What follows belongs to an exercise in optimizing a design on an open flow for small area; a production flow would make more cautious choices. In this exercise RTL edits were held to simulation tests only and were not proved equivalent to the original. The series may have gaps, and a smaller design here may also do less where the tests do not look.

==> flow/design.v <==
module system_top (
    input  wire               clk,
    input  wire               rst_n,
    input  wire signed [15:0] data_in,
    output wire signed [3:0]  sdm_out
);
    reg [6:0] cnt;
    reg       fp;
    always @(posedge clk or negedge rst_n) begin
        if (!rst_n) begin cnt <= 7'd0; fp <= 1'b1; end
        else begin
            cnt <= cnt + 7'd1;
            if (cnt == 7'd50) fp <= 1'b0;
        end
    end
    wire c0 = (cnt == 7'd0);
    reg [51*16-1:0] r1;
    wire [15:0] r1_in = c0 ? data_in : (fp ? 16'd0 : r1[51*16-1:50*16]);
    always @(posedge clk) r1 <= {r1[50*16-1:0], r1_in};
    wire [15:0] x1 = r1[15:0];
    reg [16:0] g1;
    always @(*) begin
        case (cnt)
            7'd0: g1 = 17'd131069;
            7'd14: g1 = 17'd59013;
            7'd15: g1 = 17'd6370;
            7'd16: g1 = 17'd3102;
            7'd17: g1 = 17'd1835;
            7'd18: g1 = 17'd1140;
            7'd19: g1 = 17'd707;
            7'd20: g1 = 17'd426;
            7'd21: g1 = 17'd244;
            7'd22: g1 = 17'd131;
            7'd23: g1 = 17'd64;
            7'd24: g1 = 17'd28;
            7'd25: g1 = 17'd10;
            7'd26: g1 = 17'd3;
            7'd27: g1 = 17'd1;
            7'd28: g1 = 17'd6;
            7'd29: g1 = 17'd19;
            7'd30: g1 = 17'd47;
            7'd31: g1 = 17'd100;
            7'd32: g1 = 17'd194;
            7'd33: g1 = 17'd348;
            7'd34: g1 = 17'd591;
            7'd35: g1 = 17'd969;
            7'd36: g1 = 17'd1572;
            7'd37: g1 = 17'd2633;
            7'd38: g1 = 17'd5062;
            7'd39: g1 = 17'd19558;
            7'd40: g1 = 17'd119360;
            7'd41: g1 = 17'd126813;
            7'd42: g1 = 17'd128713;
            7'd43: g1 = 17'd129629;
            7'd44: g1 = 17'd130172;
            7'd45: g1 = 17'd130520;
            7'd46: g1 = 17'd130747;
            7'd47: g1 = 17'd130891;
            7'd48: g1 = 17'd130979;
            7'd49: g1 = 17'd131029;
            7'd50: g1 = 17'd131055;
            7'd51: g1 = 17'd131067;
            7'd52: g1 = 17'd131071;
            7'd53: g1 = 17'd131069;
            7'd54: g1 = 17'd131061;
            7'd55: g1 = 17'd131042;
            7'd56: g1 = 17'd131003;
            7'd57: g1 = 17'd130931;
            7'd58: g1 = 17'd130810;
            7'd59: g1 = 17'd130616;
            7'd60: g1 = 17'd130312;
            7'd61: g1 = 17'd129838;
            7'd62: g1 = 17'd129054;
            7'd63: g1 = 17'd127529;
            7'd64: g1 = 17'd122851;
            7'd78: g1 = 17'd131071;
            7'd79: g1 = 17'd131067;
            7'd80: g1 = 17'd131055;
            7'd81: g1 = 17'd131029;
            7'd82: g1 = 17'd130979;
            7'd83: g1 = 17'd130891;
            7'd84: g1 = 17'd130747;
            7'd85: g1 = 17'd130520;
            7'd86: g1 = 17'd130172;
            7'd87: g1 = 17'd129629;
            7'd88: g1 = 17'd128713;
            7'd89: g1 = 17'd126813;
            7'd90: g1 = 17'd119360;
            7'd91: g1 = 17'd19558;
            7'd92: g1 = 17'd5062;
            7'd93: g1 = 17'd2633;
            7'd94: g1 = 17'd1572;
            7'd95: g1 = 17'd969;
            7'd96: g1 = 17'd591;
            7'd97: g1 = 17'd348;
            7'd98: g1 = 17'd194;
            7'd99: g1 = 17'd100;
            7'd100: g1 = 17'd47;
            7'd101: g1 = 17'd19;
            7'd102: g1 = 17'd6;
            7'd103: g1 = 17'd1;
            7'd104: g1 = 17'd3;
            7'd105: g1 = 17'd10;
            7'd106: g1 = 17'd28;
            7'd107: g1 = 17'd64;
            7'd108: g1 = 17'd131;
            7'd109: g1 = 17'd244;
            7'd110: g1 = 17'd426;
            7'd111: g1 = 17'd707;
            7'd112: g1 = 17'd1140;
            7'd113: g1 = 17'd1835;
            7'd114: g1 = 17'd3102;
            7'd115: g1 = 17'd6370;
            7'd116: g1 = 17'd59013;
            7'd117: g1 = 17'd122851;
            7'd118: g1 = 17'd127529;
            7'd119: g1 = 17'd129054;
            7'd120: g1 = 17'd129838;
            7'd121: g1 = 17'd130312;
            7'd122: g1 = 17'd130616;
            7'd123: g1 = 17'd130810;
            7'd124: g1 = 17'd130931;
            7'd125: g1 = 17'd131003;
            7'd126: g1 = 17'd131042;
            7'd127: g1 = 17'd131061;
            default: g1 = 17'd0;
        endcase
    end
    wire mac_first = (cnt == 7'd14) | (cnt == 7'd78);
    wire mac_last  = (cnt == 7'd64) | c0;
    reg  [31:0] acc1;      
    wire m_0 = ~(acc1[0] & ~mac_first);
    wire m_1 = ~(acc1[1] & ~mac_first);
    wire m_2 = ~(acc1[2] & ~mac_first);
    wire m_3 = ~(acc1[3] & ~mac_first);
    wire m_4 = ~(acc1[4] & ~mac_first);
    wire m_5 = ~(acc1[5] & ~mac_first);
    wire m_6 = ~(acc1[6] & ~mac_first);
    wire m_7 = ~(acc1[7] & ~mac_first);
    wire m_8 = ~(acc1[8] & ~mac_first);
    wire m_9 = ~(acc1[9] & ~mac_first);
    wire m_10 = ~(acc1[10] & ~mac_first);
    wire m_11 = ~(acc1[11] & ~mac_first);
    wire m_12 = ~(acc1[12] & ~mac_first);
    wire m_13 = ~(acc1[13] & ~mac_first);
    wire m_14 = ~(acc1[14] & ~mac_first);
    wire m_15 = ~(~acc1[15] & ~mac_first);
    wire m_16 = ~(acc1[16] | mac_first);
    wire m_17 = ~(~acc1[17] & ~mac_first);
    wire m_18 = ~(~acc1[18] & ~mac_first);
    wire m_19 = ~(~acc1[19] & ~mac_first);
    wire m_20 = ~(~acc1[20] & ~mac_first);
    wire m_21 = ~(~acc1[21] & ~mac_first);
    wire m_22 = ~(~acc1[22] & ~mac_first);
    wire m_23 = ~(~acc1[23] & ~mac_first);
    wire m_24 = ~(~acc1[24] & ~mac_first);
    wire m_25 = ~(~acc1[25] & ~mac_first);
    wire m_26 = ~(~acc1[26] & ~mac_first);
    wire m_27 = ~(~acc1[27] & ~mac_first);
    wire m_28 = ~(~acc1[28] & ~mac_first);
    wire m_29 = ~(~acc1[29] & ~mac_first);
    wire m_30 = ~(~acc1[30] & ~mac_first);
    wire m_31 = ~(~acc1[31] & ~mac_first);
    wire m_32 = ~(x1[0] & g1[0]);
    wire m_33 = ~(x1[0] & g1[1]);
    wire m_34 = ~(x1[0] & g1[2]);
    wire m_35 = ~(x1[0] & g1[3]);
    wire m_36 = ~(x1[0] & g1[4]);
    wire m_37 = ~(x1[0] & g1[5]);
    wire m_38 = ~(x1[0] & g1[6]);
    wire m_39 = ~(x1[0] & g1[7]);
    wire m_40 = ~(x1[0] & g1[8]);
    wire m_41 = ~(x1[0] & g1[9]);
    wire m_42 = ~(x1[0] & g1[10]);
    wire m_43 = ~(x1[0] & g1[11]);
    wire m_44 = ~(x1[0] & g1[12]);
    wire m_45 = ~(x1[0] & g1[13]);
    wire m_46 = ~(x1[0] & g1[14]);
    wire m_47 = ~(x1[0] & g1[15]);
    wire m_48 = ~(x1[1] & g1[0]);
    wire m_49 = ~(x1[1] & g1[1]);
    wire m_50 = ~(x1[1] & g1[2]);
    wire m_51 = ~(x1[1] & g1[3]);
    wire m_52 = ~(x1[1] & g1[4]);
    wire m_53 = ~(x1[1] & g1[5]);
    wire m_54 = ~(x1[1] & g1[6]);
    wire m_55 = ~(x1[1] & g1[7]);
    wire m_56 = ~(x1[1] & g1[8]);
    wire m_57 = ~(x1[1] & g1[9]);
    wire m_58 = ~(x1[1] & g1[10]);
    wire m_59 = ~(x1[1] & g1[11]);
    wire m_60 = ~(x1[1] & g1[12]);
    wire m_61 = ~(x1[1] & g1[13]);
    wire m_62 = ~(x1[1] & g1[14]);
    wire m_63 = ~(x1[1] & g1[15]);
    wire m_64 = ~(x1[2] & g1[0]);
    wire m_65 = ~(x1[2] & g1[1]);
    wire m_66 = ~(x1[2] & g1[2]);
    wire m_67 = ~(x1[2] & g1[3]);
    wire m_68 = ~(x1[2] & g1[4]);
    wire m_69 = ~(x1[2] & g1[5]);
    wire m_70 = ~(x1[2] & g1[6]);
    wire m_71 = ~(x1[2] & g1[7]);
    wire m_72 = ~(x1[2] & g1[8]);
    wire m_73 = ~(x1[2] & g1[9]);
    wire m_74 = ~(x1[2] & g1[10]);
    wire m_75 = ~(x1[2] & g1[11]);
    wire m_76 = ~(x1[2] & g1[12]);
    wire m_77 = ~(x1[2] & g1[13]);
    wire m_78 = ~(x1[2] & g1[14]);
    wire m_79 = ~(x1[2] & g1[15]);
    wire m_80 = ~(x1[3] & g1[0]);
    wire m_81 = ~(x1[3] & g1[1]);
    wire m_82 = ~(x1[3] & g1[2]);
    wire m_83 = ~(x1[3] & g1[3]);
    wire m_84 = ~(x1[3] & g1[4]);
    wire m_85 = ~(x1[3] & g1[5]);
    wire m_86 = ~(x1[3] & g1[6]);
    wire m_87 = ~(x1[3] & g1[7]);
    wire m_88 = ~(x1[3] & g1[8]);
    wire m_89 = ~(x1[3] & g1[9]);
    wire m_90 = ~(x1[3] & g1[10]);
    wire m_91 = ~(x1[3] & g1[11]);
    wire m_92 = ~(x1[3] & g1[12]);
    wire m_93 = ~(x1[3] & g1[13]);
    wire m_94 = ~(x1[3] & g1[14]);
    wire m_95 = ~(x1[3] & g1[15]);
    wire m_96 = ~(x1[4] & g1[0]);
    wire m_97 = ~(x1[4] & g1[1]);
    wire m_98 = ~(x1[4] & g1[2]);
    wire m_99 = ~(x1[4] & g1[3]);
    wire m_100 = ~(x1[4] & g1[4]);
    wire m_101 = ~(x1[4] & g1[5]);
    wire m_102 = ~(x1[4] & g1[6]);
    wire m_103 = ~(x1[4] & g1[7]);
    wire m_104 = ~(x1[4] & g1[8]);
    wire m_105 = ~(x1[4] & g1[9]);
    wire m_106 = ~(x1[4] & g1[10]);
    wire m_107 = ~(x1[4] & g1[11]);
    wire m_108 = ~(x1[4] & g1[12]);
    wire m_109 = ~(x1[4] & g1[13]);
    wire m_110 = ~(x1[4] & g1[14]);
    wire m_111 = ~(x1[4] & g1[15]);
    wire m_112 = ~(x1[5] & g1[0]);
    wire m_113 = ~(x1[5] & g1[1]);
    wire m_114 = ~(x1[5] & g1[2]);
    wire m_115 = ~(x1[5] & g1[3]);
    wire m_116 = ~(x1[5] & g1[4]);
    wire m_117 = ~(x1[5] & g1[5]);
    wire m_118 = ~(x1[5] & g1[6]);
    wire m_119 = ~(x1[5] & g1[7]);
    wire m_120 = ~(x1[5] & g1[8]);
    wire m_121 = ~(x1[5] & g1[9]);
    wire m_122 = ~(x1[5] & g1[10]);
    wire m_123 = ~(x1[5] & g1[11]);
    wire m_124 = ~(x1[5] & g1[12]);
    wire m_125 = ~(x1[5] & g1[13]);
    wire m_126 = ~(x1[5] & g1[14]);
    wire m_127 = ~(x1[5] & g1[15]);
    wire m_128 = ~(x1[6] & g1[0]);
    wire m_129 = ~(x1[6] & g1[1]);
    wire m_130 = ~(x1[6] & g1[2]);
    wire m_131 = ~(x1[6] & g1[3]);
    wire m_132 = ~(x1[6] & g1[4]);
    wire m_133 = ~(x1[6] & g1[5]);
    wire m_134 = ~(x1[6] & g1[6]);
    wire m_135 = ~(x1[6] & g1[7]);
    wire m_136 = ~(x1[6] & g1[8]);
    wire m_137 = ~(x1[6] & g1[9]);
    wire m_138 = ~(x1[6] & g1[10]);
    wire m_139 = ~(x1[6] & g1[11]);
    wire m_140 = ~(x1[6] & g1[12]);
    wire m_141 = ~(x1[6] & g1[13]);
    wire m_142 = ~(x1[6] & g1[14]);
    wire m_143 = ~(x1[6] & g1[15]);
    wire m_144 = ~(x1[7] & g1[0]);
    wire m_145 = ~(x1[7] & g1[1]);
    wire m_146 = ~(x1[7] & g1[2]);
    wire m_147 = ~(x1[7] & g1[3]);
    wire m_148 = ~(x1[7] & g1[4]);
    wire m_149 = ~(x1[7] & g1[5]);
    wire m_150 = ~(x1[7] & g1[6]);
    wire m_151 = ~(x1[7] & g1[7]);
    wire m_152 = ~(x1[7] & g1[8]);
    wire m_153 = ~(x1[7] & g1[9]);
    wire m_154 = ~(x1[7] & g1[10]);
    wire m_155 = ~(x1[7] & g1[11]);
    wire m_156 = ~(x1[7] & g1[12]);
    wire m_157 = ~(x1[7] & g1[13]);
    wire m_158 = ~(x1[7] & g1[14]);
    wire m_159 = ~(x1[7] & g1[15]);
    wire m_160 = ~(x1[8] & g1[0]);
    wire m_161 = ~(x1[8] & g1[1]);
    wire m_162 = ~(x1[8] & g1[2]);
    wire m_163 = ~(x1[8] & g1[3]);
    wire m_164 = ~(x1[8] & g1[4]);
    wire m_165 = ~(x1[8] & g1[5]);
    wire m_166 = ~(x1[8] & g1[6]);
    wire m_167 = ~(x1[8] & g1[7]);
    wire m_168 = ~(x1[8] & g1[8]);
    wire m_169 = ~(x1[8] & g1[9]);
    wire m_170 = ~(x1[8] & g1[10]);
    wire m_171 = ~(x1[8] & g1[11]);
    wire m_172 = ~(x1[8] & g1[12]);
    wire m_173 = ~(x1[8] & g1[13]);
    wire m_174 = ~(x1[8] & g1[14]);
    wire m_175 = ~(x1[8] & g1[15]);
    wire m_176 = ~(x1[9] & g1[0]);
    wire m_177 = ~(x1[9] & g1[1]);
    wire m_178 = ~(x1[9] & g1[2]);
    wire m_179 = ~(x1[9] & g1[3]);
    wire m_180 = ~(x1[9] & g1[4]);
    wire m_181 = ~(x1[9] & g1[5]);
    wire m_182 = ~(x1[9] & g1[6]);
    wire m_183 = ~(x1[9] & g1[7]);
    wire m_184 = ~(x1[9] & g1[8]);
    wire m_185 = ~(x1[9] & g1[9]);
    wire m_186 = ~(x1[9] & g1[10]);
    wire m_187 = ~(x1[9] & g1[11]);
    wire m_188 = ~(x1[9] & g1[12]);
    wire m_189 = ~(x1[9] & g1[13]);
    wire m_190 = ~(x1[9] & g1[14]);
    wire m_191 = ~(x1[9] & g1[15]);
    wire m_192 = ~(x1[10] & g1[0]);
    wire m_193 = ~(x1[10] & g1[1]);
    wire m_194 = ~(x1[10] & g1[2]);
    wire m_195 = ~(x1[10] & g1[3]);
    wire m_196 = ~(x1[10] & g1[4]);
    wire m_197 = ~(x1[10] & g1[5]);
    wire m_198 = ~(x1[10] & g1[6]);
    wire m_199 = ~(x1[10] & g1[7]);
    wire m_200 = ~(x1[10] & g1[8]);
    wire m_201 = ~(x1[10] & g1[9]);
    wire m_202 = ~(x1[10] & g1[10]);
    wire m_203 = ~(x1[10] & g1[11]);
    wire m_204 = ~(x1[10] & g1[12]);
    wire m_205 = ~(x1[10] & g1[13]);
    wire m_206 = ~(x1[10] & g1[14]);
    wire m_207 = ~(x1[10] & g1[15]);
    wire m_208 = ~(x1[11] & g1[0]);
    wire m_209 = ~(x1[11] & g1[1]);
    wire m_210 = ~(x1[11] & g1[2]);
    wire m_211 = ~(x1[11] & g1[3]);
    wire m_212 = ~(x1[11] & g1[4]);
    wire m_213 = ~(x1[11] & g1[5]);
    wire m_214 = ~(x1[11] & g1[6]);
    wire m_215 = ~(x1[11] & g1[7]);
    wire m_216 = ~(x1[11] & g1[8]);
    wire m_217 = ~(x1[11] & g1[9]);
    wire m_218 = ~(x1[11] & g1[10]);
    wire m_219 = ~(x1[11] & g1[11]);
    wire m_220 = ~(x1[11] & g1[12]);
    wire m_221 = ~(x1[11] & g1[13]);
    wire m_222 = ~(x1[11] & g1[14]);
    wire m_223 = ~(x1[11] & g1[15]);
    wire m_224 = ~(x1[12] & g1[0]);
    wire m_225 = ~(x1[12] & g1[1]);
    wire m_226 = ~(x1[12] & g1[2]);
    wire m_227 = ~(x1[12] & g1[3]);
    wire m_228 = ~(x1[12] & g1[4]);
    wire m_229 = ~(x1[12] & g1[5]);
    wire m_230 = ~(x1[12] & g1[6]);
    wire m_231 = ~(x1[12] & g1[7]);
    wire m_232 = ~(x1[12] & g1[8]);
    wire m_233 = ~(x1[12] & g1[9]);
    wire m_234 = ~(x1[12] & g1[10]);
    wire m_235 = ~(x1[12] & g1[11]);
    wire m_236 = ~(x1[12] & g1[12]);
    wire m_237 = ~(x1[12] & g1[13]);
    wire m_238 = ~(x1[12] & g1[14]);
    wire m_239 = ~(x1[12] & g1[15]);
    wire m_240 = ~(x1[13] & g1[0]);
    wire m_241 = ~(x1[13] & g1[1]);
    wire m_242 = ~(x1[13] & g1[2]);
    wire m_243 = ~(x1[13] & g1[3]);
    wire m_244 = ~(x1[13] & g1[4]);
    wire m_245 = ~(x1[13] & g1[5]);
    wire m_246 = ~(x1[13] & g1[6]);
    wire m_247 = ~(x1[13] & g1[7]);
    wire m_248 = ~(x1[13] & g1[8]);
    wire m_249 = ~(x1[13] & g1[9]);
    wire m_250 = ~(x1[13] & g1[10]);
    wire m_251 = ~(x1[13] & g1[11]);
    wire m_252 = ~(x1[13] & g1[12]);
    wire m_253 = ~(x1[13] & g1[13]);
    wire m_254 = ~(x1[13] & g1[14]);
    wire m_255 = ~(x1[13] & g1[15]);
    wire m_256 = ~(x1[14] & g1[0]);
    wire m_257 = ~(x1[14] & g1[1]);
    wire m_258 = ~(x1[14] & g1[2]);
    wire m_259 = ~(x1[14] & g1[3]);
    wire m_260 = ~(x1[14] & g1[4]);
    wire m_261 = ~(x1[14] & g1[5]);
    wire m_262 = ~(x1[14] & g1[6]);
    wire m_263 = ~(x1[14] & g1[7]);
    wire m_264 = ~(x1[14] & g1[8]);
    wire m_265 = ~(x1[14] & g1[9]);
    wire m_266 = ~(x1[14] & g1[10]);
    wire m_267 = ~(x1[14] & g1[11]);
    wire m_268 = ~(x1[14] & g1[12]);
    wire m_269 = ~(x1[14] & g1[13]);
    wire m_270 = ~(x1[14] & g1[14]);
    wire m_271 = ~(x1[14] & g1[15]);
    wire m_272 = ~(x1[15] & ~g1[0]);
    wire m_273 = ~(x1[15] & ~g1[1]);
    wire m_274 = ~(x1[15] & ~g1[2]);
    wire m_275 = ~(x1[15] & ~g1[3]);
    wire m_276 = ~(x1[15] & ~g1[4]);
    wire m_277 = ~(x1[15] & ~g1[5]);
    wire m_278 = ~(x1[15] & ~g1[6]);
    wire m_279 = ~(x1[15] & ~g1[7]);
    wire m_280 = ~(x1[15] & ~g1[8]);
    wire m_281 = ~(x1[15] & ~g1[9]);
    wire m_282 = ~(x1[15] & ~g1[10]);
    wire m_283 = ~(x1[15] & ~g1[11]);
    wire m_284 = ~(x1[15] & ~g1[12]);
    wire m_285 = ~(x1[15] & ~g1[13]);
    wire m_286 = ~(x1[15] & ~g1[14]);
    wire m_287 = ~(x1[15] & ~g1[15]);
    wire m_288 = ~(g1[16] & ~x1[0]);
    wire m_289 = ~(g1[16] & ~x1[1]);
    wire m_290 = ~(g1[16] & ~x1[2]);
    wire m_291 = ~(g1[16] & ~x1[3]);
    wire m_292 = ~(g1[16] & ~x1[4]);
    wire m_293 = ~(g1[16] & ~x1[5]);
    wire m_294 = ~(g1[16] & ~x1[6]);
    wire m_295 = ~(g1[16] & ~x1[7]);
    wire m_296 = ~(g1[16] & ~x1[8]);
    wire m_297 = ~(g1[16] & ~x1[9]);
    wire m_298 = ~(g1[16] & ~x1[10]);
    wire m_299 = ~(g1[16] & ~x1[11]);
    wire m_300 = ~(g1[16] & ~x1[12]);
    wire m_301 = ~(g1[16] & ~x1[13]);
    wire m_302 = ~(g1[16] & ~x1[14]);
    wire m_303 = ~(x1[15] & g1[16]);
    wire m_304 = m_0 ^ m_32;
    wire m_305 = m_0 | m_32;
    wire m_306, m_307;
    fa_cell m_u306 (.a(m_1), .b(m_33), .c(m_48), .s(m_306), .co(m_307));
    wire m_308 = m_305 ^ m_306;
    wire m_309 = m_305 | m_306;
    wire m_310, m_311;
    fa_cell m_u310 (.a(m_2), .b(m_34), .c(m_49), .s(m_310), .co(m_311));
    wire m_312, m_313;
    fa_cell m_u312 (.a(m_64), .b(m_307), .c(m_310), .s(m_312), .co(m_313));
    wire m_314 = m_309 ^ m_312;
    wire m_315 = m_309 | m_312;
    wire m_316, m_317;
    fa_cell m_u316 (.a(m_3), .b(m_35), .c(m_50), .s(m_316), .co(m_317));
    wire m_318, m_319;
    fa_cell m_u318 (.a(m_65), .b(m_80), .c(m_311), .s(m_318), .co(m_319));
    wire m_320, m_321;
    fa_cell m_u320 (.a(m_316), .b(m_313), .c(m_318), .s(m_320), .co(m_321));
    wire m_322 = m_315 ^ m_320;
    wire m_323 = m_315 | m_320;
    wire m_324, m_325;
    fa_cell m_u324 (.a(m_4), .b(m_36), .c(m_51), .s(m_324), .co(m_325));
    wire m_326, m_327;
    fa_cell m_u326 (.a(m_66), .b(m_81), .c(m_96), .s(m_326), .co(m_327));
    wire m_328, m_329;
    fa_cell m_u328 (.a(m_317), .b(m_324), .c(m_326), .s(m_328), .co(m_329));
    wire m_330, m_331;
    fa_cell m_u330 (.a(m_319), .b(m_328), .c(m_321), .s(m_330), .co(m_331));
    wire m_332 = m_323 ^ m_330;
    wire m_333 = m_323 | m_330;
    wire m_334, m_335;
    fa_cell m_u334 (.a(m_5), .b(m_37), .c(m_52), .s(m_334), .co(m_335));
    wire m_336, m_337;
    fa_cell m_u336 (.a(m_67), .b(m_82), .c(m_97), .s(m_336), .co(m_337));
    wire m_338, m_339;
    fa_cell m_u338 (.a(m_112), .b(m_325), .c(m_327), .s(m_338), .co(m_339));
    wire m_340, m_341;
    fa_cell m_u340 (.a(m_334), .b(m_336), .c(m_329), .s(m_340), .co(m_341));
    wire m_342, m_343;
    fa_cell m_u342 (.a(m_338), .b(m_340), .c(m_331), .s(m_342), .co(m_343));
    wire m_344 = m_333 ^ m_342;
    wire m_345 = m_333 | m_342;
    wire m_346, m_347;
    fa_cell m_u346 (.a(m_6), .b(m_38), .c(m_53), .s(m_346), .co(m_347));
    wire m_348, m_349;
    fa_cell m_u348 (.a(m_68), .b(m_83), .c(m_98), .s(m_348), .co(m_349));
    wire m_350, m_351;
    fa_cell m_u350 (.a(m_113), .b(m_128), .c(m_335), .s(m_350), .co(m_351));
    wire m_352, m_353;
    fa_cell m_u352 (.a(m_337), .b(m_346), .c(m_348), .s(m_352), .co(m_353));
    wire m_354, m_355;
    fa_cell m_u354 (.a(m_339), .b(m_350), .c(m_352), .s(m_354), .co(m_355));
    wire m_356, m_357;
    fa_cell m_u356 (.a(m_341), .b(m_354), .c(m_343), .s(m_356), .co(m_357));
    wire m_358 = m_345 ^ m_356;
    wire m_359 = m_345 | m_356;
    wire m_360, m_361;
    fa_cell m_u360 (.a(m_7), .b(m_39), .c(m_54), .s(m_360), .co(m_361));
    wire m_362, m_363;
    fa_cell m_u362 (.a(m_69), .b(m_84), .c(m_99), .s(m_362), .co(m_363));
    wire m_364, m_365;
    fa_cell m_u364 (.a(m_114), .b(m_129), .c(m_144), .s(m_364), .co(m_365));
    wire m_366, m_367;
    fa_cell m_u366 (.a(m_347), .b(m_349), .c(m_360), .s(m_366), .co(m_367));
    wire m_368, m_369;
    fa_cell m_u368 (.a(m_362), .b(m_364), .c(m_351), .s(m_368), .co(m_369));
    wire m_370, m_371;
    fa_cell m_u370 (.a(m_353), .b(m_366), .c(m_368), .s(m_370), .co(m_371));
    wire m_372, m_373;
    fa_cell m_u372 (.a(m_355), .b(m_370), .c(m_357), .s(m_372), .co(m_373));
    wire m_374 = m_359 ^ m_372;
    wire m_375 = m_359 | m_372;
    wire m_376, m_377;
    fa_cell m_u376 (.a(m_8), .b(m_40), .c(m_55), .s(m_376), .co(m_377));
    wire m_378, m_379;
    fa_cell m_u378 (.a(m_70), .b(m_85), .c(m_100), .s(m_378), .co(m_379));
    wire m_380, m_381;
    fa_cell m_u380 (.a(m_115), .b(m_130), .c(m_145), .s(m_380), .co(m_381));
    wire m_382, m_383;
    fa_cell m_u382 (.a(m_160), .b(m_361), .c(m_363), .s(m_382), .co(m_383));
    wire m_384, m_385;
    fa_cell m_u384 (.a(m_365), .b(m_376), .c(m_378), .s(m_384), .co(m_385));
    wire m_386, m_387;
    fa_cell m_u386 (.a(m_380), .b(m_367), .c(m_382), .s(m_386), .co(m_387));
    wire m_388, m_389;
    fa_cell m_u388 (.a(m_384), .b(m_369), .c(m_386), .s(m_388), .co(m_389));
    wire m_390, m_391;
    fa_cell m_u390 (.a(m_371), .b(m_388), .c(m_373), .s(m_390), .co(m_391));
    wire m_392 = m_375 ^ m_390;
    wire m_393 = m_375 | m_390;
    wire m_394, m_395;
    fa_cell m_u394 (.a(m_9), .b(m_41), .c(m_56), .s(m_394), .co(m_395));
    wire m_396, m_397;
    fa_cell m_u396 (.a(m_71), .b(m_86), .c(m_101), .s(m_396), .co(m_397));
    wire m_398, m_399;
    fa_cell m_u398 (.a(m_116), .b(m_131), .c(m_146), .s(m_398), .co(m_399));
    wire m_400, m_401;
    fa_cell m_u400 (.a(m_161), .b(m_176), .c(m_377), .s(m_400), .co(m_401));
    wire m_402, m_403;
    fa_cell m_u402 (.a(m_379), .b(m_381), .c(m_394), .s(m_402), .co(m_403));
    wire m_404, m_405;
    fa_cell m_u404 (.a(m_396), .b(m_398), .c(m_383), .s(m_404), .co(m_405));
    wire m_406, m_407;
    fa_cell m_u406 (.a(m_385), .b(m_400), .c(m_402), .s(m_406), .co(m_407));
    wire m_408, m_409;
    fa_cell m_u408 (.a(m_387), .b(m_404), .c(m_406), .s(m_408), .co(m_409));
    wire m_410, m_411;
    fa_cell m_u410 (.a(m_389), .b(m_408), .c(m_391), .s(m_410), .co(m_411));
    wire m_412 = m_393 ^ m_410;
    wire m_413 = m_393 | m_410;
    wire m_414, m_415;
    fa_cell m_u414 (.a(m_10), .b(m_42), .c(m_57), .s(m_414), .co(m_415));
    wire m_416, m_417;
    fa_cell m_u416 (.a(m_72), .b(m_87), .c(m_102), .s(m_416), .co(m_417));
    wire m_418, m_419;
    fa_cell m_u418 (.a(m_117), .b(m_132), .c(m_147), .s(m_418), .co(m_419));
    wire m_420, m_421;
    fa_cell m_u420 (.a(m_162), .b(m_177), .c(m_192), .s(m_420), .co(m_421));
    wire m_422, m_423;
    fa_cell m_u422 (.a(m_395), .b(m_397), .c(m_399), .s(m_422), .co(m_423));
    wire m_424, m_425;
    fa_cell m_u424 (.a(m_414), .b(m_416), .c(m_418), .s(m_424), .co(m_425));
    wire m_426, m_427;
    fa_cell m_u426 (.a(m_420), .b(m_401), .c(m_403), .s(m_426), .co(m_427));
    wire m_428, m_429;
    fa_cell m_u428 (.a(m_422), .b(m_424), .c(m_405), .s(m_428), .co(m_429));
    wire m_430, m_431;
    fa_cell m_u430 (.a(m_407), .b(m_426), .c(m_428), .s(m_430), .co(m_431));
    wire m_432, m_433;
    fa_cell m_u432 (.a(m_409), .b(m_430), .c(m_411), .s(m_432), .co(m_433));
    wire m_434 = m_413 ^ m_432;
    wire m_435 = m_413 | m_432;
    wire m_436, m_437;
    fa_cell m_u436 (.a(m_11), .b(m_43), .c(m_58), .s(m_436), .co(m_437));
    wire m_438, m_439;
    fa_cell m_u438 (.a(m_73), .b(m_88), .c(m_103), .s(m_438), .co(m_439));
    wire m_440, m_441;
    fa_cell m_u440 (.a(m_118), .b(m_133), .c(m_148), .s(m_440), .co(m_441));
    wire m_442, m_443;
    fa_cell m_u442 (.a(m_163), .b(m_178), .c(m_193), .s(m_442), .co(m_443));
    wire m_444, m_445;
    fa_cell m_u444 (.a(m_208), .b(m_415), .c(m_417), .s(m_444), .co(m_445));
    wire m_446, m_447;
    fa_cell m_u446 (.a(m_419), .b(m_421), .c(m_436), .s(m_446), .co(m_447));
    wire m_448, m_449;
    fa_cell m_u448 (.a(m_438), .b(m_440), .c(m_442), .s(m_448), .co(m_449));
    wire m_450, m_451;
    fa_cell m_u450 (.a(m_423), .b(m_425), .c(m_444), .s(m_450), .co(m_451));
    wire m_452, m_453;
    fa_cell m_u452 (.a(m_446), .b(m_448), .c(m_427), .s(m_452), .co(m_453));
    wire m_454, m_455;
    fa_cell m_u454 (.a(m_450), .b(m_429), .c(m_452), .s(m_454), .co(m_455));
    wire m_456, m_457;
    fa_cell m_u456 (.a(m_431), .b(m_454), .c(m_433), .s(m_456), .co(m_457));
    wire m_458 = m_435 ^ m_456;
    wire m_459 = m_435 | m_456;
    wire m_460, m_461;
    fa_cell m_u460 (.a(m_12), .b(m_44), .c(m_59), .s(m_460), .co(m_461));
    wire m_462, m_463;
    fa_cell m_u462 (.a(m_74), .b(m_89), .c(m_104), .s(m_462), .co(m_463));
    wire m_464, m_465;
    fa_cell m_u464 (.a(m_119), .b(m_134), .c(m_149), .s(m_464), .co(m_465));
    wire m_466, m_467;
    fa_cell m_u466 (.a(m_164), .b(m_179), .c(m_194), .s(m_466), .co(m_467));
    wire m_468, m_469;
    fa_cell m_u468 (.a(m_209), .b(m_224), .c(m_437), .s(m_468), .co(m_469));
    wire m_470, m_471;
    fa_cell m_u470 (.a(m_439), .b(m_441), .c(m_443), .s(m_470), .co(m_471));
    wire m_472, m_473;
    fa_cell m_u472 (.a(m_460), .b(m_462), .c(m_464), .s(m_472), .co(m_473));
    wire m_474, m_475;
    fa_cell m_u474 (.a(m_466), .b(m_445), .c(m_447), .s(m_474), .co(m_475));
    wire m_476, m_477;
    fa_cell m_u476 (.a(m_449), .b(m_468), .c(m_470), .s(m_476), .co(m_477));
    wire m_478, m_479;
    fa_cell m_u478 (.a(m_472), .b(m_451), .c(m_474), .s(m_478), .co(m_479));
    wire m_480, m_481;
    fa_cell m_u480 (.a(m_476), .b(m_453), .c(m_478), .s(m_480), .co(m_481));
    wire m_482, m_483;
    fa_cell m_u482 (.a(m_455), .b(m_480), .c(m_457), .s(m_482), .co(m_483));
    wire m_484 = m_459 ^ m_482;
    wire m_485 = m_459 | m_482;
    wire m_486, m_487;
    fa_cell m_u486 (.a(m_13), .b(m_45), .c(m_60), .s(m_486), .co(m_487));
    wire m_488, m_489;
    fa_cell m_u488 (.a(m_75), .b(m_90), .c(m_105), .s(m_488), .co(m_489));
    wire m_490, m_491;
    fa_cell m_u490 (.a(m_120), .b(m_135), .c(m_150), .s(m_490), .co(m_491));
    wire m_492, m_493;
    fa_cell m_u492 (.a(m_165), .b(m_180), .c(m_195), .s(m_492), .co(m_493));
    wire m_494, m_495;
    fa_cell m_u494 (.a(m_210), .b(m_225), .c(m_240), .s(m_494), .co(m_495));
    wire m_496, m_497;
    fa_cell m_u496 (.a(m_461), .b(m_463), .c(m_465), .s(m_496), .co(m_497));
    wire m_498, m_499;
    fa_cell m_u498 (.a(m_467), .b(m_486), .c(m_488), .s(m_498), .co(m_499));
    wire m_500, m_501;
    fa_cell m_u500 (.a(m_490), .b(m_492), .c(m_494), .s(m_500), .co(m_501));
    wire m_502, m_503;
    fa_cell m_u502 (.a(m_469), .b(m_471), .c(m_473), .s(m_502), .co(m_503));
    wire m_504, m_505;
    fa_cell m_u504 (.a(m_496), .b(m_498), .c(m_500), .s(m_504), .co(m_505));
    wire m_506, m_507;
    fa_cell m_u506 (.a(m_475), .b(m_477), .c(m_502), .s(m_506), .co(m_507));
    wire m_508, m_509;
    fa_cell m_u508 (.a(m_504), .b(m_479), .c(m_506), .s(m_508), .co(m_509));
    wire m_510, m_511;
    fa_cell m_u510 (.a(m_481), .b(m_508), .c(m_483), .s(m_510), .co(m_511));
    wire m_512 = m_485 ^ m_510;
    wire m_513 = m_485 | m_510;
    wire m_514, m_515;
    fa_cell m_u514 (.a(m_14), .b(m_46), .c(m_61), .s(m_514), .co(m_515));
    wire m_516, m_517;
    fa_cell m_u516 (.a(m_76), .b(m_91), .c(m_106), .s(m_516), .co(m_517));
    wire m_518, m_519;
    fa_cell m_u518 (.a(m_121), .b(m_136), .c(m_151), .s(m_518), .co(m_519));
    wire m_520, m_521;
    fa_cell m_u520 (.a(m_166), .b(m_181), .c(m_196), .s(m_520), .co(m_521));
    wire m_522, m_523;
    fa_cell m_u522 (.a(m_211), .b(m_226), .c(m_241), .s(m_522), .co(m_523));
    wire m_524, m_525;
    fa_cell m_u524 (.a(m_256), .b(m_487), .c(m_489), .s(m_524), .co(m_525));
    wire m_526, m_527;
    fa_cell m_u526 (.a(m_491), .b(m_493), .c(m_495), .s(m_526), .co(m_527));
    wire m_528, m_529;
    fa_cell m_u528 (.a(m_514), .b(m_516), .c(m_518), .s(m_528), .co(m_529));
    wire m_530, m_531;
    fa_cell m_u530 (.a(m_520), .b(m_522), .c(m_497), .s(m_530), .co(m_531));
    wire m_532, m_533;
    fa_cell m_u532 (.a(m_499), .b(m_501), .c(m_524), .s(m_532), .co(m_533));
    wire m_534, m_535;
    fa_cell m_u534 (.a(m_526), .b(m_528), .c(m_503), .s(m_534), .co(m_535));
    wire m_536, m_537;
    fa_cell m_u536 (.a(m_530), .b(m_505), .c(m_532), .s(m_536), .co(m_537));
    wire m_538, m_539;
    fa_cell m_u538 (.a(m_507), .b(m_534), .c(m_536), .s(m_538), .co(m_539));
    wire m_540, m_541;
    fa_cell m_u540 (.a(m_509), .b(m_538), .c(m_511), .s(m_540), .co(m_541));
    wire m_542 = m_513 ^ m_540;
    wire m_543 = m_513 | m_540;
    wire m_544, m_545;
    fa_cell m_u544 (.a(m_15), .b(m_47), .c(m_62), .s(m_544), .co(m_545));
    wire m_546, m_547;
    fa_cell m_u546 (.a(m_77), .b(m_92), .c(m_107), .s(m_546), .co(m_547));
    wire m_548, m_549;
    fa_cell m_u548 (.a(m_122), .b(m_137), .c(m_152), .s(m_548), .co(m_549));
    wire m_550, m_551;
    fa_cell m_u550 (.a(m_167), .b(m_182), .c(m_197), .s(m_550), .co(m_551));
    wire m_552, m_553;
    fa_cell m_u552 (.a(m_212), .b(m_227), .c(m_242), .s(m_552), .co(m_553));
    wire m_554, m_555;
    fa_cell m_u554 (.a(m_257), .b(m_272), .c(~x1[15]), .s(m_554), .co(m_555));
    wire m_556, m_557;
    fa_cell m_u556 (.a(m_515), .b(m_517), .c(m_519), .s(m_556), .co(m_557));
    wire m_558, m_559;
    fa_cell m_u558 (.a(m_521), .b(m_523), .c(m_544), .s(m_558), .co(m_559));
    wire m_560, m_561;
    fa_cell m_u560 (.a(m_546), .b(m_548), .c(m_550), .s(m_560), .co(m_561));
    wire m_562, m_563;
    fa_cell m_u562 (.a(m_552), .b(m_554), .c(m_525), .s(m_562), .co(m_563));
    wire m_564, m_565;
    fa_cell m_u564 (.a(m_527), .b(m_529), .c(m_556), .s(m_564), .co(m_565));
    wire m_566, m_567;
    fa_cell m_u566 (.a(m_558), .b(m_560), .c(m_531), .s(m_566), .co(m_567));
    wire m_568, m_569;
    fa_cell m_u568 (.a(m_533), .b(m_562), .c(m_564), .s(m_568), .co(m_569));
    wire m_570, m_571;
    fa_cell m_u570 (.a(m_535), .b(m_566), .c(m_537), .s(m_570), .co(m_571));
    wire m_572, m_573;
    fa_cell m_u572 (.a(m_568), .b(m_539), .c(m_570), .s(m_572), .co(m_573));
    wire m_574, m_575;
    fa_cell m_u574 (.a(m_572), .b(m_541), .c(m_543), .s(m_574), .co(m_575));
    wire m_576, m_577;
    fa_cell m_u576 (.a(m_16), .b(m_63), .c(m_78), .s(m_576), .co(m_577));
    wire m_578, m_579;
    fa_cell m_u578 (.a(m_93), .b(m_108), .c(m_123), .s(m_578), .co(m_579));
    wire m_580, m_581;
    fa_cell m_u580 (.a(m_138), .b(m_153), .c(m_168), .s(m_580), .co(m_581));
    wire m_582, m_583;
    fa_cell m_u582 (.a(m_183), .b(m_198), .c(m_213), .s(m_582), .co(m_583));
    wire m_584, m_585;
    fa_cell m_u584 (.a(m_228), .b(m_243), .c(m_258), .s(m_584), .co(m_585));
    wire m_586, m_587;
    fa_cell m_u586 (.a(m_273), .b(m_288), .c(~g1[16]), .s(m_586), .co(m_587));
    wire m_588, m_589;
    fa_cell m_u588 (.a(m_545), .b(m_547), .c(m_549), .s(m_588), .co(m_589));
    wire m_590, m_591;
    fa_cell m_u590 (.a(m_551), .b(m_553), .c(m_555), .s(m_590), .co(m_591));
    wire m_592, m_593;
    fa_cell m_u592 (.a(m_576), .b(m_578), .c(m_580), .s(m_592), .co(m_593));
    wire m_594, m_595;
    fa_cell m_u594 (.a(m_582), .b(m_584), .c(m_586), .s(m_594), .co(m_595));
    wire m_596, m_597;
    fa_cell m_u596 (.a(m_557), .b(m_559), .c(m_561), .s(m_596), .co(m_597));
    wire m_598, m_599;
    fa_cell m_u598 (.a(m_588), .b(m_590), .c(m_592), .s(m_598), .co(m_599));
    wire m_600, m_601;
    fa_cell m_u600 (.a(m_594), .b(m_563), .c(m_565), .s(m_600), .co(m_601));
    wire m_602, m_603;
    fa_cell m_u602 (.a(m_596), .b(m_567), .c(m_598), .s(m_602), .co(m_603));
    wire m_604, m_605;
    fa_cell m_u604 (.a(m_569), .b(m_600), .c(m_602), .s(m_604), .co(m_605));
    wire m_606, m_607;
    fa_cell m_u606 (.a(m_571), .b(m_604), .c(m_573), .s(m_606), .co(m_607));
    wire m_608 = m_606 ^ m_575;
    wire m_609 = m_606 | m_575;
    wire m_610, m_611;
    fa_cell m_u610 (.a(m_17), .b(m_79), .c(m_94), .s(m_610), .co(m_611));
    wire m_612, m_613;
    fa_cell m_u612 (.a(m_109), .b(m_124), .c(m_139), .s(m_612), .co(m_613));
    wire m_614, m_615;
    fa_cell m_u614 (.a(m_154), .b(m_169), .c(m_184), .s(m_614), .co(m_615));
    wire m_616, m_617;
    fa_cell m_u616 (.a(m_199), .b(m_214), .c(m_229), .s(m_616), .co(m_617));
    wire m_618, m_619;
    fa_cell m_u618 (.a(m_244), .b(m_259), .c(m_274), .s(m_618), .co(m_619));
    wire m_620, m_621;
    fa_cell m_u620 (.a(m_289), .b(m_577), .c(m_579), .s(m_620), .co(m_621));
    wire m_622, m_623;
    fa_cell m_u622 (.a(m_581), .b(m_583), .c(m_585), .s(m_622), .co(m_623));
    wire m_624, m_625;
    fa_cell m_u624 (.a(m_587), .b(m_610), .c(m_612), .s(m_624), .co(m_625));
    wire m_626, m_627;
    fa_cell m_u626 (.a(m_614), .b(m_616), .c(m_618), .s(m_626), .co(m_627));
    wire m_628, m_629;
    fa_cell m_u628 (.a(m_589), .b(m_591), .c(m_593), .s(m_628), .co(m_629));
    wire m_630, m_631;
    fa_cell m_u630 (.a(m_595), .b(m_620), .c(m_622), .s(m_630), .co(m_631));
    wire m_632, m_633;
    fa_cell m_u632 (.a(m_624), .b(m_626), .c(m_597), .s(m_632), .co(m_633));
    wire m_634, m_635;
    fa_cell m_u634 (.a(m_599), .b(m_628), .c(m_630), .s(m_634), .co(m_635));
    wire m_636, m_637;
    fa_cell m_u636 (.a(m_601), .b(m_632), .c(m_603), .s(m_636), .co(m_637));
    wire m_638, m_639;
    fa_cell m_u638 (.a(m_634), .b(m_605), .c(m_636), .s(m_638), .co(m_639));
    wire m_640, m_641;
    fa_cell m_u640 (.a(m_638), .b(m_607), .c(m_609), .s(m_640), .co(m_641));
    wire m_642, m_643;
    fa_cell m_u642 (.a(m_18), .b(m_95), .c(m_110), .s(m_642), .co(m_643));
    wire m_644, m_645;
    fa_cell m_u644 (.a(m_125), .b(m_140), .c(m_155), .s(m_644), .co(m_645));
    wire m_646, m_647;
    fa_cell m_u646 (.a(m_170), .b(m_185), .c(m_200), .s(m_646), .co(m_647));
    wire m_648, m_649;
    fa_cell m_u648 (.a(m_215), .b(m_230), .c(m_245), .s(m_648), .co(m_649));
    wire m_650, m_651;
    fa_cell m_u650 (.a(m_260), .b(m_275), .c(m_290), .s(m_650), .co(m_651));
    wire m_652, m_653;
    fa_cell m_u652 (.a(m_611), .b(m_613), .c(m_615), .s(m_652), .co(m_653));
    wire m_654, m_655;
    fa_cell m_u654 (.a(m_617), .b(m_619), .c(m_642), .s(m_654), .co(m_655));
    wire m_656, m_657;
    fa_cell m_u656 (.a(m_644), .b(m_646), .c(m_648), .s(m_656), .co(m_657));
    wire m_658, m_659;
    fa_cell m_u658 (.a(m_650), .b(m_621), .c(m_623), .s(m_658), .co(m_659));
    wire m_660, m_661;
    fa_cell m_u660 (.a(m_625), .b(m_627), .c(m_652), .s(m_660), .co(m_661));
    wire m_662, m_663;
    fa_cell m_u662 (.a(m_654), .b(m_656), .c(m_629), .s(m_662), .co(m_663));
    wire m_664, m_665;
    fa_cell m_u664 (.a(m_631), .b(m_658), .c(m_660), .s(m_664), .co(m_665));
    wire m_666, m_667;
    fa_cell m_u666 (.a(m_633), .b(m_635), .c(m_662), .s(m_666), .co(m_667));
    wire m_668, m_669;
    fa_cell m_u668 (.a(m_664), .b(m_637), .c(m_666), .s(m_668), .co(m_669));
    wire m_670, m_671;
    fa_cell m_u670 (.a(m_639), .b(m_668), .c(m_641), .s(m_670), .co(m_671));
    wire m_672, m_673;
    fa_cell m_u672 (.a(m_19), .b(m_111), .c(m_126), .s(m_672), .co(m_673));
    wire m_674, m_675;
    fa_cell m_u674 (.a(m_141), .b(m_156), .c(m_171), .s(m_674), .co(m_675));
    wire m_676, m_677;
    fa_cell m_u676 (.a(m_186), .b(m_201), .c(m_216), .s(m_676), .co(m_677));
    wire m_678, m_679;
    fa_cell m_u678 (.a(m_231), .b(m_246), .c(m_261), .s(m_678), .co(m_679));
    wire m_680, m_681;
    fa_cell m_u680 (.a(m_276), .b(m_291), .c(m_643), .s(m_680), .co(m_681));
    wire m_682, m_683;
    fa_cell m_u682 (.a(m_645), .b(m_647), .c(m_649), .s(m_682), .co(m_683));
    wire m_684, m_685;
    fa_cell m_u684 (.a(m_651), .b(m_672), .c(m_674), .s(m_684), .co(m_685));
    wire m_686, m_687;
    fa_cell m_u686 (.a(m_676), .b(m_678), .c(m_653), .s(m_686), .co(m_687));
    wire m_688, m_689;
    fa_cell m_u688 (.a(m_655), .b(m_657), .c(m_680), .s(m_688), .co(m_689));
    wire m_690, m_691;
    fa_cell m_u690 (.a(m_682), .b(m_684), .c(m_659), .s(m_690), .co(m_691));
    wire m_692, m_693;
    fa_cell m_u692 (.a(m_661), .b(m_686), .c(m_688), .s(m_692), .co(m_693));
    wire m_694, m_695;
    fa_cell m_u694 (.a(m_663), .b(m_690), .c(m_665), .s(m_694), .co(m_695));
    wire m_696, m_697;
    fa_cell m_u696 (.a(m_692), .b(m_667), .c(m_694), .s(m_696), .co(m_697));
    wire m_698, m_699;
    fa_cell m_u698 (.a(m_669), .b(m_696), .c(m_671), .s(m_698), .co(m_699));
    wire m_700, m_701;
    fa_cell m_u700 (.a(m_20), .b(m_127), .c(m_142), .s(m_700), .co(m_701));
    wire m_702, m_703;
    fa_cell m_u702 (.a(m_157), .b(m_172), .c(m_187), .s(m_702), .co(m_703));
    wire m_704, m_705;
    fa_cell m_u704 (.a(m_202), .b(m_217), .c(m_232), .s(m_704), .co(m_705));
    wire m_706, m_707;
    fa_cell m_u706 (.a(m_247), .b(m_262), .c(m_277), .s(m_706), .co(m_707));
    wire m_708, m_709;
    fa_cell m_u708 (.a(m_292), .b(m_673), .c(m_675), .s(m_708), .co(m_709));
    wire m_710, m_711;
    fa_cell m_u710 (.a(m_677), .b(m_679), .c(m_700), .s(m_710), .co(m_711));
    wire m_712, m_713;
    fa_cell m_u712 (.a(m_702), .b(m_704), .c(m_706), .s(m_712), .co(m_713));
    wire m_714, m_715;
    fa_cell m_u714 (.a(m_681), .b(m_683), .c(m_685), .s(m_714), .co(m_715));
    wire m_716, m_717;
    fa_cell m_u716 (.a(m_708), .b(m_710), .c(m_712), .s(m_716), .co(m_717));
    wire m_718, m_719;
    fa_cell m_u718 (.a(m_687), .b(m_689), .c(m_714), .s(m_718), .co(m_719));
    wire m_720, m_721;
    fa_cell m_u720 (.a(m_691), .b(m_716), .c(m_693), .s(m_720), .co(m_721));
    wire m_722, m_723;
    fa_cell m_u722 (.a(m_718), .b(m_695), .c(m_720), .s(m_722), .co(m_723));
    wire m_724, m_725;
    fa_cell m_u724 (.a(m_697), .b(m_722), .c(m_699), .s(m_724), .co(m_725));
    wire m_726, m_727;
    fa_cell m_u726 (.a(m_21), .b(m_143), .c(m_158), .s(m_726), .co(m_727));
    wire m_728, m_729;
    fa_cell m_u728 (.a(m_173), .b(m_188), .c(m_203), .s(m_728), .co(m_729));
    wire m_730, m_731;
    fa_cell m_u730 (.a(m_218), .b(m_233), .c(m_248), .s(m_730), .co(m_731));
    wire m_732, m_733;
    fa_cell m_u732 (.a(m_263), .b(m_278), .c(m_293), .s(m_732), .co(m_733));
    wire m_734, m_735;
    fa_cell m_u734 (.a(m_701), .b(m_703), .c(m_705), .s(m_734), .co(m_735));
    wire m_736, m_737;
    fa_cell m_u736 (.a(m_707), .b(m_726), .c(m_728), .s(m_736), .co(m_737));
    wire m_738, m_739;
    fa_cell m_u738 (.a(m_730), .b(m_732), .c(m_709), .s(m_738), .co(m_739));
    wire m_740, m_741;
    fa_cell m_u740 (.a(m_711), .b(m_713), .c(m_734), .s(m_740), .co(m_741));
    wire m_742, m_743;
    fa_cell m_u742 (.a(m_736), .b(m_715), .c(m_738), .s(m_742), .co(m_743));
    wire m_744, m_745;
    fa_cell m_u744 (.a(m_717), .b(m_740), .c(m_719), .s(m_744), .co(m_745));
    wire m_746, m_747;
    fa_cell m_u746 (.a(m_742), .b(m_721), .c(m_744), .s(m_746), .co(m_747));
    wire m_748, m_749;
    fa_cell m_u748 (.a(m_723), .b(m_746), .c(m_725), .s(m_748), .co(m_749));
    wire m_750, m_751;
    fa_cell m_u750 (.a(m_22), .b(m_159), .c(m_174), .s(m_750), .co(m_751));
    wire m_752, m_753;
    fa_cell m_u752 (.a(m_189), .b(m_204), .c(m_219), .s(m_752), .co(m_753));
    wire m_754, m_755;
    fa_cell m_u754 (.a(m_234), .b(m_249), .c(m_264), .s(m_754), .co(m_755));
    wire m_756, m_757;
    fa_cell m_u756 (.a(m_279), .b(m_294), .c(m_727), .s(m_756), .co(m_757));
    wire m_758, m_759;
    fa_cell m_u758 (.a(m_729), .b(m_731), .c(m_733), .s(m_758), .co(m_759));
    wire m_760, m_761;
    fa_cell m_u760 (.a(m_750), .b(m_752), .c(m_754), .s(m_760), .co(m_761));
    wire m_762, m_763;
    fa_cell m_u762 (.a(m_735), .b(m_737), .c(m_756), .s(m_762), .co(m_763));
    wire m_764, m_765;
    fa_cell m_u764 (.a(m_758), .b(m_760), .c(m_739), .s(m_764), .co(m_765));
    wire m_766, m_767;
    fa_cell m_u766 (.a(m_741), .b(m_762), .c(m_743), .s(m_766), .co(m_767));
    wire m_768, m_769;
    fa_cell m_u768 (.a(m_764), .b(m_745), .c(m_766), .s(m_768), .co(m_769));
    wire m_770, m_771;
    fa_cell m_u770 (.a(m_747), .b(m_768), .c(m_749), .s(m_770), .co(m_771));
    wire m_772, m_773;
    fa_cell m_u772 (.a(m_23), .b(m_175), .c(m_190), .s(m_772), .co(m_773));
    wire m_774, m_775;
    fa_cell m_u774 (.a(m_205), .b(m_220), .c(m_235), .s(m_774), .co(m_775));
    wire m_776, m_777;
    fa_cell m_u776 (.a(m_250), .b(m_265), .c(m_280), .s(m_776), .co(m_777));
    wire m_778, m_779;
    fa_cell m_u778 (.a(m_295), .b(m_751), .c(m_753), .s(m_778), .co(m_779));
    wire m_780, m_781;
    fa_cell m_u780 (.a(m_755), .b(m_772), .c(m_774), .s(m_780), .co(m_781));
    wire m_782, m_783;
    fa_cell m_u782 (.a(m_776), .b(m_757), .c(m_759), .s(m_782), .co(m_783));
    wire m_784, m_785;
    fa_cell m_u784 (.a(m_761), .b(m_778), .c(m_780), .s(m_784), .co(m_785));
    wire m_786, m_787;
    fa_cell m_u786 (.a(m_763), .b(m_782), .c(m_765), .s(m_786), .co(m_787));
    wire m_788, m_789;
    fa_cell m_u788 (.a(m_784), .b(m_767), .c(m_786), .s(m_788), .co(m_789));
    wire m_790, m_791;
    fa_cell m_u790 (.a(m_769), .b(m_788), .c(m_771), .s(m_790), .co(m_791));
    wire m_792, m_793;
    fa_cell m_u792 (.a(m_24), .b(m_191), .c(m_206), .s(m_792), .co(m_793));
    wire m_794, m_795;
    fa_cell m_u794 (.a(m_221), .b(m_236), .c(m_251), .s(m_794), .co(m_795));
    wire m_796, m_797;
    fa_cell m_u796 (.a(m_266), .b(m_281), .c(m_296), .s(m_796), .co(m_797));
    wire m_798, m_799;
    fa_cell m_u798 (.a(m_773), .b(m_775), .c(m_777), .s(m_798), .co(m_799));
    wire m_800, m_801;
    fa_cell m_u800 (.a(m_792), .b(m_794), .c(m_796), .s(m_800), .co(m_801));
    wire m_802, m_803;
    fa_cell m_u802 (.a(m_779), .b(m_781), .c(m_798), .s(m_802), .co(m_803));
    wire m_804, m_805;
    fa_cell m_u804 (.a(m_800), .b(m_783), .c(m_785), .s(m_804), .co(m_805));
    wire m_806, m_807;
    fa_cell m_u806 (.a(m_802), .b(m_787), .c(m_804), .s(m_806), .co(m_807));
    wire m_808, m_809;
    fa_cell m_u808 (.a(m_789), .b(m_806), .c(m_791), .s(m_808), .co(m_809));
    wire m_810, m_811;
    fa_cell m_u810 (.a(m_25), .b(m_207), .c(m_222), .s(m_810), .co(m_811));
    wire m_812, m_813;
    fa_cell m_u812 (.a(m_237), .b(m_252), .c(m_267), .s(m_812), .co(m_813));
    wire m_814, m_815;
    fa_cell m_u814 (.a(m_282), .b(m_297), .c(m_793), .s(m_814), .co(m_815));
    wire m_816, m_817;
    fa_cell m_u816 (.a(m_795), .b(m_797), .c(m_810), .s(m_816), .co(m_817));
    wire m_818, m_819;
    fa_cell m_u818 (.a(m_812), .b(m_799), .c(m_801), .s(m_818), .co(m_819));
    wire m_820, m_821;
    fa_cell m_u820 (.a(m_814), .b(m_816), .c(m_803), .s(m_820), .co(m_821));
    wire m_822, m_823;
    fa_cell m_u822 (.a(m_818), .b(m_805), .c(m_820), .s(m_822), .co(m_823));
    wire m_824, m_825;
    fa_cell m_u824 (.a(m_807), .b(m_822), .c(m_809), .s(m_824), .co(m_825));
    wire m_826, m_827;
    fa_cell m_u826 (.a(m_26), .b(m_223), .c(m_238), .s(m_826), .co(m_827));
    wire m_828, m_829;
    fa_cell m_u828 (.a(m_253), .b(m_268), .c(m_283), .s(m_828), .co(m_829));
    wire m_830, m_831;
    fa_cell m_u830 (.a(m_298), .b(m_811), .c(m_813), .s(m_830), .co(m_831));
    wire m_832, m_833;
    fa_cell m_u832 (.a(m_826), .b(m_828), .c(m_815), .s(m_832), .co(m_833));
    wire m_834, m_835;
    fa_cell m_u834 (.a(m_817), .b(m_830), .c(m_819), .s(m_834), .co(m_835));
    wire m_836, m_837;
    fa_cell m_u836 (.a(m_832), .b(m_821), .c(m_834), .s(m_836), .co(m_837));
    wire m_838, m_839;
    fa_cell m_u838 (.a(m_823), .b(m_836), .c(m_825), .s(m_838), .co(m_839));
    wire m_840, m_841;
    fa_cell m_u840 (.a(m_27), .b(m_239), .c(m_254), .s(m_840), .co(m_841));
    wire m_842, m_843;
    fa_cell m_u842 (.a(m_269), .b(m_284), .c(m_299), .s(m_842), .co(m_843));
    wire m_844, m_845;
    fa_cell m_u844 (.a(m_827), .b(m_829), .c(m_840), .s(m_844), .co(m_845));
    wire m_846, m_847;
    fa_cell m_u846 (.a(m_842), .b(m_831), .c(m_844), .s(m_846), .co(m_847));
    wire m_848, m_849;
    fa_cell m_u848 (.a(m_833), .b(m_846), .c(m_835), .s(m_848), .co(m_849));
    wire m_850, m_851;
    fa_cell m_u850 (.a(m_837), .b(m_848), .c(m_839), .s(m_850), .co(m_851));
    wire m_852, m_853;
    fa_cell m_u852 (.a(m_28), .b(m_255), .c(m_270), .s(m_852), .co(m_853));
    wire m_854, m_855;
    fa_cell m_u854 (.a(m_285), .b(m_300), .c(m_841), .s(m_854), .co(m_855));
    wire m_856, m_857;
    fa_cell m_u856 (.a(m_843), .b(m_852), .c(m_845), .s(m_856), .co(m_857));
    wire m_858, m_859;
    fa_cell m_u858 (.a(m_854), .b(m_847), .c(m_856), .s(m_858), .co(m_859));
    wire m_860, m_861;
    fa_cell m_u860 (.a(m_858), .b(m_849), .c(m_851), .s(m_860), .co(m_861));
    wire m_862, m_863;
    fa_cell m_u862 (.a(m_29), .b(m_271), .c(m_286), .s(m_862), .co(m_863));
    wire m_864, m_865;
    fa_cell m_u864 (.a(m_301), .b(m_853), .c(m_862), .s(m_864), .co(m_865));
    wire m_866, m_867;
    fa_cell m_u866 (.a(m_855), .b(m_864), .c(m_857), .s(m_866), .co(m_867));
    wire m_868, m_869;
    fa_cell m_u868 (.a(m_859), .b(m_866), .c(m_861), .s(m_868), .co(m_869));
    wire m_870, m_871;
    fa_cell m_u870 (.a(m_30), .b(m_287), .c(m_302), .s(m_870), .co(m_871));
    wire m_872, m_873;
    fa_cell m_u872 (.a(m_863), .b(m_870), .c(m_865), .s(m_872), .co(m_873));
    wire m_874, m_875;
    fa_cell m_u874 (.a(m_872), .b(m_867), .c(m_869), .s(m_874), .co(m_875));
    wire m_876 = m_31 ^ ~x1[15] ^ m_303;
    wire m_877 = ~g1[16] ^ m_871 ^ m_876;
    wire m_878 = m_877 ^ m_873 ^ m_875;
    wire [31:0] s1raw = {m_878, m_874, m_868, m_860, m_850, m_838, m_824, m_808, m_790, m_770, m_748, m_724, m_698, m_670, m_640, m_608, m_574, m_542, m_512, m_484, m_458, m_434, m_412, m_392, m_374, m_358, m_344, m_332, m_322, m_314, m_308, m_304};
    wire [31:0] s1 = {~m_878, ~m_874, ~m_868, ~m_860, ~m_850, ~m_838, ~m_824, ~m_808, ~m_790, ~m_770, ~m_748, ~m_724, ~m_698, ~m_670, ~m_640, m_608, ~m_574, m_542, m_512, m_484, m_458, m_434, m_412, m_392, m_374, m_358, m_344, m_332, m_322, m_314, m_308, m_304};
    always @(posedge clk) acc1 <= s1raw;
    reg [15:0] so;
    wire so_ld = mac_last & ~(fp & c0);
    always @(posedge clk or negedge rst_n) begin
        if (!rst_n) so <= 16'h0002;
        else so <= so_ld ? s1[31:16] : {so[0], so[15:1]};
    end
    wire [6:0] cm = cnt - 7'd1;
    wire chain = (cm[5:4] == 2'd3);
    wire [1:0] r2s = cm[5:4] - 2'd1;
    wire last2 = (cnt[3:0] == 4'd0);
    wire m2 = fp & (cnt <= 7'd16);
    reg  [15:0] r2 [0:10];
    wire [10:0] e2;
    genvar gi;
    generate for (gi = 0; gi < 11; gi = gi + 1) begin : g2
        assign e2[gi] = r2[gi][0] & ~m2;
        if (gi == 0) begin : s0
            always @(posedge clk) r2[gi] <= {chain ? so[0] : e2[gi], r2[gi][15:1]};
        end else begin : sn
            always @(posedge clk) r2[gi] <= {chain ? e2[gi-1] : e2[gi], r2[gi][15:1]};
        end
    end endgenerate
    wire odd2 = r2s[0];
    wire [2:0] lin0 = {(odd2 ? e2[8] : e2[2]), (odd2 ? e2[9] : e2[1]), (odd2 ? e2[10] : e2[0])};
    reg [10:0] lut0;
    always @(*) begin
        case ({r2s[1], lin0})
            4'd0: lut0 = 11'd354;
            4'd1: lut0 = 11'd358;
            4'd2: lut0 = 11'd346;
            4'd3: lut0 = 11'd350;
            4'd4: lut0 = 11'd285;
            4'd5: lut0 = 11'd289;
            4'd6: lut0 = 11'd277;
            4'd7: lut0 = 11'd281;
            4'd8: lut0 = 11'd354;
            4'd9: lut0 = 11'd403;
            4'd10: lut0 = 11'd0;
            4'd11: lut0 = 11'd49;
            4'd12: lut0 = 11'd1754;
            4'd13: lut0 = 11'd1803;
            4'd14: lut0 = 11'd1400;
            4'd15: lut0 = 11'd1449;
            default: lut0 = 11'd0;
        endcase
    end
    wire [2:0] lin1 = {(odd2 ? e2[2] : e2[8]), (odd2 ? e2[1] : e2[9]), (odd2 ? e2[0] : e2[10])};
    reg [10:0] lut1;
    always @(*) begin
        case ({r2s[1], lin1})
            4'd0: lut1 = 11'd390;
            4'd1: lut1 = 11'd413;
            4'd2: lut1 = 11'd224;
            4'd3: lut1 = 11'd247;
            4'd4: lut1 = 11'd1028;
            4'd5: lut1 = 11'd1051;
            4'd6: lut1 = 11'd862;
            4'd7: lut1 = 11'd885;
            4'd8: lut1 = 11'd390;
            4'd9: lut1 = 11'd390;
            4'd10: lut1 = 11'd446;
            4'd11: lut1 = 11'd446;
            4'd12: lut1 = 11'd0;
            4'd13: lut1 = 11'd0;
            4'd14: lut1 = 11'd56;
            4'd15: lut1 = 11'd56;
            default: lut1 = 11'd0;
        endcase
    end
    wire [2:0] lin2 = {e2[5], (odd2 ? e2[6] : e2[4]), (odd2 ? e2[7] : e2[3])};
    reg [15:0] lut2;
    always @(*) begin
        case ({r2s[1], lin2})
            4'd0: lut2 = 16'd4249;
            4'd1: lut2 = 16'd4751;
            4'd2: lut2 = 16'd2012;
            4'd3: lut2 = 16'd2514;
            4'd4: lut2 = 16'd35266;
            4'd5: lut2 = 16'd35768;
            4'd6: lut2 = 16'd33029;
            4'd7: lut2 = 16'd33531;
            4'd8: lut2 = 16'd4249;
            4'd9: lut2 = 16'd0;
            4'd10: lut2 = 16'd19145;
            4'd11: lut2 = 16'd14896;
            4'd12: lut2 = 16'd29082;
            4'd13: lut2 = 16'd24833;
            4'd14: lut2 = 16'd43978;
            4'd15: lut2 = 16'd39729;
            default: lut2 = 16'd0;
        endcase
    end
    wire [1:0] lin3 = {(odd2 ? e2[4] : e2[6]), (odd2 ? e2[3] : e2[7])};
    reg [15:0] lut3;
    always @(*) begin
        case ({r2s[1], lin3})
            3'd0: lut3 = 16'd60543;
            3'd1: lut3 = 16'd58767;
            3'd2: lut3 = 16'd65382;
            3'd3: lut3 = 16'd63606;
            3'd4: lut3 = 16'd60543;
            3'd5: lut3 = 16'd62103;
            3'd6: lut3 = 16'd55511;
            3'd7: lut3 = 16'd57071;
            default: lut3 = 16'd0;
        endcase
    end
    wire d_0, d_1;
    fa_cell d_u0 (.a(lut0[0]), .b(lut1[0]), .c(lut2[0]), .s(d_0), .co(d_1));
    wire d_2, d_3;
    ha_cell d_u2 (.a(lut3[0]), .b(d_0), .s(d_2), .co(d_3));
    wire d_4, d_5;
    fa_cell d_u4 (.a(lut0[1]), .b(lut1[1]), .c(lut2[1]), .s(d_4), .co(d_5));
    wire d_6, d_7;
    fa_cell d_u6 (.a(lut3[1]), .b(d_1), .c(d_4), .s(d_6), .co(d_7));
    wire d_8, d_9;
    ha_cell d_u8 (.a(d_3), .b(d_6), .s(d_8), .co(d_9));
    wire d_10, d_11;
    fa_cell d_u10 (.a(lut0[2]), .b(lut1[2]), .c(lut2[2]), .s(d_10), .co(d_11));
    wire d_12, d_13;
    fa_cell d_u12 (.a(lut3[2]), .b(d_5), .c(d_10), .s(d_12), .co(d_13));
    wire d_14, d_15;
    fa_cell d_u14 (.a(d_7), .b(d_12), .c(d_9), .s(d_14), .co(d_15));
    wire d_16, d_17;
    fa_cell d_u16 (.a(lut0[3]), .b(lut1[3]), .c(lut2[3]), .s(d_16), .co(d_17));
    wire d_18, d_19;
    fa_cell d_u18 (.a(lut3[3]), .b(d_11), .c(d_16), .s(d_18), .co(d_19));
    wire d_20, d_21;
    fa_cell d_u20 (.a(d_13), .b(d_18), .c(d_15), .s(d_20), .co(d_21));
    wire d_22, d_23;
    fa_cell d_u22 (.a(lut0[4]), .b(lut1[4]), .c(lut2[4]), .s(d_22), .co(d_23));
    wire d_24, d_25;
    fa_cell d_u24 (.a(lut3[4]), .b(d_17), .c(d_22), .s(d_24), .co(d_25));
    wire d_26, d_27;
    fa_cell d_u26 (.a(d_19), .b(d_24), .c(d_21), .s(d_26), .co(d_27));
    wire d_28, d_29;
    fa_cell d_u28 (.a(lut0[5]), .b(lut1[5]), .c(lut2[5]), .s(d_28), .co(d_29));
    wire d_30, d_31;
    fa_cell d_u30 (.a(lut3[5]), .b(d_23), .c(d_28), .s(d_30), .co(d_31));
    wire d_32, d_33;
    fa_cell d_u32 (.a(d_25), .b(d_30), .c(d_27), .s(d_32), .co(d_33));
    wire d_34, d_35;
    fa_cell d_u34 (.a(lut0[6]), .b(lut1[6]), .c(lut2[6]), .s(d_34), .co(d_35));
    wire d_36, d_37;
    fa_cell d_u36 (.a(lut3[6]), .b(d_29), .c(d_34), .s(d_36), .co(d_37));
    wire d_38, d_39;
    fa_cell d_u38 (.a(d_31), .b(d_36), .c(d_33), .s(d_38), .co(d_39));
    wire d_40, d_41;
    fa_cell d_u40 (.a(lut0[7]), .b(lut1[7]), .c(lut2[7]), .s(d_40), .co(d_41));
    wire d_42, d_43;
    fa_cell d_u42 (.a(lut3[7]), .b(d_35), .c(d_40), .s(d_42), .co(d_43));
    wire d_44, d_45;
    fa_cell d_u44 (.a(d_37), .b(d_42), .c(d_39), .s(d_44), .co(d_45));
    wire d_46, d_47;
    fa_cell d_u46 (.a(lut0[8]), .b(lut1[8]), .c(lut2[8]), .s(d_46), .co(d_47));
    wire d_48, d_49;
    fa_cell d_u48 (.a(lut3[8]), .b(d_41), .c(d_46), .s(d_48), .co(d_49));
    wire d_50, d_51;
    fa_cell d_u50 (.a(d_43), .b(d_48), .c(d_45), .s(d_50), .co(d_51));
    wire d_52, d_53;
    fa_cell d_u52 (.a(lut0[9]), .b(lut1[9]), .c(lut2[9]), .s(d_52), .co(d_53));
    wire d_54, d_55;
    fa_cell d_u54 (.a(lut3[9]), .b(d_47), .c(d_52), .s(d_54), .co(d_55));
    wire d_56, d_57;
    fa_cell d_u56 (.a(d_49), .b(d_54), .c(d_51), .s(d_56), .co(d_57));
    wire d_58, d_59;
    fa_cell d_u58 (.a(lut0[10]), .b(lut1[10]), .c(lut2[10]), .s(d_58), .co(d_59));
    wire d_60, d_61;
    fa_cell d_u60 (.a(lut3[10]), .b(d_53), .c(d_58), .s(d_60), .co(d_61));
    wire d_62, d_63;
    fa_cell d_u62 (.a(d_55), .b(d_60), .c(d_57), .s(d_62), .co(d_63));
    wire d_64, d_65;
    fa_cell d_u64 (.a(lut2[11]), .b(lut3[11]), .c(d_59), .s(d_64), .co(d_65));
    wire d_66, d_67;
    fa_cell d_u66 (.a(d_61), .b(d_64), .c(d_63), .s(d_66), .co(d_67));
    wire d_68, d_69;
    fa_cell d_u68 (.a(lut2[12]), .b(lut3[12]), .c(d_65), .s(d_68), .co(d_69));
    wire d_70, d_71;
    ha_cell d_u70 (.a(d_68), .b(d_67), .s(d_70), .co(d_71));
    wire d_72, d_73;
    fa_cell d_u72 (.a(lut2[13]), .b(lut3[13]), .c(d_69), .s(d_72), .co(d_73));
    wire d_74, d_75;
    ha_cell d_u74 (.a(d_72), .b(d_71), .s(d_74), .co(d_75));
    wire d_76, d_77;
    fa_cell d_u76 (.a(lut2[14]), .b(lut3[14]), .c(d_73), .s(d_76), .co(d_77));
    wire d_78, d_79;
    ha_cell d_u78 (.a(d_76), .b(d_75), .s(d_78), .co(d_79));
    wire d_80, d_81;
    fa_cell d_u80 (.a(lut2[15]), .b(lut3[15]), .c(d_77), .s(d_80), .co(d_81));
    wire d_82, d_83;
    ha_cell d_u82 (.a(d_80), .b(d_79), .s(d_82), .co(d_83));
    wire d_84 = d_81 ^ d_83;
    wire d_85 = d_2 ^ last2;
    wire d_86 = d_8 ^ last2;
    wire d_87 = d_14 ^ last2;
    wire d_88 = d_20 ^ last2;
    wire d_89 = d_26 ^ last2;
    wire d_90 = d_32 ^ last2;
    wire d_91 = d_38 ^ last2;
    wire d_92 = d_44 ^ last2;
    wire d_93 = d_50 ^ last2;
    wire d_94 = d_56 ^ last2;
    wire d_95 = d_62 ^ last2;
    wire d_96 = d_66 ^ last2;
    wire d_97 = d_70 ^ last2;
    wire d_98 = d_74 ^ last2;
    wire d_99 = d_78 ^ last2;
    wire d_100 = d_82 ^ last2;
    wire d_101 = d_84 ^ last2;
    wire d_102, d_103;
    fa_cell d_u102 (.a(acc2[0]), .b(d_85), .c(last2), .s(d_102), .co(d_103));
    wire d_104, d_105;
    fa_cell d_u104 (.a(acc2[1]), .b(d_86), .c(d_103), .s(d_104), .co(d_105));
    wire d_106, d_107;
    fa_cell d_u106 (.a(acc2[2]), .b(d_87), .c(d_105), .s(d_106), .co(d_107));
    wire d_108, d_109;
    fa_cell d_u108 (.a(acc2[3]), .b(d_88), .c(d_107), .s(d_108), .co(d_109));
    wire d_110, d_111;
    fa_cell d_u110 (.a(acc2[4]), .b(d_89), .c(d_109), .s(d_110), .co(d_111));
    wire d_112, d_113;
    fa_cell d_u112 (.a(acc2[5]), .b(d_90), .c(d_111), .s(d_112), .co(d_113));
    wire d_114, d_115;
    fa_cell d_u114 (.a(acc2[6]), .b(d_91), .c(d_113), .s(d_114), .co(d_115));
    wire d_116, d_117;
    fa_cell d_u116 (.a(acc2[7]), .b(d_92), .c(d_115), .s(d_116), .co(d_117));
    wire d_118, d_119;
    fa_cell d_u118 (.a(acc2[8]), .b(d_93), .c(d_117), .s(d_118), .co(d_119));
    wire d_120, d_121;
    fa_cell d_u120 (.a(acc2[9]), .b(d_94), .c(d_119), .s(d_120), .co(d_121));
    wire d_122, d_123;
    fa_cell d_u122 (.a(acc2[10]), .b(d_95), .c(d_121), .s(d_122), .co(d_123));
    wire d_124, d_125;
    fa_cell d_u124 (.a(acc2[11]), .b(d_96), .c(d_123), .s(d_124), .co(d_125));
    wire d_126, d_127;
    fa_cell d_u126 (.a(acc2[12]), .b(d_97), .c(d_125), .s(d_126), .co(d_127));
    wire d_128, d_129;
    fa_cell d_u128 (.a(acc2[13]), .b(d_98), .c(d_127), .s(d_128), .co(d_129));
    wire d_130, d_131;
    fa_cell d_u130 (.a(acc2[14]), .b(d_99), .c(d_129), .s(d_130), .co(d_131));
    wire d_132, d_133;
    fa_cell d_u132 (.a(acc2[15]), .b(d_100), .c(d_131), .s(d_132), .co(d_133));
    wire d_134, d_135;
    fa_cell d_u134 (.a(acc2[16]), .b(d_101), .c(d_133), .s(d_134), .co(d_135));
    wire d_136 = acc2[17] ^ d_135 ^ d_134;
    wire [17:0] t2 = {~d_136, ~d_134, d_132, d_130, d_128, d_126, d_124, d_122, d_120, d_118, d_116, d_114, d_112, d_110, d_108, d_106, d_104, d_102};
    reg  [17:0] acc2;
    always @(posedge clk) acc2 <= last2 ? 18'd65536 : {t2[17], t2[17:1]};
    reg [15:0] s3;
    always @(posedge clk or negedge rst_n) begin
        if (!rst_n) s3 <= 16'd0;
        else if (last2 & ~(fp & c0)) s3 <= t2[15:0];
    end
    reg [31:0] int1, int2, int3;    
    wire [3:0] dout;
    reg [8:0] k1;
    always @(*) begin
        case (dout)
            4'd0: k1 = 9'd0;
            4'd1: k1 = 9'd491;
            4'd2: k1 = 9'd470;
            4'd3: k1 = 9'd449;
            4'd4: k1 = 9'd428;
            4'd5: k1 = 9'd407;
            4'd6: k1 = 9'd386;
            4'd7: k1 = 9'd365;
            4'd8: k1 = 9'd168;
            4'd9: k1 = 9'd147;
            4'd10: k1 = 9'd126;
            4'd11: k1 = 9'd105;
            4'd12: k1 = 9'd84;
            4'd13: k1 = 9'd63;
            4'd14: k1 = 9'd42;
            4'd15: k1 = 9'd21;
            default: k1 = 9'd0;
        endcase
    end
    reg [9:0] k2;
    always @(*) begin
        case (dout)
            4'd0: k2 = 10'd0;
            4'd1: k2 = 10'd975;
            4'd2: k2 = 10'd926;
            4'd3: k2 = 10'd877;
            4'd4: k2 = 10'd828;
            4'd5: k2 = 10'd779;
            4'd6: k2 = 10'd730;
            4'd7: k2 = 10'd681;
            4'd8: k2 = 10'd392;
            4'd9: k2 = 10'd343;
            4'd10: k2 = 10'd294;
            4'd11: k2 = 10'd245;
            4'd12: k2 = 10'd196;
            4'd13: k2 = 10'd147;
            4'd14: k2 = 10'd98;
            4'd15: k2 = 10'd49;
            default: k2 = 10'd0;
        endcase
    end
    reg [5:0] k3;
    always @(*) begin
        case (dout)
            4'd0: k3 = 6'd0;
            4'd1: k3 = 6'd61;
            4'd2: k3 = 6'd58;
            4'd3: k3 = 6'd55;
            4'd4: k3 = 6'd52;
            4'd5: k3 = 6'd49;
            4'd6: k3 = 6'd46;
            4'd7: k3 = 6'd43;
            4'd8: k3 = 6'd24;
            4'd9: k3 = 6'd21;
            4'd10: k3 = 6'd18;
            4'd11: k3 = 6'd15;
            4'd12: k3 = 6'd12;
            4'd13: k3 = 6'd9;
            4'd14: k3 = 6'd6;
            4'd15: k3 = 6'd3;
            default: k3 = 6'd0;
        endcase
    end
    wire n_0 = int3[3] | int3[2];
    wire n_1 = (int3[0] & int3[4]) | (int3[0] & n_0) | (int3[4] & n_0);
    wire n_2 = (~int3[1] & int3[5]) | (~int3[1] & n_1) | (int3[5] & n_1);
    wire n_3, n_4;
    fa_cell n_u3 (.a(int3[0]), .b(~int3[2]), .c(int3[6]), .s(n_3), .co(n_4));
    wire n_5 = n_3 | n_2;
    wire n_6, n_7;
    fa_cell n_u6 (.a(~int3[1]), .b(int3[7]), .c(n_4), .s(n_6), .co(n_7));
    wire n_8 = (~int3[3] & n_6) | (~int3[3] & n_5) | (n_6 & n_5);
    wire n_9, n_10;
    fa_cell n_u9 (.a(int3[2]), .b(int3[4]), .c(~int3[8]), .s(n_9), .co(n_10));
    wire n_11 = (~n_9 & n_7) | (~n_9 & n_8) | (n_7 & n_8);
    wire n_12, n_13;
    fa_cell n_u12 (.a(int3[3]), .b(int3[5]), .c(n_10), .s(n_12), .co(n_13));
    wire n_14 = (int3[9] & ~n_12) | (int3[9] & n_11) | (~n_12 & n_11);
    wire n_15, n_16;
    fa_cell n_u15 (.a(int3[4]), .b(int3[6]), .c(~int3[10]), .s(n_15), .co(n_16));
    wire n_17 = (n_15 & n_13) | (n_15 & ~n_14) | (n_13 & ~n_14);
    wire n_18, n_19;
    fa_cell n_u18 (.a(int3[5]), .b(int3[7]), .c(n_16), .s(n_18), .co(n_19));
    wire n_20 = (~int3[11] & n_18) | (~int3[11] & n_17) | (n_18 & n_17);
    wire n_21, n_22;
    fa_cell n_u21 (.a(int3[6]), .b(int3[8]), .c(~int3[12]), .s(n_21), .co(n_22));
    wire n_23 = (n_21 & n_19) | (n_21 & n_20) | (n_19 & n_20);
    wire n_24, n_25;
    fa_cell n_u24 (.a(int3[7]), .b(int3[9]), .c(n_22), .s(n_24), .co(n_25));
    wire n_26 = (~int3[13] & n_24) | (~int3[13] & n_23) | (n_24 & n_23);
    wire n_27, n_28;
    fa_cell n_u27 (.a(int3[8]), .b(int3[10]), .c(~int3[14]), .s(n_27), .co(n_28));
    wire n_29 = (n_27 & n_25) | (n_27 & n_26) | (n_25 & n_26);
    wire n_30, n_31;
    fa_cell n_u30 (.a(int3[9]), .b(int3[11]), .c(int3[15]), .s(n_30), .co(n_31));
    wire n_32 = (n_28 & n_30) | (n_28 & n_29) | (n_30 & n_29);
    wire n_33, n_34;
    fa_cell n_u33 (.a(int3[10]), .b(int3[12]), .c(n_31), .s(n_33), .co(n_34));
    wire n_35 = (~int3[16] & n_33) | (~int3[16] & n_32) | (n_33 & n_32);
    wire n_36, n_37;
    fa_cell n_u36 (.a(int3[11]), .b(int3[13]), .c(~int3[17]), .s(n_36), .co(n_37));
    wire n_38 = (n_36 & n_34) | (n_36 & n_35) | (n_34 & n_35);
    wire n_39, n_40;
    fa_cell n_u39 (.a(int3[12]), .b(int3[14]), .c(n_37), .s(n_39), .co(n_40));
    wire n_41 = (~int3[18] & n_39) | (~int3[18] & n_38) | (n_39 & n_38);
    wire n_42, n_43;
    fa_cell n_u42 (.a(~int3[13]), .b(int3[15]), .c(int3[19]), .s(n_42), .co(n_43));
    wire n_44 = (~n_42 & n_40) | (~n_42 & n_41) | (n_40 & n_41);
    wire n_45, n_46;
    fa_cell n_u45 (.a(int3[14]), .b(int3[16]), .c(int3[20]), .s(n_45), .co(n_46));
    wire n_47 = (~n_43 & n_45) | (~n_43 & n_44) | (n_45 & n_44);
    wire n_48, n_49;
    fa_cell n_u48 (.a(int3[17]), .b(int3[21]), .c(n_46), .s(n_48), .co(n_49));
    wire n_50 = (~int3[15] & n_48) | (~int3[15] & n_47) | (n_48 & n_47);
    wire n_51, n_52;
    fa_cell n_u51 (.a(int3[16]), .b(int3[18]), .c(int3[22]), .s(n_51), .co(n_52));
    wire n_53 = (n_51 & n_49) | (n_51 & n_50) | (n_49 & n_50);
    wire n_54, n_55;
    fa_cell n_u54 (.a(int3[17]), .b(int3[19]), .c(int3[23]), .s(n_54), .co(n_55));
    wire n_56, n_57;
    fa_cell n_u56 (.a(n_52), .b(n_54), .c(n_53), .s(n_56), .co(n_57));
    wire n_58, n_59;
    fa_cell n_u58 (.a(~int3[18]), .b(int3[20]), .c(int3[24]), .s(n_58), .co(n_59));
    wire n_60, n_61;
    fa_cell n_u60 (.a(n_55), .b(~n_58), .c(n_57), .s(n_60), .co(n_61));
    wire n_62, n_63;
    fa_cell n_u62 (.a(int3[19]), .b(~int3[21]), .c(int3[25]), .s(n_62), .co(n_63));
    wire n_64, n_65;
    fa_cell n_u64 (.a(~n_59), .b(n_62), .c(n_61), .s(n_64), .co(n_65));
    wire n_66, n_67;
    fa_cell n_u66 (.a(int3[20]), .b(int3[22]), .c(~int3[26]), .s(n_66), .co(n_67));
    wire n_68, n_69;
    fa_cell n_u68 (.a(n_63), .b(~n_66), .c(n_65), .s(n_68), .co(n_69));
    wire n_70, n_71;
    fa_cell n_u70 (.a(int3[21]), .b(int3[23]), .c(int3[27]), .s(n_70), .co(n_71));
    wire n_72, n_73;
    fa_cell n_u72 (.a(n_67), .b(n_70), .c(~n_69), .s(n_72), .co(n_73));
    wire n_74, n_75;
    fa_cell n_u74 (.a(int3[22]), .b(int3[28]), .c(n_71), .s(n_74), .co(n_75));
    wire n_76, n_77;
    fa_cell n_u76 (.a(~int3[24]), .b(n_74), .c(n_73), .s(n_76), .co(n_77));
    wire n_78, n_79;
    fa_cell n_u78 (.a(int3[23]), .b(int3[25]), .c(~int3[29]), .s(n_78), .co(n_79));
    wire n_80, n_81;
    fa_cell n_u80 (.a(n_78), .b(n_75), .c(n_77), .s(n_80), .co(n_81));
    wire n_82 = int3[24] ^ ~int3[26] ^ int3[30];
    wire n_83 = n_79 ^ ~n_82 ^ n_81;
    wire n_84, n_85;
    fa_cell n_u84 (.a(int1[0]), .b(s3[0]), .c(s3[2]), .s(n_84), .co(n_85));
    wire n_86, n_87;
    fa_cell n_u86 (.a(int1[1]), .b(s3[1]), .c(s3[3]), .s(n_86), .co(n_87));
    wire n_88, n_89;
    ha_cell n_u88 (.a(n_85), .b(n_86), .s(n_88), .co(n_89));
    wire n_90, n_91;
    fa_cell n_u90 (.a(int1[2]), .b(s3[0]), .c(s3[2]), .s(n_90), .co(n_91));
    wire n_92, n_93;
    fa_cell n_u92 (.a(s3[4]), .b(n_87), .c(n_90), .s(n_92), .co(n_93));
    wire n_94, n_95;
    ha_cell n_u94 (.a(n_89), .b(n_92), .s(n_94), .co(n_95));
    wire n_96, n_97;
    fa_cell n_u96 (.a(int1[3]), .b(s3[1]), .c(s3[3]), .s(n_96), .co(n_97));
    wire n_98, n_99;
    fa_cell n_u98 (.a(s3[5]), .b(n_91), .c(n_96), .s(n_98), .co(n_99));
    wire n_100, n_101;
    fa_cell n_u100 (.a(n_93), .b(n_98), .c(n_95), .s(n_100), .co(n_101));
    wire n_102, n_103;
    fa_cell n_u102 (.a(int1[4]), .b(s3[2]), .c(s3[4]), .s(n_102), .co(n_103));
    wire n_104, n_105;
    fa_cell n_u104 (.a(s3[6]), .b(n_97), .c(n_102), .s(n_104), .co(n_105));
    wire n_106, n_107;
    fa_cell n_u106 (.a(n_99), .b(n_104), .c(n_101), .s(n_106), .co(n_107));
    wire n_108, n_109;
    fa_cell n_u108 (.a(int1[5]), .b(s3[3]), .c(s3[5]), .s(n_108), .co(n_109));
    wire n_110, n_111;
    fa_cell n_u110 (.a(s3[7]), .b(n_103), .c(n_108), .s(n_110), .co(n_111));
    wire n_112, n_113;
    fa_cell n_u112 (.a(n_105), .b(n_110), .c(n_107), .s(n_112), .co(n_113));
    wire n_114, n_115;
    fa_cell n_u114 (.a(int1[6]), .b(s3[4]), .c(s3[6]), .s(n_114), .co(n_115));
    wire n_116, n_117;
    fa_cell n_u116 (.a(s3[8]), .b(n_109), .c(n_114), .s(n_116), .co(n_117));
    wire n_118, n_119;
    fa_cell n_u118 (.a(n_111), .b(n_116), .c(n_113), .s(n_118), .co(n_119));
    wire n_120, n_121;
    fa_cell n_u120 (.a(int1[7]), .b(s3[5]), .c(s3[7]), .s(n_120), .co(n_121));
    wire n_122, n_123;
    fa_cell n_u122 (.a(s3[9]), .b(n_115), .c(n_120), .s(n_122), .co(n_123));
    wire n_124, n_125;
    fa_cell n_u124 (.a(n_117), .b(n_122), .c(n_119), .s(n_124), .co(n_125));
    wire n_126, n_127;
    fa_cell n_u126 (.a(int1[8]), .b(s3[6]), .c(s3[8]), .s(n_126), .co(n_127));
    wire n_128, n_129;
    fa_cell n_u128 (.a(s3[10]), .b(n_121), .c(n_126), .s(n_128), .co(n_129));
    wire n_130, n_131;
    fa_cell n_u130 (.a(n_123), .b(n_128), .c(n_125), .s(n_130), .co(n_131));
    wire n_132, n_133;
    fa_cell n_u132 (.a(int1[9]), .b(s3[7]), .c(s3[9]), .s(n_132), .co(n_133));
    wire n_134, n_135;
    fa_cell n_u134 (.a(s3[11]), .b(n_127), .c(n_132), .s(n_134), .co(n_135));
    wire n_136, n_137;
    fa_cell n_u136 (.a(n_129), .b(n_134), .c(n_131), .s(n_136), .co(n_137));
    wire n_138, n_139;
    fa_cell n_u138 (.a(int1[10]), .b(s3[8]), .c(s3[10]), .s(n_138), .co(n_139));
    wire n_140, n_141;
    fa_cell n_u140 (.a(s3[12]), .b(n_133), .c(n_138), .s(n_140), .co(n_141));
    wire n_142, n_143;
    fa_cell n_u142 (.a(n_135), .b(n_140), .c(n_137), .s(n_142), .co(n_143));
    wire n_144, n_145;
    ha_cell n_u144 (.a(n_142), .b(k1[0]), .s(n_144), .co(n_145));
    wire n_146, n_147;
    fa_cell n_u146 (.a(int1[11]), .b(s3[9]), .c(s3[11]), .s(n_146), .co(n_147));
    wire n_148, n_149;
    fa_cell n_u148 (.a(s3[13]), .b(n_139), .c(n_146), .s(n_148), .co(n_149));
    wire n_150, n_151;
    fa_cell n_u150 (.a(n_141), .b(n_148), .c(n_143), .s(n_150), .co(n_151));
    wire n_152, n_153;
    fa_cell n_u152 (.a(n_150), .b(k1[1]), .c(n_145), .s(n_152), .co(n_153));
    wire n_154, n_155;
    fa_cell n_u154 (.a(int1[12]), .b(s3[10]), .c(s3[12]), .s(n_154), .co(n_155));
    wire n_156, n_157;
    fa_cell n_u156 (.a(s3[14]), .b(n_147), .c(n_154), .s(n_156), .co(n_157));
    wire n_158, n_159;
    fa_cell n_u158 (.a(n_149), .b(n_156), .c(n_151), .s(n_158), .co(n_159));
    wire n_160, n_161;
    fa_cell n_u160 (.a(n_158), .b(k1[2]), .c(n_153), .s(n_160), .co(n_161));
    wire n_162, n_163;
    fa_cell n_u162 (.a(s3[11]), .b(s3[13]), .c(n_155), .s(n_162), .co(n_163));
    wire n_164, n_165;
    fa_cell n_u164 (.a(int1[13]), .b(s3[15]), .c(~n_157), .s(n_164), .co(n_165));
    wire n_166, n_167;
    fa_cell n_u166 (.a(n_162), .b(~n_164), .c(n_159), .s(n_166), .co(n_167));
    wire n_168, n_169;
    fa_cell n_u168 (.a(n_166), .b(k1[3]), .c(n_161), .s(n_168), .co(n_169));
    wire n_170, n_171;
    fa_cell n_u170 (.a(~int1[14]), .b(s3[12]), .c(s3[14]), .s(n_170), .co(n_171));
    wire n_172, n_173;
    fa_cell n_u172 (.a(n_170), .b(n_163), .c(~n_165), .s(n_172), .co(n_173));
    wire n_174, n_175;
    fa_cell n_u174 (.a(n_172), .b(n_167), .c(k1[4]), .s(n_174), .co(n_175));
    wire n_176, n_177;
    fa_cell n_u176 (.a(n_174), .b(n_169), .c(n_168), .s(n_176), .co(n_177));
    wire n_178, n_179;
    fa_cell n_u178 (.a(int1[15]), .b(s3[13]), .c(n_171), .s(n_178), .co(n_179));
    wire n_180, n_181;
    fa_cell n_u180 (.a(~s3[15]), .b(n_178), .c(n_173), .s(n_180), .co(n_181));
    wire n_182, n_183;
    fa_cell n_u182 (.a(n_180), .b(k1[5]), .c(n_175), .s(n_182), .co(n_183));
    wire n_184, n_185;
    fa_cell n_u184 (.a(n_182), .b(n_177), .c(n_176), .s(n_184), .co(n_185));
    wire n_186, n_187;
    fa_cell n_u186 (.a(~int1[16]), .b(s3[14]), .c(n_179), .s(n_186), .co(n_187));
    wire n_188, n_189;
    fa_cell n_u188 (.a(n_186), .b(n_181), .c(k1[6]), .s(n_188), .co(n_189));
    wire n_190, n_191;
    fa_cell n_u190 (.a(n_188), .b(n_183), .c(n_185), .s(n_190), .co(n_191));
    wire n_192, n_193;
    fa_cell n_u192 (.a(int1[17]), .b(~s3[15]), .c(n_187), .s(n_192), .co(n_193));
    wire n_194, n_195;
    fa_cell n_u194 (.a(n_192), .b(k1[7]), .c(n_189), .s(n_194), .co(n_195));
    wire n_196, n_197;
    fa_cell n_u196 (.a(n_194), .b(n_191), .c(n_190), .s(n_196), .co(n_197));
    wire n_198, n_199;
    fa_cell n_u198 (.a(int1[18]), .b(n_193), .c(~k1[8]), .s(n_198), .co(n_199));
    wire n_200, n_201;
    fa_cell n_u200 (.a(n_198), .b(n_195), .c(n_197), .s(n_200), .co(n_201));
    wire n_202, n_203;
    fa_cell n_u202 (.a(~int1[19]), .b(n_199), .c(n_201), .s(n_202), .co(n_203));
    wire n_204, n_205;
    fa_cell n_u204 (.a(~int1[20]), .b(n_203), .c(n_202), .s(n_204), .co(n_205));
    wire n_206, n_207;
    fa_cell n_u206 (.a(~int1[21]), .b(n_205), .c(n_204), .s(n_206), .co(n_207));
    wire n_208, n_209;
    fa_cell n_u208 (.a(~int1[22]), .b(n_207), .c(n_206), .s(n_208), .co(n_209));
    wire n_210, n_211;
    fa_cell n_u210 (.a(~int1[23]), .b(n_209), .c(n_208), .s(n_210), .co(n_211));
    wire n_212, n_213;
    fa_cell n_u212 (.a(~int1[24]), .b(n_211), .c(n_210), .s(n_212), .co(n_213));
    wire n_214, n_215;
    fa_cell n_u214 (.a(~int1[25]), .b(n_213), .c(n_212), .s(n_214), .co(n_215));
    wire n_216, n_217;
    fa_cell n_u216 (.a(~int1[26]), .b(n_215), .c(n_214), .s(n_216), .co(n_217));
    wire n_218, n_219;
    fa_cell n_u218 (.a(~int1[27]), .b(n_217), .c(n_216), .s(n_218), .co(n_219));
    wire n_220, n_221;
    fa_cell n_u220 (.a(~int1[28]), .b(n_219), .c(n_218), .s(n_220), .co(n_221));
    wire n_222, n_223;
    fa_cell n_u222 (.a(~int1[29]), .b(n_221), .c(n_220), .s(n_222), .co(n_223));
    wire n_224, n_225;
    fa_cell n_u224 (.a(~int1[30]), .b(n_223), .c(n_222), .s(n_224), .co(n_225));
    wire n_226 = ~int1[31] ^ n_225 ^ n_224;
    wire n_227, n_228;
    fa_cell n_u227 (.a(int2[0]), .b(int1[3]), .c(int1[1]), .s(n_227), .co(n_228));
    wire n_229, n_230;
    fa_cell n_u229 (.a(int1[6]), .b(int1[7]), .c(~int3[11]), .s(n_229), .co(n_230));
    wire n_231, n_232;
    fa_cell n_u231 (.a(~int3[17]), .b(n_227), .c(n_229), .s(n_231), .co(n_232));
    wire n_233 = int1[10] ^ n_231;
    wire n_234 = ~int1[10] | n_231;
    wire n_235, n_236;
    fa_cell n_u235 (.a(int1[3]), .b(int1[4]), .c(int1[2]), .s(n_235), .co(n_236));
    wire n_237, n_238;
    fa_cell n_u237 (.a(int2[1]), .b(int1[11]), .c(int3[12]), .s(n_237), .co(n_238));
    wire n_239, n_240;
    fa_cell n_u239 (.a(int1[7]), .b(int1[8]), .c(~int3[18]), .s(n_239), .co(n_240));
    wire n_241, n_242;
    fa_cell n_u241 (.a(n_228), .b(n_230), .c(n_235), .s(n_241), .co(n_242));
    wire n_243, n_244;
    fa_cell n_u243 (.a(n_239), .b(n_232), .c(n_241), .s(n_243), .co(n_244));
    wire n_245, n_246;
    fa_cell n_u245 (.a(~n_237), .b(n_234), .c(n_243), .s(n_245), .co(n_246));
    wire n_247, n_248;
    fa_cell n_u247 (.a(int2[2]), .b(int1[4]), .c(int1[5]), .s(n_247), .co(n_248));
    wire n_249, n_250;
    fa_cell n_u249 (.a(int1[8]), .b(int1[9]), .c(~int3[13]), .s(n_249), .co(n_250));
    wire n_251, n_252;
    fa_cell n_u251 (.a(int1[12]), .b(int3[19]), .c(n_238), .s(n_251), .co(n_252));
    wire n_253, n_254;
    fa_cell n_u253 (.a(n_236), .b(n_240), .c(n_247), .s(n_253), .co(n_254));
    wire n_255, n_256;
    fa_cell n_u255 (.a(n_249), .b(n_242), .c(n_253), .s(n_255), .co(n_256));
    wire n_257, n_258;
    fa_cell n_u257 (.a(n_244), .b(n_255), .c(n_246), .s(n_257), .co(n_258));
    wire n_259, n_260;
    fa_cell n_u259 (.a(~n_251), .b(n_245), .c(n_257), .s(n_259), .co(n_260));
    wire n_261, n_262;
    fa_cell n_u261 (.a(int2[3]), .b(int1[5]), .c(int1[6]), .s(n_261), .co(n_262));
    wire n_263, n_264;
    fa_cell n_u263 (.a(int1[9]), .b(int1[10]), .c(int1[13]), .s(n_263), .co(n_264));
    wire n_265, n_266;
    fa_cell n_u265 (.a(~int3[14]), .b(int3[20]), .c(n_248), .s(n_265), .co(n_266));
    wire n_267, n_268;
    fa_cell n_u267 (.a(n_250), .b(n_261), .c(n_263), .s(n_267), .co(n_268));
    wire n_269, n_270;
    fa_cell n_u269 (.a(n_254), .b(n_265), .c(n_267), .s(n_269), .co(n_270));
    wire n_271, n_272;
    fa_cell n_u271 (.a(~n_252), .b(n_256), .c(n_269), .s(n_271), .co(n_272));
    wire n_273, n_274;
    fa_cell n_u273 (.a(n_271), .b(n_258), .c(n_260), .s(n_273), .co(n_274));
    wire n_275, n_276;
    fa_cell n_u275 (.a(int2[4]), .b(int1[6]), .c(int1[7]), .s(n_275), .co(n_276));
    wire n_277, n_278;
    fa_cell n_u277 (.a(int1[10]), .b(int1[11]), .c(int1[14]), .s(n_277), .co(n_278));
    wire n_279, n_280;
    fa_cell n_u279 (.a(int3[15]), .b(int3[21]), .c(n_262), .s(n_279), .co(n_280));
    wire n_281, n_282;
    fa_cell n_u281 (.a(n_264), .b(n_275), .c(n_277), .s(n_281), .co(n_282));
    wire n_283, n_284;
    fa_cell n_u283 (.a(n_266), .b(n_268), .c(n_279), .s(n_283), .co(n_284));
    wire n_285, n_286;
    fa_cell n_u285 (.a(n_281), .b(n_270), .c(n_283), .s(n_285), .co(n_286));
    wire n_287, n_288;
    fa_cell n_u287 (.a(n_272), .b(n_285), .c(n_274), .s(n_287), .co(n_288));
    wire n_289, n_290;
    fa_cell n_u289 (.a(int2[5]), .b(int1[7]), .c(int1[8]), .s(n_289), .co(n_290));
    wire n_291, n_292;
    fa_cell n_u291 (.a(int1[11]), .b(int1[12]), .c(~int3[16]), .s(n_291), .co(n_292));
    wire n_293, n_294;
    fa_cell n_u293 (.a(int3[22]), .b(n_276), .c(n_278), .s(n_293), .co(n_294));
    wire n_295, n_296;
    fa_cell n_u295 (.a(n_289), .b(n_291), .c(n_280), .s(n_295), .co(n_296));
    wire n_297, n_298;
    fa_cell n_u297 (.a(n_282), .b(n_293), .c(n_284), .s(n_297), .co(n_298));
    wire n_299, n_300;
    fa_cell n_u299 (.a(n_295), .b(n_286), .c(n_297), .s(n_299), .co(n_300));
    wire n_301, n_302;
    fa_cell n_u301 (.a(~int1[15]), .b(n_299), .c(n_288), .s(n_301), .co(n_302));
    wire n_303, n_304;
    fa_cell n_u303 (.a(int2[6]), .b(int1[8]), .c(int1[9]), .s(n_303), .co(n_304));
    wire n_305, n_306;
    fa_cell n_u305 (.a(int1[12]), .b(int1[16]), .c(~int3[17]), .s(n_305), .co(n_306));
    wire n_307, n_308;
    fa_cell n_u307 (.a(int3[23]), .b(n_290), .c(n_292), .s(n_307), .co(n_308));
    wire n_309, n_310;
    fa_cell n_u309 (.a(n_303), .b(n_305), .c(n_294), .s(n_309), .co(n_310));
    wire n_311, n_312;
    fa_cell n_u311 (.a(n_307), .b(n_296), .c(n_309), .s(n_311), .co(n_312));
    wire n_313, n_314;
    fa_cell n_u313 (.a(n_298), .b(n_311), .c(n_300), .s(n_313), .co(n_314));
    wire n_315, n_316;
    fa_cell n_u315 (.a(~int1[13]), .b(n_313), .c(n_302), .s(n_315), .co(n_316));
    wire n_317, n_318;
    fa_cell n_u317 (.a(int2[7]), .b(int1[9]), .c(int1[10]), .s(n_317), .co(n_318));
    wire n_319, n_320;
    fa_cell n_u319 (.a(int1[13]), .b(int1[14]), .c(int1[17]), .s(n_319), .co(n_320));
    wire n_321, n_322;
    fa_cell n_u321 (.a(~int3[18]), .b(n_304), .c(n_306), .s(n_321), .co(n_322));
    wire n_323, n_324;
    fa_cell n_u323 (.a(~int3[24]), .b(n_317), .c(n_308), .s(n_323), .co(n_324));
    wire n_325, n_326;
    fa_cell n_u325 (.a(n_321), .b(n_310), .c(n_323), .s(n_325), .co(n_326));
    wire n_327, n_328;
    fa_cell n_u327 (.a(~n_319), .b(n_312), .c(n_325), .s(n_327), .co(n_328));
    wire n_329, n_330;
    fa_cell n_u329 (.a(n_327), .b(n_314), .c(n_316), .s(n_329), .co(n_330));
    wire n_331, n_332;
    fa_cell n_u331 (.a(int2[8]), .b(int1[10]), .c(int1[11]), .s(n_331), .co(n_332));
    wire n_333, n_334;
    fa_cell n_u333 (.a(int1[14]), .b(~int1[15]), .c(int1[18]), .s(n_333), .co(n_334));
    wire n_335, n_336;
    fa_cell n_u335 (.a(int3[25]), .b(n_318), .c(n_331), .s(n_335), .co(n_336));
    wire n_337, n_338;
    fa_cell n_u337 (.a(int3[19]), .b(n_320), .c(n_333), .s(n_337), .co(n_338));
    wire n_339, n_340;
    fa_cell n_u339 (.a(n_322), .b(n_335), .c(n_324), .s(n_339), .co(n_340));
    wire n_341, n_342;
    fa_cell n_u341 (.a(~n_337), .b(n_326), .c(n_339), .s(n_341), .co(n_342));
    wire n_343, n_344;
    fa_cell n_u343 (.a(n_328), .b(n_341), .c(n_330), .s(n_343), .co(n_344));
    wire n_345, n_346;
    fa_cell n_u345 (.a(int2[9]), .b(int1[11]), .c(int1[12]), .s(n_345), .co(n_346));
    wire n_347, n_348;
    fa_cell n_u347 (.a(int1[15]), .b(~int1[16]), .c(int1[19]), .s(n_347), .co(n_348));
    wire n_349, n_350;
    fa_cell n_u349 (.a(int3[20]), .b(int3[26]), .c(n_332), .s(n_349), .co(n_350));
    wire n_351, n_352;
    fa_cell n_u351 (.a(n_345), .b(n_347), .c(n_336), .s(n_351), .co(n_352));
    wire n_353, n_354;
    fa_cell n_u353 (.a(n_334), .b(n_338), .c(~n_349), .s(n_353), .co(n_354));
    wire n_355, n_356;
    fa_cell n_u355 (.a(n_351), .b(~n_353), .c(n_340), .s(n_355), .co(n_356));
    wire n_357, n_358;
    fa_cell n_u357 (.a(n_342), .b(n_355), .c(n_344), .s(n_357), .co(n_358));
    wire n_359, n_360;
    fa_cell n_u359 (.a(int2[10]), .b(int1[12]), .c(~int1[13]), .s(n_359), .co(n_360));
    wire n_361, n_362;
    fa_cell n_u361 (.a(~int1[16]), .b(int1[17]), .c(int1[20]), .s(n_361), .co(n_362));
    wire n_363, n_364;
    fa_cell n_u363 (.a(int3[21]), .b(n_346), .c(n_348), .s(n_363), .co(n_364));
    wire n_365, n_366;
    fa_cell n_u365 (.a(n_359), .b(n_361), .c(n_350), .s(n_365), .co(n_366));
    wire n_367, n_368;
    fa_cell n_u367 (.a(n_363), .b(n_352), .c(n_365), .s(n_367), .co(n_368));
    wire n_369, n_370;
    fa_cell n_u369 (.a(int3[27]), .b(n_354), .c(~n_367), .s(n_369), .co(n_370));
    wire n_371, n_372;
    fa_cell n_u371 (.a(n_356), .b(~n_369), .c(n_358), .s(n_371), .co(n_372));
    wire n_373, n_374;
    ha_cell n_u373 (.a(n_371), .b(k2[0]), .s(n_373), .co(n_374));
    wire n_375, n_376;
    fa_cell n_u375 (.a(int2[11]), .b(~int1[13]), .c(int1[17]), .s(n_375), .co(n_376));
    wire n_377, n_378;
    fa_cell n_u377 (.a(~int1[14]), .b(int1[18]), .c(int1[21]), .s(n_377), .co(n_378));
    wire n_379, n_380;
    fa_cell n_u379 (.a(int3[22]), .b(n_360), .c(n_362), .s(n_379), .co(n_380));
    wire n_381, n_382;
    fa_cell n_u381 (.a(n_375), .b(n_377), .c(n_364), .s(n_381), .co(n_382));
    wire n_383, n_384;
    fa_cell n_u383 (.a(n_379), .b(n_366), .c(n_381), .s(n_383), .co(n_384));
    wire n_385, n_386;
    fa_cell n_u385 (.a(~int3[28]), .b(n_368), .c(n_383), .s(n_385), .co(n_386));
    wire n_387, n_388;
    fa_cell n_u387 (.a(~n_370), .b(n_385), .c(n_372), .s(n_387), .co(n_388));
    wire n_389, n_390;
    fa_cell n_u389 (.a(n_387), .b(k2[1]), .c(n_374), .s(n_389), .co(n_390));
    wire n_391, n_392;
    fa_cell n_u391 (.a(int2[12]), .b(~int1[14]), .c(int1[15]), .s(n_391), .co(n_392));
    wire n_393, n_394;
    fa_cell n_u393 (.a(int1[18]), .b(~int1[19]), .c(int1[22]), .s(n_393), .co(n_394));
    wire n_395, n_396;
    fa_cell n_u395 (.a(int3[23]), .b(int3[29]), .c(n_376), .s(n_395), .co(n_396));
    wire n_397, n_398;
    fa_cell n_u397 (.a(n_378), .b(n_391), .c(n_393), .s(n_397), .co(n_398));
    wire n_399, n_400;
    fa_cell n_u399 (.a(n_380), .b(n_395), .c(n_397), .s(n_399), .co(n_400));
    wire n_401, n_402;
    fa_cell n_u401 (.a(n_382), .b(n_399), .c(n_384), .s(n_401), .co(n_402));
    wire n_403, n_404;
    fa_cell n_u403 (.a(n_386), .b(n_401), .c(n_388), .s(n_403), .co(n_404));
    wire n_405, n_406;
    fa_cell n_u405 (.a(n_403), .b(k2[2]), .c(n_390), .s(n_405), .co(n_406));
    wire n_407, n_408;
    fa_cell n_u407 (.a(int2[13]), .b(int1[15]), .c(~int1[16]), .s(n_407), .co(n_408));
    wire n_409, n_410;
    fa_cell n_u409 (.a(int1[19]), .b(int1[20]), .c(~int1[23]), .s(n_409), .co(n_410));
    wire n_411, n_412;
    fa_cell n_u411 (.a(~int3[24]), .b(int3[30]), .c(n_392), .s(n_411), .co(n_412));
    wire n_413, n_414;
    fa_cell n_u413 (.a(n_394), .b(n_407), .c(n_396), .s(n_413), .co(n_414));
    wire n_415, n_416;
    fa_cell n_u415 (.a(n_398), .b(n_411), .c(n_413), .s(n_415), .co(n_416));
    wire n_417, n_418;
    fa_cell n_u417 (.a(n_400), .b(n_415), .c(n_402), .s(n_417), .co(n_418));
    wire n_419, n_420;
    fa_cell n_u419 (.a(~n_409), .b(n_417), .c(n_404), .s(n_419), .co(n_420));
    wire n_421, n_422;
    fa_cell n_u421 (.a(n_419), .b(k2[3]), .c(n_406), .s(n_421), .co(n_422));
    wire n_423, n_424;
    fa_cell n_u423 (.a(int2[14]), .b(int1[16]), .c(int1[20]), .s(n_423), .co(n_424));
    wire n_425, n_426;
    fa_cell n_u425 (.a(int1[17]), .b(~int1[21]), .c(int1[24]), .s(n_425), .co(n_426));
    wire n_427, n_428;
    fa_cell n_u427 (.a(int3[25]), .b(int3[31]), .c(n_408), .s(n_427), .co(n_428));
    wire n_429, n_430;
    fa_cell n_u429 (.a(n_425), .b(n_412), .c(n_427), .s(n_429), .co(n_430));
    wire n_431, n_432;
    fa_cell n_u431 (.a(n_410), .b(n_423), .c(~n_414), .s(n_431), .co(n_432));
    wire n_433, n_434;
    fa_cell n_u433 (.a(n_429), .b(n_416), .c(~n_431), .s(n_433), .co(n_434));
    wire n_435, n_436;
    fa_cell n_u435 (.a(n_433), .b(n_418), .c(n_420), .s(n_435), .co(n_436));
    wire n_437, n_438;
    fa_cell n_u437 (.a(n_435), .b(k2[4]), .c(n_422), .s(n_437), .co(n_438));
    wire n_439, n_440;
    fa_cell n_u439 (.a(int2[15]), .b(int1[21]), .c(int1[22]), .s(n_439), .co(n_440));
    wire n_441, n_442;
    fa_cell n_u441 (.a(int1[17]), .b(int1[18]), .c(int1[25]), .s(n_441), .co(n_442));
    wire n_443, n_444;
    fa_cell n_u443 (.a(~int3[26]), .b(n_424), .c(n_439), .s(n_443), .co(n_444));
    wire n_445, n_446;
    fa_cell n_u445 (.a(n_426), .b(n_441), .c(n_428), .s(n_445), .co(n_446));
    wire n_447, n_448;
    fa_cell n_u447 (.a(~n_443), .b(n_430), .c(n_445), .s(n_447), .co(n_448));
    wire n_449, n_450;
    fa_cell n_u449 (.a(~n_432), .b(n_447), .c(n_434), .s(n_449), .co(n_450));
    wire n_451, n_452;
    fa_cell n_u451 (.a(n_449), .b(n_436), .c(k2[5]), .s(n_451), .co(n_452));
    wire n_453, n_454;
    fa_cell n_u453 (.a(n_451), .b(n_438), .c(n_437), .s(n_453), .co(n_454));
    wire n_455, n_456;
    fa_cell n_u455 (.a(int2[16]), .b(int1[19]), .c(int1[22]), .s(n_455), .co(n_456));
    wire n_457, n_458;
    fa_cell n_u457 (.a(int1[18]), .b(~int1[23]), .c(int1[26]), .s(n_457), .co(n_458));
    wire n_459, n_460;
    fa_cell n_u459 (.a(int3[27]), .b(n_440), .c(n_455), .s(n_459), .co(n_460));
    wire n_461, n_462;
    fa_cell n_u461 (.a(n_442), .b(n_457), .c(n_446), .s(n_461), .co(n_462));
    wire n_463, n_464;
    fa_cell n_u463 (.a(n_444), .b(n_459), .c(~n_448), .s(n_463), .co(n_464));
    wire n_465, n_466;
    fa_cell n_u465 (.a(n_461), .b(~n_463), .c(n_450), .s(n_465), .co(n_466));
    wire n_467, n_468;
    fa_cell n_u467 (.a(n_465), .b(k2[6]), .c(n_452), .s(n_467), .co(n_468));
    wire n_469, n_470;
    fa_cell n_u469 (.a(n_467), .b(n_454), .c(n_453), .s(n_469), .co(n_470));
    wire n_471, n_472;
    fa_cell n_u471 (.a(int2[17]), .b(int1[19]), .c(int1[20]), .s(n_471), .co(n_472));
    wire n_473, n_474;
    fa_cell n_u473 (.a(int1[23]), .b(int1[24]), .c(~int1[27]), .s(n_473), .co(n_474));
    wire n_475, n_476;
    fa_cell n_u475 (.a(int3[28]), .b(n_456), .c(n_471), .s(n_475), .co(n_476));
    wire n_477, n_478;
    fa_cell n_u477 (.a(n_473), .b(n_460), .c(n_475), .s(n_477), .co(n_478));
    wire n_479, n_480;
    fa_cell n_u479 (.a(n_458), .b(n_462), .c(~n_477), .s(n_479), .co(n_480));
    wire n_481, n_482;
    fa_cell n_u481 (.a(~n_464), .b(n_479), .c(n_466), .s(n_481), .co(n_482));
    wire n_483, n_484;
    fa_cell n_u483 (.a(n_481), .b(k2[7]), .c(n_468), .s(n_483), .co(n_484));
    wire n_485, n_486;
    fa_cell n_u485 (.a(n_483), .b(n_470), .c(n_469), .s(n_485), .co(n_486));
    wire n_487, n_488;
    fa_cell n_u487 (.a(int2[18]), .b(int1[20]), .c(int1[21]), .s(n_487), .co(n_488));
    wire n_489, n_490;
    fa_cell n_u489 (.a(int1[24]), .b(int1[25]), .c(~int1[28]), .s(n_489), .co(n_490));
    wire n_491, n_492;
    fa_cell n_u491 (.a(~int3[29]), .b(n_472), .c(n_474), .s(n_491), .co(n_492));
    wire n_493, n_494;
    fa_cell n_u493 (.a(n_487), .b(n_489), .c(n_476), .s(n_493), .co(n_494));
    wire n_495, n_496;
    fa_cell n_u495 (.a(n_491), .b(n_478), .c(n_493), .s(n_495), .co(n_496));
    wire n_497, n_498;
    fa_cell n_u497 (.a(n_480), .b(~n_495), .c(n_482), .s(n_497), .co(n_498));
    wire n_499, n_500;
    fa_cell n_u499 (.a(n_497), .b(k2[8]), .c(n_484), .s(n_499), .co(n_500));
    wire n_501, n_502;
    fa_cell n_u501 (.a(n_499), .b(n_486), .c(n_485), .s(n_501), .co(n_502));
    wire n_503, n_504;
    fa_cell n_u503 (.a(int1[21]), .b(int1[22]), .c(int1[25]), .s(n_503), .co(n_504));
    wire n_505, n_506;
    fa_cell n_u505 (.a(int2[19]), .b(~int1[26]), .c(int1[29]), .s(n_505), .co(n_506));
    wire n_507, n_508;
    fa_cell n_u507 (.a(n_488), .b(n_490), .c(n_503), .s(n_507), .co(n_508));
    wire n_509, n_510;
    fa_cell n_u509 (.a(int3[30]), .b(n_505), .c(~n_492), .s(n_509), .co(n_510));
    wire n_511, n_512;
    fa_cell n_u511 (.a(n_507), .b(n_494), .c(~n_509), .s(n_511), .co(n_512));
    wire n_513, n_514;
    fa_cell n_u513 (.a(n_496), .b(n_511), .c(~n_498), .s(n_513), .co(n_514));
    wire n_515, n_516;
    fa_cell n_u515 (.a(n_513), .b(k2[9]), .c(~n_500), .s(n_515), .co(n_516));
    wire n_517, n_518;
    fa_cell n_u517 (.a(~n_515), .b(n_502), .c(n_501), .s(n_517), .co(n_518));
    wire n_519, n_520;
    fa_cell n_u519 (.a(int2[20]), .b(int1[22]), .c(int1[23]), .s(n_519), .co(n_520));
    wire n_521, n_522;
    fa_cell n_u521 (.a(int1[26]), .b(int1[27]), .c(~int1[30]), .s(n_521), .co(n_522));
    wire n_523, n_524;
    fa_cell n_u523 (.a(n_504), .b(n_519), .c(n_521), .s(n_523), .co(n_524));
    wire n_525, n_526;
    fa_cell n_u525 (.a(int3[31]), .b(n_506), .c(n_510), .s(n_525), .co(n_526));
    wire n_527, n_528;
    fa_cell n_u527 (.a(n_508), .b(n_523), .c(n_512), .s(n_527), .co(n_528));
    wire n_529, n_530;
    fa_cell n_u529 (.a(~n_525), .b(n_527), .c(n_514), .s(n_529), .co(n_530));
    wire n_531, n_532;
    fa_cell n_u531 (.a(n_529), .b(n_516), .c(~n_518), .s(n_531), .co(n_532));
    wire n_533, n_534;
    fa_cell n_u533 (.a(int2[21]), .b(int1[23]), .c(int1[24]), .s(n_533), .co(n_534));
    wire n_535, n_536;
    fa_cell n_u535 (.a(int1[27]), .b(int1[28]), .c(int1[31]), .s(n_535), .co(n_536));
    wire n_537, n_538;
    fa_cell n_u537 (.a(n_520), .b(n_522), .c(n_533), .s(n_537), .co(n_538));
    wire n_539, n_540;
    fa_cell n_u539 (.a(n_535), .b(n_524), .c(n_537), .s(n_539), .co(n_540));
    wire n_541, n_542;
    fa_cell n_u541 (.a(~n_526), .b(n_539), .c(n_528), .s(n_541), .co(n_542));
    wire n_543, n_544;
    fa_cell n_u543 (.a(n_541), .b(n_530), .c(n_532), .s(n_543), .co(n_544));
    wire n_545, n_546;
    fa_cell n_u545 (.a(int1[24]), .b(int1[25]), .c(int1[28]), .s(n_545), .co(n_546));
    wire n_547, n_548;
    fa_cell n_u547 (.a(int1[29]), .b(n_534), .c(n_536), .s(n_547), .co(n_548));
    wire n_549, n_550;
    fa_cell n_u549 (.a(n_545), .b(n_538), .c(n_547), .s(n_549), .co(n_550));
    wire n_551, n_552;
    fa_cell n_u551 (.a(~int2[22]), .b(n_540), .c(n_549), .s(n_551), .co(n_552));
    wire n_553, n_554;
    fa_cell n_u553 (.a(n_551), .b(n_542), .c(n_544), .s(n_553), .co(n_554));
    wire n_555, n_556;
    fa_cell n_u555 (.a(int1[25]), .b(int1[26]), .c(int1[29]), .s(n_555), .co(n_556));
    wire n_557, n_558;
    fa_cell n_u557 (.a(int1[30]), .b(n_546), .c(n_555), .s(n_557), .co(n_558));
    wire n_559, n_560;
    fa_cell n_u559 (.a(n_548), .b(n_557), .c(n_550), .s(n_559), .co(n_560));
    wire n_561, n_562;
    fa_cell n_u561 (.a(~int2[23]), .b(n_552), .c(n_559), .s(n_561), .co(n_562));
    wire n_563, n_564;
    fa_cell n_u563 (.a(n_561), .b(n_554), .c(n_553), .s(n_563), .co(n_564));
    wire n_565, n_566;
    fa_cell n_u565 (.a(int2[24]), .b(int1[26]), .c(int1[27]), .s(n_565), .co(n_566));
    wire n_567, n_568;
    fa_cell n_u567 (.a(int1[30]), .b(~int1[31]), .c(n_556), .s(n_567), .co(n_568));
    wire n_569, n_570;
    fa_cell n_u569 (.a(n_565), .b(n_558), .c(n_567), .s(n_569), .co(n_570));
    wire n_571, n_572;
    fa_cell n_u571 (.a(n_569), .b(n_560), .c(n_562), .s(n_571), .co(n_572));
    wire n_573, n_574;
    fa_cell n_u573 (.a(n_571), .b(n_564), .c(n_563), .s(n_573), .co(n_574));
    wire n_575, n_576;
    fa_cell n_u575 (.a(int2[25]), .b(int1[27]), .c(int1[28]), .s(n_575), .co(n_576));
    wire n_577, n_578;
    fa_cell n_u577 (.a(~int1[31]), .b(n_566), .c(n_575), .s(n_577), .co(n_578));
    wire n_579, n_580;
    fa_cell n_u579 (.a(n_568), .b(n_577), .c(n_570), .s(n_579), .co(n_580));
    wire n_581, n_582;
    fa_cell n_u581 (.a(n_579), .b(n_572), .c(n_574), .s(n_581), .co(n_582));
    wire n_583, n_584;
    fa_cell n_u583 (.a(int1[28]), .b(int1[29]), .c(n_576), .s(n_583), .co(n_584));
    wire n_585, n_586;
    fa_cell n_u585 (.a(~int2[26]), .b(n_578), .c(n_583), .s(n_585), .co(n_586));
    wire n_587, n_588;
    fa_cell n_u587 (.a(n_585), .b(n_580), .c(n_582), .s(n_587), .co(n_588));
    wire n_589, n_590;
    fa_cell n_u589 (.a(~int2[27]), .b(int1[29]), .c(int1[30]), .s(n_589), .co(n_590));
    wire n_591, n_592;
    fa_cell n_u591 (.a(n_589), .b(n_584), .c(n_586), .s(n_591), .co(n_592));
    wire n_593, n_594;
    fa_cell n_u593 (.a(n_591), .b(n_588), .c(n_587), .s(n_593), .co(n_594));
    wire n_595, n_596;
    fa_cell n_u595 (.a(int2[28]), .b(int1[30]), .c(~int1[31]), .s(n_595), .co(n_596));
    wire n_597, n_598;
    fa_cell n_u597 (.a(n_590), .b(n_595), .c(n_592), .s(n_597), .co(n_598));
    wire n_599, n_600;
    fa_cell n_u599 (.a(n_597), .b(n_594), .c(n_593), .s(n_599), .co(n_600));
    wire n_601, n_602;
    fa_cell n_u601 (.a(int2[29]), .b(~int1[31]), .c(n_596), .s(n_601), .co(n_602));
    wire n_603, n_604;
    fa_cell n_u603 (.a(n_601), .b(n_598), .c(n_600), .s(n_603), .co(n_604));
    wire n_605, n_606;
    fa_cell n_u605 (.a(~int2[30]), .b(n_602), .c(n_604), .s(n_605), .co(n_606));
    wire n_607 = ~int2[31] ^ n_606 ^ n_605;
    wire n_608, n_609;
    fa_cell n_u608 (.a(int2[2]), .b(int2[0]), .c(int2[4]), .s(n_608), .co(n_609));
    wire n_610, n_611;
    fa_cell n_u610 (.a(int3[0]), .b(int2[7]), .c(~n_608), .s(n_610), .co(n_611));
    wire n_612, n_613;
    fa_cell n_u612 (.a(int3[1]), .b(int2[2]), .c(int2[3]), .s(n_612), .co(n_613));
    wire n_614, n_615;
    fa_cell n_u614 (.a(int2[1]), .b(int2[8]), .c(~int2[5]), .s(n_614), .co(n_615));
    wire n_616, n_617;
    fa_cell n_u616 (.a(n_609), .b(n_612), .c(~n_614), .s(n_616), .co(n_617));
    wire n_618, n_619;
    fa_cell n_u618 (.a(n_611), .b(n_610), .c(~n_616), .s(n_618), .co(n_619));
    wire n_620, n_621;
    fa_cell n_u620 (.a(int3[2]), .b(int2[3]), .c(int2[4]), .s(n_620), .co(n_621));
    wire n_622, n_623;
    fa_cell n_u622 (.a(int2[6]), .b(n_613), .c(n_620), .s(n_622), .co(n_623));
    wire n_624, n_625;
    fa_cell n_u624 (.a(int2[9]), .b(n_615), .c(~n_617), .s(n_624), .co(n_625));
    wire n_626, n_627;
    fa_cell n_u626 (.a(~n_622), .b(n_619), .c(n_624), .s(n_626), .co(n_627));
    wire n_628, n_629;
    fa_cell n_u628 (.a(int3[3]), .b(int2[4]), .c(int2[5]), .s(n_628), .co(n_629));
    wire n_630, n_631;
    fa_cell n_u630 (.a(int2[7]), .b(n_621), .c(n_628), .s(n_630), .co(n_631));
    wire n_632, n_633;
    fa_cell n_u632 (.a(~int2[10]), .b(n_623), .c(n_630), .s(n_632), .co(n_633));
    wire n_634, n_635;
    fa_cell n_u634 (.a(n_625), .b(~n_632), .c(n_627), .s(n_634), .co(n_635));
    wire n_636, n_637;
    fa_cell n_u636 (.a(int3[4]), .b(int2[5]), .c(int2[6]), .s(n_636), .co(n_637));
    wire n_638, n_639;
    fa_cell n_u638 (.a(int2[8]), .b(n_629), .c(n_636), .s(n_638), .co(n_639));
    wire n_640, n_641;
    fa_cell n_u640 (.a(n_631), .b(n_638), .c(n_633), .s(n_640), .co(n_641));
    wire n_642, n_643;
    fa_cell n_u642 (.a(int2[11]), .b(~n_640), .c(n_635), .s(n_642), .co(n_643));
    wire n_644, n_645;
    fa_cell n_u644 (.a(int3[5]), .b(int2[6]), .c(int2[7]), .s(n_644), .co(n_645));
    wire n_646, n_647;
    fa_cell n_u646 (.a(int2[9]), .b(n_637), .c(n_644), .s(n_646), .co(n_647));
    wire n_648, n_649;
    fa_cell n_u648 (.a(~int2[12]), .b(n_639), .c(n_646), .s(n_648), .co(n_649));
    wire n_650, n_651;
    fa_cell n_u650 (.a(n_648), .b(n_641), .c(~n_643), .s(n_650), .co(n_651));
    wire n_652, n_653;
    fa_cell n_u652 (.a(int3[6]), .b(int2[7]), .c(int2[8]), .s(n_652), .co(n_653));
    wire n_654, n_655;
    fa_cell n_u654 (.a(int2[10]), .b(n_645), .c(n_652), .s(n_654), .co(n_655));
    wire n_656, n_657;
    fa_cell n_u656 (.a(n_647), .b(n_654), .c(n_649), .s(n_656), .co(n_657));
    wire n_658, n_659;
    fa_cell n_u658 (.a(~int2[13]), .b(n_656), .c(n_651), .s(n_658), .co(n_659));
    wire n_660, n_661;
    fa_cell n_u660 (.a(int3[7]), .b(int2[8]), .c(int2[9]), .s(n_660), .co(n_661));
    wire n_662, n_663;
    fa_cell n_u662 (.a(int2[11]), .b(int2[14]), .c(n_653), .s(n_662), .co(n_663));
    wire n_664, n_665;
    fa_cell n_u664 (.a(n_660), .b(n_655), .c(n_662), .s(n_664), .co(n_665));
    wire n_666, n_667;
    fa_cell n_u666 (.a(n_664), .b(n_657), .c(n_659), .s(n_666), .co(n_667));
    wire n_668, n_669;
    fa_cell n_u668 (.a(int3[8]), .b(int2[9]), .c(int2[10]), .s(n_668), .co(n_669));
    wire n_670, n_671;
    fa_cell n_u670 (.a(int2[12]), .b(int2[15]), .c(n_661), .s(n_670), .co(n_671));
    wire n_672, n_673;
    fa_cell n_u672 (.a(n_668), .b(n_663), .c(n_670), .s(n_672), .co(n_673));
    wire n_674, n_675;
    fa_cell n_u674 (.a(n_665), .b(n_672), .c(n_667), .s(n_674), .co(n_675));
    wire n_676, n_677;
    fa_cell n_u676 (.a(int3[9]), .b(int2[10]), .c(int2[11]), .s(n_676), .co(n_677));
    wire n_678, n_679;
    fa_cell n_u678 (.a(int2[13]), .b(int2[16]), .c(n_669), .s(n_678), .co(n_679));
    wire n_680, n_681;
    fa_cell n_u680 (.a(n_676), .b(n_671), .c(n_678), .s(n_680), .co(n_681));
    wire n_682, n_683;
    fa_cell n_u682 (.a(n_673), .b(n_680), .c(n_675), .s(n_682), .co(n_683));
    wire n_684, n_685;
    fa_cell n_u684 (.a(int3[10]), .b(int2[11]), .c(int2[12]), .s(n_684), .co(n_685));
    wire n_686, n_687;
    fa_cell n_u686 (.a(int2[17]), .b(n_677), .c(n_684), .s(n_686), .co(n_687));
    wire n_688, n_689;
    fa_cell n_u688 (.a(n_679), .b(n_686), .c(n_681), .s(n_688), .co(n_689));
    wire n_690, n_691;
    fa_cell n_u690 (.a(~int2[14]), .b(n_688), .c(n_683), .s(n_690), .co(n_691));
    wire n_692, n_693;
    fa_cell n_u692 (.a(int3[11]), .b(int2[12]), .c(int2[13]), .s(n_692), .co(n_693));
    wire n_694, n_695;
    fa_cell n_u694 (.a(int2[18]), .b(n_685), .c(n_692), .s(n_694), .co(n_695));
    wire n_696, n_697;
    fa_cell n_u696 (.a(~int2[15]), .b(n_687), .c(n_694), .s(n_696), .co(n_697));
    wire n_698, n_699;
    fa_cell n_u698 (.a(n_696), .b(n_689), .c(n_691), .s(n_698), .co(n_699));
    wire n_700, n_701;
    fa_cell n_u700 (.a(int3[12]), .b(int2[13]), .c(~int2[14]), .s(n_700), .co(n_701));
    wire n_702, n_703;
    fa_cell n_u702 (.a(int2[16]), .b(int2[19]), .c(~n_693), .s(n_702), .co(n_703));
    wire n_704, n_705;
    fa_cell n_u704 (.a(n_700), .b(n_695), .c(~n_702), .s(n_704), .co(n_705));
    wire n_706, n_707;
    fa_cell n_u706 (.a(n_697), .b(n_704), .c(n_699), .s(n_706), .co(n_707));
    wire n_708, n_709;
    fa_cell n_u708 (.a(~int3[13]), .b(int2[14]), .c(int2[15]), .s(n_708), .co(n_709));
    wire n_710, n_711;
    fa_cell n_u710 (.a(int2[17]), .b(n_708), .c(n_703), .s(n_710), .co(n_711));
    wire n_712, n_713;
    fa_cell n_u712 (.a(int2[20]), .b(n_701), .c(n_705), .s(n_712), .co(n_713));
    wire n_714, n_715;
    fa_cell n_u714 (.a(~n_710), .b(n_712), .c(n_707), .s(n_714), .co(n_715));
    wire n_716, n_717;
    fa_cell n_u716 (.a(~int3[14]), .b(int2[15]), .c(int2[16]), .s(n_716), .co(n_717));
    wire n_718, n_719;
    fa_cell n_u718 (.a(int2[18]), .b(n_709), .c(n_716), .s(n_718), .co(n_719));
    wire n_720, n_721;
    fa_cell n_u720 (.a(~int2[21]), .b(n_718), .c(n_711), .s(n_720), .co(n_721));
    wire n_722, n_723;
    fa_cell n_u722 (.a(n_713), .b(~n_720), .c(n_715), .s(n_722), .co(n_723));
    wire n_724, n_725;
    fa_cell n_u724 (.a(int3[15]), .b(int2[16]), .c(int2[17]), .s(n_724), .co(n_725));
    wire n_726, n_727;
    fa_cell n_u726 (.a(int2[22]), .b(n_717), .c(n_724), .s(n_726), .co(n_727));
    wire n_728, n_729;
    fa_cell n_u728 (.a(~int2[19]), .b(n_719), .c(n_726), .s(n_728), .co(n_729));
    wire n_730, n_731;
    fa_cell n_u730 (.a(n_721), .b(n_728), .c(~n_723), .s(n_730), .co(n_731));
    wire n_732 = n_730 ^ k3[0];
    wire n_733 = ~n_730 & k3[0];
    wire n_734, n_735;
    fa_cell n_u734 (.a(~int3[16]), .b(int2[17]), .c(int2[18]), .s(n_734), .co(n_735));
    wire n_736, n_737;
    fa_cell n_u736 (.a(int2[20]), .b(int2[23]), .c(n_725), .s(n_736), .co(n_737));
    wire n_738, n_739;
    fa_cell n_u738 (.a(n_734), .b(n_727), .c(n_736), .s(n_738), .co(n_739));
    wire n_740, n_741;
    fa_cell n_u740 (.a(n_729), .b(n_738), .c(n_731), .s(n_740), .co(n_741));
    wire n_742, n_743;
    fa_cell n_u742 (.a(~n_740), .b(k3[1]), .c(n_733), .s(n_742), .co(n_743));
    wire n_744, n_745;
    fa_cell n_u744 (.a(~int3[17]), .b(int2[18]), .c(int2[21]), .s(n_744), .co(n_745));
    wire n_746, n_747;
    fa_cell n_u746 (.a(~int2[19]), .b(n_735), .c(n_744), .s(n_746), .co(n_747));
    wire n_748, n_749;
    fa_cell n_u748 (.a(n_737), .b(n_746), .c(n_739), .s(n_748), .co(n_749));
    wire n_750, n_751;
    fa_cell n_u750 (.a(~int2[24]), .b(n_748), .c(n_741), .s(n_750), .co(n_751));
    wire n_752, n_753;
    fa_cell n_u752 (.a(~n_750), .b(k3[2]), .c(n_743), .s(n_752), .co(n_753));
    wire n_754, n_755;
    fa_cell n_u754 (.a(int3[18]), .b(int2[19]), .c(int2[22]), .s(n_754), .co(n_755));
    wire n_756, n_757;
    fa_cell n_u756 (.a(int2[20]), .b(~int2[25]), .c(n_745), .s(n_756), .co(n_757));
    wire n_758, n_759;
    fa_cell n_u758 (.a(~n_754), .b(n_747), .c(n_756), .s(n_758), .co(n_759));
    wire n_760, n_761;
    fa_cell n_u760 (.a(n_758), .b(n_749), .c(n_751), .s(n_760), .co(n_761));
    wire n_762, n_763;
    fa_cell n_u762 (.a(~n_760), .b(k3[3]), .c(n_753), .s(n_762), .co(n_763));
    wire n_764, n_765;
    fa_cell n_u764 (.a(int3[19]), .b(~int2[21]), .c(int2[23]), .s(n_764), .co(n_765));
    wire n_766, n_767;
    fa_cell n_u766 (.a(~int2[26]), .b(n_755), .c(n_764), .s(n_766), .co(n_767));
    wire n_768, n_769;
    fa_cell n_u768 (.a(int2[20]), .b(n_757), .c(n_759), .s(n_768), .co(n_769));
    wire n_770, n_771;
    fa_cell n_u770 (.a(~n_766), .b(n_768), .c(n_761), .s(n_770), .co(n_771));
    wire n_772, n_773;
    fa_cell n_u772 (.a(~n_770), .b(k3[4]), .c(n_763), .s(n_772), .co(n_773));
    wire n_774, n_775;
    fa_cell n_u774 (.a(int3[20]), .b(int2[21]), .c(~int2[22]), .s(n_774), .co(n_775));
    wire n_776, n_777;
    fa_cell n_u776 (.a(int2[24]), .b(int2[27]), .c(n_774), .s(n_776), .co(n_777));
    wire n_778, n_779;
    fa_cell n_u778 (.a(n_765), .b(n_767), .c(~n_776), .s(n_778), .co(n_779));
    wire n_780, n_781;
    fa_cell n_u780 (.a(~n_778), .b(n_769), .c(n_771), .s(n_780), .co(n_781));
    wire n_782, n_783;
    fa_cell n_u782 (.a(n_780), .b(k3[5]), .c(~n_773), .s(n_782), .co(n_783));
    wire n_784, n_785;
    fa_cell n_u784 (.a(~int3[21]), .b(int2[22]), .c(int2[23]), .s(n_784), .co(n_785));
    wire n_786, n_787;
    fa_cell n_u786 (.a(~int2[25]), .b(int2[28]), .c(n_784), .s(n_786), .co(n_787));
    wire n_788, n_789;
    fa_cell n_u788 (.a(n_775), .b(n_777), .c(~n_786), .s(n_788), .co(n_789));
    wire n_790, n_791;
    fa_cell n_u790 (.a(~n_779), .b(n_788), .c(n_781), .s(n_790), .co(n_791));
    wire n_792, n_793;
    fa_cell n_u792 (.a(n_790), .b(n_783), .c(n_782), .s(n_792), .co(n_793));
    wire n_794, n_795;
    fa_cell n_u794 (.a(int3[22]), .b(~int2[23]), .c(int2[24]), .s(n_794), .co(n_795));
    wire n_796, n_797;
    fa_cell n_u796 (.a(int2[26]), .b(int2[29]), .c(n_785), .s(n_796), .co(n_797));
    wire n_798, n_799;
    fa_cell n_u798 (.a(~n_794), .b(n_787), .c(n_796), .s(n_798), .co(n_799));
    wire n_800, n_801;
    fa_cell n_u800 (.a(n_789), .b(~n_798), .c(n_791), .s(n_800), .co(n_801));
    wire n_802, n_803;
    fa_cell n_u802 (.a(n_800), .b(n_793), .c(n_792), .s(n_802), .co(n_803));
    wire n_804, n_805;
    fa_cell n_u804 (.a(int3[23]), .b(int2[24]), .c(int2[25]), .s(n_804), .co(n_805));
    wire n_806, n_807;
    fa_cell n_u806 (.a(~int2[27]), .b(int2[30]), .c(n_795), .s(n_806), .co(n_807));
    wire n_808, n_809;
    fa_cell n_u808 (.a(n_804), .b(~n_797), .c(n_806), .s(n_808), .co(n_809));
    wire n_810, n_811;
    fa_cell n_u810 (.a(~n_799), .b(n_808), .c(n_801), .s(n_810), .co(n_811));
    wire n_812, n_813;
    fa_cell n_u812 (.a(n_810), .b(n_803), .c(n_802), .s(n_812), .co(n_813));
    wire n_814, n_815;
    fa_cell n_u814 (.a(int3[24]), .b(~int2[25]), .c(int2[26]), .s(n_814), .co(n_815));
    wire n_816, n_817;
    fa_cell n_u816 (.a(int2[28]), .b(~int2[31]), .c(n_805), .s(n_816), .co(n_817));
    wire n_818, n_819;
    fa_cell n_u818 (.a(n_807), .b(n_816), .c(n_809), .s(n_818), .co(n_819));
    wire n_820, n_821;
    fa_cell n_u820 (.a(~n_814), .b(n_818), .c(n_811), .s(n_820), .co(n_821));
    wire n_822, n_823;
    fa_cell n_u822 (.a(n_820), .b(n_813), .c(n_812), .s(n_822), .co(n_823));
    wire n_824, n_825;
    fa_cell n_u824 (.a(int3[25]), .b(~int2[26]), .c(int2[29]), .s(n_824), .co(n_825));
    wire n_826, n_827;
    fa_cell n_u826 (.a(~int2[27]), .b(n_824), .c(n_817), .s(n_826), .co(n_827));
    wire n_828, n_829;
    fa_cell n_u828 (.a(~n_815), .b(n_826), .c(n_819), .s(n_828), .co(n_829));
    wire n_830, n_831;
    fa_cell n_u830 (.a(n_828), .b(n_821), .c(n_823), .s(n_830), .co(n_831));
    wire n_832, n_833;
    fa_cell n_u832 (.a(int3[26]), .b(~int2[27]), .c(int2[28]), .s(n_832), .co(n_833));
    wire n_834, n_835;
    fa_cell n_u834 (.a(~int2[30]), .b(n_825), .c(n_832), .s(n_834), .co(n_835));
    wire n_836, n_837;
    fa_cell n_u836 (.a(n_834), .b(n_827), .c(n_829), .s(n_836), .co(n_837));
    wire n_838, n_839;
    fa_cell n_u838 (.a(n_836), .b(n_831), .c(n_830), .s(n_838), .co(n_839));
    wire n_840, n_841;
    fa_cell n_u840 (.a(int2[28]), .b(int2[29]), .c(int2[31]), .s(n_840), .co(n_841));
    wire n_842, n_843;
    fa_cell n_u842 (.a(n_833), .b(n_840), .c(n_835), .s(n_842), .co(n_843));
    wire n_844, n_845;
    fa_cell n_u844 (.a(~int3[27]), .b(n_842), .c(n_837), .s(n_844), .co(n_845));
    wire n_846, n_847;
    fa_cell n_u846 (.a(n_844), .b(n_839), .c(n_838), .s(n_846), .co(n_847));
    wire n_848, n_849;
    fa_cell n_u848 (.a(~int3[28]), .b(int2[29]), .c(n_841), .s(n_848), .co(n_849));
    wire n_850, n_851;
    fa_cell n_u850 (.a(~int2[30]), .b(n_848), .c(n_843), .s(n_850), .co(n_851));
    wire n_852, n_853;
    fa_cell n_u852 (.a(n_850), .b(n_845), .c(n_847), .s(n_852), .co(n_853));
    wire n_854, n_855;
    fa_cell n_u854 (.a(int3[29]), .b(~int2[30]), .c(int2[31]), .s(n_854), .co(n_855));
    wire n_856, n_857;
    fa_cell n_u856 (.a(n_854), .b(n_849), .c(n_851), .s(n_856), .co(n_857));
    wire n_858, n_859;
    fa_cell n_u858 (.a(n_856), .b(n_853), .c(n_852), .s(n_858), .co(n_859));
    wire n_860, n_861;
    fa_cell n_u860 (.a(int3[30]), .b(int2[31]), .c(n_855), .s(n_860), .co(n_861));
    wire n_862, n_863;
    fa_cell n_u862 (.a(n_860), .b(n_857), .c(n_859), .s(n_862), .co(n_863));
    wire n_864 = ~int3[31] ^ n_861 ^ n_863;
    wire [7:0] ip = {~n_83, ~n_80, ~n_76, ~n_72, n_68, n_64, n_60, n_56};
    assign dout = (~ip[7] & (ip[6:3] != 4'b0000)) ? 4'd7 :
                  ( ip[7] & (ip[6:3] != 4'b1111)) ? 4'd8 : ip[3:0];
    assign sdm_out = dout;
    wire [31:0] int1_n = {n_226, n_224, n_222, n_220, n_218, n_216, n_214, n_212, n_210, n_208, n_206, n_204, n_202, n_200, n_196, n_190, n_184, n_176, n_168, n_160, n_152, n_144, n_136, n_130, n_124, n_118, n_112, n_106, n_100, n_94, n_88, n_84};
    wire [31:0] int2_n = {n_607, n_605, n_603, n_599, n_593, n_587, n_581, n_573, n_563, n_553, n_543, n_531, n_517, n_501, n_485, n_469, n_453, n_437, n_421, n_405, n_389, n_373, n_357, n_343, n_329, n_315, n_301, n_287, n_273, n_259, n_245, n_233};
    wire [31:0] int3_n = {n_864, n_862, n_858, n_852, ~n_846, ~n_838, ~n_830, ~n_822, ~n_812, ~n_802, ~n_792, ~n_782, n_772, n_762, n_752, n_742, n_732, n_722, n_714, n_706, n_698, n_690, n_682, n_674, n_666, n_658, n_650, ~n_642, ~n_634, ~n_626, ~n_618, ~n_610};
    always @(posedge clk or negedge rst_n) begin
        if (!rst_n) begin
            int1 <= 32'hfff96000; int2 <= 32'h3337c002; int3 <= 32'h66f08001;
        end else begin
            int1 <= int1_n; int2 <= int2_n; int3 <= int3_n;
        end
    end
endmodule
module fa_cell (input wire a, input wire b, input wire c, output wire s, output wire co);
    assign s  = a ^ b ^ c;
    assign co = (a & b) | (a & c) | (b & c);
endmodule
module ha_cell (input wire a, input wire b, output wire s, output wire co);
    assign s  = a ^ b;
    assign co = a & b;
endmodule
==> flow/run.sh <==
#!/bin/bash
# synth_recipe.tcl (not shown) runs the flow's synth.tcl, then flattens the netlist and writes it again
# the make line also repeats each setting of config.mk as NAME=value (left out here)
make -C /OpenROAD-flow-scripts/flow DESIGN_CONFIG=/design/flow/config.mk WORK_HOME=/design/flow/orfs CLKGATE_MAP_FILE= SYNTH_SCRIPT=/design/flow/synth_recipe.tcl finish
==> flow/config.mk <==
export PLATFORM = sky130hd
export DESIGN_NAME = system_top
export DESIGN_NICKNAME = system_top
export VERILOG_FILES = /design/flow/design.v
export SDC_FILE = /design/flow/constraint.sdc
export NUM_CORES = 4
export LEC_CHECK = 0
export CAP_MARGIN = 20
export CORE_MARGIN = 2
export CORE_UTILIZATION = 40
export CTS_BUF_LIST = sky130_fd_sc_hd__clkbuf_4
export PLACE_DENSITY = 0.6
export SLEW_MARGIN = 20
export SYNTH_HIERARCHICAL = 1
==> flow/constraint.sdc <==
create_clock -name core_clock -period 20.0 [get_ports {clk}]
set_input_delay 4.0000 -clock core_clock [delete_from_list [all_inputs] [get_ports {clk}]]
set_output_delay 4.0000 -clock core_clock [all_outputs]
set_load 0.01 [all_outputs]
**Run 1: sizing map**

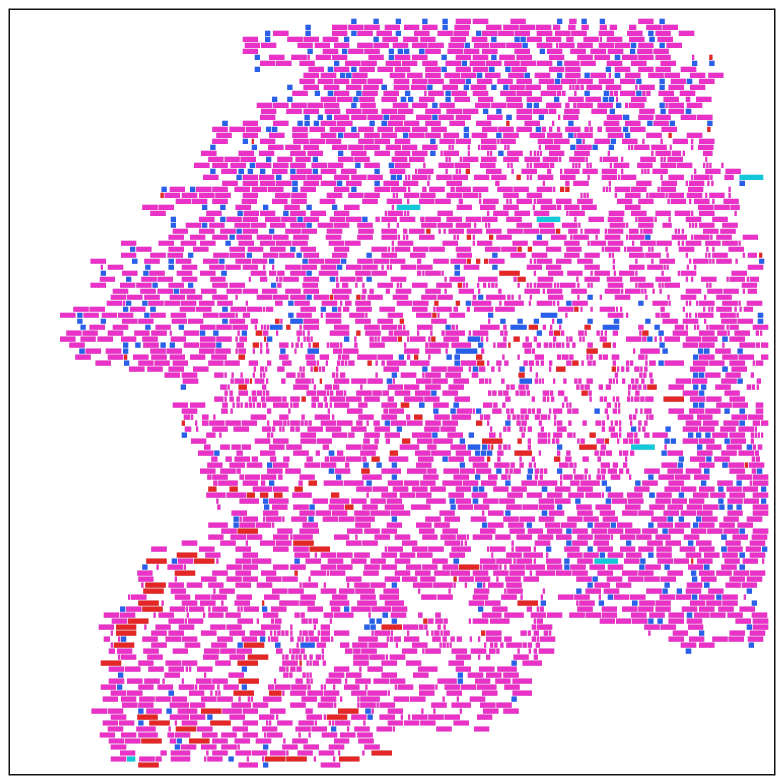
size	color	cells
drive 6 and up	cyan	6
drive 2	red	138
drive 1 or less	magenta	3119
drive 3 to 4	blue	494

**Run 1: cells colored by class**

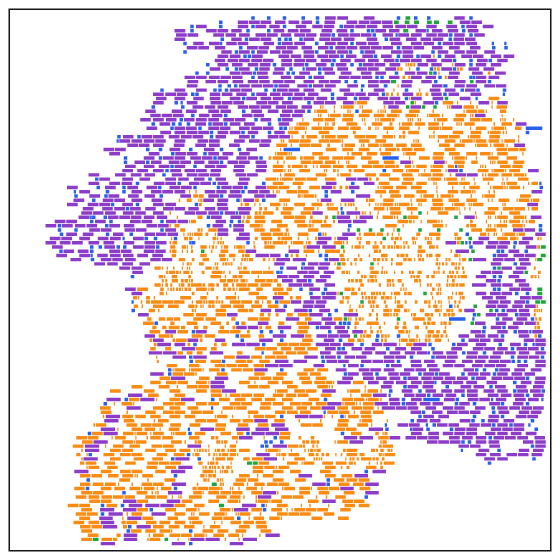
class	color	cells	share of their area
all other logic	orange	2022	44%
other buffers and delay cells	green	61	1.0%
clock drivers and dummy loads	blue	496	7.3%
flip-flops	purple	1178	48%
share of cell area taken by flip-flops and latches: 0.463
Site Rows: 125
final standard cell utilization of the core: 0.452

**Run 1: gate-type map**

The bar under the picture is 100 um long.
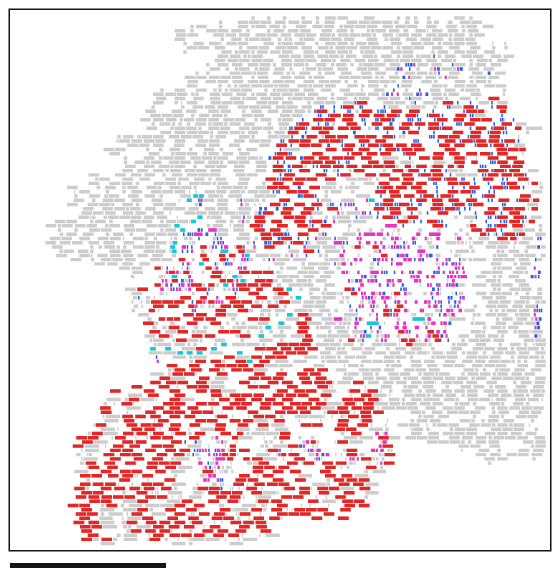
family	color	cells
NAND gates	blue	455
inverting AOI/OAI gates	magenta	278
multiplexers	cyan	36
adder and majority cells	red	812
non-filler instance count after layout: 5285
leading cell type in the layout, fill and taps excluded: dfxtp_1

==> flow_metrics.env, run 1 <==
export IMPL_vertical_extent_of_the_die_um=347
export IMPL_min_period_over_period=0.854
export IMPL_worst_r2r_path_depth=47
export IMPL_whs_endpoint="r1[194]"
export IMPL_cp_max_fo=14
export IMPL_detailedRoute_firstPassIterationCount=5
export IMPL_crit_reg2reg_capture="int1[31]"
export IMPL_actual_slew_at_the_worst_max_slew_pin_ps=1170
export IMPL_synth_adder_area_share=0.334
export IMPL_setup_violations=0
export IMPL_share_of_synthesized_area_spent_on_multiplexers=0.00877
export IMPL_post_route_drc_count=0
export IMPL_critPathSlowestCell="fa_1"
export IMPL_yosys_area_share_xor_xnor=0.00965
export IMPL_number_of_buffers_created_by_cts=303
export IMPL_critPathMaxStageDelay_ps=550
export IMPL_clkTransAtPathRegs_ps=70
export IMPL_grt_antenna_before_repair=4
export IMPL_netlist_instances=3320
export IMPL_compound_cell_area_share_of_the_yosys_netlist=0.0430
export IMPL_netlist_cell_type_count=80
export IMPL_routabilityCongestion=0.865
export IMPL_drt_iter0_markers=1502
export IMPL_worst_endpoint_required_ps=21090
export IMPL_cts_root_buf="clkbuf_4"
export IMPL_hold_viol_final=0
export IMPL_total_length_of_routed_wires_um=87600
export IMPL_die_w_um=347
export IMPL_main_combinational_cell_family_by_area_after_synthesis="adder cells"
export IMPL_tritoncts_clock_tree="done"
export IMPL_r2r_slack_ps=2920
export IMPL_unrepaired_setup_endpoints_after_global_routing="no"
export IMPL_num_io_pins=22
export IMPL_drv_cap=0
export IMPL_grt_pass1_vias=26800
export IMPL_grt_start_max_net_pins=82
export IMPL_worstSetupPathType="flop to flop"
export IMPL_timing_critical_path_mode_cell="fa_1"
export IMPL_timing_slew_headroom=0.218
export IMPL_floorplan_die_area_um2=120000
export IMPL_critPathCaptureType="flop"
export IMPL_layout_cells_most_common_list="dfxtp_1, fa_1, clkbuf_4, nand2_1, inv_1"
export IMPL_avgRoutedWirePerCell_um=16.6
export IMPL_finalNetCount=4394
export IMPL_syn2layout_area_growth_pct=11.8
export IMPL_run_status="timing/DRC/antenna clean"
export IMPL_timing_hold_worst_path_depth=0
export IMPL_crit_arrival_ps=18160
export IMPL_report_final_slew_viol_count=0
export IMPL_synth_enable_flop_cells=0
export IMPL_timing_hold_worst_class="flop to flop"
export IMPL_synth_top_flop_cell="dfxtp_1"
export IMPL_drive_gt1_frac=0.170
==> run 1: cell families (layout without fill, tap and decap cells) <==
logic type      count (synthesis)  count (layout)
compound gates                306             306
xor+xnor                       47              47
fa+ha+maj                     812             812
buf+inv                       314             748
flops                        1178            1178
mux                            36              36
other cells                     1               8
simple gates                  626             626
==> run 1: per-module statistics from Yosys, one instance, submodules excluded <==
module      cells  flops+latches  times used
fa_cell         1              0         737
ha_cell         1              0          10
system_top   2573           1178           1
==> run 1: sequential cells by signal, indices dropped and copies added, names as in the netlist <==
register,cells
acc1,32
cnt,7
int1,32
acc2,18
fp,1
r2,176
so,16
int2,32
r1,816
s3,16
int3,32
==> run 1: synthesized netlist by cell type (all sizes together), types with 3 or more instances <==
master / number / area, um^2
ha: 73 / 913
nor2: 79 / 299
o211ai: 14 / 105
nor2b: 17 / 106
o2111ai: 3 / 26.3
o221ai: 3 / 26.3
dfstp: 40 / 1050
or2: 31 / 194
a21boi: 3 / 22.5
inv: 189 / 709
a311oi: 3 / 26.3
mux2: 18 / 206
a31oi: 19 / 155
o311ai: 3 / 26.3
o21a: 4 / 30.0
mux2i: 16 / 160
a221oi: 4 / 35.0
nand3: 19 / 95.1
a22oi: 4 / 30.0
dfxtp: 1042 / 20900
and2: 23 / 144
o22ai: 12 / 75.1
clkbuf: 48 / 180
xor2: 7 / 61.3
xnor2: 39 / 368
o31ai: 9 / 77.6
fa: 737 / 14800
nor3: 12 / 60.1
a221o: 5 / 50.1
dfrtp: 96 / 2400
nand2: 383 / 1450
buf: 75 / 405
a21oi: 82 / 493
and3: 3 / 18.8
a21o: 9 / 68.8
o21ai: 104 / 536
nand2b: 52 / 325
a211oi: 10 / 75.1
==> run 1: stage by stage <==
step	utilization	cell area, um^2	hold slack [ps]	setup WS [ps]	instances
5_1_grt	0.452	52500	250	2090	5283
4_1_cts	0.451	52500	241	2820	5281
3_3_place_gp	0.420	48800	309	2920	4785
2_1_floorplan	-	46900	310	4230	3323
6_report	0.452	52500	254	2920	5285
3_5_place_dp	0.420	48800	312	2750	4785
==> run 1: area by class of cell <==
type | instances | area (um^2) | share of cell area
Timing Repair Buffer | 61 | 512 | 0.00975
Multi-Input combinational cell | 1831 | 21300 | 0.407
Antenna cell | 4 | 10.0 | 0.000191
Inverter | 191 | 717 | 0.0137
Clock inverter | 55 | 363 | 0.00691
Sequential cell | 1178 | 24300 | 0.463
Tap cell | 1524 | 1910 | 0.0363
Clock buffer | 441 | 3310 | 0.0631
==> run 1: metal layers <==
metal / GRT usage / wire length (um)
met1: 0.213 / 39800
met2: 0.234 / 40200
met3: 0.0435 / 5300
met4: 0.0603 / 2240
met5: 0 / 0
==> run 1: how the worst max path moves through the flow <==
stage	end	cells past startpoint
2_1_floorplan	int1[31]	47
3_3_place_gp	int1[31]	47
3_5_place_dp	int1[31]	47
4_1_cts	int1[31]	47
5_1_grt	int1[31]	47
6_report	int1[31]	47
==> run 1: critical path, delay by kind of cell, from the launching register on <==
kind,cells,cell delay (ps)
AOI/OAI and AO/OA,4,790
DFF,1,490
and+or+nand+nor,5,1250
adders and majority gates,31,13100
buffers and inverters,3,400
xor gates and xnor gates,4,1010
**Run 1: M4 wires**

The bar under the picture is 100 um long. Supply wires on this layer in gray.
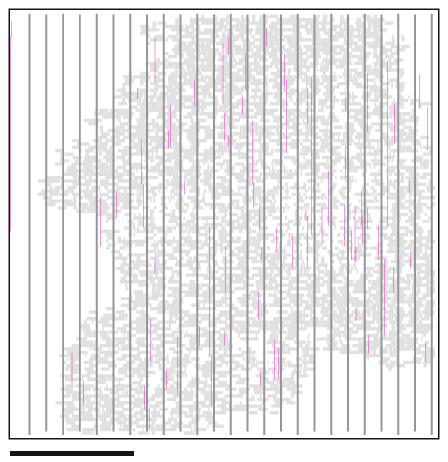

## Run 2: what changed since run 1
--- a/flow/config.mk
+++ b/flow/config.mk
@@ -8,7 +8,6 @@
 export CAP_MARGIN = 20
 export CORE_MARGIN = 2
 export CORE_UTILIZATION = 40
-export CTS_BUF_LIST = sky130_fd_sc_hd__clkbuf_4
 export PLACE_DENSITY = 0.6
 export SLEW_MARGIN = 20
 export SYNTH_HIERARCHICAL = 1
**Run 2: M4 wires**

The bar under the picture is 100 um long. Supply wires on this layer in gray.
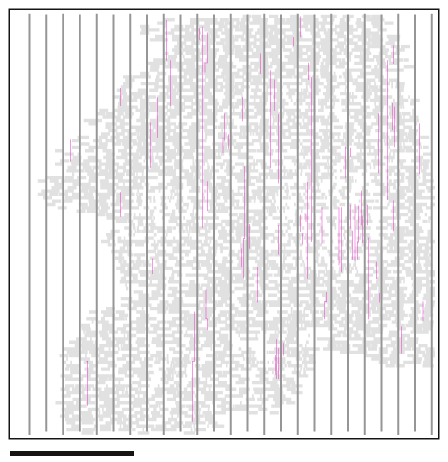
nets with wire on the layer	35
share of all routed wire	2.5%
longest straight run	163 um
main direction	vertical
wire length on this layer	2170 um
via count: 23300
total length of routed wires: 86700 um

**Run 2: cells colored by class**

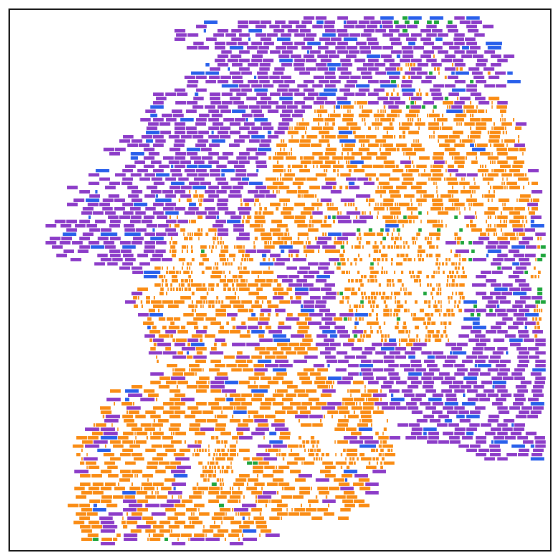
class	color	cells	share of their area
flip-flops	purple	1178	48%
clock drivers and dummy loads	blue	203	7.6%
other buffers and delay cells	green	61	1.0%
all other logic	orange	2022	43%
share of cell area taken by flip-flops and latches: 0.462
final standard cell utilization of the core: 0.453
final std cell area, no fill: 52700 um^2
core box area: 116000 um^2

==> flow_metrics.env, run 2 <==
export IMPL_compound_cell_area_share_of_the_yosys_netlist=0.0430
export IMPL_unrepaired_setup_endpoints_after_global_routing="no"
export IMPL_fin_cells=4990
export IMPL_layout_area_seq_um2=24300
export IMPL_synth_largest_type_area_fraction=0.445
export IMPL_drt_iter0_markers=1613
export IMPL_number_of_buffers_created_by_cts=109
export IMPL_multi_input_comb_area_um2=21300
export IMPL_finalWorstSetupSlack_ps=2830
export IMPL_worst_path_buf_inv=3
export IMPL_vertical_extent_of_the_die_um=347
export IMPL_topRoutingLayerUsed="met4"
export IMPL_worst_endpoint_required_ps=20630
export IMPL_drv_cap=0
export IMPL_timing_slew_headroom=0.192
export IMPL_place_inst=4785
export IMPL_report_final_slew_viol_count=0
export IMPL_finalNetCount=4200
export IMPL_synth_adder_area_share=0.334
export IMPL_mostFrequentLayoutCell="dfxtp_1"
export IMPL_main_combinational_cell_family_by_area_after_synthesis="adder cells"
export IMPL_hold_viol_final=0
export IMPL_layout_cells_most_common_list="dfxtp_1, fa_1, nand2_1, inv_1, clkbuf_16"
export IMPL_crit_arrival_ps=17800
export IMPL_netlist_cell_type_count=80
export IMPL_synth_top_cells_by_count="dfxtp_1, fa_1, nand2_1"
export IMPL_yosys_area_share_xor_xnor=0.00965
export IMPL_timing_critical_path_mode_cell="fa_1"
export IMPL_routed_wl_met2_um=39400
export IMPL_syn2layout_area_growth_pct=12.2
export IMPL_synth_largest_area_cell="dfxtp_1"
export IMPL_tritoncts_clock_tree="done"
export IMPL_detail_route_wirelength_met1_um=39800
export IMPL_cts_root_buf="clkbuf_16"
export IMPL_run_status="timing/DRC/antenna clean"
export IMPL_critPathMaxStageDelay_ps=550
export IMPL_avgRoutedWirePerCell_um=17.4
export IMPL_floorplan_die_area_um2=120000
export IMPL_routabilityCongestion=0.865
export IMPL_actual_slew_at_the_worst_max_slew_pin_ps=1210
export IMPL_critPathSlowestCell="fa_1"
export IMPL_worstSetupPathType="flop to flop"
export IMPL_drive_gt1_frac=0.105
## run 2: cell types whose count changed in the layout (fill, tap and decap cells not counted), moves of 8 or more
cell        delta
clkinv_1      -31
clkinv_2       +8
clkinvlp_4    +10
clkbuf_16    +110
clkbuf_4     -441
clkbuf_8      +20
clkbuf_1      +13
## run 2: layout make-up
type	instances	area share
clock inverters	60	0.0147
inverters	191	0.0136
clock buffers	143	0.0584
multi-input cells	1831	0.405
flip-flops and latches	1178	0.462
diodes	2	0.0000951
well taps	1524	0.0362
repair buffers	61	0.00972
## run 2: final timing paths
check / slack [ps] / from / end / cells after the start
worst min-delay path: 280 / r1[76] / r1[92] / 0
min in group asynchronous: 3370 / rst_n / int1[12] / 1
worst max register to register: 2830 / int3[8] / int1[31] / 47
max in group asynchronous: 15300 / rst_n / int2[2] / 2
worst min register to register: 280 / r1[76] / r1[92] / 0
worst max-delay path: 2830 / int3[8] / int1[31] / 47
## run 2: modules after synthesis, one instance, submodules excluded
module / copies in the design / cell area (um^2) / flip-flops and latches / cells inside
system_top: 1 / 32000 / 1178 / 2573
fa_cell: 737 / 20.0 / 0 / 1
ha_cell: 10 / 12.5 / 0 / 1
## run 2: routing by layer
| layer | up-vias | GRT usage |
|---|---|---|
| met2 | 608 | 0.233 |
| met1 | 12000 | 0.217 |
| li1 | 10500 | - |
| met5 | - | 0 |
| met3 | 154 | 0.0320 |
| met4 | 0 | 0.0475 |
## run 2: kinds of logic after synthesis
group,count (synthesis)
simple gates,626
other cells,1
mux,36
xor+xnor,47
fa+ha+maj,812
buf+inv,314
compound gates,306
flops,1178
## run 2: worst reg2reg max path: cells and delay by family (launching register included)
kind	cells	cell delay, ps
flops	1	490
simple gates	5	1260
xor+xnor	4	1020
compound gates	4	800
buf+inv	3	400
fa+ha+maj	31	13120
## run 2: per-stage QoR
stage	util	hold slack, ps
detailed placement	0.420	312
CTS	0.453	277
global placement	0.420	309
finish	0.453	283
floorplan	-	310
global route	0.453	285
**Run 2: the clock network**

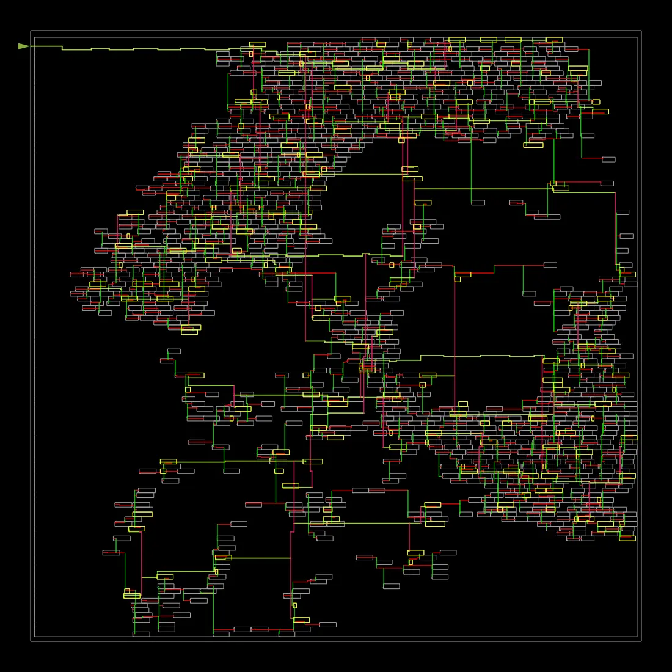

## Run 3: what changed since run 2
--- a/flow/config.mk
+++ b/flow/config.mk
@@ -8,6 +8,9 @@
 export CAP_MARGIN = 20
 export CORE_MARGIN = 2
 export CORE_UTILIZATION = 40
+export CTS_BUF_LIST = sky130_fd_sc_hd__clkbuf_16
+export CTS_CLUSTER_DIAMETER = 100
+export CTS_CLUSTER_SIZE = 24
 export PLACE_DENSITY = 0.6
 export SLEW_MARGIN = 20
 export SYNTH_HIERARCHICAL = 1
**Run 3: the clock network**

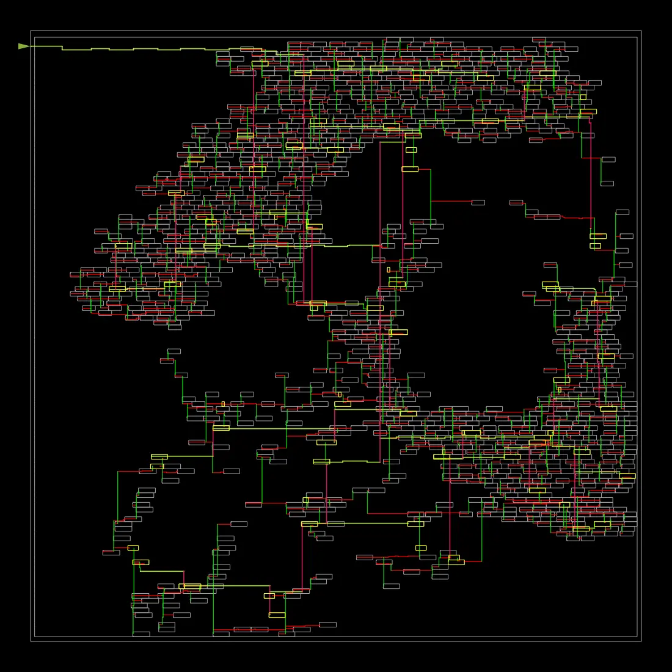
worst clock skew: 37.8 ps
clock insertion delay at the later pin of the skew report: 690 ps
number of buffers created by CTS: 61
clock buffers: 61

**Run 3: sizing map**

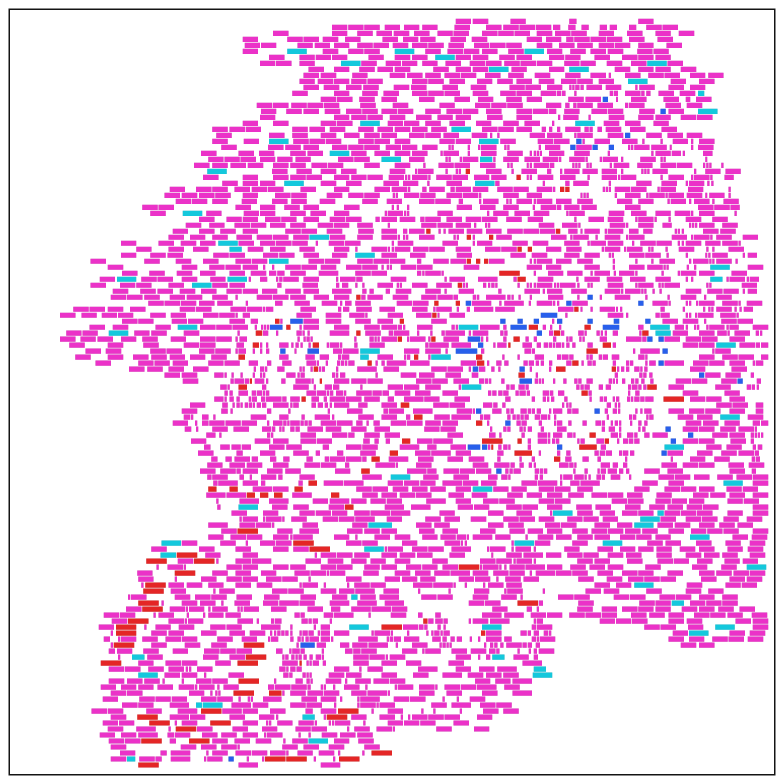
size	color	cells
drive 3 to 4	blue	51
drive 2	red	121
drive 1 or less	magenta	3098
drive 6 and up	cyan	78
non-clock buffer count in the final layout: 61
Final Worst Setup Slack: 2820 ps

==> flow_metrics.env, run 3 <==
export IMPL_routabilityCongestion=0.865
export IMPL_yosys_area_share_xor_xnor=0.00965
export IMPL_worstSetupPathType="flop to flop"
export IMPL_mostFrequentLayoutCell="dfxtp_1"
export IMPL_final_standard_cell_utilization_of_the_core=0.436
export IMPL_report_final_slew_viol_count=0
export IMPL_finalNetCount=4152
export IMPL_core_box_area_um2=116000
export IMPL_cts_root_buf="clkbuf_16"
export IMPL_unrepaired_setup_endpoints_after_global_routing="no"
export IMPL_synth_largest_type_area_fraction=0.445
export IMPL_main_combinational_cell_family_by_area_after_synthesis="adder cells"
export IMPL_floorplan_die_area_um2=120000
export IMPL_run_status="timing/DRC/antenna clean"
export IMPL_timing_critical_path_mode_cell="fa_1"
export IMPL_vias=22800
export IMPL_total_length_of_routed_wires_um=85400
export IMPL_drt_iter0_markers=1457
export IMPL_timing_slew_headroom=0.226
export IMPL_post_route_cell_area_um2=50600
export IMPL_syn2layout_area_growth_pct=7.85
export IMPL_synth_largest_area_cell="dfxtp_1"
export IMPL_critPathSlowestCell="fa_1"
export IMPL_netlist_cell_type_count=80
export IMPL_crit_arrival_ps=17770
export IMPL_vertical_extent_of_the_die_um=347
export IMPL_worst_endpoint_required_ps=20600
export IMPL_hold_viol_final=0
export IMPL_final_period_demand_of_the_worst_path_ps=17180
export IMPL_drive_gt1_frac=0.0747
export IMPL_compound_cell_area_share_of_the_yosys_netlist=0.0430
export IMPL_detailedRoute_firstPassIterationCount=5
export IMPL_synth_adder_area_share=0.334
export IMPL_actual_slew_at_the_worst_max_slew_pin_ps=1160
export IMPL_avgRoutedWirePerCell_um=17.5
export IMPL_layout_cells_most_common_list="dfxtp_1, fa_1, nand2_1, inv_1, dfrtp_1"
export IMPL_drv_cap=0
export IMPL_largest_registers="r1 (816), r2 (176)"
export IMPL_synth_top_cells_by_count="dfxtp_1, fa_1, nand2_1"
export IMPL_worst_path_buf_inv=3
-- run 3: cell counts after synthesis --
Identical to the previous run, type by type.
-- run 3: Yosys stat by module, one instance, submodules excluded --
module,flops+latches,times used
system_top,1178,1
fa_cell,0,737
ha_cell,0,10
-- run 3: kinds of logic (layout without fill, tap and decap cells) --
kind of cell,Yosys count,count (layout)
DFF,1178,1178
adders and majority gates,812,812
and+or+nand+nor,626,626
buffers and inverters,314,339
AOI/OAI and AO/OA,306,306
xor gates and xnor gates,47,47
muxes,36,36
other,1,6
-- run 3: worst register-to-register path, delay by kind of cell, from the launching register on --
family / cells / cell delay [ps]
and+or+nand+nor: 5 / 1250
adders and majority gates: 31 / 13160
buffers and inverters: 3 / 410
DFF: 1 / 510
AOI/OAI and AO/OA: 4 / 810
xor gates and xnor gates: 4 / 1010
-- run 3: worst paths after layout --
check / from / to / slack [ps] / depth (start not counted)
worst max-delay path: int3[8] / int1[31] / 2820 / 47
worst min-delay path: r1[256] / r1[272] / 310 / 0
worst max register to register: int3[8] / int1[31] / 2820 / 47
worst min register to register: r1[256] / r1[272] / 310 / 0
max in group asynchronous: rst_n / int3[7] / 15320 / 2
min in group asynchronous: rst_n / int1[17] / 3350 / 1
-- run 3: final cells by class --
class,count,area (um^2),share of cell area
Sequential cell,1178,24300,0.480
Multi-Input combinational cell,1831,21300,0.422
Tap cell,1524,1910,0.0377
Clock buffer,61,1530,0.0302
Inverter,191,717,0.0142
Timing Repair Buffer,61,512,0.0101
Clock inverter,26,284,0.00561
Antenna cell,2,5.00,0.0000989
-- run 3: stage by stage --
stage / instances / worst slack [ps] / hold slack (ps)
floorplan: 3323 / 4230 / 310
global placement: 4785 / 2920 / 309
detailed placement: 4785 / 2750 / 312
finish: 4874 / 2820 / 307
global route: 4872 / 2050 / 302
CTS: 4872 / 2730 / 296
-- run 3: metal layers --
layer | part of all wire | GRT usage
met4 | 0.023 | 0.0389
met3 | 0.053 | 0.0250
met2 | 0.46 | 0.231
met5 | 0 | 0
met1 | 0.47 | 0.217
**Run 3: M4 wires**

The bar under the picture is 100 um long. Supply wires on this layer in gray.
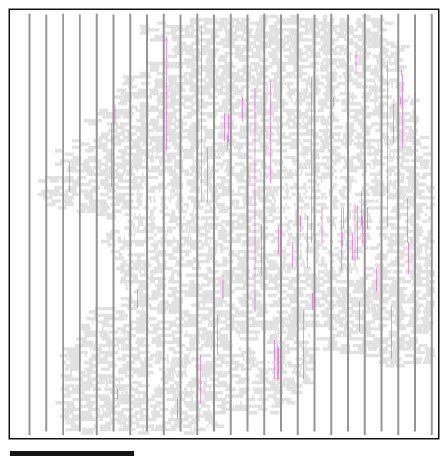

## Run 4: what changed since run 3
--- a/flow/config.mk
+++ b/flow/config.mk
@@ -9,8 +9,8 @@
 export CORE_MARGIN = 2
 export CORE_UTILIZATION = 40
 export CTS_BUF_LIST = sky130_fd_sc_hd__clkbuf_16
-export CTS_CLUSTER_DIAMETER = 100
-export CTS_CLUSTER_SIZE = 24
+export CTS_CLUSTER_DIAMETER = 80
+export CTS_CLUSTER_SIZE = 30
 export PLACE_DENSITY = 0.6
 export SLEW_MARGIN = 20
 export SYNTH_HIERARCHICAL = 1
**Run 4: M4 wires**

The bar under the picture is 100 um long. Supply wires on this layer in gray.
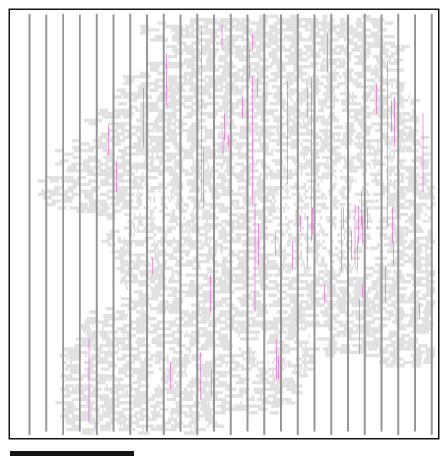
longest straight run	141 um
nets with wire on the layer	30
wire length on this layer	2010 um
main direction	vertical
share of all routed wire	2.4%

==> flow_metrics.env, run 4 <==
export IMPL_worstSetupPathType="flop to flop"
export IMPL_syn2layout_area_growth_pct=7.91
export IMPL_run_status="timing/DRC/antenna clean"
export IMPL_number_of_buffers_created_by_cts=55
export IMPL_detailedRoute_firstPassIterationCount=6
export IMPL_unrepaired_setup_endpoints_after_global_routing="no"
export IMPL_worst_r2r_path_depth=47
export IMPL_drive_gt1_frac=0.0753
export IMPL_core_box_area_um2=116000
export IMPL_routabilityCongestion=0.865
export IMPL_timing_hold_worst_path_depth=0
export IMPL_vias=22800
export IMPL_report_final_slew_viol_count=0
export IMPL_crit_reg2reg_capture="int1[31]"
export IMPL_synth_largest_area_cell="dfxtp_1"
export IMPL_largest_register_ffs=816
export IMPL_drv_cap=0
export IMPL_synth_top_cells_by_count="dfxtp_1, fa_1, nand2_1"
export IMPL_num_io_pins=22
export IMPL_busiest_layer="met2"
export IMPL_r2r_slack_ps=2900
export IMPL_clock_insertion_delay_at_the_later_pin_of_the_skew_report_ps=710
export IMPL_vertical_extent_of_the_die_um=347
export IMPL_worst_endpoint_required_ps=20620
export IMPL_endpoint="int1[31]"
export IMPL_total_length_of_routed_wires_um=85000
export IMPL_avgRoutedWirePerCell_um=17.4
export IMPL_cts_root_buf="clkbuf_16"
export IMPL_met3_usage=0.0255
export IMPL_netlist_cell_type_count=80
export IMPL_synth_top_flop_cell="dfxtp_1"
export IMPL_timing_critical_path_mode_cell="fa_1"
export IMPL_hold_viol_final=0
export IMPL_largest_registers="r1 (816), r2 (176)"
export IMPL_layout_cells_most_common_list="dfxtp_1, fa_1, nand2_1, inv_1, dfrtp_1"
export IMPL_floorplan_die_area_um2=120000
export IMPL_timing_slew_headroom=0.226
export IMPL_critPathSlowestCell="fa_1"
export IMPL_actual_slew_at_the_worst_max_slew_pin_ps=1160
export IMPL_synth_largest_type_area_fraction=0.445
export IMPL_crit_arrival_ps=17720
export IMPL_crit_path_start="int3[8]"
export IMPL_mostFrequentLayoutCell="dfxtp_1"
export IMPL_globalRouteMet1Util=0.217
export IMPL_drt_iter0_markers=1578
export IMPL_syn_area_per_cell_um2=14.1
export IMPL_grtUsageMet2=0.228
export IMPL_yosysWarnings=8
**Run 4: critical path on the layout**

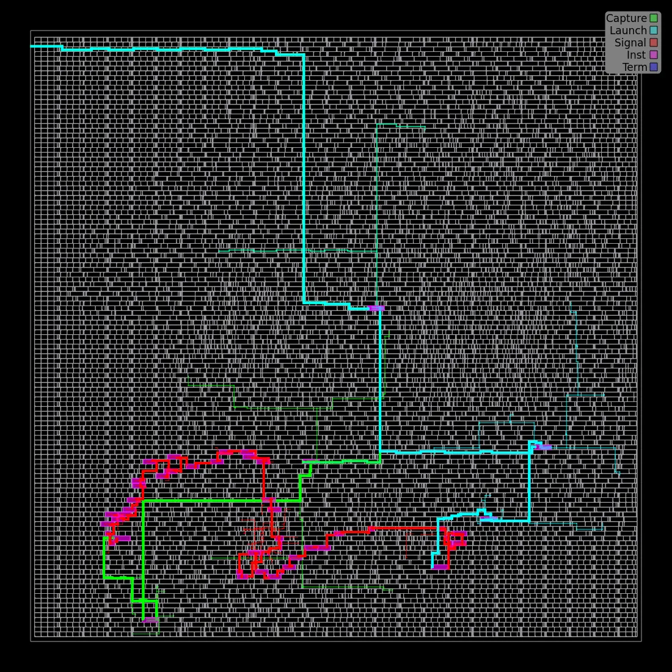
Final Worst Setup Slack: 2900 ps
final standard cell utilization of the core: 0.436
aggregate negative setup slack: 0 ps
final period demand of the worst path: 17100 ps

-- run 4: logic make-up after synthesis --
logic type	Yosys count	share of synthesized area
adder cells (fa/ha/maj)	812	0.334
AO/OA/AOI/OAI	306	0.0430
multiplexers	36	0.00877
other	1	0.0000799
AND/OR/NAND/NOR	626	0.0584
XOR/XNOR	47	0.00965
flip-flops	1178	0.518
buffers and inverters	314	0.0278
-- run 4: metrics by stage --
step	instances	hold WS, ps	worst slack (ps)	instance area, um^2
final	4871	287	2900	50600
after global routing	4869	288	2080	50600
after CTS	4869	282	2760	50600
after detailed placement	4785	312	2750	48800
after global placement	4785	309	2920	48800
after floorplan	3323	310	4230	46900
-- run 4: layout make-up --
cell class / count / area [um^2]
fillers: 10400 / 65600
flip-flops and latches: 1178 / 24300
multi-input cells: 1831 / 21300
well taps: 1524 / 1910
clock buffers: 55 / 1380
inverters: 191 / 717
repair buffers: 61 / 512
clock inverters: 29 / 462
diodes: 2 / 5.00
-- run 4: worst min path at each step --
stage	slack, ps	start	end
after detailed placement	310	r1[86]	r1[102]
after global placement	310	r1[531]	r1[547]
after global routing	290	r1[242]	r1[258]
after CTS	280	r1[242]	r1[258]
after floorplan	310	r1[84]	r1[100]
final	290	r1[242]	r1[258]
-- run 4: modules after synthesis, one instance, submodules excluded --
module | cells | times used | flip-flops and latches | cell area (um^2)
ha_cell | 1 | 10 | 0 | 12.5
fa_cell | 1 | 737 | 0 | 20.0
system_top | 2573 | 1 | 1178 | 32000
-- run 4: metal layers --
metal	up-vias	wire length (um)
li1	10300	-
met1	11900	39800
met2	477	38800
met3	120	4320
met4	0	2010
met5	-	0
-- run 4: critical path: cells and delay by family (launching register included) --
family / cells / cell delay (ps)
adder cells (fa/ha/maj): 31 / 13090
AND/OR/NAND/NOR: 5 / 1250
XOR/XNOR: 4 / 1010
AO/OA/AOI/OAI: 4 / 810
flip-flops: 1 / 500
buffers and inverters: 3 / 400
**Run 4: cells colored by class**

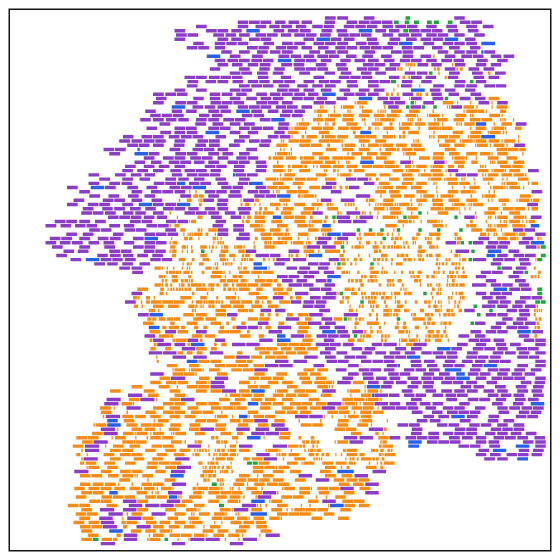

## Run 5: large edit since run 4, in outline
flow/design.v: 2221 -> 1876 lines; modules unchanged: 2
  system_top: edited, 2213 -> 1868 lines
--- a/flow/config.mk
+++ b/flow/config.mk
@@ -6,9 +6,10 @@
 export NUM_CORES = 4
 export LEC_CHECK = 0
+export ABC_AREA = 1
 export CAP_MARGIN = 20
 export CORE_MARGIN = 2
 export CORE_UTILIZATION = 40
 export CTS_BUF_LIST = sky130_fd_sc_hd__clkbuf_16
-export CTS_CLUSTER_DIAMETER = 80
+export CTS_CLUSTER_DIAMETER = 100
 export CTS_CLUSTER_SIZE = 30
 export PLACE_DENSITY = 0.6
**Run 5: cells colored by class**

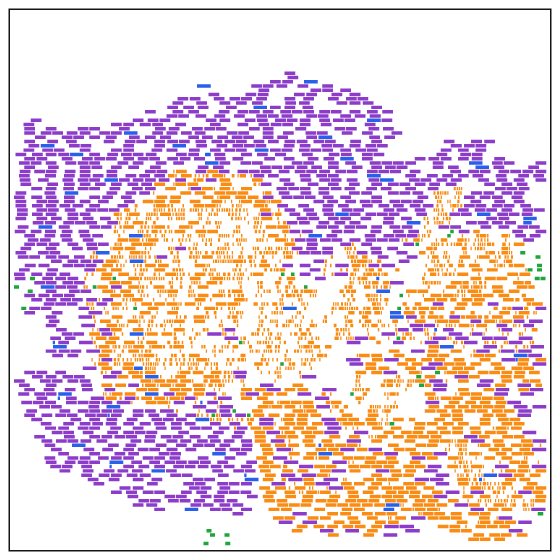
final std cell area, no fill: 49100 um^2
core box area: 114000 um^2

==> flow_metrics.env, run 5 <==
export IMPL_critPathSlowestCell="xnor2_1"
export IMPL_actual_slew_at_the_worst_max_slew_pin_ps=1100
export IMPL_synth_largest_area_cell="dfxtp_1"
export IMPL_r2r_slack_ps=2790
export IMPL_final_period_demand_of_the_worst_path_ps=17210
export IMPL_worstSetupPathType="flop to flop"
export IMPL_avgRoutedWirePerCell_um=16.9
export IMPL_largest_registers="r1 (816), r2 (176)"
export IMPL_vertical_extent_of_the_die_um=343
export IMPL_mostFrequentLayoutCell="dfxtp_1"
export IMPL_cts_root_buf="clkbuf_16"
export IMPL_worst_endpoint_required_ps=20590
export IMPL_drt_iter0_markers=1975
export IMPL_synth_top_cells_by_count="dfxtp_1, fa_1, nand2_1"
export IMPL_drv_cap=0
export IMPL_report_final_slew_viol_count=0
export IMPL_detailedRoute_firstPassIterationCount=6
export IMPL_place_area_um2=47700
export IMPL_unrepaired_setup_endpoints_after_global_routing="no"
export IMPL_layout_cells_most_common_list="dfxtp_1, fa_1, nand2_1, nor2_1, inv_1"
export IMPL_clock_insertion_delay_at_the_later_pin_of_the_skew_report_ps=650
export IMPL_detail_route_wirelength_met1_um=40300
export IMPL_run_status="timing/DRC/antenna clean"
export IMPL_netlist_cell_type_count=56
export IMPL_floorplan_die_area_um2=118000
export IMPL_met3_wirelength_um=5270
export IMPL_timing_slew_headroom=0.266
export IMPL_syn_area_per_cell_um2=12.8
export IMPL_yosysWarnings=8
**Run 5: M4 wires**

The bar under the picture is 100 um long. Supply wires on this layer in gray.
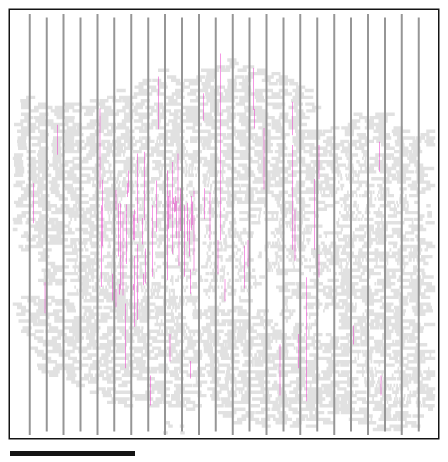
total length of routed wires: 86900 um
via count: 24300

## run 5: final timing paths
path | from | endpoint | cells past startpoint
worst max-delay path | int3[0] | int1[31] | 54
min in group asynchronous | rst_n | int3[4] | 1
worst min register to register | r2[1][9] | r2[1][8] | 0
worst min-delay path | r2[1][9] | r2[1][8] | 0
max in group asynchronous | rst_n | int3[15] | 2
worst max register to register | int3[0] | int1[31] | 54
## run 5: cells by family after synthesis
| group | count (synthesis) | share of synthesized area |
|---|---|---|
| muxes | 1 | 0.000244 |
| other | 1 | 0.0000814 |
| xor gates and xnor gates | 50 | 0.00950 |
| buffers and inverters | 377 | 0.0359 |
| and+or+nand+nor | 1085 | 0.102 |
| adders and majority gates | 710 | 0.298 |
| DFF | 1178 | 0.528 |
| AOI/OAI and AO/OA | 212 | 0.0269 |
## run 5: per-module statistics from Yosys (local to each module, per instance)
module	flops+latches	cells	copies in the design	area [um^2]
fa_cell	0	1	645	20.0
ha_cell	0	1	12	12.5
system_top	1178	2957	1	33000
## run 5: layout make-up
type / instances / area [um^2]
Clock buffer: 49 / 1230
Inverter: 274 / 1040
Fill cell: 10500 / 65300
Multi-Input combinational cell: 2062 / 20100
Sequential cell: 1178 / 24300
Clock inverter: 16 / 136
Timing Repair Buffer: 39 / 347
Tap cell: 1512 / 1890
## run 5: per-layer routing
layer	GRT usage	up-vias
li1	-	11100
met1	0.224	12300
met2	0.233	697
met3	0.0260	169
met4	0.0477	0
met5	0	-
## run 5: stage by stage
step,hold WS [ps],setup WS [ps],utilization,cells
floorplan,310,4330,-,3617
finish,314,2790,0.429,5130
global route,321,1660,0.429,5130
CTS,307,2710,0.429,5130
global placement,310,3060,0.417,5065
detailed placement,312,2760,0.417,5065
## run 5: worst max-delay path: cells and delay by family, from the launching register on
kind / cells / cell delay (ps)
buffers and inverters: 2 / 400
flip-flops: 1 / 560
AO/OA/AOI/OAI: 3 / 530
adder cells (fa/ha/maj): 29 / 13220
XOR/XNOR: 4 / 1280
AND/OR/NAND/NOR: 16 / 1170
**Run 5: the clock network**

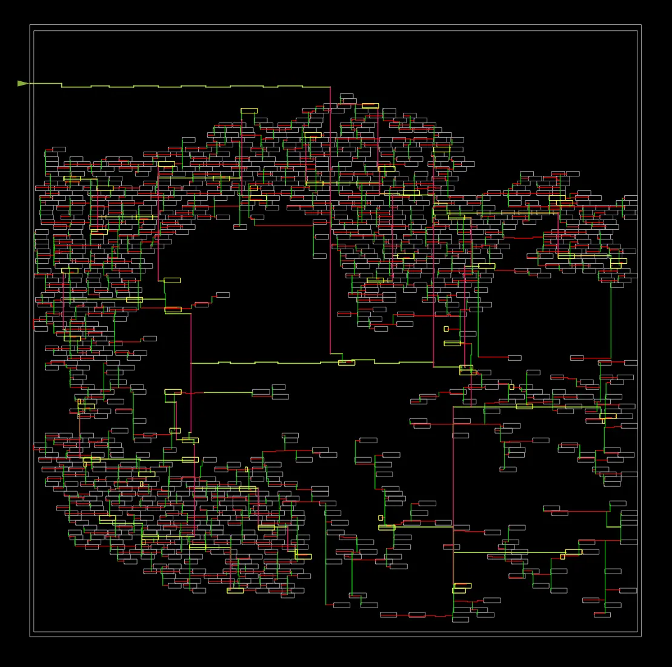

## Run 6: what changed since run 5
--- a/flow/config.mk
+++ b/flow/config.mk
@@ -11,7 +11,7 @@
 export CORE_UTILIZATION = 40
 export CTS_BUF_LIST = sky130_fd_sc_hd__clkbuf_16
 export CTS_CLUSTER_DIAMETER = 100
-export CTS_CLUSTER_SIZE = 30
+export CTS_CLUSTER_SIZE = 24
 export PLACE_DENSITY = 0.6
 export SLEW_MARGIN = 20
 export SYNTH_HIERARCHICAL = 1
**Run 6: the clock network**

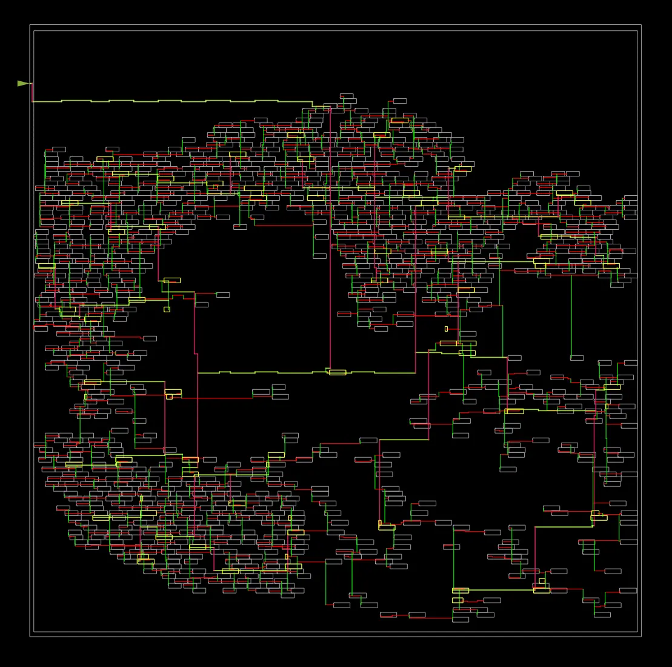
clock buffers: 58
worst clock skew: 41.1 ps
number of buffers created by CTS: 57
count of flip-flops and latches: 1178

**Run 6: sizing map**

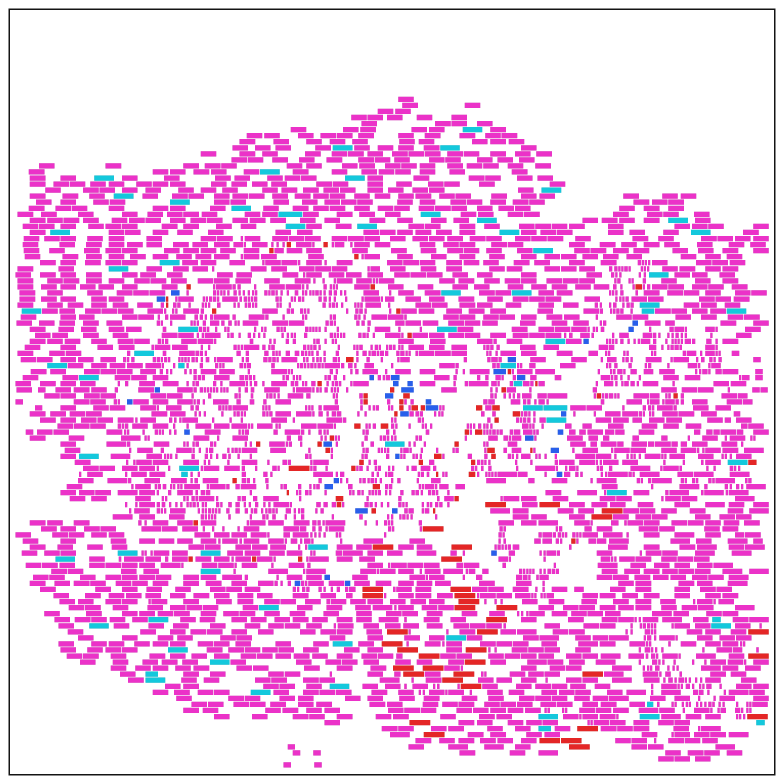
non-clock buffer count in the final layout: 39
final std cell area, no fill: 49400 um^2
layout overhead on the synthesized area: 7.10%

==> flow_metrics.env, run 6 <==
export IMPL_netlist_cell_type_count=56
export IMPL_mostFrequentLayoutCell="dfxtp_1"
export IMPL_vias=24300
export IMPL_synth_top_cells_by_count="dfxtp_1, fa_1, nand2_1"
export IMPL_setup_violations=0
export IMPL_synth_largest_area_cell="dfxtp_1"
export IMPL_rows=124
export IMPL_finalNetCount=4340
export IMPL_cts_htree_levels=2
export IMPL_crit_path_start="int3[0]"
export IMPL_core_box_area_um2=114000
export IMPL_yosysWarnings=8
export IMPL_grt_pass1_vias=25300
export IMPL_floorplan_die_area_um2=118000
export IMPL_timing_slew_headroom=0.273
export IMPL_unrepaired_setup_endpoints_after_global_routing="no"
export IMPL_yosys_cell_count_top_type="dfxtp_1"
export IMPL_final_period_demand_of_the_worst_path_ps=17180
export IMPL_largest_register_ffs=816
export IMPL_hpwlAfterDp_um=64400
export IMPL_cp_max_fo=11
export IMPL_die_w_um=343
export IMPL_largest_registers="r1 (816), r2 (176)"
export IMPL_diodes_inserted=0
export IMPL_grt_pass1_wl_um=143000
export IMPL_critPathSlowestCell="xnor2_1"
export IMPL_worstSetupPathType="flop to flop"
export IMPL_layout_cells_most_common_list="dfxtp_1, fa_1, nand2_1, nor2_1, inv_1"
export IMPL_routabilityCongestion=0.931
export IMPL_start_util=0.403
export IMPL_post_cts_hold_buffer_count=0
export IMPL_place_area_um2=47700
export IMPL_vertical_extent_of_the_die_um=343
export IMPL_cts_root_buf="clkbuf_16"
export IMPL_fill_cells=10500
export IMPL_drv_cap=0
export IMPL_syn_area_per_cell_um2=12.8
export IMPL_netlist_instances=3614
export IMPL_multi_input_comb_area_um2=20100
export IMPL_routed_via_density=4.72
export IMPL_critical_path_reg2reg_startpoint="int3[0]"
export IMPL_detailedRoute_firstPassIterationCount=10
export IMPL_crit_arrival_ps=17810
export IMPL_worst_endpoint_required_ps=20630
export IMPL_drt_iter0_markers=1999
export IMPL_synth_area_leaders="dfxtp_1, fa_1, dfrtp_1"
export IMPL_report_final_slew_viol_count=0
export IMPL_avgRoutedWirePerCell_um=17.0
export IMPL_run_status="timing/DRC/antenna clean"
export IMPL_total_length_of_routed_wires_um=87400
export IMPL_clock_insertion_delay_at_the_later_pin_of_the_skew_report_ps=690
export IMPL_actual_slew_at_the_worst_max_slew_pin_ps=1090
export IMPL_cts_repair_resize_count=0
export IMPL_post_cts_repair_setup_buffers=0
export IMPL_layout_area_seq_um2=24300
export IMPL_hold_path_startpoint="r2[5][1]"
-- run 6: cell types whose count changed in the layout (fill, tap and decap cells not counted), sizes merged --
cell | previous run | this run
clkbuf | 49 | 58
clkinv | 13 | 15
bufinv | 0 | 1
-- run 6: modules after synthesis (local to each module, per instance) --
module | flops+latches | cells | cell area, um^2 | copies in the design
system_top | 1178 | 2957 | 33000 | 1
fa_cell | 0 | 1 | 20.0 | 645
ha_cell | 0 | 1 | 12.5 | 12
-- run 6: path summary, 6_finish.rpt --
path                            end  depth (start not counted)  slack [ps]
min                        r2[5][0]                          0         310
max                        int1[31]                         54        2820
max in group asynchronous     so[3]                          2       15250
min in group asynchronous   int3[1]                          1        3370
max reg2reg                int1[31]                         54        2820
min reg2reg                r2[5][0]                          0         310
-- run 6: per-layer routing --
| metal | vias up | global-route usage | part of all wire |
|---|---|---|---|
| met5 | - | 0 | 0 |
| met2 | 773 | 0.234 | 0.44 |
| met4 | 0 | 0.0496 | 0.032 |
| li1 | 11200 | - | - |
| met3 | 171 | 0.0282 | 0.065 |
| met1 | 12200 | 0.225 | 0.46 |
-- run 6: logic make-up after synthesis --
family,after synthesis,synth area share
AOI/OAI and AO/OA,212,0.0269
xor gates and xnor gates,50,0.00950
adders and majority gates,710,0.298
buffers and inverters,377,0.0359
DFF,1178,0.528
muxes,1,0.000244
other,1,0.0000814
and+or+nand+nor,1085,0.102
-- run 6: final cells by class --
cell class,count,share of cell area
flip-flops and latches,1178,0.493
inverters,274,0.0211
repair buffers,39,0.00702
multi-input cells,2062,0.408
clock inverters,19,0.00373
clock buffers,58,0.0294
well taps,1512,0.0383
-- run 6: worst max-delay path: cells and delay by family (launching register included) --
kind / cells / cell delay, ps
xor gates and xnor gates: 4 / 1280
and+or+nand+nor: 16 / 1160
buffers and inverters: 2 / 390
DFF: 1 / 550
AOI/OAI and AO/OA: 3 / 530
adders and majority gates: 29 / 13220
-- run 6: metrics by stage --
stage	util	hold WS, ps	setup WS (ps)	std cells
after floorplan	-	310	4330	3617
after global placement	0.417	310	3060	5065
after detailed placement	0.417	312	2760	5065
after CTS	0.432	306	2740	5142
after global routing	0.432	315	1670	5142
final	0.432	305	2820	5142
**Run 6: cells colored by class**

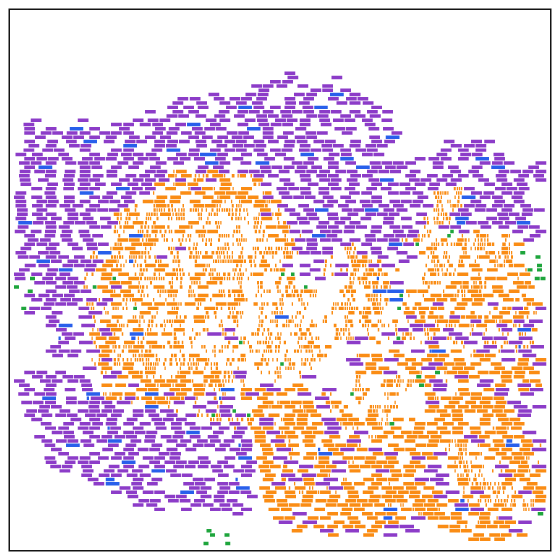

--- run 7: outline of the changes from run 6 ---
flow/design.v: 1876 -> 2015 lines; modules unchanged: 2
  system_top: edited, 1868 -> 2004 lines
  pp_cell: new, 3 lines
==> module pp_cell as of run 7 <==
module pp_cell (input wire sa, input wire sb, input wire sc, input wire x1, input wire x2, input wire x3, output wire y);
    assign y = ~((sa & x1) | (sb & x2) | (sc & x3));
endmodule
--- a/flow/config.mk
+++ b/flow/config.mk
@@ -6,12 +6,11 @@
 export NUM_CORES = 4
 export LEC_CHECK = 0
-export ABC_AREA = 1
 export CAP_MARGIN = 20
 export CORE_MARGIN = 2
-export CORE_UTILIZATION = 40
+export CORE_UTILIZATION = 65
 export CTS_BUF_LIST = sky130_fd_sc_hd__clkbuf_16
 export CTS_CLUSTER_DIAMETER = 100
-export CTS_CLUSTER_SIZE = 24
-export PLACE_DENSITY = 0.6
+export CTS_CLUSTER_SIZE = 30
+export PLACE_DENSITY = 0.75
 export SLEW_MARGIN = 20
 export SYNTH_HIERARCHICAL = 1
**Run 7: cells colored by class**

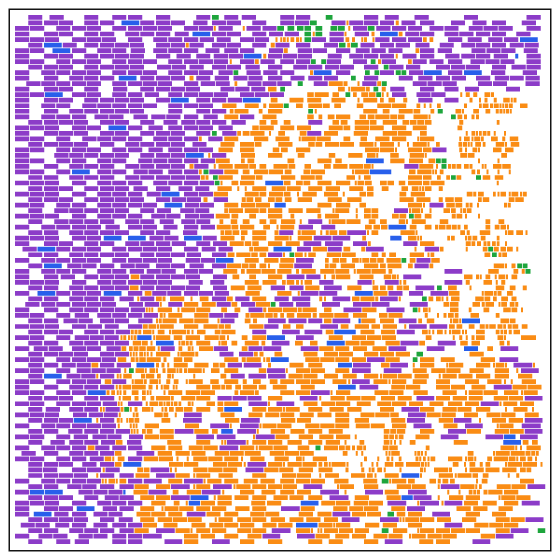
class	color	cells	share of their area
flip-flops	purple	1178	52%
other buffers and delay cells	green	66	1.2%
clock drivers and dummy loads	blue	67	3.3%
all other logic	orange	1694	43%
share of cell area taken by flip-flops and latches: 0.511
core box area: 68300 um^2
Site Rows: 96
final standard cell utilization of the core: 0.697

==> flow_metrics.env, run 7 <==
export IMPL_num_io_pins=22
export IMPL_layout_cells_most_common_list="dfxtp_1, fa_1, inv_1, a222oi_1, nand2_1"
export IMPL_avgRoutedWirePerCell_um=23.4
export IMPL_run_status="timing/DRC/antenna clean"
export IMPL_syn2layout_area_growth_pct=6.59
export IMPL_drv_cap=0
export IMPL_largest_registers="r1 (816), r2 (176)"
export IMPL_netlist_instances=2937
export IMPL_yosysWarnings=8
export IMPL_vertical_extent_of_the_die_um=266
export IMPL_actual_slew_at_the_worst_max_slew_pin_ps=1070
export IMPL_synth_largest_area_cell="dfxtp_1"
export IMPL_start_util=0.654
export IMPL_setup_violations=0
export IMPL_tritoncts_clock_tree="done"
export IMPL_yosys_cell_count_top_type="dfxtp_1"
export IMPL_critPathSlowestCell="a211oi_2"
export IMPL_placement_setup_worst_slack_ps=1400
export IMPL_place_area_um2=46000
export IMPL_vias=22600
export IMPL_worst_endpoint_required_ps=20500
export IMPL_post_route_cell_area_um2=47600
export IMPL_netlist_cell_type_count=87
export IMPL_routabilityCongestion=0.911
export IMPL_post_cts_repair_setup_buffers=0
export IMPL_diodes_inserted=0
export IMPL_unrepaired_setup_endpoints_after_global_routing="no"
export IMPL_synth_top_cells_by_count="dfxtp_1, fa_1, inv_1"
export IMPL_syn_area_per_cell_um2=15.2
export IMPL_post_cts_hold_buffer_count=0
export IMPL_final_period_demand_of_the_worst_path_ps=18540
export IMPL_crit_arrival_ps=19030
export IMPL_timing_hold_worst_class="flop to flop"
export IMPL_cts_htree_levels=2
export IMPL_cts_repair_resize_count=0
export IMPL_routed_via_density=5.81
export IMPL_die_w_um=266
export IMPL_drt_iter0_markers=2730
export IMPL_largest_register_ffs=816
export IMPL_grt_pass1_vias=25000
export IMPL_worstSetupPathType="flop to flop"
export IMPL_cp_max_fo=17
export IMPL_worst_clock_skew_ps=44.0
export IMPL_finalNetCount=3718
export IMPL_cts_root_buf="clkbuf_16"
export IMPL_floorplan_die_area_um2=70800
export IMPL_mostFrequentLayoutCell="dfxtp_1"
export IMPL_finalWorstSetupSlack_ps=1460
export IMPL_synth_area_leaders="dfxtp_1, fa_1, dfrtp_1"
export IMPL_total_length_of_routed_wires_um=90900
export IMPL_grt_antenna_before_repair=0
export IMPL_hpwlAfterDp_um=63000
**Run 7: the clock network**

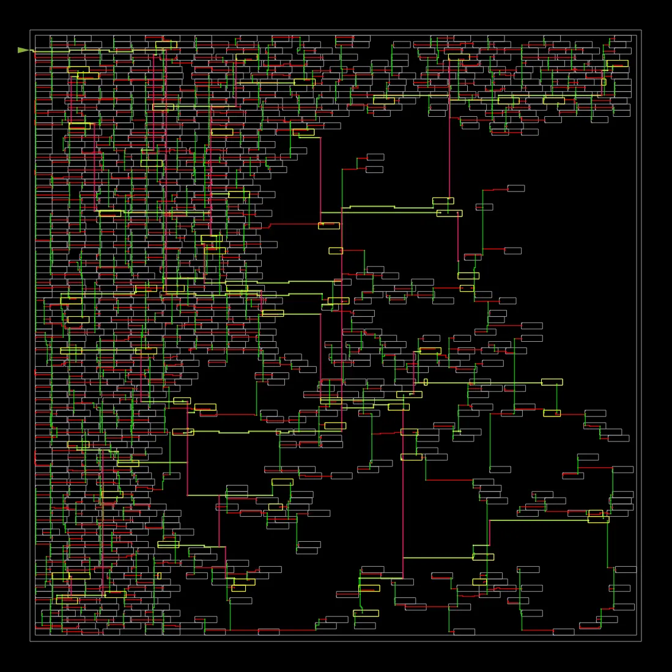
clock buffers: 51
number of clock sinks: 1178
number of buffers created by CTS: 50
clock insertion delay at the later pin of the skew report: 670 ps

## run 7: cell types whose count changed in the layout (fill, tap and decap cells not counted), sizes merged, moves of 29 or more
cell    before  now
inv        277  160
xor2        35    6
nand2b       0   50
nor2       293   65
a222oi       0  136
nand2      498  130
nand3      213   13
xnor2       15   46
o21ai      105   62
## run 7: worst paths after layout
| path | startpoint | end | slack [ps] | cells after the start |
|---|---|---|---|---|
| max | cnt[4] | so[15] | 1460 | 63 |
| min | r1[503] | r1[519] | 310 | 0 |
| max reg2reg | cnt[4] | so[15] | 1460 | 63 |
| min reg2reg | r1[503] | r1[519] | 310 | 0 |
| max in group asynchronous | rst_n | so[15] | 15290 | 2 |
| min in group asynchronous | rst_n | int3[8] | 3370 | 1 |
## run 7: cells by family after synthesis
kind of cell    synth area share
simple gates              0.0360
fa+ha+maj                  0.308
buf+inv                   0.0195
other cells            0.0000839
mux                       0.0108
compound gates            0.0705
flops                      0.544
xor+xnor                  0.0107
## run 7: critical path, delay by kind of cell (launching register included)
family,cells,cell delay [ps]
fa+ha+maj,31,11570
compound gates,10,3180
buf+inv,15,1580
xor+xnor,5,790
flops,1,690
simple gates,2,570
## run 7: modules after synthesis, one instance, submodules excluded
| module | copies in the design | cells inside | cell area [um^2] | flip-flops and latches |
|---|---|---|---|---|
| ha_cell | 12 | 1 | 12.5 | 0 |
| fa_cell | 645 | 1 | 20.0 | 0 |
| pp_cell | 136 | 1 | 10.0 | 0 |
| system_top | 1 | 2144 | 30200 | 1178 |
## run 7: layout make-up
type                    instances  area [um^2]
inverters                     151          567
repair buffers                 66          549
fillers                      4358        20700
multi-input cells            1543        19500
clock inverters                16          280
clock buffers                  51         1280
flip-flops and latches       1178        24300
well taps                     882         1100
## run 7: per-stage QoR
stage,instances,hold WS (ps),util
final,3887,307,0.697
after global placement,3818,309,0.674
after CTS,3886,297,0.697
after detailed placement,3819,312,0.674
after floorplan,2940,310,-
after global routing,3887,318,0.697
## run 7: routing by layer
layer / track usage / routed length, um
met5: 0 / 0
met2: 0.429 / 43300
met3: 0.0494 / 5740
met1: 0.389 / 39300
met4: 0.0695 / 2460
**Run 7: sizing map**

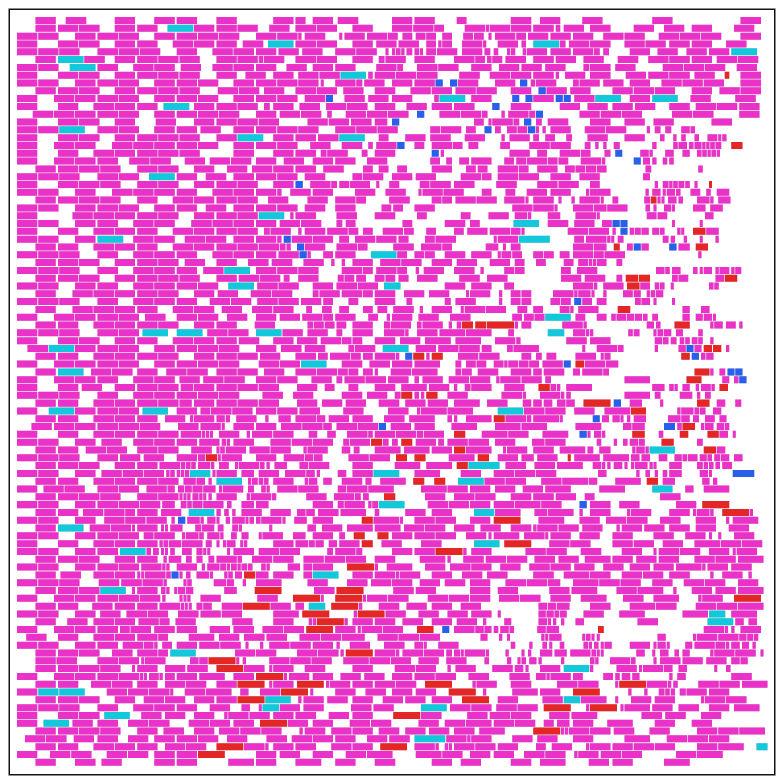

## Run 8: what changed since run 7
--- a/flow/config.mk
+++ b/flow/config.mk
@@ -7,10 +7,10 @@
 export LEC_CHECK = 0
 export CAP_MARGIN = 20
 export CORE_MARGIN = 2
-export CORE_UTILIZATION = 65
+export CORE_UTILIZATION = 40
 export CTS_BUF_LIST = sky130_fd_sc_hd__clkbuf_16
 export CTS_CLUSTER_DIAMETER = 100
-export CTS_CLUSTER_SIZE = 30
-export PLACE_DENSITY = 0.75
+export CTS_CLUSTER_SIZE = 24
+export PLACE_DENSITY = 0.6
 export SLEW_MARGIN = 20
 export SYNTH_HIERARCHICAL = 1
**Run 8: sizing map**

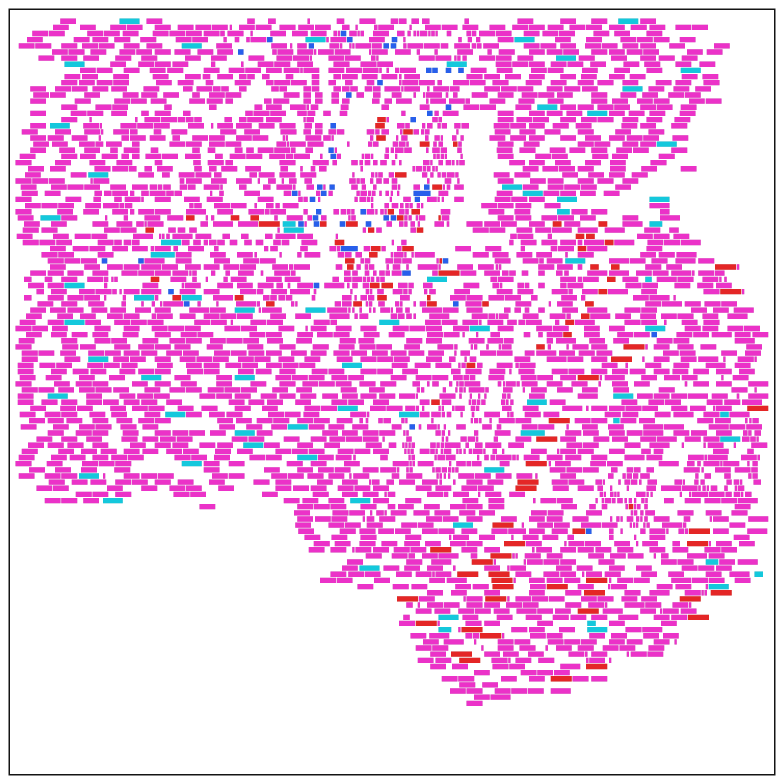
size	color	cells
drive 3 to 4	blue	49
drive 6 and up	cyan	70
drive 2	red	97
drive 1 or less	magenta	2803
final std cell area, no fill: 48500 um^2
non-clock buffer count in the final layout: 66
layout overhead on the synthesized area: 8.61%

==> flow_metrics.env, run 8 <==
export IMPL_worst_clock_skew_ps=37.7
export IMPL_endpoint="so[15]"
export IMPL_placement_setup_worst_slack_ps=1490
export IMPL_actual_slew_at_the_worst_max_slew_pin_ps=1090
export IMPL_grt_antenna_before_repair=0
export IMPL_fill_cells=9900
export IMPL_unrepaired_setup_endpoints_after_global_routing="no"
export IMPL_synth_area_leaders="dfxtp_1, fa_1, dfrtp_1"
export IMPL_timing_critical_path_max_delay_family="adder cells"
export IMPL_final_period_demand_of_the_worst_path_ps=18500
export IMPL_r2r_slack_ps=1500
export IMPL_tritoncts_clock_tree="done"
export IMPL_floorplan_die_area_um2=114000
export IMPL_avgRoutedWirePerCell_um=18.4
export IMPL_vias=22200
export IMPL_yosysWarnings=8
export IMPL_mostFrequentLayoutCell="dfxtp_1"
export IMPL_rows=122
export IMPL_synth_largest_area_cell="dfxtp_1"
export IMPL_timing_hold_worst_class="flop to flop"
export IMPL_worst_r2r_path_depth=63
export IMPL_start_util=0.404
export IMPL_run_status="timing/DRC/antenna clean"
export IMPL_finalNetCount=3726
export IMPL_worst_endpoint_required_ps=20520
export IMPL_cts_htree_levels=2
export IMPL_hpwlAfterDp_um=59000
export IMPL_total_length_of_routed_wires_um=83100
export IMPL_routed_via_density=4.92
export IMPL_worstSetupPathType="flop to flop"
export IMPL_largest_registers="r1 (816), r2 (176)"
export IMPL_syn_area_per_cell_um2=15.2
export IMPL_crit_reg2reg_capture="so[15]"
**Run 8: gate-type map**

The bar under the picture is 100 um long.
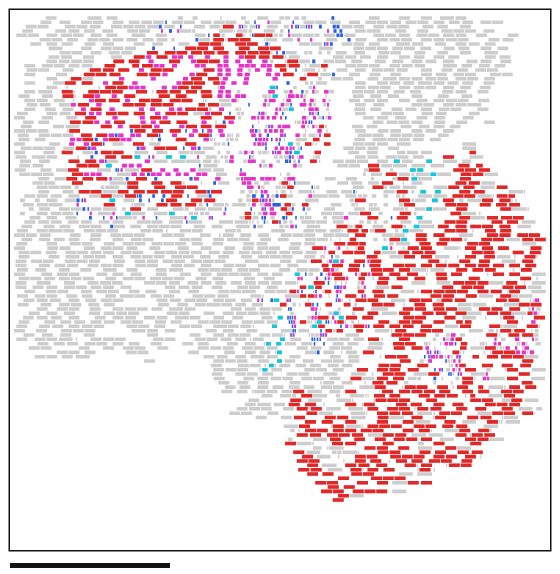
family	color	cells
inverting AOI/OAI gates	magenta	347
adder and majority cells	red	714
NAND gates	blue	198
multiplexers	cyan	45

==> run 8: layout make-up <==
class,count,area [um^2],share of cell area
Clock buffer,58,1450,0.0299
Timing Repair Buffer,66,549,0.0113
Antenna cell,1,2.50,0.0000516
Multi-Input combinational cell,1543,19500,0.403
Sequential cell,1178,24300,0.501
Clock inverter,23,231,0.00477
Inverter,151,567,0.0117
Tap cell,1488,1860,0.0384
==> run 8: worst reg2reg max path, delay by kind of cell, from the launching register on <==
kind,cells,cell delay [ps]
adder cells (fa/ha/maj),31,11650
AO/OA/AOI/OAI,10,3150
buffers and inverters,15,1530
XOR/XNOR,5,810
flip-flops,1,670
AND/OR/NAND/NOR,2,550
==> run 8: through the flow <==
step / std cells / util
6_report: 4508 / 0.438
5_1_grt: 4507 / 0.438
4_1_cts: 4504 / 0.438
3_5_place_dp: 4423 / 0.423
3_3_place_gp: 4423 / 0.423
2_1_floorplan: 2940 / -
==> run 8: per-module statistics from Yosys (local to each module, per instance) <==
module,copies in the design,flops+latches
fa_cell,645,0
ha_cell,12,0
pp_cell,136,0
system_top,1,1178
==> run 8: per-layer routing <==
layer  global-route usage  vias up  part of all wire
met5              0.00250        -           0.00055
met4               0.0414        2             0.030
met3               0.0327      165             0.076
met2                0.225      769              0.44
met1                0.217    11400              0.45
li1                     -     9912                 -
==> run 8: kinds of logic after synthesis <==
family	count (synthesis)	synth area share
buffers and inverters	219	0.0195
adder cells (fa/ha/maj)	714	0.308
AO/OA/AOI/OAI	393	0.0705
AND/OR/NAND/NOR	334	0.0360
other	1	0.0000839
multiplexers	45	0.0108
flip-flops	1178	0.544
XOR/XNOR	53	0.0107
==> run 8: worst min path at each step <==
stage,end,from,depth (start not counted)
2_1_floorplan,r1[100],r1[84],0
3_3_place_gp,r1[685],r1[669],0
3_5_place_dp,r1[157],r1[141],0
4_1_cts,r1[242],r1[226],0
5_1_grt,r1[242],r1[226],0
6_report,r1[44],r1[28],0
**Run 8: critical path on the layout**

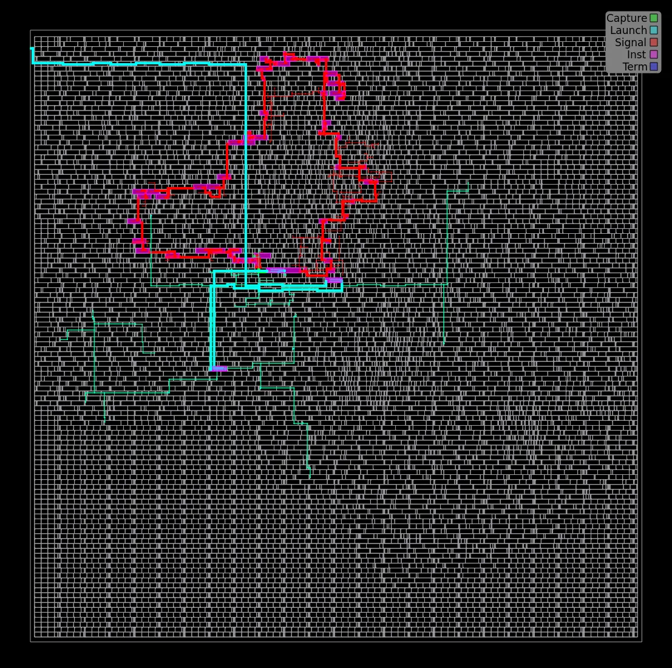

## Run 9: what changed since run 8
--- a/flow/config.mk
+++ b/flow/config.mk
@@ -5,12 +5,12 @@
 export SDC_FILE = /design/flow/constraint.sdc
 export NUM_CORES = 4
 export LEC_CHECK = 0
-export CAP_MARGIN = 20
+export CAP_MARGIN = 5
 export CORE_MARGIN = 2
 export CORE_UTILIZATION = 40
 export CTS_BUF_LIST = sky130_fd_sc_hd__clkbuf_16
 export CTS_CLUSTER_DIAMETER = 100
 export CTS_CLUSTER_SIZE = 24
 export PLACE_DENSITY = 0.6
-export SLEW_MARGIN = 20
+export SLEW_MARGIN = 5
 export SYNTH_HIERARCHICAL = 1
**Run 9: critical path on the layout**

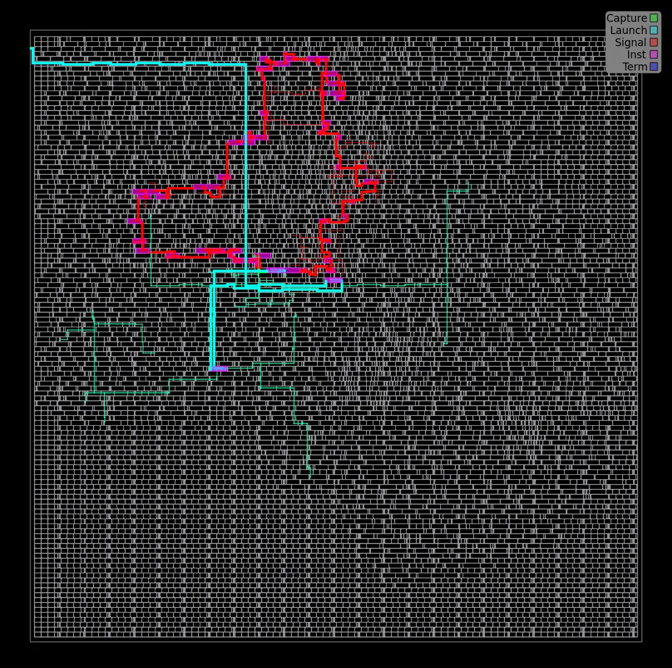
Final Worst Setup Slack: 1460 ps
final period demand of the worst path: 18540 ps
non-filler instance count after layout: 4506
final standard cell utilization of the core: 0.438

==> flow_metrics.env, run 9 <==
export IMPL_start_util=0.404
export IMPL_post_cts_repair_setup_buffers=0
export IMPL_total_length_of_routed_wires_um=82800
export IMPL_fill_cells=9895
export IMPL_hpwlAfterDp_um=59000
export IMPL_drive_gt1_frac=0.0709
export IMPL_mostFrequentLayoutCell="dfxtp_1"
export IMPL_finalNetCount=3724
export IMPL_timing_hold_worst_class="flop to flop"
export IMPL_crit_path_start="cnt[4]"
export IMPL_grt_pass1_wl_um=135000
export IMPL_yosysWarnings=8
export IMPL_actual_slew_at_the_worst_max_slew_pin_ps=1130
export IMPL_critPathSlowestCell="a211oi_2"
export IMPL_synth_area_leaders="dfxtp_1, fa_1, dfrtp_1"
export IMPL_largest_register_ffs=816
export IMPL_syn2layout_area_growth_pct=8.58
export IMPL_cts_htree_levels=2
export IMPL_cts_path_max_buffers=3
export IMPL_hold_path_startpoint="r1[28]"
export IMPL_timing_slew_headroom=0.248
export IMPL_worst_endpoint_required_ps=20520
export IMPL_multi_input_comb_area_um2=19500
export IMPL_r2r_slack_ps=1460
export IMPL_worstSetupPathType="flop to flop"
export IMPL_placement_setup_worst_slack_ps=1490
export IMPL_largest_registers="r1 (816), r2 (176)"
export IMPL_synth_largest_area_cell="dfxtp_1"
export IMPL_floorplan_die_area_um2=114000
export IMPL_layout_area_seq_um2=24300
export IMPL_run_status="timing/DRC/antenna clean"
export IMPL_rows=122
export IMPL_vias=22100
export IMPL_worst_clock_skew_ps=37.6
export IMPL_routed_via_density=4.91
export IMPL_syn_area_per_cell_um2=15.2
export IMPL_grt_antenna_before_repair=0
export IMPL_place_inst=4423
export IMPL_tritoncts_clock_tree="done"
export IMPL_unrepaired_setup_endpoints_after_global_routing="no"
export IMPL_synth_ff_latch_count=1178
export IMPL_netlist_instances=2937
**Run 9: gate-type map**

The bar under the picture is 100 um long.
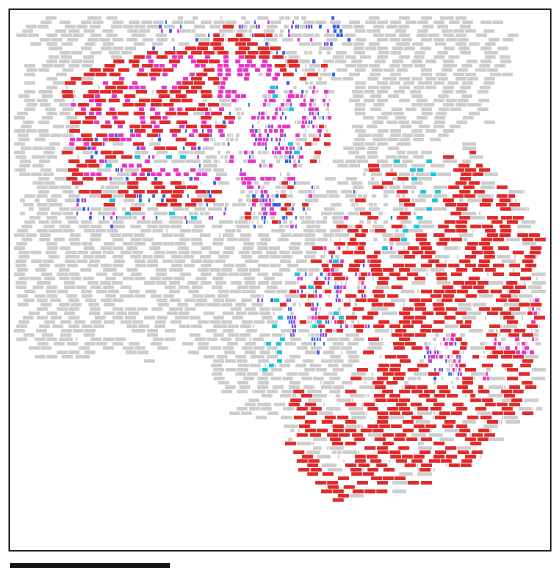
family	color	cells
multiplexers	cyan	45
inverting AOI/OAI gates	magenta	347
NAND gates	blue	198
adder and majority cells	red	714

## run 9: cell counts after synthesis
Identical to the previous run, type by type.
## run 9: critical path: cells and delay by family (launching register included)
kind	cells	cell delay, ps
adder cells (fa/ha/maj)	31	11640
XOR/XNOR	5	810
AO/OA/AOI/OAI	10	3170
AND/OR/NAND/NOR	2	570
flip-flops	1	670
buffers and inverters	15	1550
## run 9: area by class of cell
| cell class | instances | area share |
|---|---|---|
| repair buffers | 64 | 0.0110 |
| diodes | 1 | 0.0000516 |
| flip-flops and latches | 1178 | 0.501 |
| well taps | 1488 | 0.0384 |
| clock buffers | 58 | 0.0299 |
| multi-input cells | 1543 | 0.403 |
| clock inverters | 23 | 0.00477 |
| inverters | 151 | 0.0117 |
## run 9: logic make-up after synthesis
logic type               count (synthesis)  share of synthesized area
AND/OR/NAND/NOR                        334                     0.0360
other                                    1                  0.0000839
AO/OA/AOI/OAI                          393                     0.0705
buffers and inverters                  219                     0.0195
XOR/XNOR                                53                     0.0107
flip-flops                            1178                      0.544
adder cells (fa/ha/maj)                714                      0.308
multiplexers                            45                     0.0108
## run 9: through the flow
step	cell area, um^2	util	hold slack [ps]
4_1_cts	48500	0.438	319
3_5_place_dp	46800	0.423	312
3_3_place_gp	46800	0.423	310
5_1_grt	48500	0.438	326
6_report	48500	0.438	318
2_1_floorplan	44700	-	310
## run 9: per-layer routing
layer  vias to the layer above  routed length, um  track usage
li1                       9909                  -            -
met1                     11300              37500        0.217
met2                       777              36600        0.225
met3                       159               6260       0.0327
met4                         2               2440       0.0414
met5                         -                 46      0.00250
## run 9: final timing paths
path                                 end  cells past startpoint
worst max-delay path              so[15]                     63
worst min-delay path              r1[44]                      0
worst max register to register    so[15]                     63
worst min register to register    r1[44]                      0
min in group asynchronous       int3[12]                      1
max in group asynchronous         so[14]                      2
## run 9: Yosys stat by module (local to each module, per instance)
module / cells inside / times used / flops+latches
pp_cell: 1 / 136 / 0
ha_cell: 1 / 12 / 0
fa_cell: 1 / 645 / 0
system_top: 2144 / 1 / 1178
**Run 9: cells colored by class**

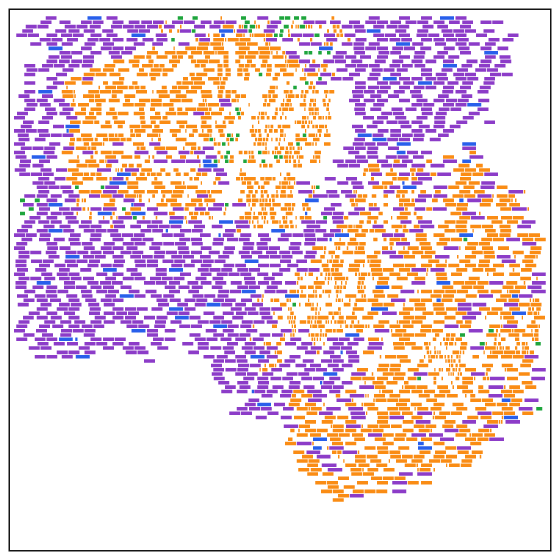

--- run 10: outline of the changes from run 9 ---
flow/design.v: 2015 -> 1980 lines; modules unchanged: 3
  system_top: edited, 2004 -> 1969 lines
--- a/flow/config.mk
+++ b/flow/config.mk
@@ -6,5 +6,7 @@
 export NUM_CORES = 4
 export LEC_CHECK = 0
-export CAP_MARGIN = 5
+export CAP_MARGIN = 20
+export CELL_PAD_IN_SITES_DETAIL_PLACEMENT = 1
+export CELL_PAD_IN_SITES_GLOBAL_PLACEMENT = 1
 export CORE_MARGIN = 2
 export CORE_UTILIZATION = 40
@@ -13,4 +15,4 @@
 export CTS_CLUSTER_SIZE = 24
 export PLACE_DENSITY = 0.6
-export SLEW_MARGIN = 5
+export SLEW_MARGIN = 20
 export SYNTH_HIERARCHICAL = 1
**Run 10: cells colored by class**

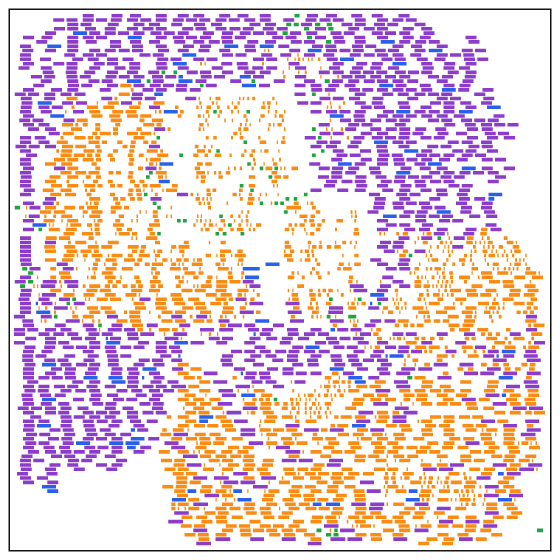
class	color	cells	share of their area
clock drivers and dummy loads	blue	95	4.3%
other buffers and delay cells	green	77	1.4%
all other logic	orange	1708	42%
flip-flops	purple	1178	52%

**Run 10: the clock network**

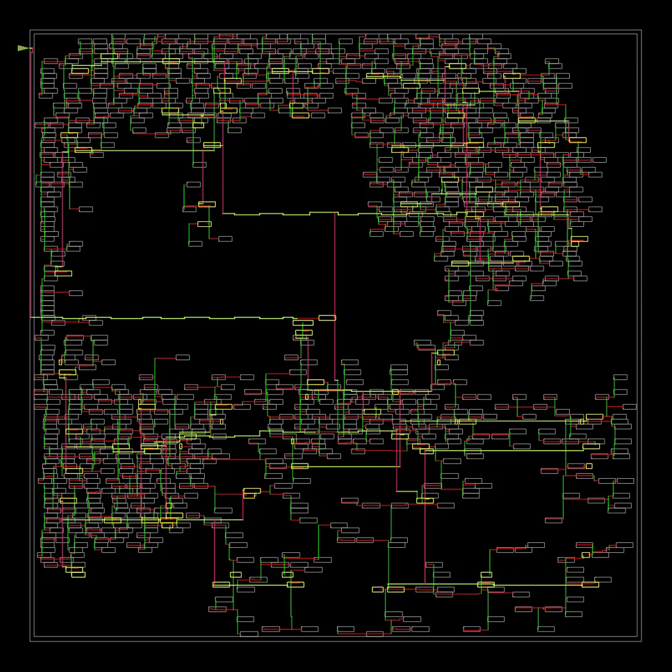
clock insertion delay at the later pin of the skew report: 660 ps
worst clock skew: 50.8 ps

==> flow_metrics.env, run 10 <==
export IMPL_run_status="timing/DRC/antenna clean"
export IMPL_critPathSlowestCell="dfrtp_1"
export IMPL_timing_hold_worst_class="flop to flop"
export IMPL_syn_area_per_cell_um2=15.1
export IMPL_cts_path_max_buffers=3
export IMPL_timing_slew_headroom=0.225
export IMPL_worstSetupPathType="flop to flop"
export IMPL_largest_registers="r1 (816), r2 (176)"
export IMPL_worst_endpoint_required_ps=20510
export IMPL_vertical_extent_of_the_die_um=337
export IMPL_final_period_demand_of_the_worst_path_ps=18730
export IMPL_hpwlAfterDp_um=67100
export IMPL_worst_path_buf_inv=3
export IMPL_hold_path_startpoint="r1[751]"
export IMPL_largest_register_ffs=816
export IMPL_syn2layout_area_growth_pct=9.85
export IMPL_grt_pass1_wl_um=151000
export IMPL_timing_critical_path_max_delay_family="adder cells"
export IMPL_post_cts_repair_setup_buffers=0
export IMPL_fmaxAchievable_mhz=53.4
export IMPL_grtUsageMet2=0.272
export IMPL_whs_endpoint="r1[767]"
export IMPL_unrepaired_setup_endpoints_after_global_routing="no"
export IMPL_yosysWarnings=8
export IMPL_grtUsageTotal=0.171
export IMPL_crit_reg2reg_capture="so[15]"
export IMPL_finalNetCount=3743
export IMPL_synth_ff_latch_count=1178
export IMPL_final_standard_cell_utilization_of_the_core=0.441
export IMPL_rows=122
export IMPL_r2r_slack_ps=1270
export IMPL_grt_antenna_before_repair=3
export IMPL_synth_area_leaders="dfxtp_1, fa_1, dfrtp_1"
export IMPL_actual_slew_at_the_worst_max_slew_pin_ps=1160
export IMPL_grt_pass1_vias=25900
export IMPL_netlist_area_um2=44300
export IMPL_drive_gt1_frac=0.0788
export IMPL_worst_r2r_path_depth=50
export IMPL_vias=22400
export IMPL_globalRouteMet1Util=0.241
export IMPL_mostFrequentLayoutCell="dfxtp_1"
export IMPL_start_util=0.402
export IMPL_cts_htree_levels=3
export IMPL_layout_cells_most_common_list="dfxtp_1, fa_1, nand2_1, inv_1, a222oi_1"
export IMPL_synth_largest_area_cell="dfxtp_1"
export IMPL_timing_hold_worst_path_depth=0
export IMPL_tritoncts_clock_tree="done"
export IMPL_routed_via_density=4.94
export IMPL_total_length_of_routed_wires_um=92300
export IMPL_floorplan_die_area_um2=113000
export IMPL_fill_cells=10900
export IMPL_netlist_instances=2933
export IMPL_crit_arrival_ps=19240
run 10: cell types whose count changed after synthesis, moves of 8 or more:
| cell | change |
|---|---|
| nand2b_1 | -23 |
| and2_1 | -8 |
| nand3_1 | +18 |
| o21ai_0 | -12 |
| clkbuf_1 | +8 |
| ha_1 | -9 |
| nand2_1 | +30 |
| a21oi_1 | +10 |
| nor2_1 | +15 |
run 10: per-module statistics from Yosys (local to each module, per instance):
module	copies in the design	flops+latches	cells	cell area [um^2]
fa_cell	638	0	1	20.0
ha_cell	11	0	1	12.5
pp_cell	136	0	1	10.0
system_top	1	1178	2148	30000
run 10: worst register-to-register path, delay by kind of cell (launching register included):
family,cells,cell delay (ps)
and+or+nand+nor,1,80
buffers and inverters,3,800
AOI/OAI and AO/OA,8,2370
xor gates and xnor gates,5,840
adders and majority gates,32,13550
muxes,1,260
DFF,1,700
run 10: cell type report:
cell class	instances	area [um^2]	share of cell area
antenna	1	2.50	0.0000514
clock buffer	68	1700	0.0350
clock inverter	27	317	0.00651
inverter	148	556	0.0114
multi-input combinational	1560	19300	0.396
sequential	1178	24300	0.500
tap	1488	1860	0.0383
timing repair buffer	77	639	0.0131
run 10: cells by family (layout without fill, tap and decap cells):
| group | count (synthesis) | after routing | synth area share |
|---|---|---|---|
| flip-flops | 1178 | 1178 | 0.549 |
| AND/OR/NAND/NOR | 367 | 367 | 0.0377 |
| other | 2 | 23 | 0.000170 |
| adder cells (fa/ha/maj) | 697 | 697 | 0.305 |
| multiplexers | 48 | 48 | 0.0116 |
| AO/OA/AOI/OAI | 370 | 370 | 0.0664 |
| buffers and inverters | 215 | 320 | 0.0190 |
| XOR/XNOR | 56 | 56 | 0.0112 |
run 10: how the worst max path moves through the flow:
stage,start,end,slack (ps),cells past startpoint
after global placement,cnt[4],so[15],1430,50
final,cnt[4],so[15],1270,50
after CTS,cnt[4],so[15],1140,50
after detailed placement,cnt[4],so[15],1110,50
after floorplan,cnt[4],so[15],2580,49
after global routing,cnt[4],so[15],270,50
run 10: metal layers:
layer / vias to the layer above / routed length, um
li1: 9925 / -
met1: 11800 / 42400
met2: 560 / 43300
met3: 138 / 4770
met4: 0 / 1860
met5: - / 0
run 10: through the flow:
stage / instance area (um^2) / cells / setup WS, ps / hold WS (ps)
global route: 48600 / 4546 / 271 / 318
floorplan: 44400 / 2953 / 2580 / 310
detailed placement: 46600 / 4450 / 1110 / 313
global placement: 46600 / 4450 / 1430 / 310
finish: 48700 / 4547 / 1270 / 312
CTS: 48600 / 4545 / 1140 / 310
**Run 10: sizing map**

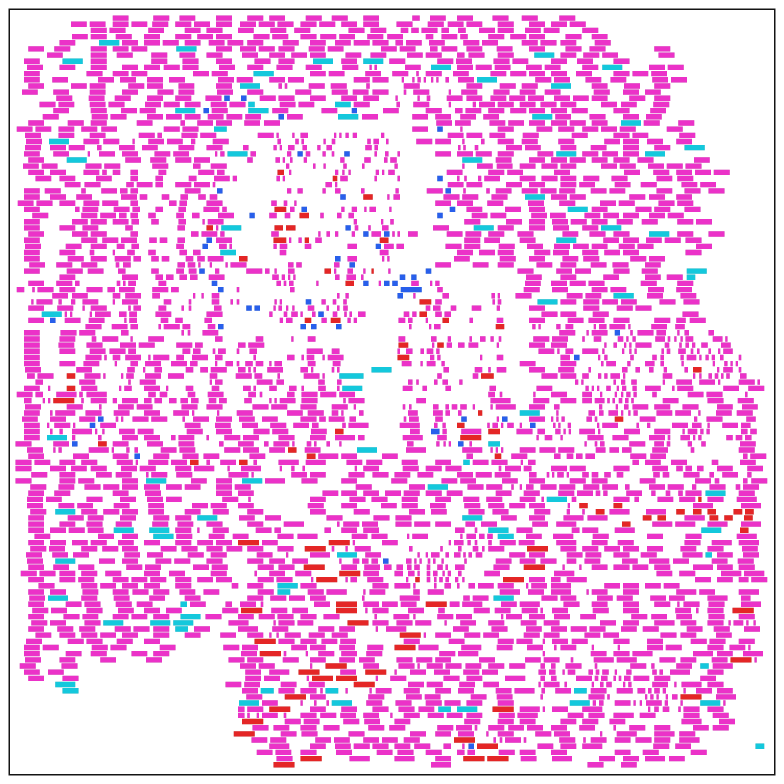

## Run 11: what changed since run 10
--- a/flow/config.mk
+++ b/flow/config.mk
@@ -6,8 +6,6 @@
 export NUM_CORES = 4
 export LEC_CHECK = 0
 export CAP_MARGIN = 20
-export CELL_PAD_IN_SITES_DETAIL_PLACEMENT = 1
-export CELL_PAD_IN_SITES_GLOBAL_PLACEMENT = 1
 export CORE_MARGIN = 2
 export CORE_UTILIZATION = 40
 export CTS_BUF_LIST = sky130_fd_sc_hd__clkbuf_16
**Run 11: sizing map**

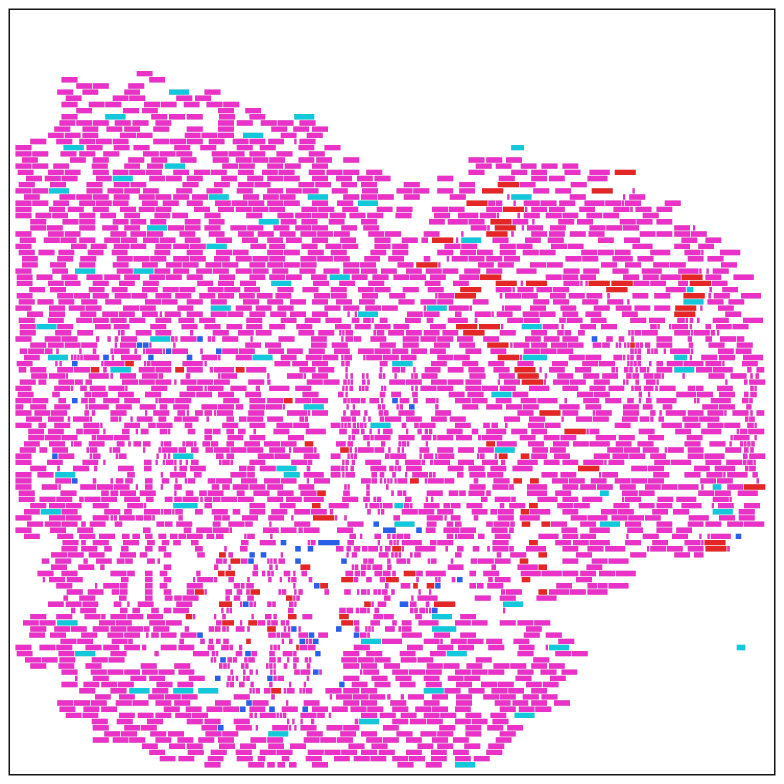
layout overhead on the synthesized area: 9.00%
non-clock buffer count in the final layout: 70
final std cell area, no fill: 48300 um^2

==> flow_metrics.env, run 11 <==
export IMPL_run_status="timing/DRC/antenna clean"
export IMPL_mostFrequentLayoutCell="dfxtp_1"
export IMPL_grt_antenna_before_repair=0
export IMPL_post_cts_repair_setup_buffers=0
export IMPL_cts_path_max_buffers=3
export IMPL_vias=22000
export IMPL_worstSetupPathType="flop to flop"
export IMPL_vertical_extent_of_the_die_um=337
export IMPL_start_util=0.402
export IMPL_total_length_of_routed_wires_um=80500
export IMPL_largest_register_ffs=816
export IMPL_final_period_demand_of_the_worst_path_ps=18410
export IMPL_crit_arrival_ps=18960
export IMPL_timing_hold_worst_class="flop to flop"
export IMPL_grt_pass1_vias=23900
export IMPL_tritoncts_clock_tree="done"
export IMPL_clock_insertion_delay_at_the_later_pin_of_the_skew_report_ps=690
export IMPL_place_inst=4444
export IMPL_critPathSlowestCell="or3b_1"
export IMPL_worst_endpoint_required_ps=20550
export IMPL_layout_cells_most_common_list="dfxtp_1, fa_1, nand2_1, inv_1, a222oi_1"
export IMPL_finalNetCount=3728
export IMPL_finalWorstSetupSlack_ps=1590
export IMPL_synth_largest_area_cell="dfxtp_1"
export IMPL_unrepaired_setup_endpoints_after_global_routing="no"
export IMPL_routed_via_density=4.86
export IMPL_diodes_inserted=0
export IMPL_synth_ff_latch_count=1178
**Run 11: cells colored by class**

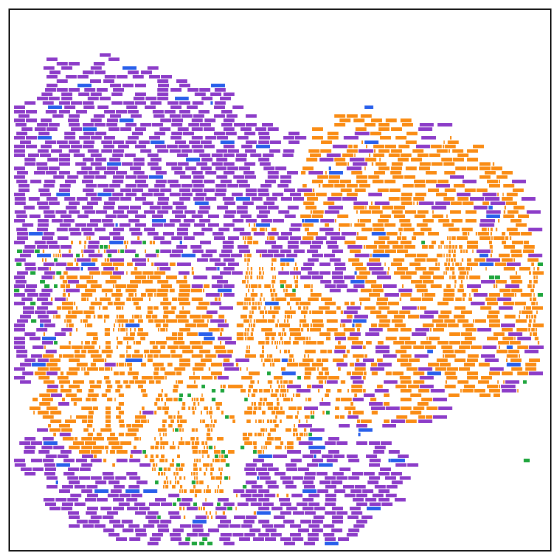
class	color	cells	share of their area
flip-flops	purple	1178	52%
other buffers and delay cells	green	70	1.2%
all other logic	orange	1708	43%
clock drivers and dummy loads	blue	83	3.7%
Site Rows: 122
final standard cell utilization of the core: 0.438
core box area: 110000 um^2
share of cell area taken by flip-flops and latches: 0.504

[run 11: area by class of cell]
| class | count | area [um^2] |
|---|---|---|
| Multi-Input combinational cell | 1560 | 19300 |
| Clock buffer | 58 | 1450 |
| Clock inverter | 25 | 245 |
| Fill cell | 10000 | 61900 |
| Inverter | 148 | 556 |
| Tap cell | 1488 | 1860 |
| Sequential cell | 1178 | 24300 |
| Timing Repair Buffer | 70 | 579 |
[run 11: cells by family (layout without fill, tap and decap cells)]
family / count (synthesis) / after routing / share of synthesized area
adders and majority gates: 697 / 697 / 0.305
other: 2 / 22 / 0.000170
DFF: 1178 / 1178 / 0.549
muxes: 48 / 48 / 0.0116
and+or+nand+nor: 367 / 367 / 0.0377
AOI/OAI and AO/OA: 370 / 370 / 0.0664
xor gates and xnor gates: 56 / 56 / 0.0112
buffers and inverters: 215 / 301 / 0.0190
[run 11: per-module statistics from Yosys, one instance, submodules excluded]
module / flip-flops and latches / cell area, um^2 / cells
fa_cell: 0 / 20.0 / 1
pp_cell: 0 / 10.0 / 1
system_top: 1178 / 30000 / 2148
ha_cell: 0 / 12.5 / 1
[run 11: routing by layer]
metal	wire [um]	global-route usage	vias up
li1	-	-	9898
met1	37600	0.215	11300
met2	35900	0.227	632
met3	5000	0.0286	156
met4	2050	0.0457	0
met5	0	0	-
[run 11: path summary, 6_finish.rpt]
kind | to | slack [ps]
max in group asynchronous | int2[24] | 15470
min in group asynchronous | int1[4] | 3380
worst min register to register | r1[213] | 280
worst max-delay path | so[15] | 1590
worst max register to register | so[15] | 1590
worst min-delay path | r1[213] | 280
[run 11: stage by stage]
step	hold WS (ps)	instance area [um^2]
finish	285	48300
global placement	310	46600
CTS	284	48300
detailed placement	312	46600
floorplan	310	44400
global route	305	48300
[run 11: critical path: cells and delay by family (launching register included)]
family,cells,cell delay (ps)
compound gates,7,1930
mux,1,210
buf+inv,2,530
simple gates,2,920
flops,1,680
xor+xnor,5,820
fa+ha+maj,31,13200
**Run 11: gate-type map**

The bar under the picture is 100 um long.
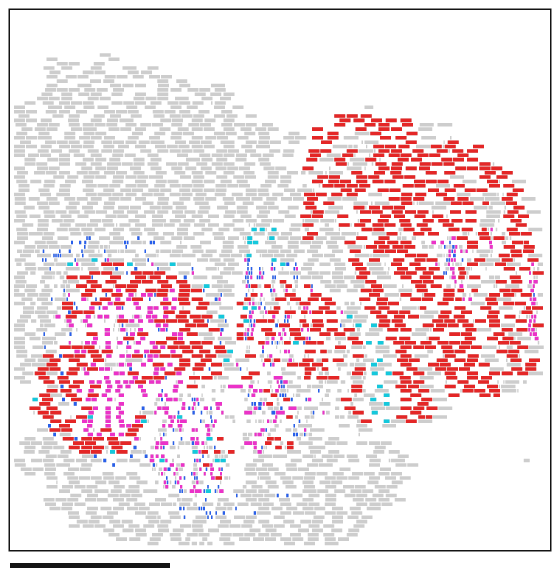

## Run 12: what changed since run 11
--- a/flow/config.mk
+++ b/flow/config.mk
@@ -9,8 +9,8 @@
 export CORE_MARGIN = 2
 export CORE_UTILIZATION = 40
 export CTS_BUF_LIST = sky130_fd_sc_hd__clkbuf_16
-export CTS_CLUSTER_DIAMETER = 100
-export CTS_CLUSTER_SIZE = 24
+export CTS_CLUSTER_DIAMETER = 120
+export CTS_CLUSTER_SIZE = 28
 export PLACE_DENSITY = 0.6
 export SLEW_MARGIN = 20
 export SYNTH_HIERARCHICAL = 1
**Run 12: gate-type map**

The bar under the picture is 100 um long.
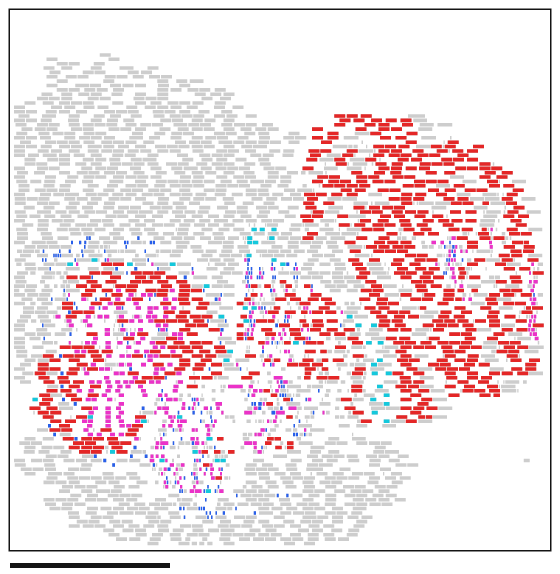
family	color	cells
adder and majority cells	red	697
inverting AOI/OAI gates	magenta	336
NAND gates	blue	221
multiplexers	cyan	48
proportion of cell area occupied by multi-input gates: 0.401
non-filler instance count after layout: 4511

==> flow_metrics.env, run 12 <==
export IMPL_totalNegativeSetupSlack_ps=0
export IMPL_worstSetupPathType="flop to flop"
export IMPL_start_util=0.402
export IMPL_synth_largest_area_cell="dfxtp_1"
export IMPL_whs_ps=289
export IMPL_synth_top_cells_by_count="dfxtp_1, fa_1, nand2_1"
export IMPL_timing_hold_worst_class="flop to flop"
export IMPL_syn2layout_area_growth_pct=8.36
export IMPL_finalWorstSetupSlack_ps=1560
export IMPL_core_box_area_um2=110000
export IMPL_busiest_layer="met2"
export IMPL_worst_endpoint_required_ps=20540
export IMPL_post_cts_repair_setup_buffers=0
export IMPL_grt_pass1_vias=23800
export IMPL_critPathSlowestCell="or3b_1"
export IMPL_unrepaired_setup_endpoints_after_global_routing="no"
export IMPL_rows=122
export IMPL_final_period_demand_of_the_worst_path_ps=18440
export IMPL_yosysWarnings=8
export IMPL_numClockSinks=1178
export IMPL_cts_path_max_buffers=3
export IMPL_tritoncts_clock_tree="done"
export IMPL_clock_insertion_delay_at_the_later_pin_of_the_skew_report_ps=690
export IMPL_layout_cells_most_common_list="dfxtp_1, fa_1, nand2_1, inv_1, a222oi_1"
export IMPL_grtUsageMet2=0.227
export IMPL_vertical_extent_of_the_die_um=337
export IMPL_fill_cells=10000
export IMPL_run_status="timing/DRC/antenna clean"
export IMPL_routed_via_density=4.87
export IMPL_crit_arrival_ps=18980
export IMPL_diodes_inserted=0
export IMPL_clkTransAtPathRegs_ps=110
export IMPL_largest_register_ffs=816
export IMPL_timing_slew_headroom=0.267
export IMPL_total_length_of_routed_wires_um=80200
export IMPL_vias=22000
export IMPL_mostFrequentLayoutCell="dfxtp_1"
export IMPL_globalRouteMet1Util=0.216
export IMPL_met3_usage=0.0268
export IMPL_critPathCaptureType="flop"
export IMPL_finalNetCount=3719
**Run 12: cells colored by class**

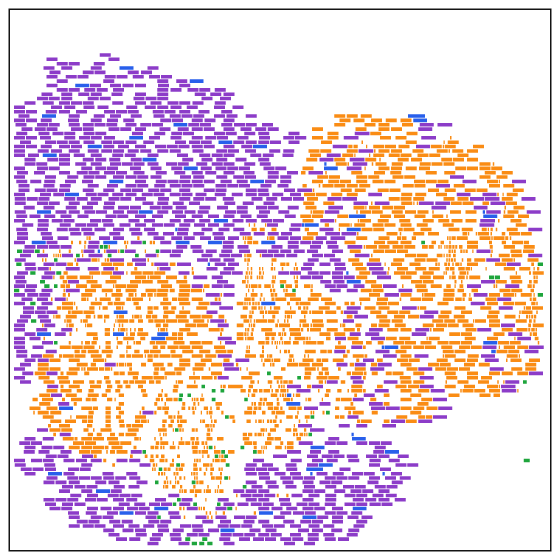
class	color	cells	share of their area
clock drivers and dummy loads	blue	67	3.1%
other buffers and delay cells	green	70	1.3%
all other logic	orange	1708	43%
flip-flops	purple	1178	53%
final standard cell utilization of the core: 0.435
share of cell area taken by flip-flops and latches: 0.507
final std cell area, no fill: 48000 um^2

run 12: cell counts after synthesis:
No cell type changed its count.
run 12: per-stage QoR:
| step | cells | util |
|---|---|---|
| after floorplan | 2953 | - |
| after global placement | 4444 | 0.423 |
| after detailed placement | 4444 | 0.423 |
| after CTS | 4511 | 0.435 |
| after global routing | 4511 | 0.435 |
| final | 4511 | 0.435 |
run 12: logic make-up (layout without fill, tap and decap cells):
| logic type | Yosys count | after routing | share of synthesized area |
|---|---|---|---|
| DFF | 1178 | 1178 | 0.549 |
| adders and majority gates | 697 | 697 | 0.305 |
| AOI/OAI and AO/OA | 370 | 370 | 0.0664 |
| and+or+nand+nor | 367 | 367 | 0.0377 |
| buffers and inverters | 215 | 285 | 0.0190 |
| xor gates and xnor gates | 56 | 56 | 0.0112 |
| muxes | 48 | 48 | 0.0116 |
| other | 2 | 22 | 0.000170 |
run 12: path summary, 6_finish.rpt:
kind | start | end | slack (ps) | cells after the start
min in group asynchronous | rst_n | int1[3] | 3380 | 1
max in group asynchronous | rst_n | int2[25] | 15460 | 2
hold / removal | r1[422] | r1[438] | 290 | 0
hold reg to reg | r1[422] | r1[438] | 290 | 0
setup reg to reg | cnt[4] | so[15] | 1560 | 48
setup / recovery | cnt[4] | so[15] | 1560 | 48
run 12: critical path: cells and delay by family (launching register included):
kind            cells  cell delay [ps]
flops               1              680
simple gates        2              920
buf+inv             2              530
compound gates      7             1950
fa+ha+maj          31            13200
mux                 1              230
xor+xnor            5              820
run 12: per-layer routing:
| metal | part of all wire | vias to the layer above |
|---|---|---|
| met5 | 0 | - |
| met4 | 0.025 | 0 |
| met3 | 0.061 | 149 |
| met2 | 0.45 | 654 |
| met1 | 0.47 | 11300 |
| li1 | - | 9869 |
run 12: cell type report:
| type | instances | area, um^2 | share of cell area |
|---|---|---|---|
| Clock buffer | 49 | 1230 | 0.0255 |
| Clock inverter | 18 | 189 | 0.00394 |
| Sequential cell | 1178 | 24300 | 0.507 |
| Timing Repair Buffer | 70 | 579 | 0.0121 |
| Multi-Input combinational cell | 1560 | 19300 | 0.401 |
| Tap cell | 1488 | 1860 | 0.0388 |
| Inverter | 148 | 556 | 0.0116 |
run 12: Yosys stat by module, one instance, submodules excluded:
module	cell area, um^2	cells inside	flip-flops and latches
ha_cell	12.5	1	0
pp_cell	10.0	1	0
fa_cell	20.0	1	0
system_top	30000	2148	1178
**Run 12: M4 wires**

The bar under the picture is 100 um long. Supply wires on this layer in gray.
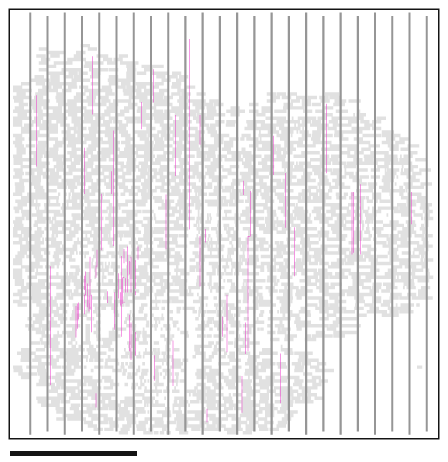

## Run 13: what changed since run 12
--- a/flow/config.mk
+++ b/flow/config.mk
@@ -11,6 +11,7 @@
 export CTS_BUF_LIST = sky130_fd_sc_hd__clkbuf_16
 export CTS_CLUSTER_DIAMETER = 120
 export CTS_CLUSTER_SIZE = 28
+export GPL_TIMING_DRIVEN = 0
 export PLACE_DENSITY = 0.6
 export SLEW_MARGIN = 20
 export SYNTH_HIERARCHICAL = 1
**Run 13: M4 wires**

The bar under the picture is 100 um long. Supply wires on this layer in gray.
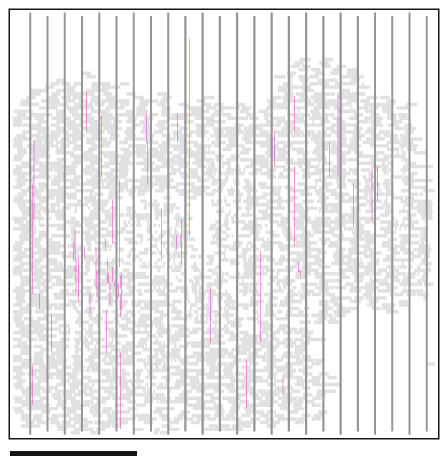
share of all routed wire	2.0%
nets with wire on the layer	33
longest straight run	155 um
main direction	vertical

==> flow_metrics.env, run 13 <==
export IMPL_mostFrequentLayoutCell="dfxtp_1"
export IMPL_worst_endpoint_required_ps=20570
export IMPL_start_util=0.402
export IMPL_totalNegativeSetupSlack_ps=0
export IMPL_fill_cells=9999
export IMPL_cts_path_max_buffers=3
export IMPL_core_box_area_um2=110000
export IMPL_r2r_slack_ps=730
export IMPL_vias=22200
export IMPL_routed_via_density=4.88
export IMPL_timing_slew_headroom=0.280
export IMPL_numClockSinks=1178
export IMPL_yosysWarnings=8
export IMPL_multi_input_comb_area_um2=19300
export IMPL_run_status="timing/DRC/antenna clean"
export IMPL_largest_register_ffs=816
export IMPL_total_length_of_routed_wires_um=83000
export IMPL_worstSetupPathType="flop to flop"
export IMPL_rows=122
export IMPL_hold_path_startpoint="r1[75]"
export IMPL_layout_cells_most_common_list="dfxtp_1, fa_1, nand2_1, inv_1, a222oi_1"
**Run 13: sizing map**

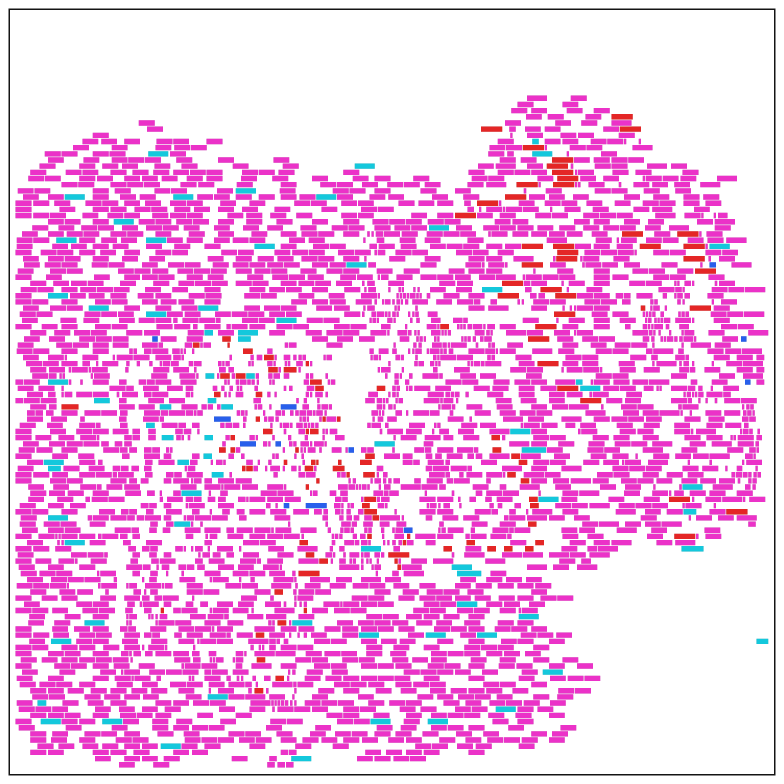
size	color	cells
drive 1 or less	magenta	2855
drive 6 and up	cyan	74
drive 2	red	117
drive 3 to 4	blue	12

## run 13: cell counts after synthesis
Identical to the previous run, type by type.
## run 13: worst reg2reg max path, delay by kind of cell (launching register included)
kind | cells | cell delay (ps)
AOI/OAI and AO/OA | 8 | 2690
xor gates and xnor gates | 5 | 880
muxes | 1 | 290
buffers and inverters | 4 | 1130
and+or+nand+nor | 1 | 90
DFF | 1 | 480
adders and majority gates | 32 | 13670
## run 13: stage by stage
step	std cells	hold WS (ps)
floorplan	2953	310
global placement	4462	310
detailed placement	4478	312
CTS	4546	276
global route	4546	286
finish	4546	272
## run 13: cell type report
| type | count | area share |
|---|---|---|
| Timing Repair Buffer | 37 | 0.00890 |
| Tap cell | 1488 | 0.0386 |
| Sequential cell | 1178 | 0.504 |
| Inverter | 148 | 0.0115 |
| Clock inverter | 18 | 0.00415 |
| Multi-Input combinational cell | 1560 | 0.401 |
| Clock buffer | 50 | 0.0259 |
| Buffer | 67 | 0.00594 |
## run 13: path summary, 6_finish.rpt
kind,end,cells past startpoint
min reg2reg,r1[91],0
min,r1[91],0
max reg2reg,so[15],51
min in group asynchronous,int2[2],1
max,so[15],51
max in group asynchronous,int2[31],2
## run 13: cell families after synthesis
group / count (synthesis) / share of synthesized area
buffers and inverters: 215 / 0.0190
AND/OR/NAND/NOR: 367 / 0.0377
XOR/XNOR: 56 / 0.0112
multiplexers: 48 / 0.0116
other: 2 / 0.000170
flip-flops: 1178 / 0.549
AO/OA/AOI/OAI: 370 / 0.0664
adder cells (fa/ha/maj): 697 / 0.305
## run 13: per-layer routing
layer	GRT usage	vias up	routed length, um
met2	0.237	675	37800
met5	0	-	0
met3	0.0220	121	5000
li1	-	9946	-
met4	0.0406	0	1620
met1	0.223	11400	38600
## run 13: per-module statistics from Yosys, one instance, submodules excluded
module      times used  flip-flops and latches  area [um^2]  cells
system_top           1                    1178        30000   2148
fa_cell            638                       0         20.0      1
ha_cell             11                       0         12.5      1
pp_cell            136                       0         10.0      1

==> notes/layouts.md <==
Pictures saved along the way, in no particular order.

M4 wires.
The bar under the picture is 100 um long. Supply wires on this layer in gray.
image #1
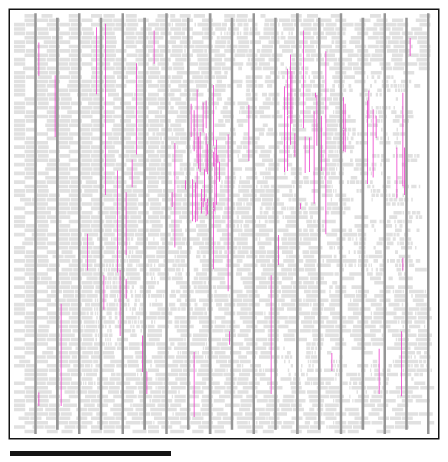
image #2
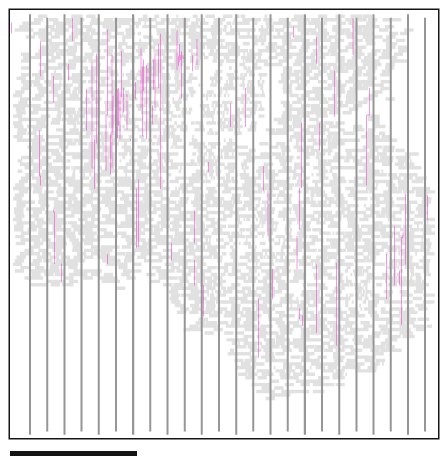
image #3
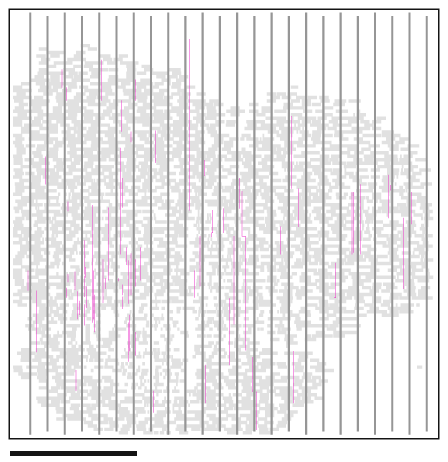
image #4
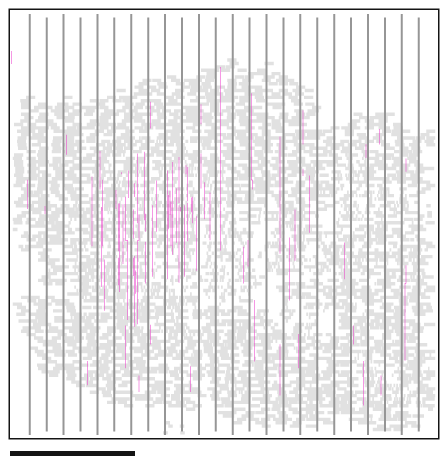
image #5
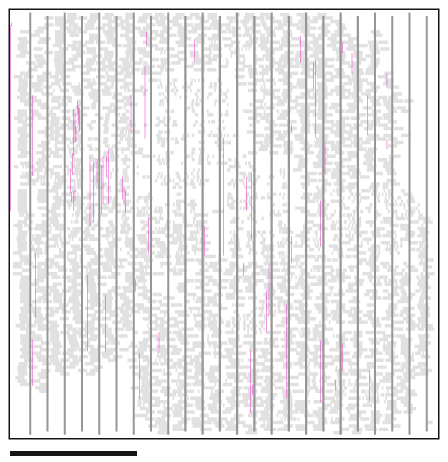
| from | picture |
|---|---|
| run 8 | image #2 |
| run 10 | image #5 |
| run 7 | image #1 |
| run 6 | image #4 |
| run 11 | image #3 |

separate check: timing with driven ports:
No port has a modelled driver above. Below, the same layouts with a new extraction and two added sets of constraints. Step 1, drivers: a clkbuf_16 drives clk and a buf_2 each remaining input, both assumed. Step 2 times the ports against the registers' clock, not the clock port: input delays grow and output delays shrink by t, the midpoint of the rising clock arrivals with the driver on. Three values: no drivers, after step 1, after step 2; two values: the first two.
| run | t (ns) | setup WS [ns] | cell pins on the clock port's net |
|---|---|---|---|
| run 1 | 1.188 | 2.924 / 2.924 / 2.924 | 1 |
| run 2 | 0.762 | 2.826 / 2.826 / 2.826 | 1 |
| run 3 | 0.745 | 2.825 / 2.825 / 2.825 | 1 |
| run 4 | 0.744 | 2.901 / 2.901 / 2.901 | 1 |
| run 5 | 0.705 | 2.785 / 2.785 / 2.785 | 1 |
| run 6 | 0.734 | 2.817 / 2.817 / 2.817 | 1 |
| run 7 | 0.714 | 1.464 / 1.464 / 1.464 | 1 |
| run 8 | 0.730 | 1.501 / 1.501 / 1.501 | 1 |
| run 9 | 0.731 | 1.458 / 1.458 / 1.458 | 1 |
| run 10 | 0.700 | 1.268 / 1.268 / 1.268 | 1 |
| run 11 | 0.736 | 1.588 / 1.588 / 1.588 | 1 |
| run 12 | 0.717 | 1.560 / 1.560 / 1.560 | 1 |
| run 13 | 0.723 | 0.728 / 0.728 / 0.728 | 1 |
After both steps setup and hold are still met in every run listed.
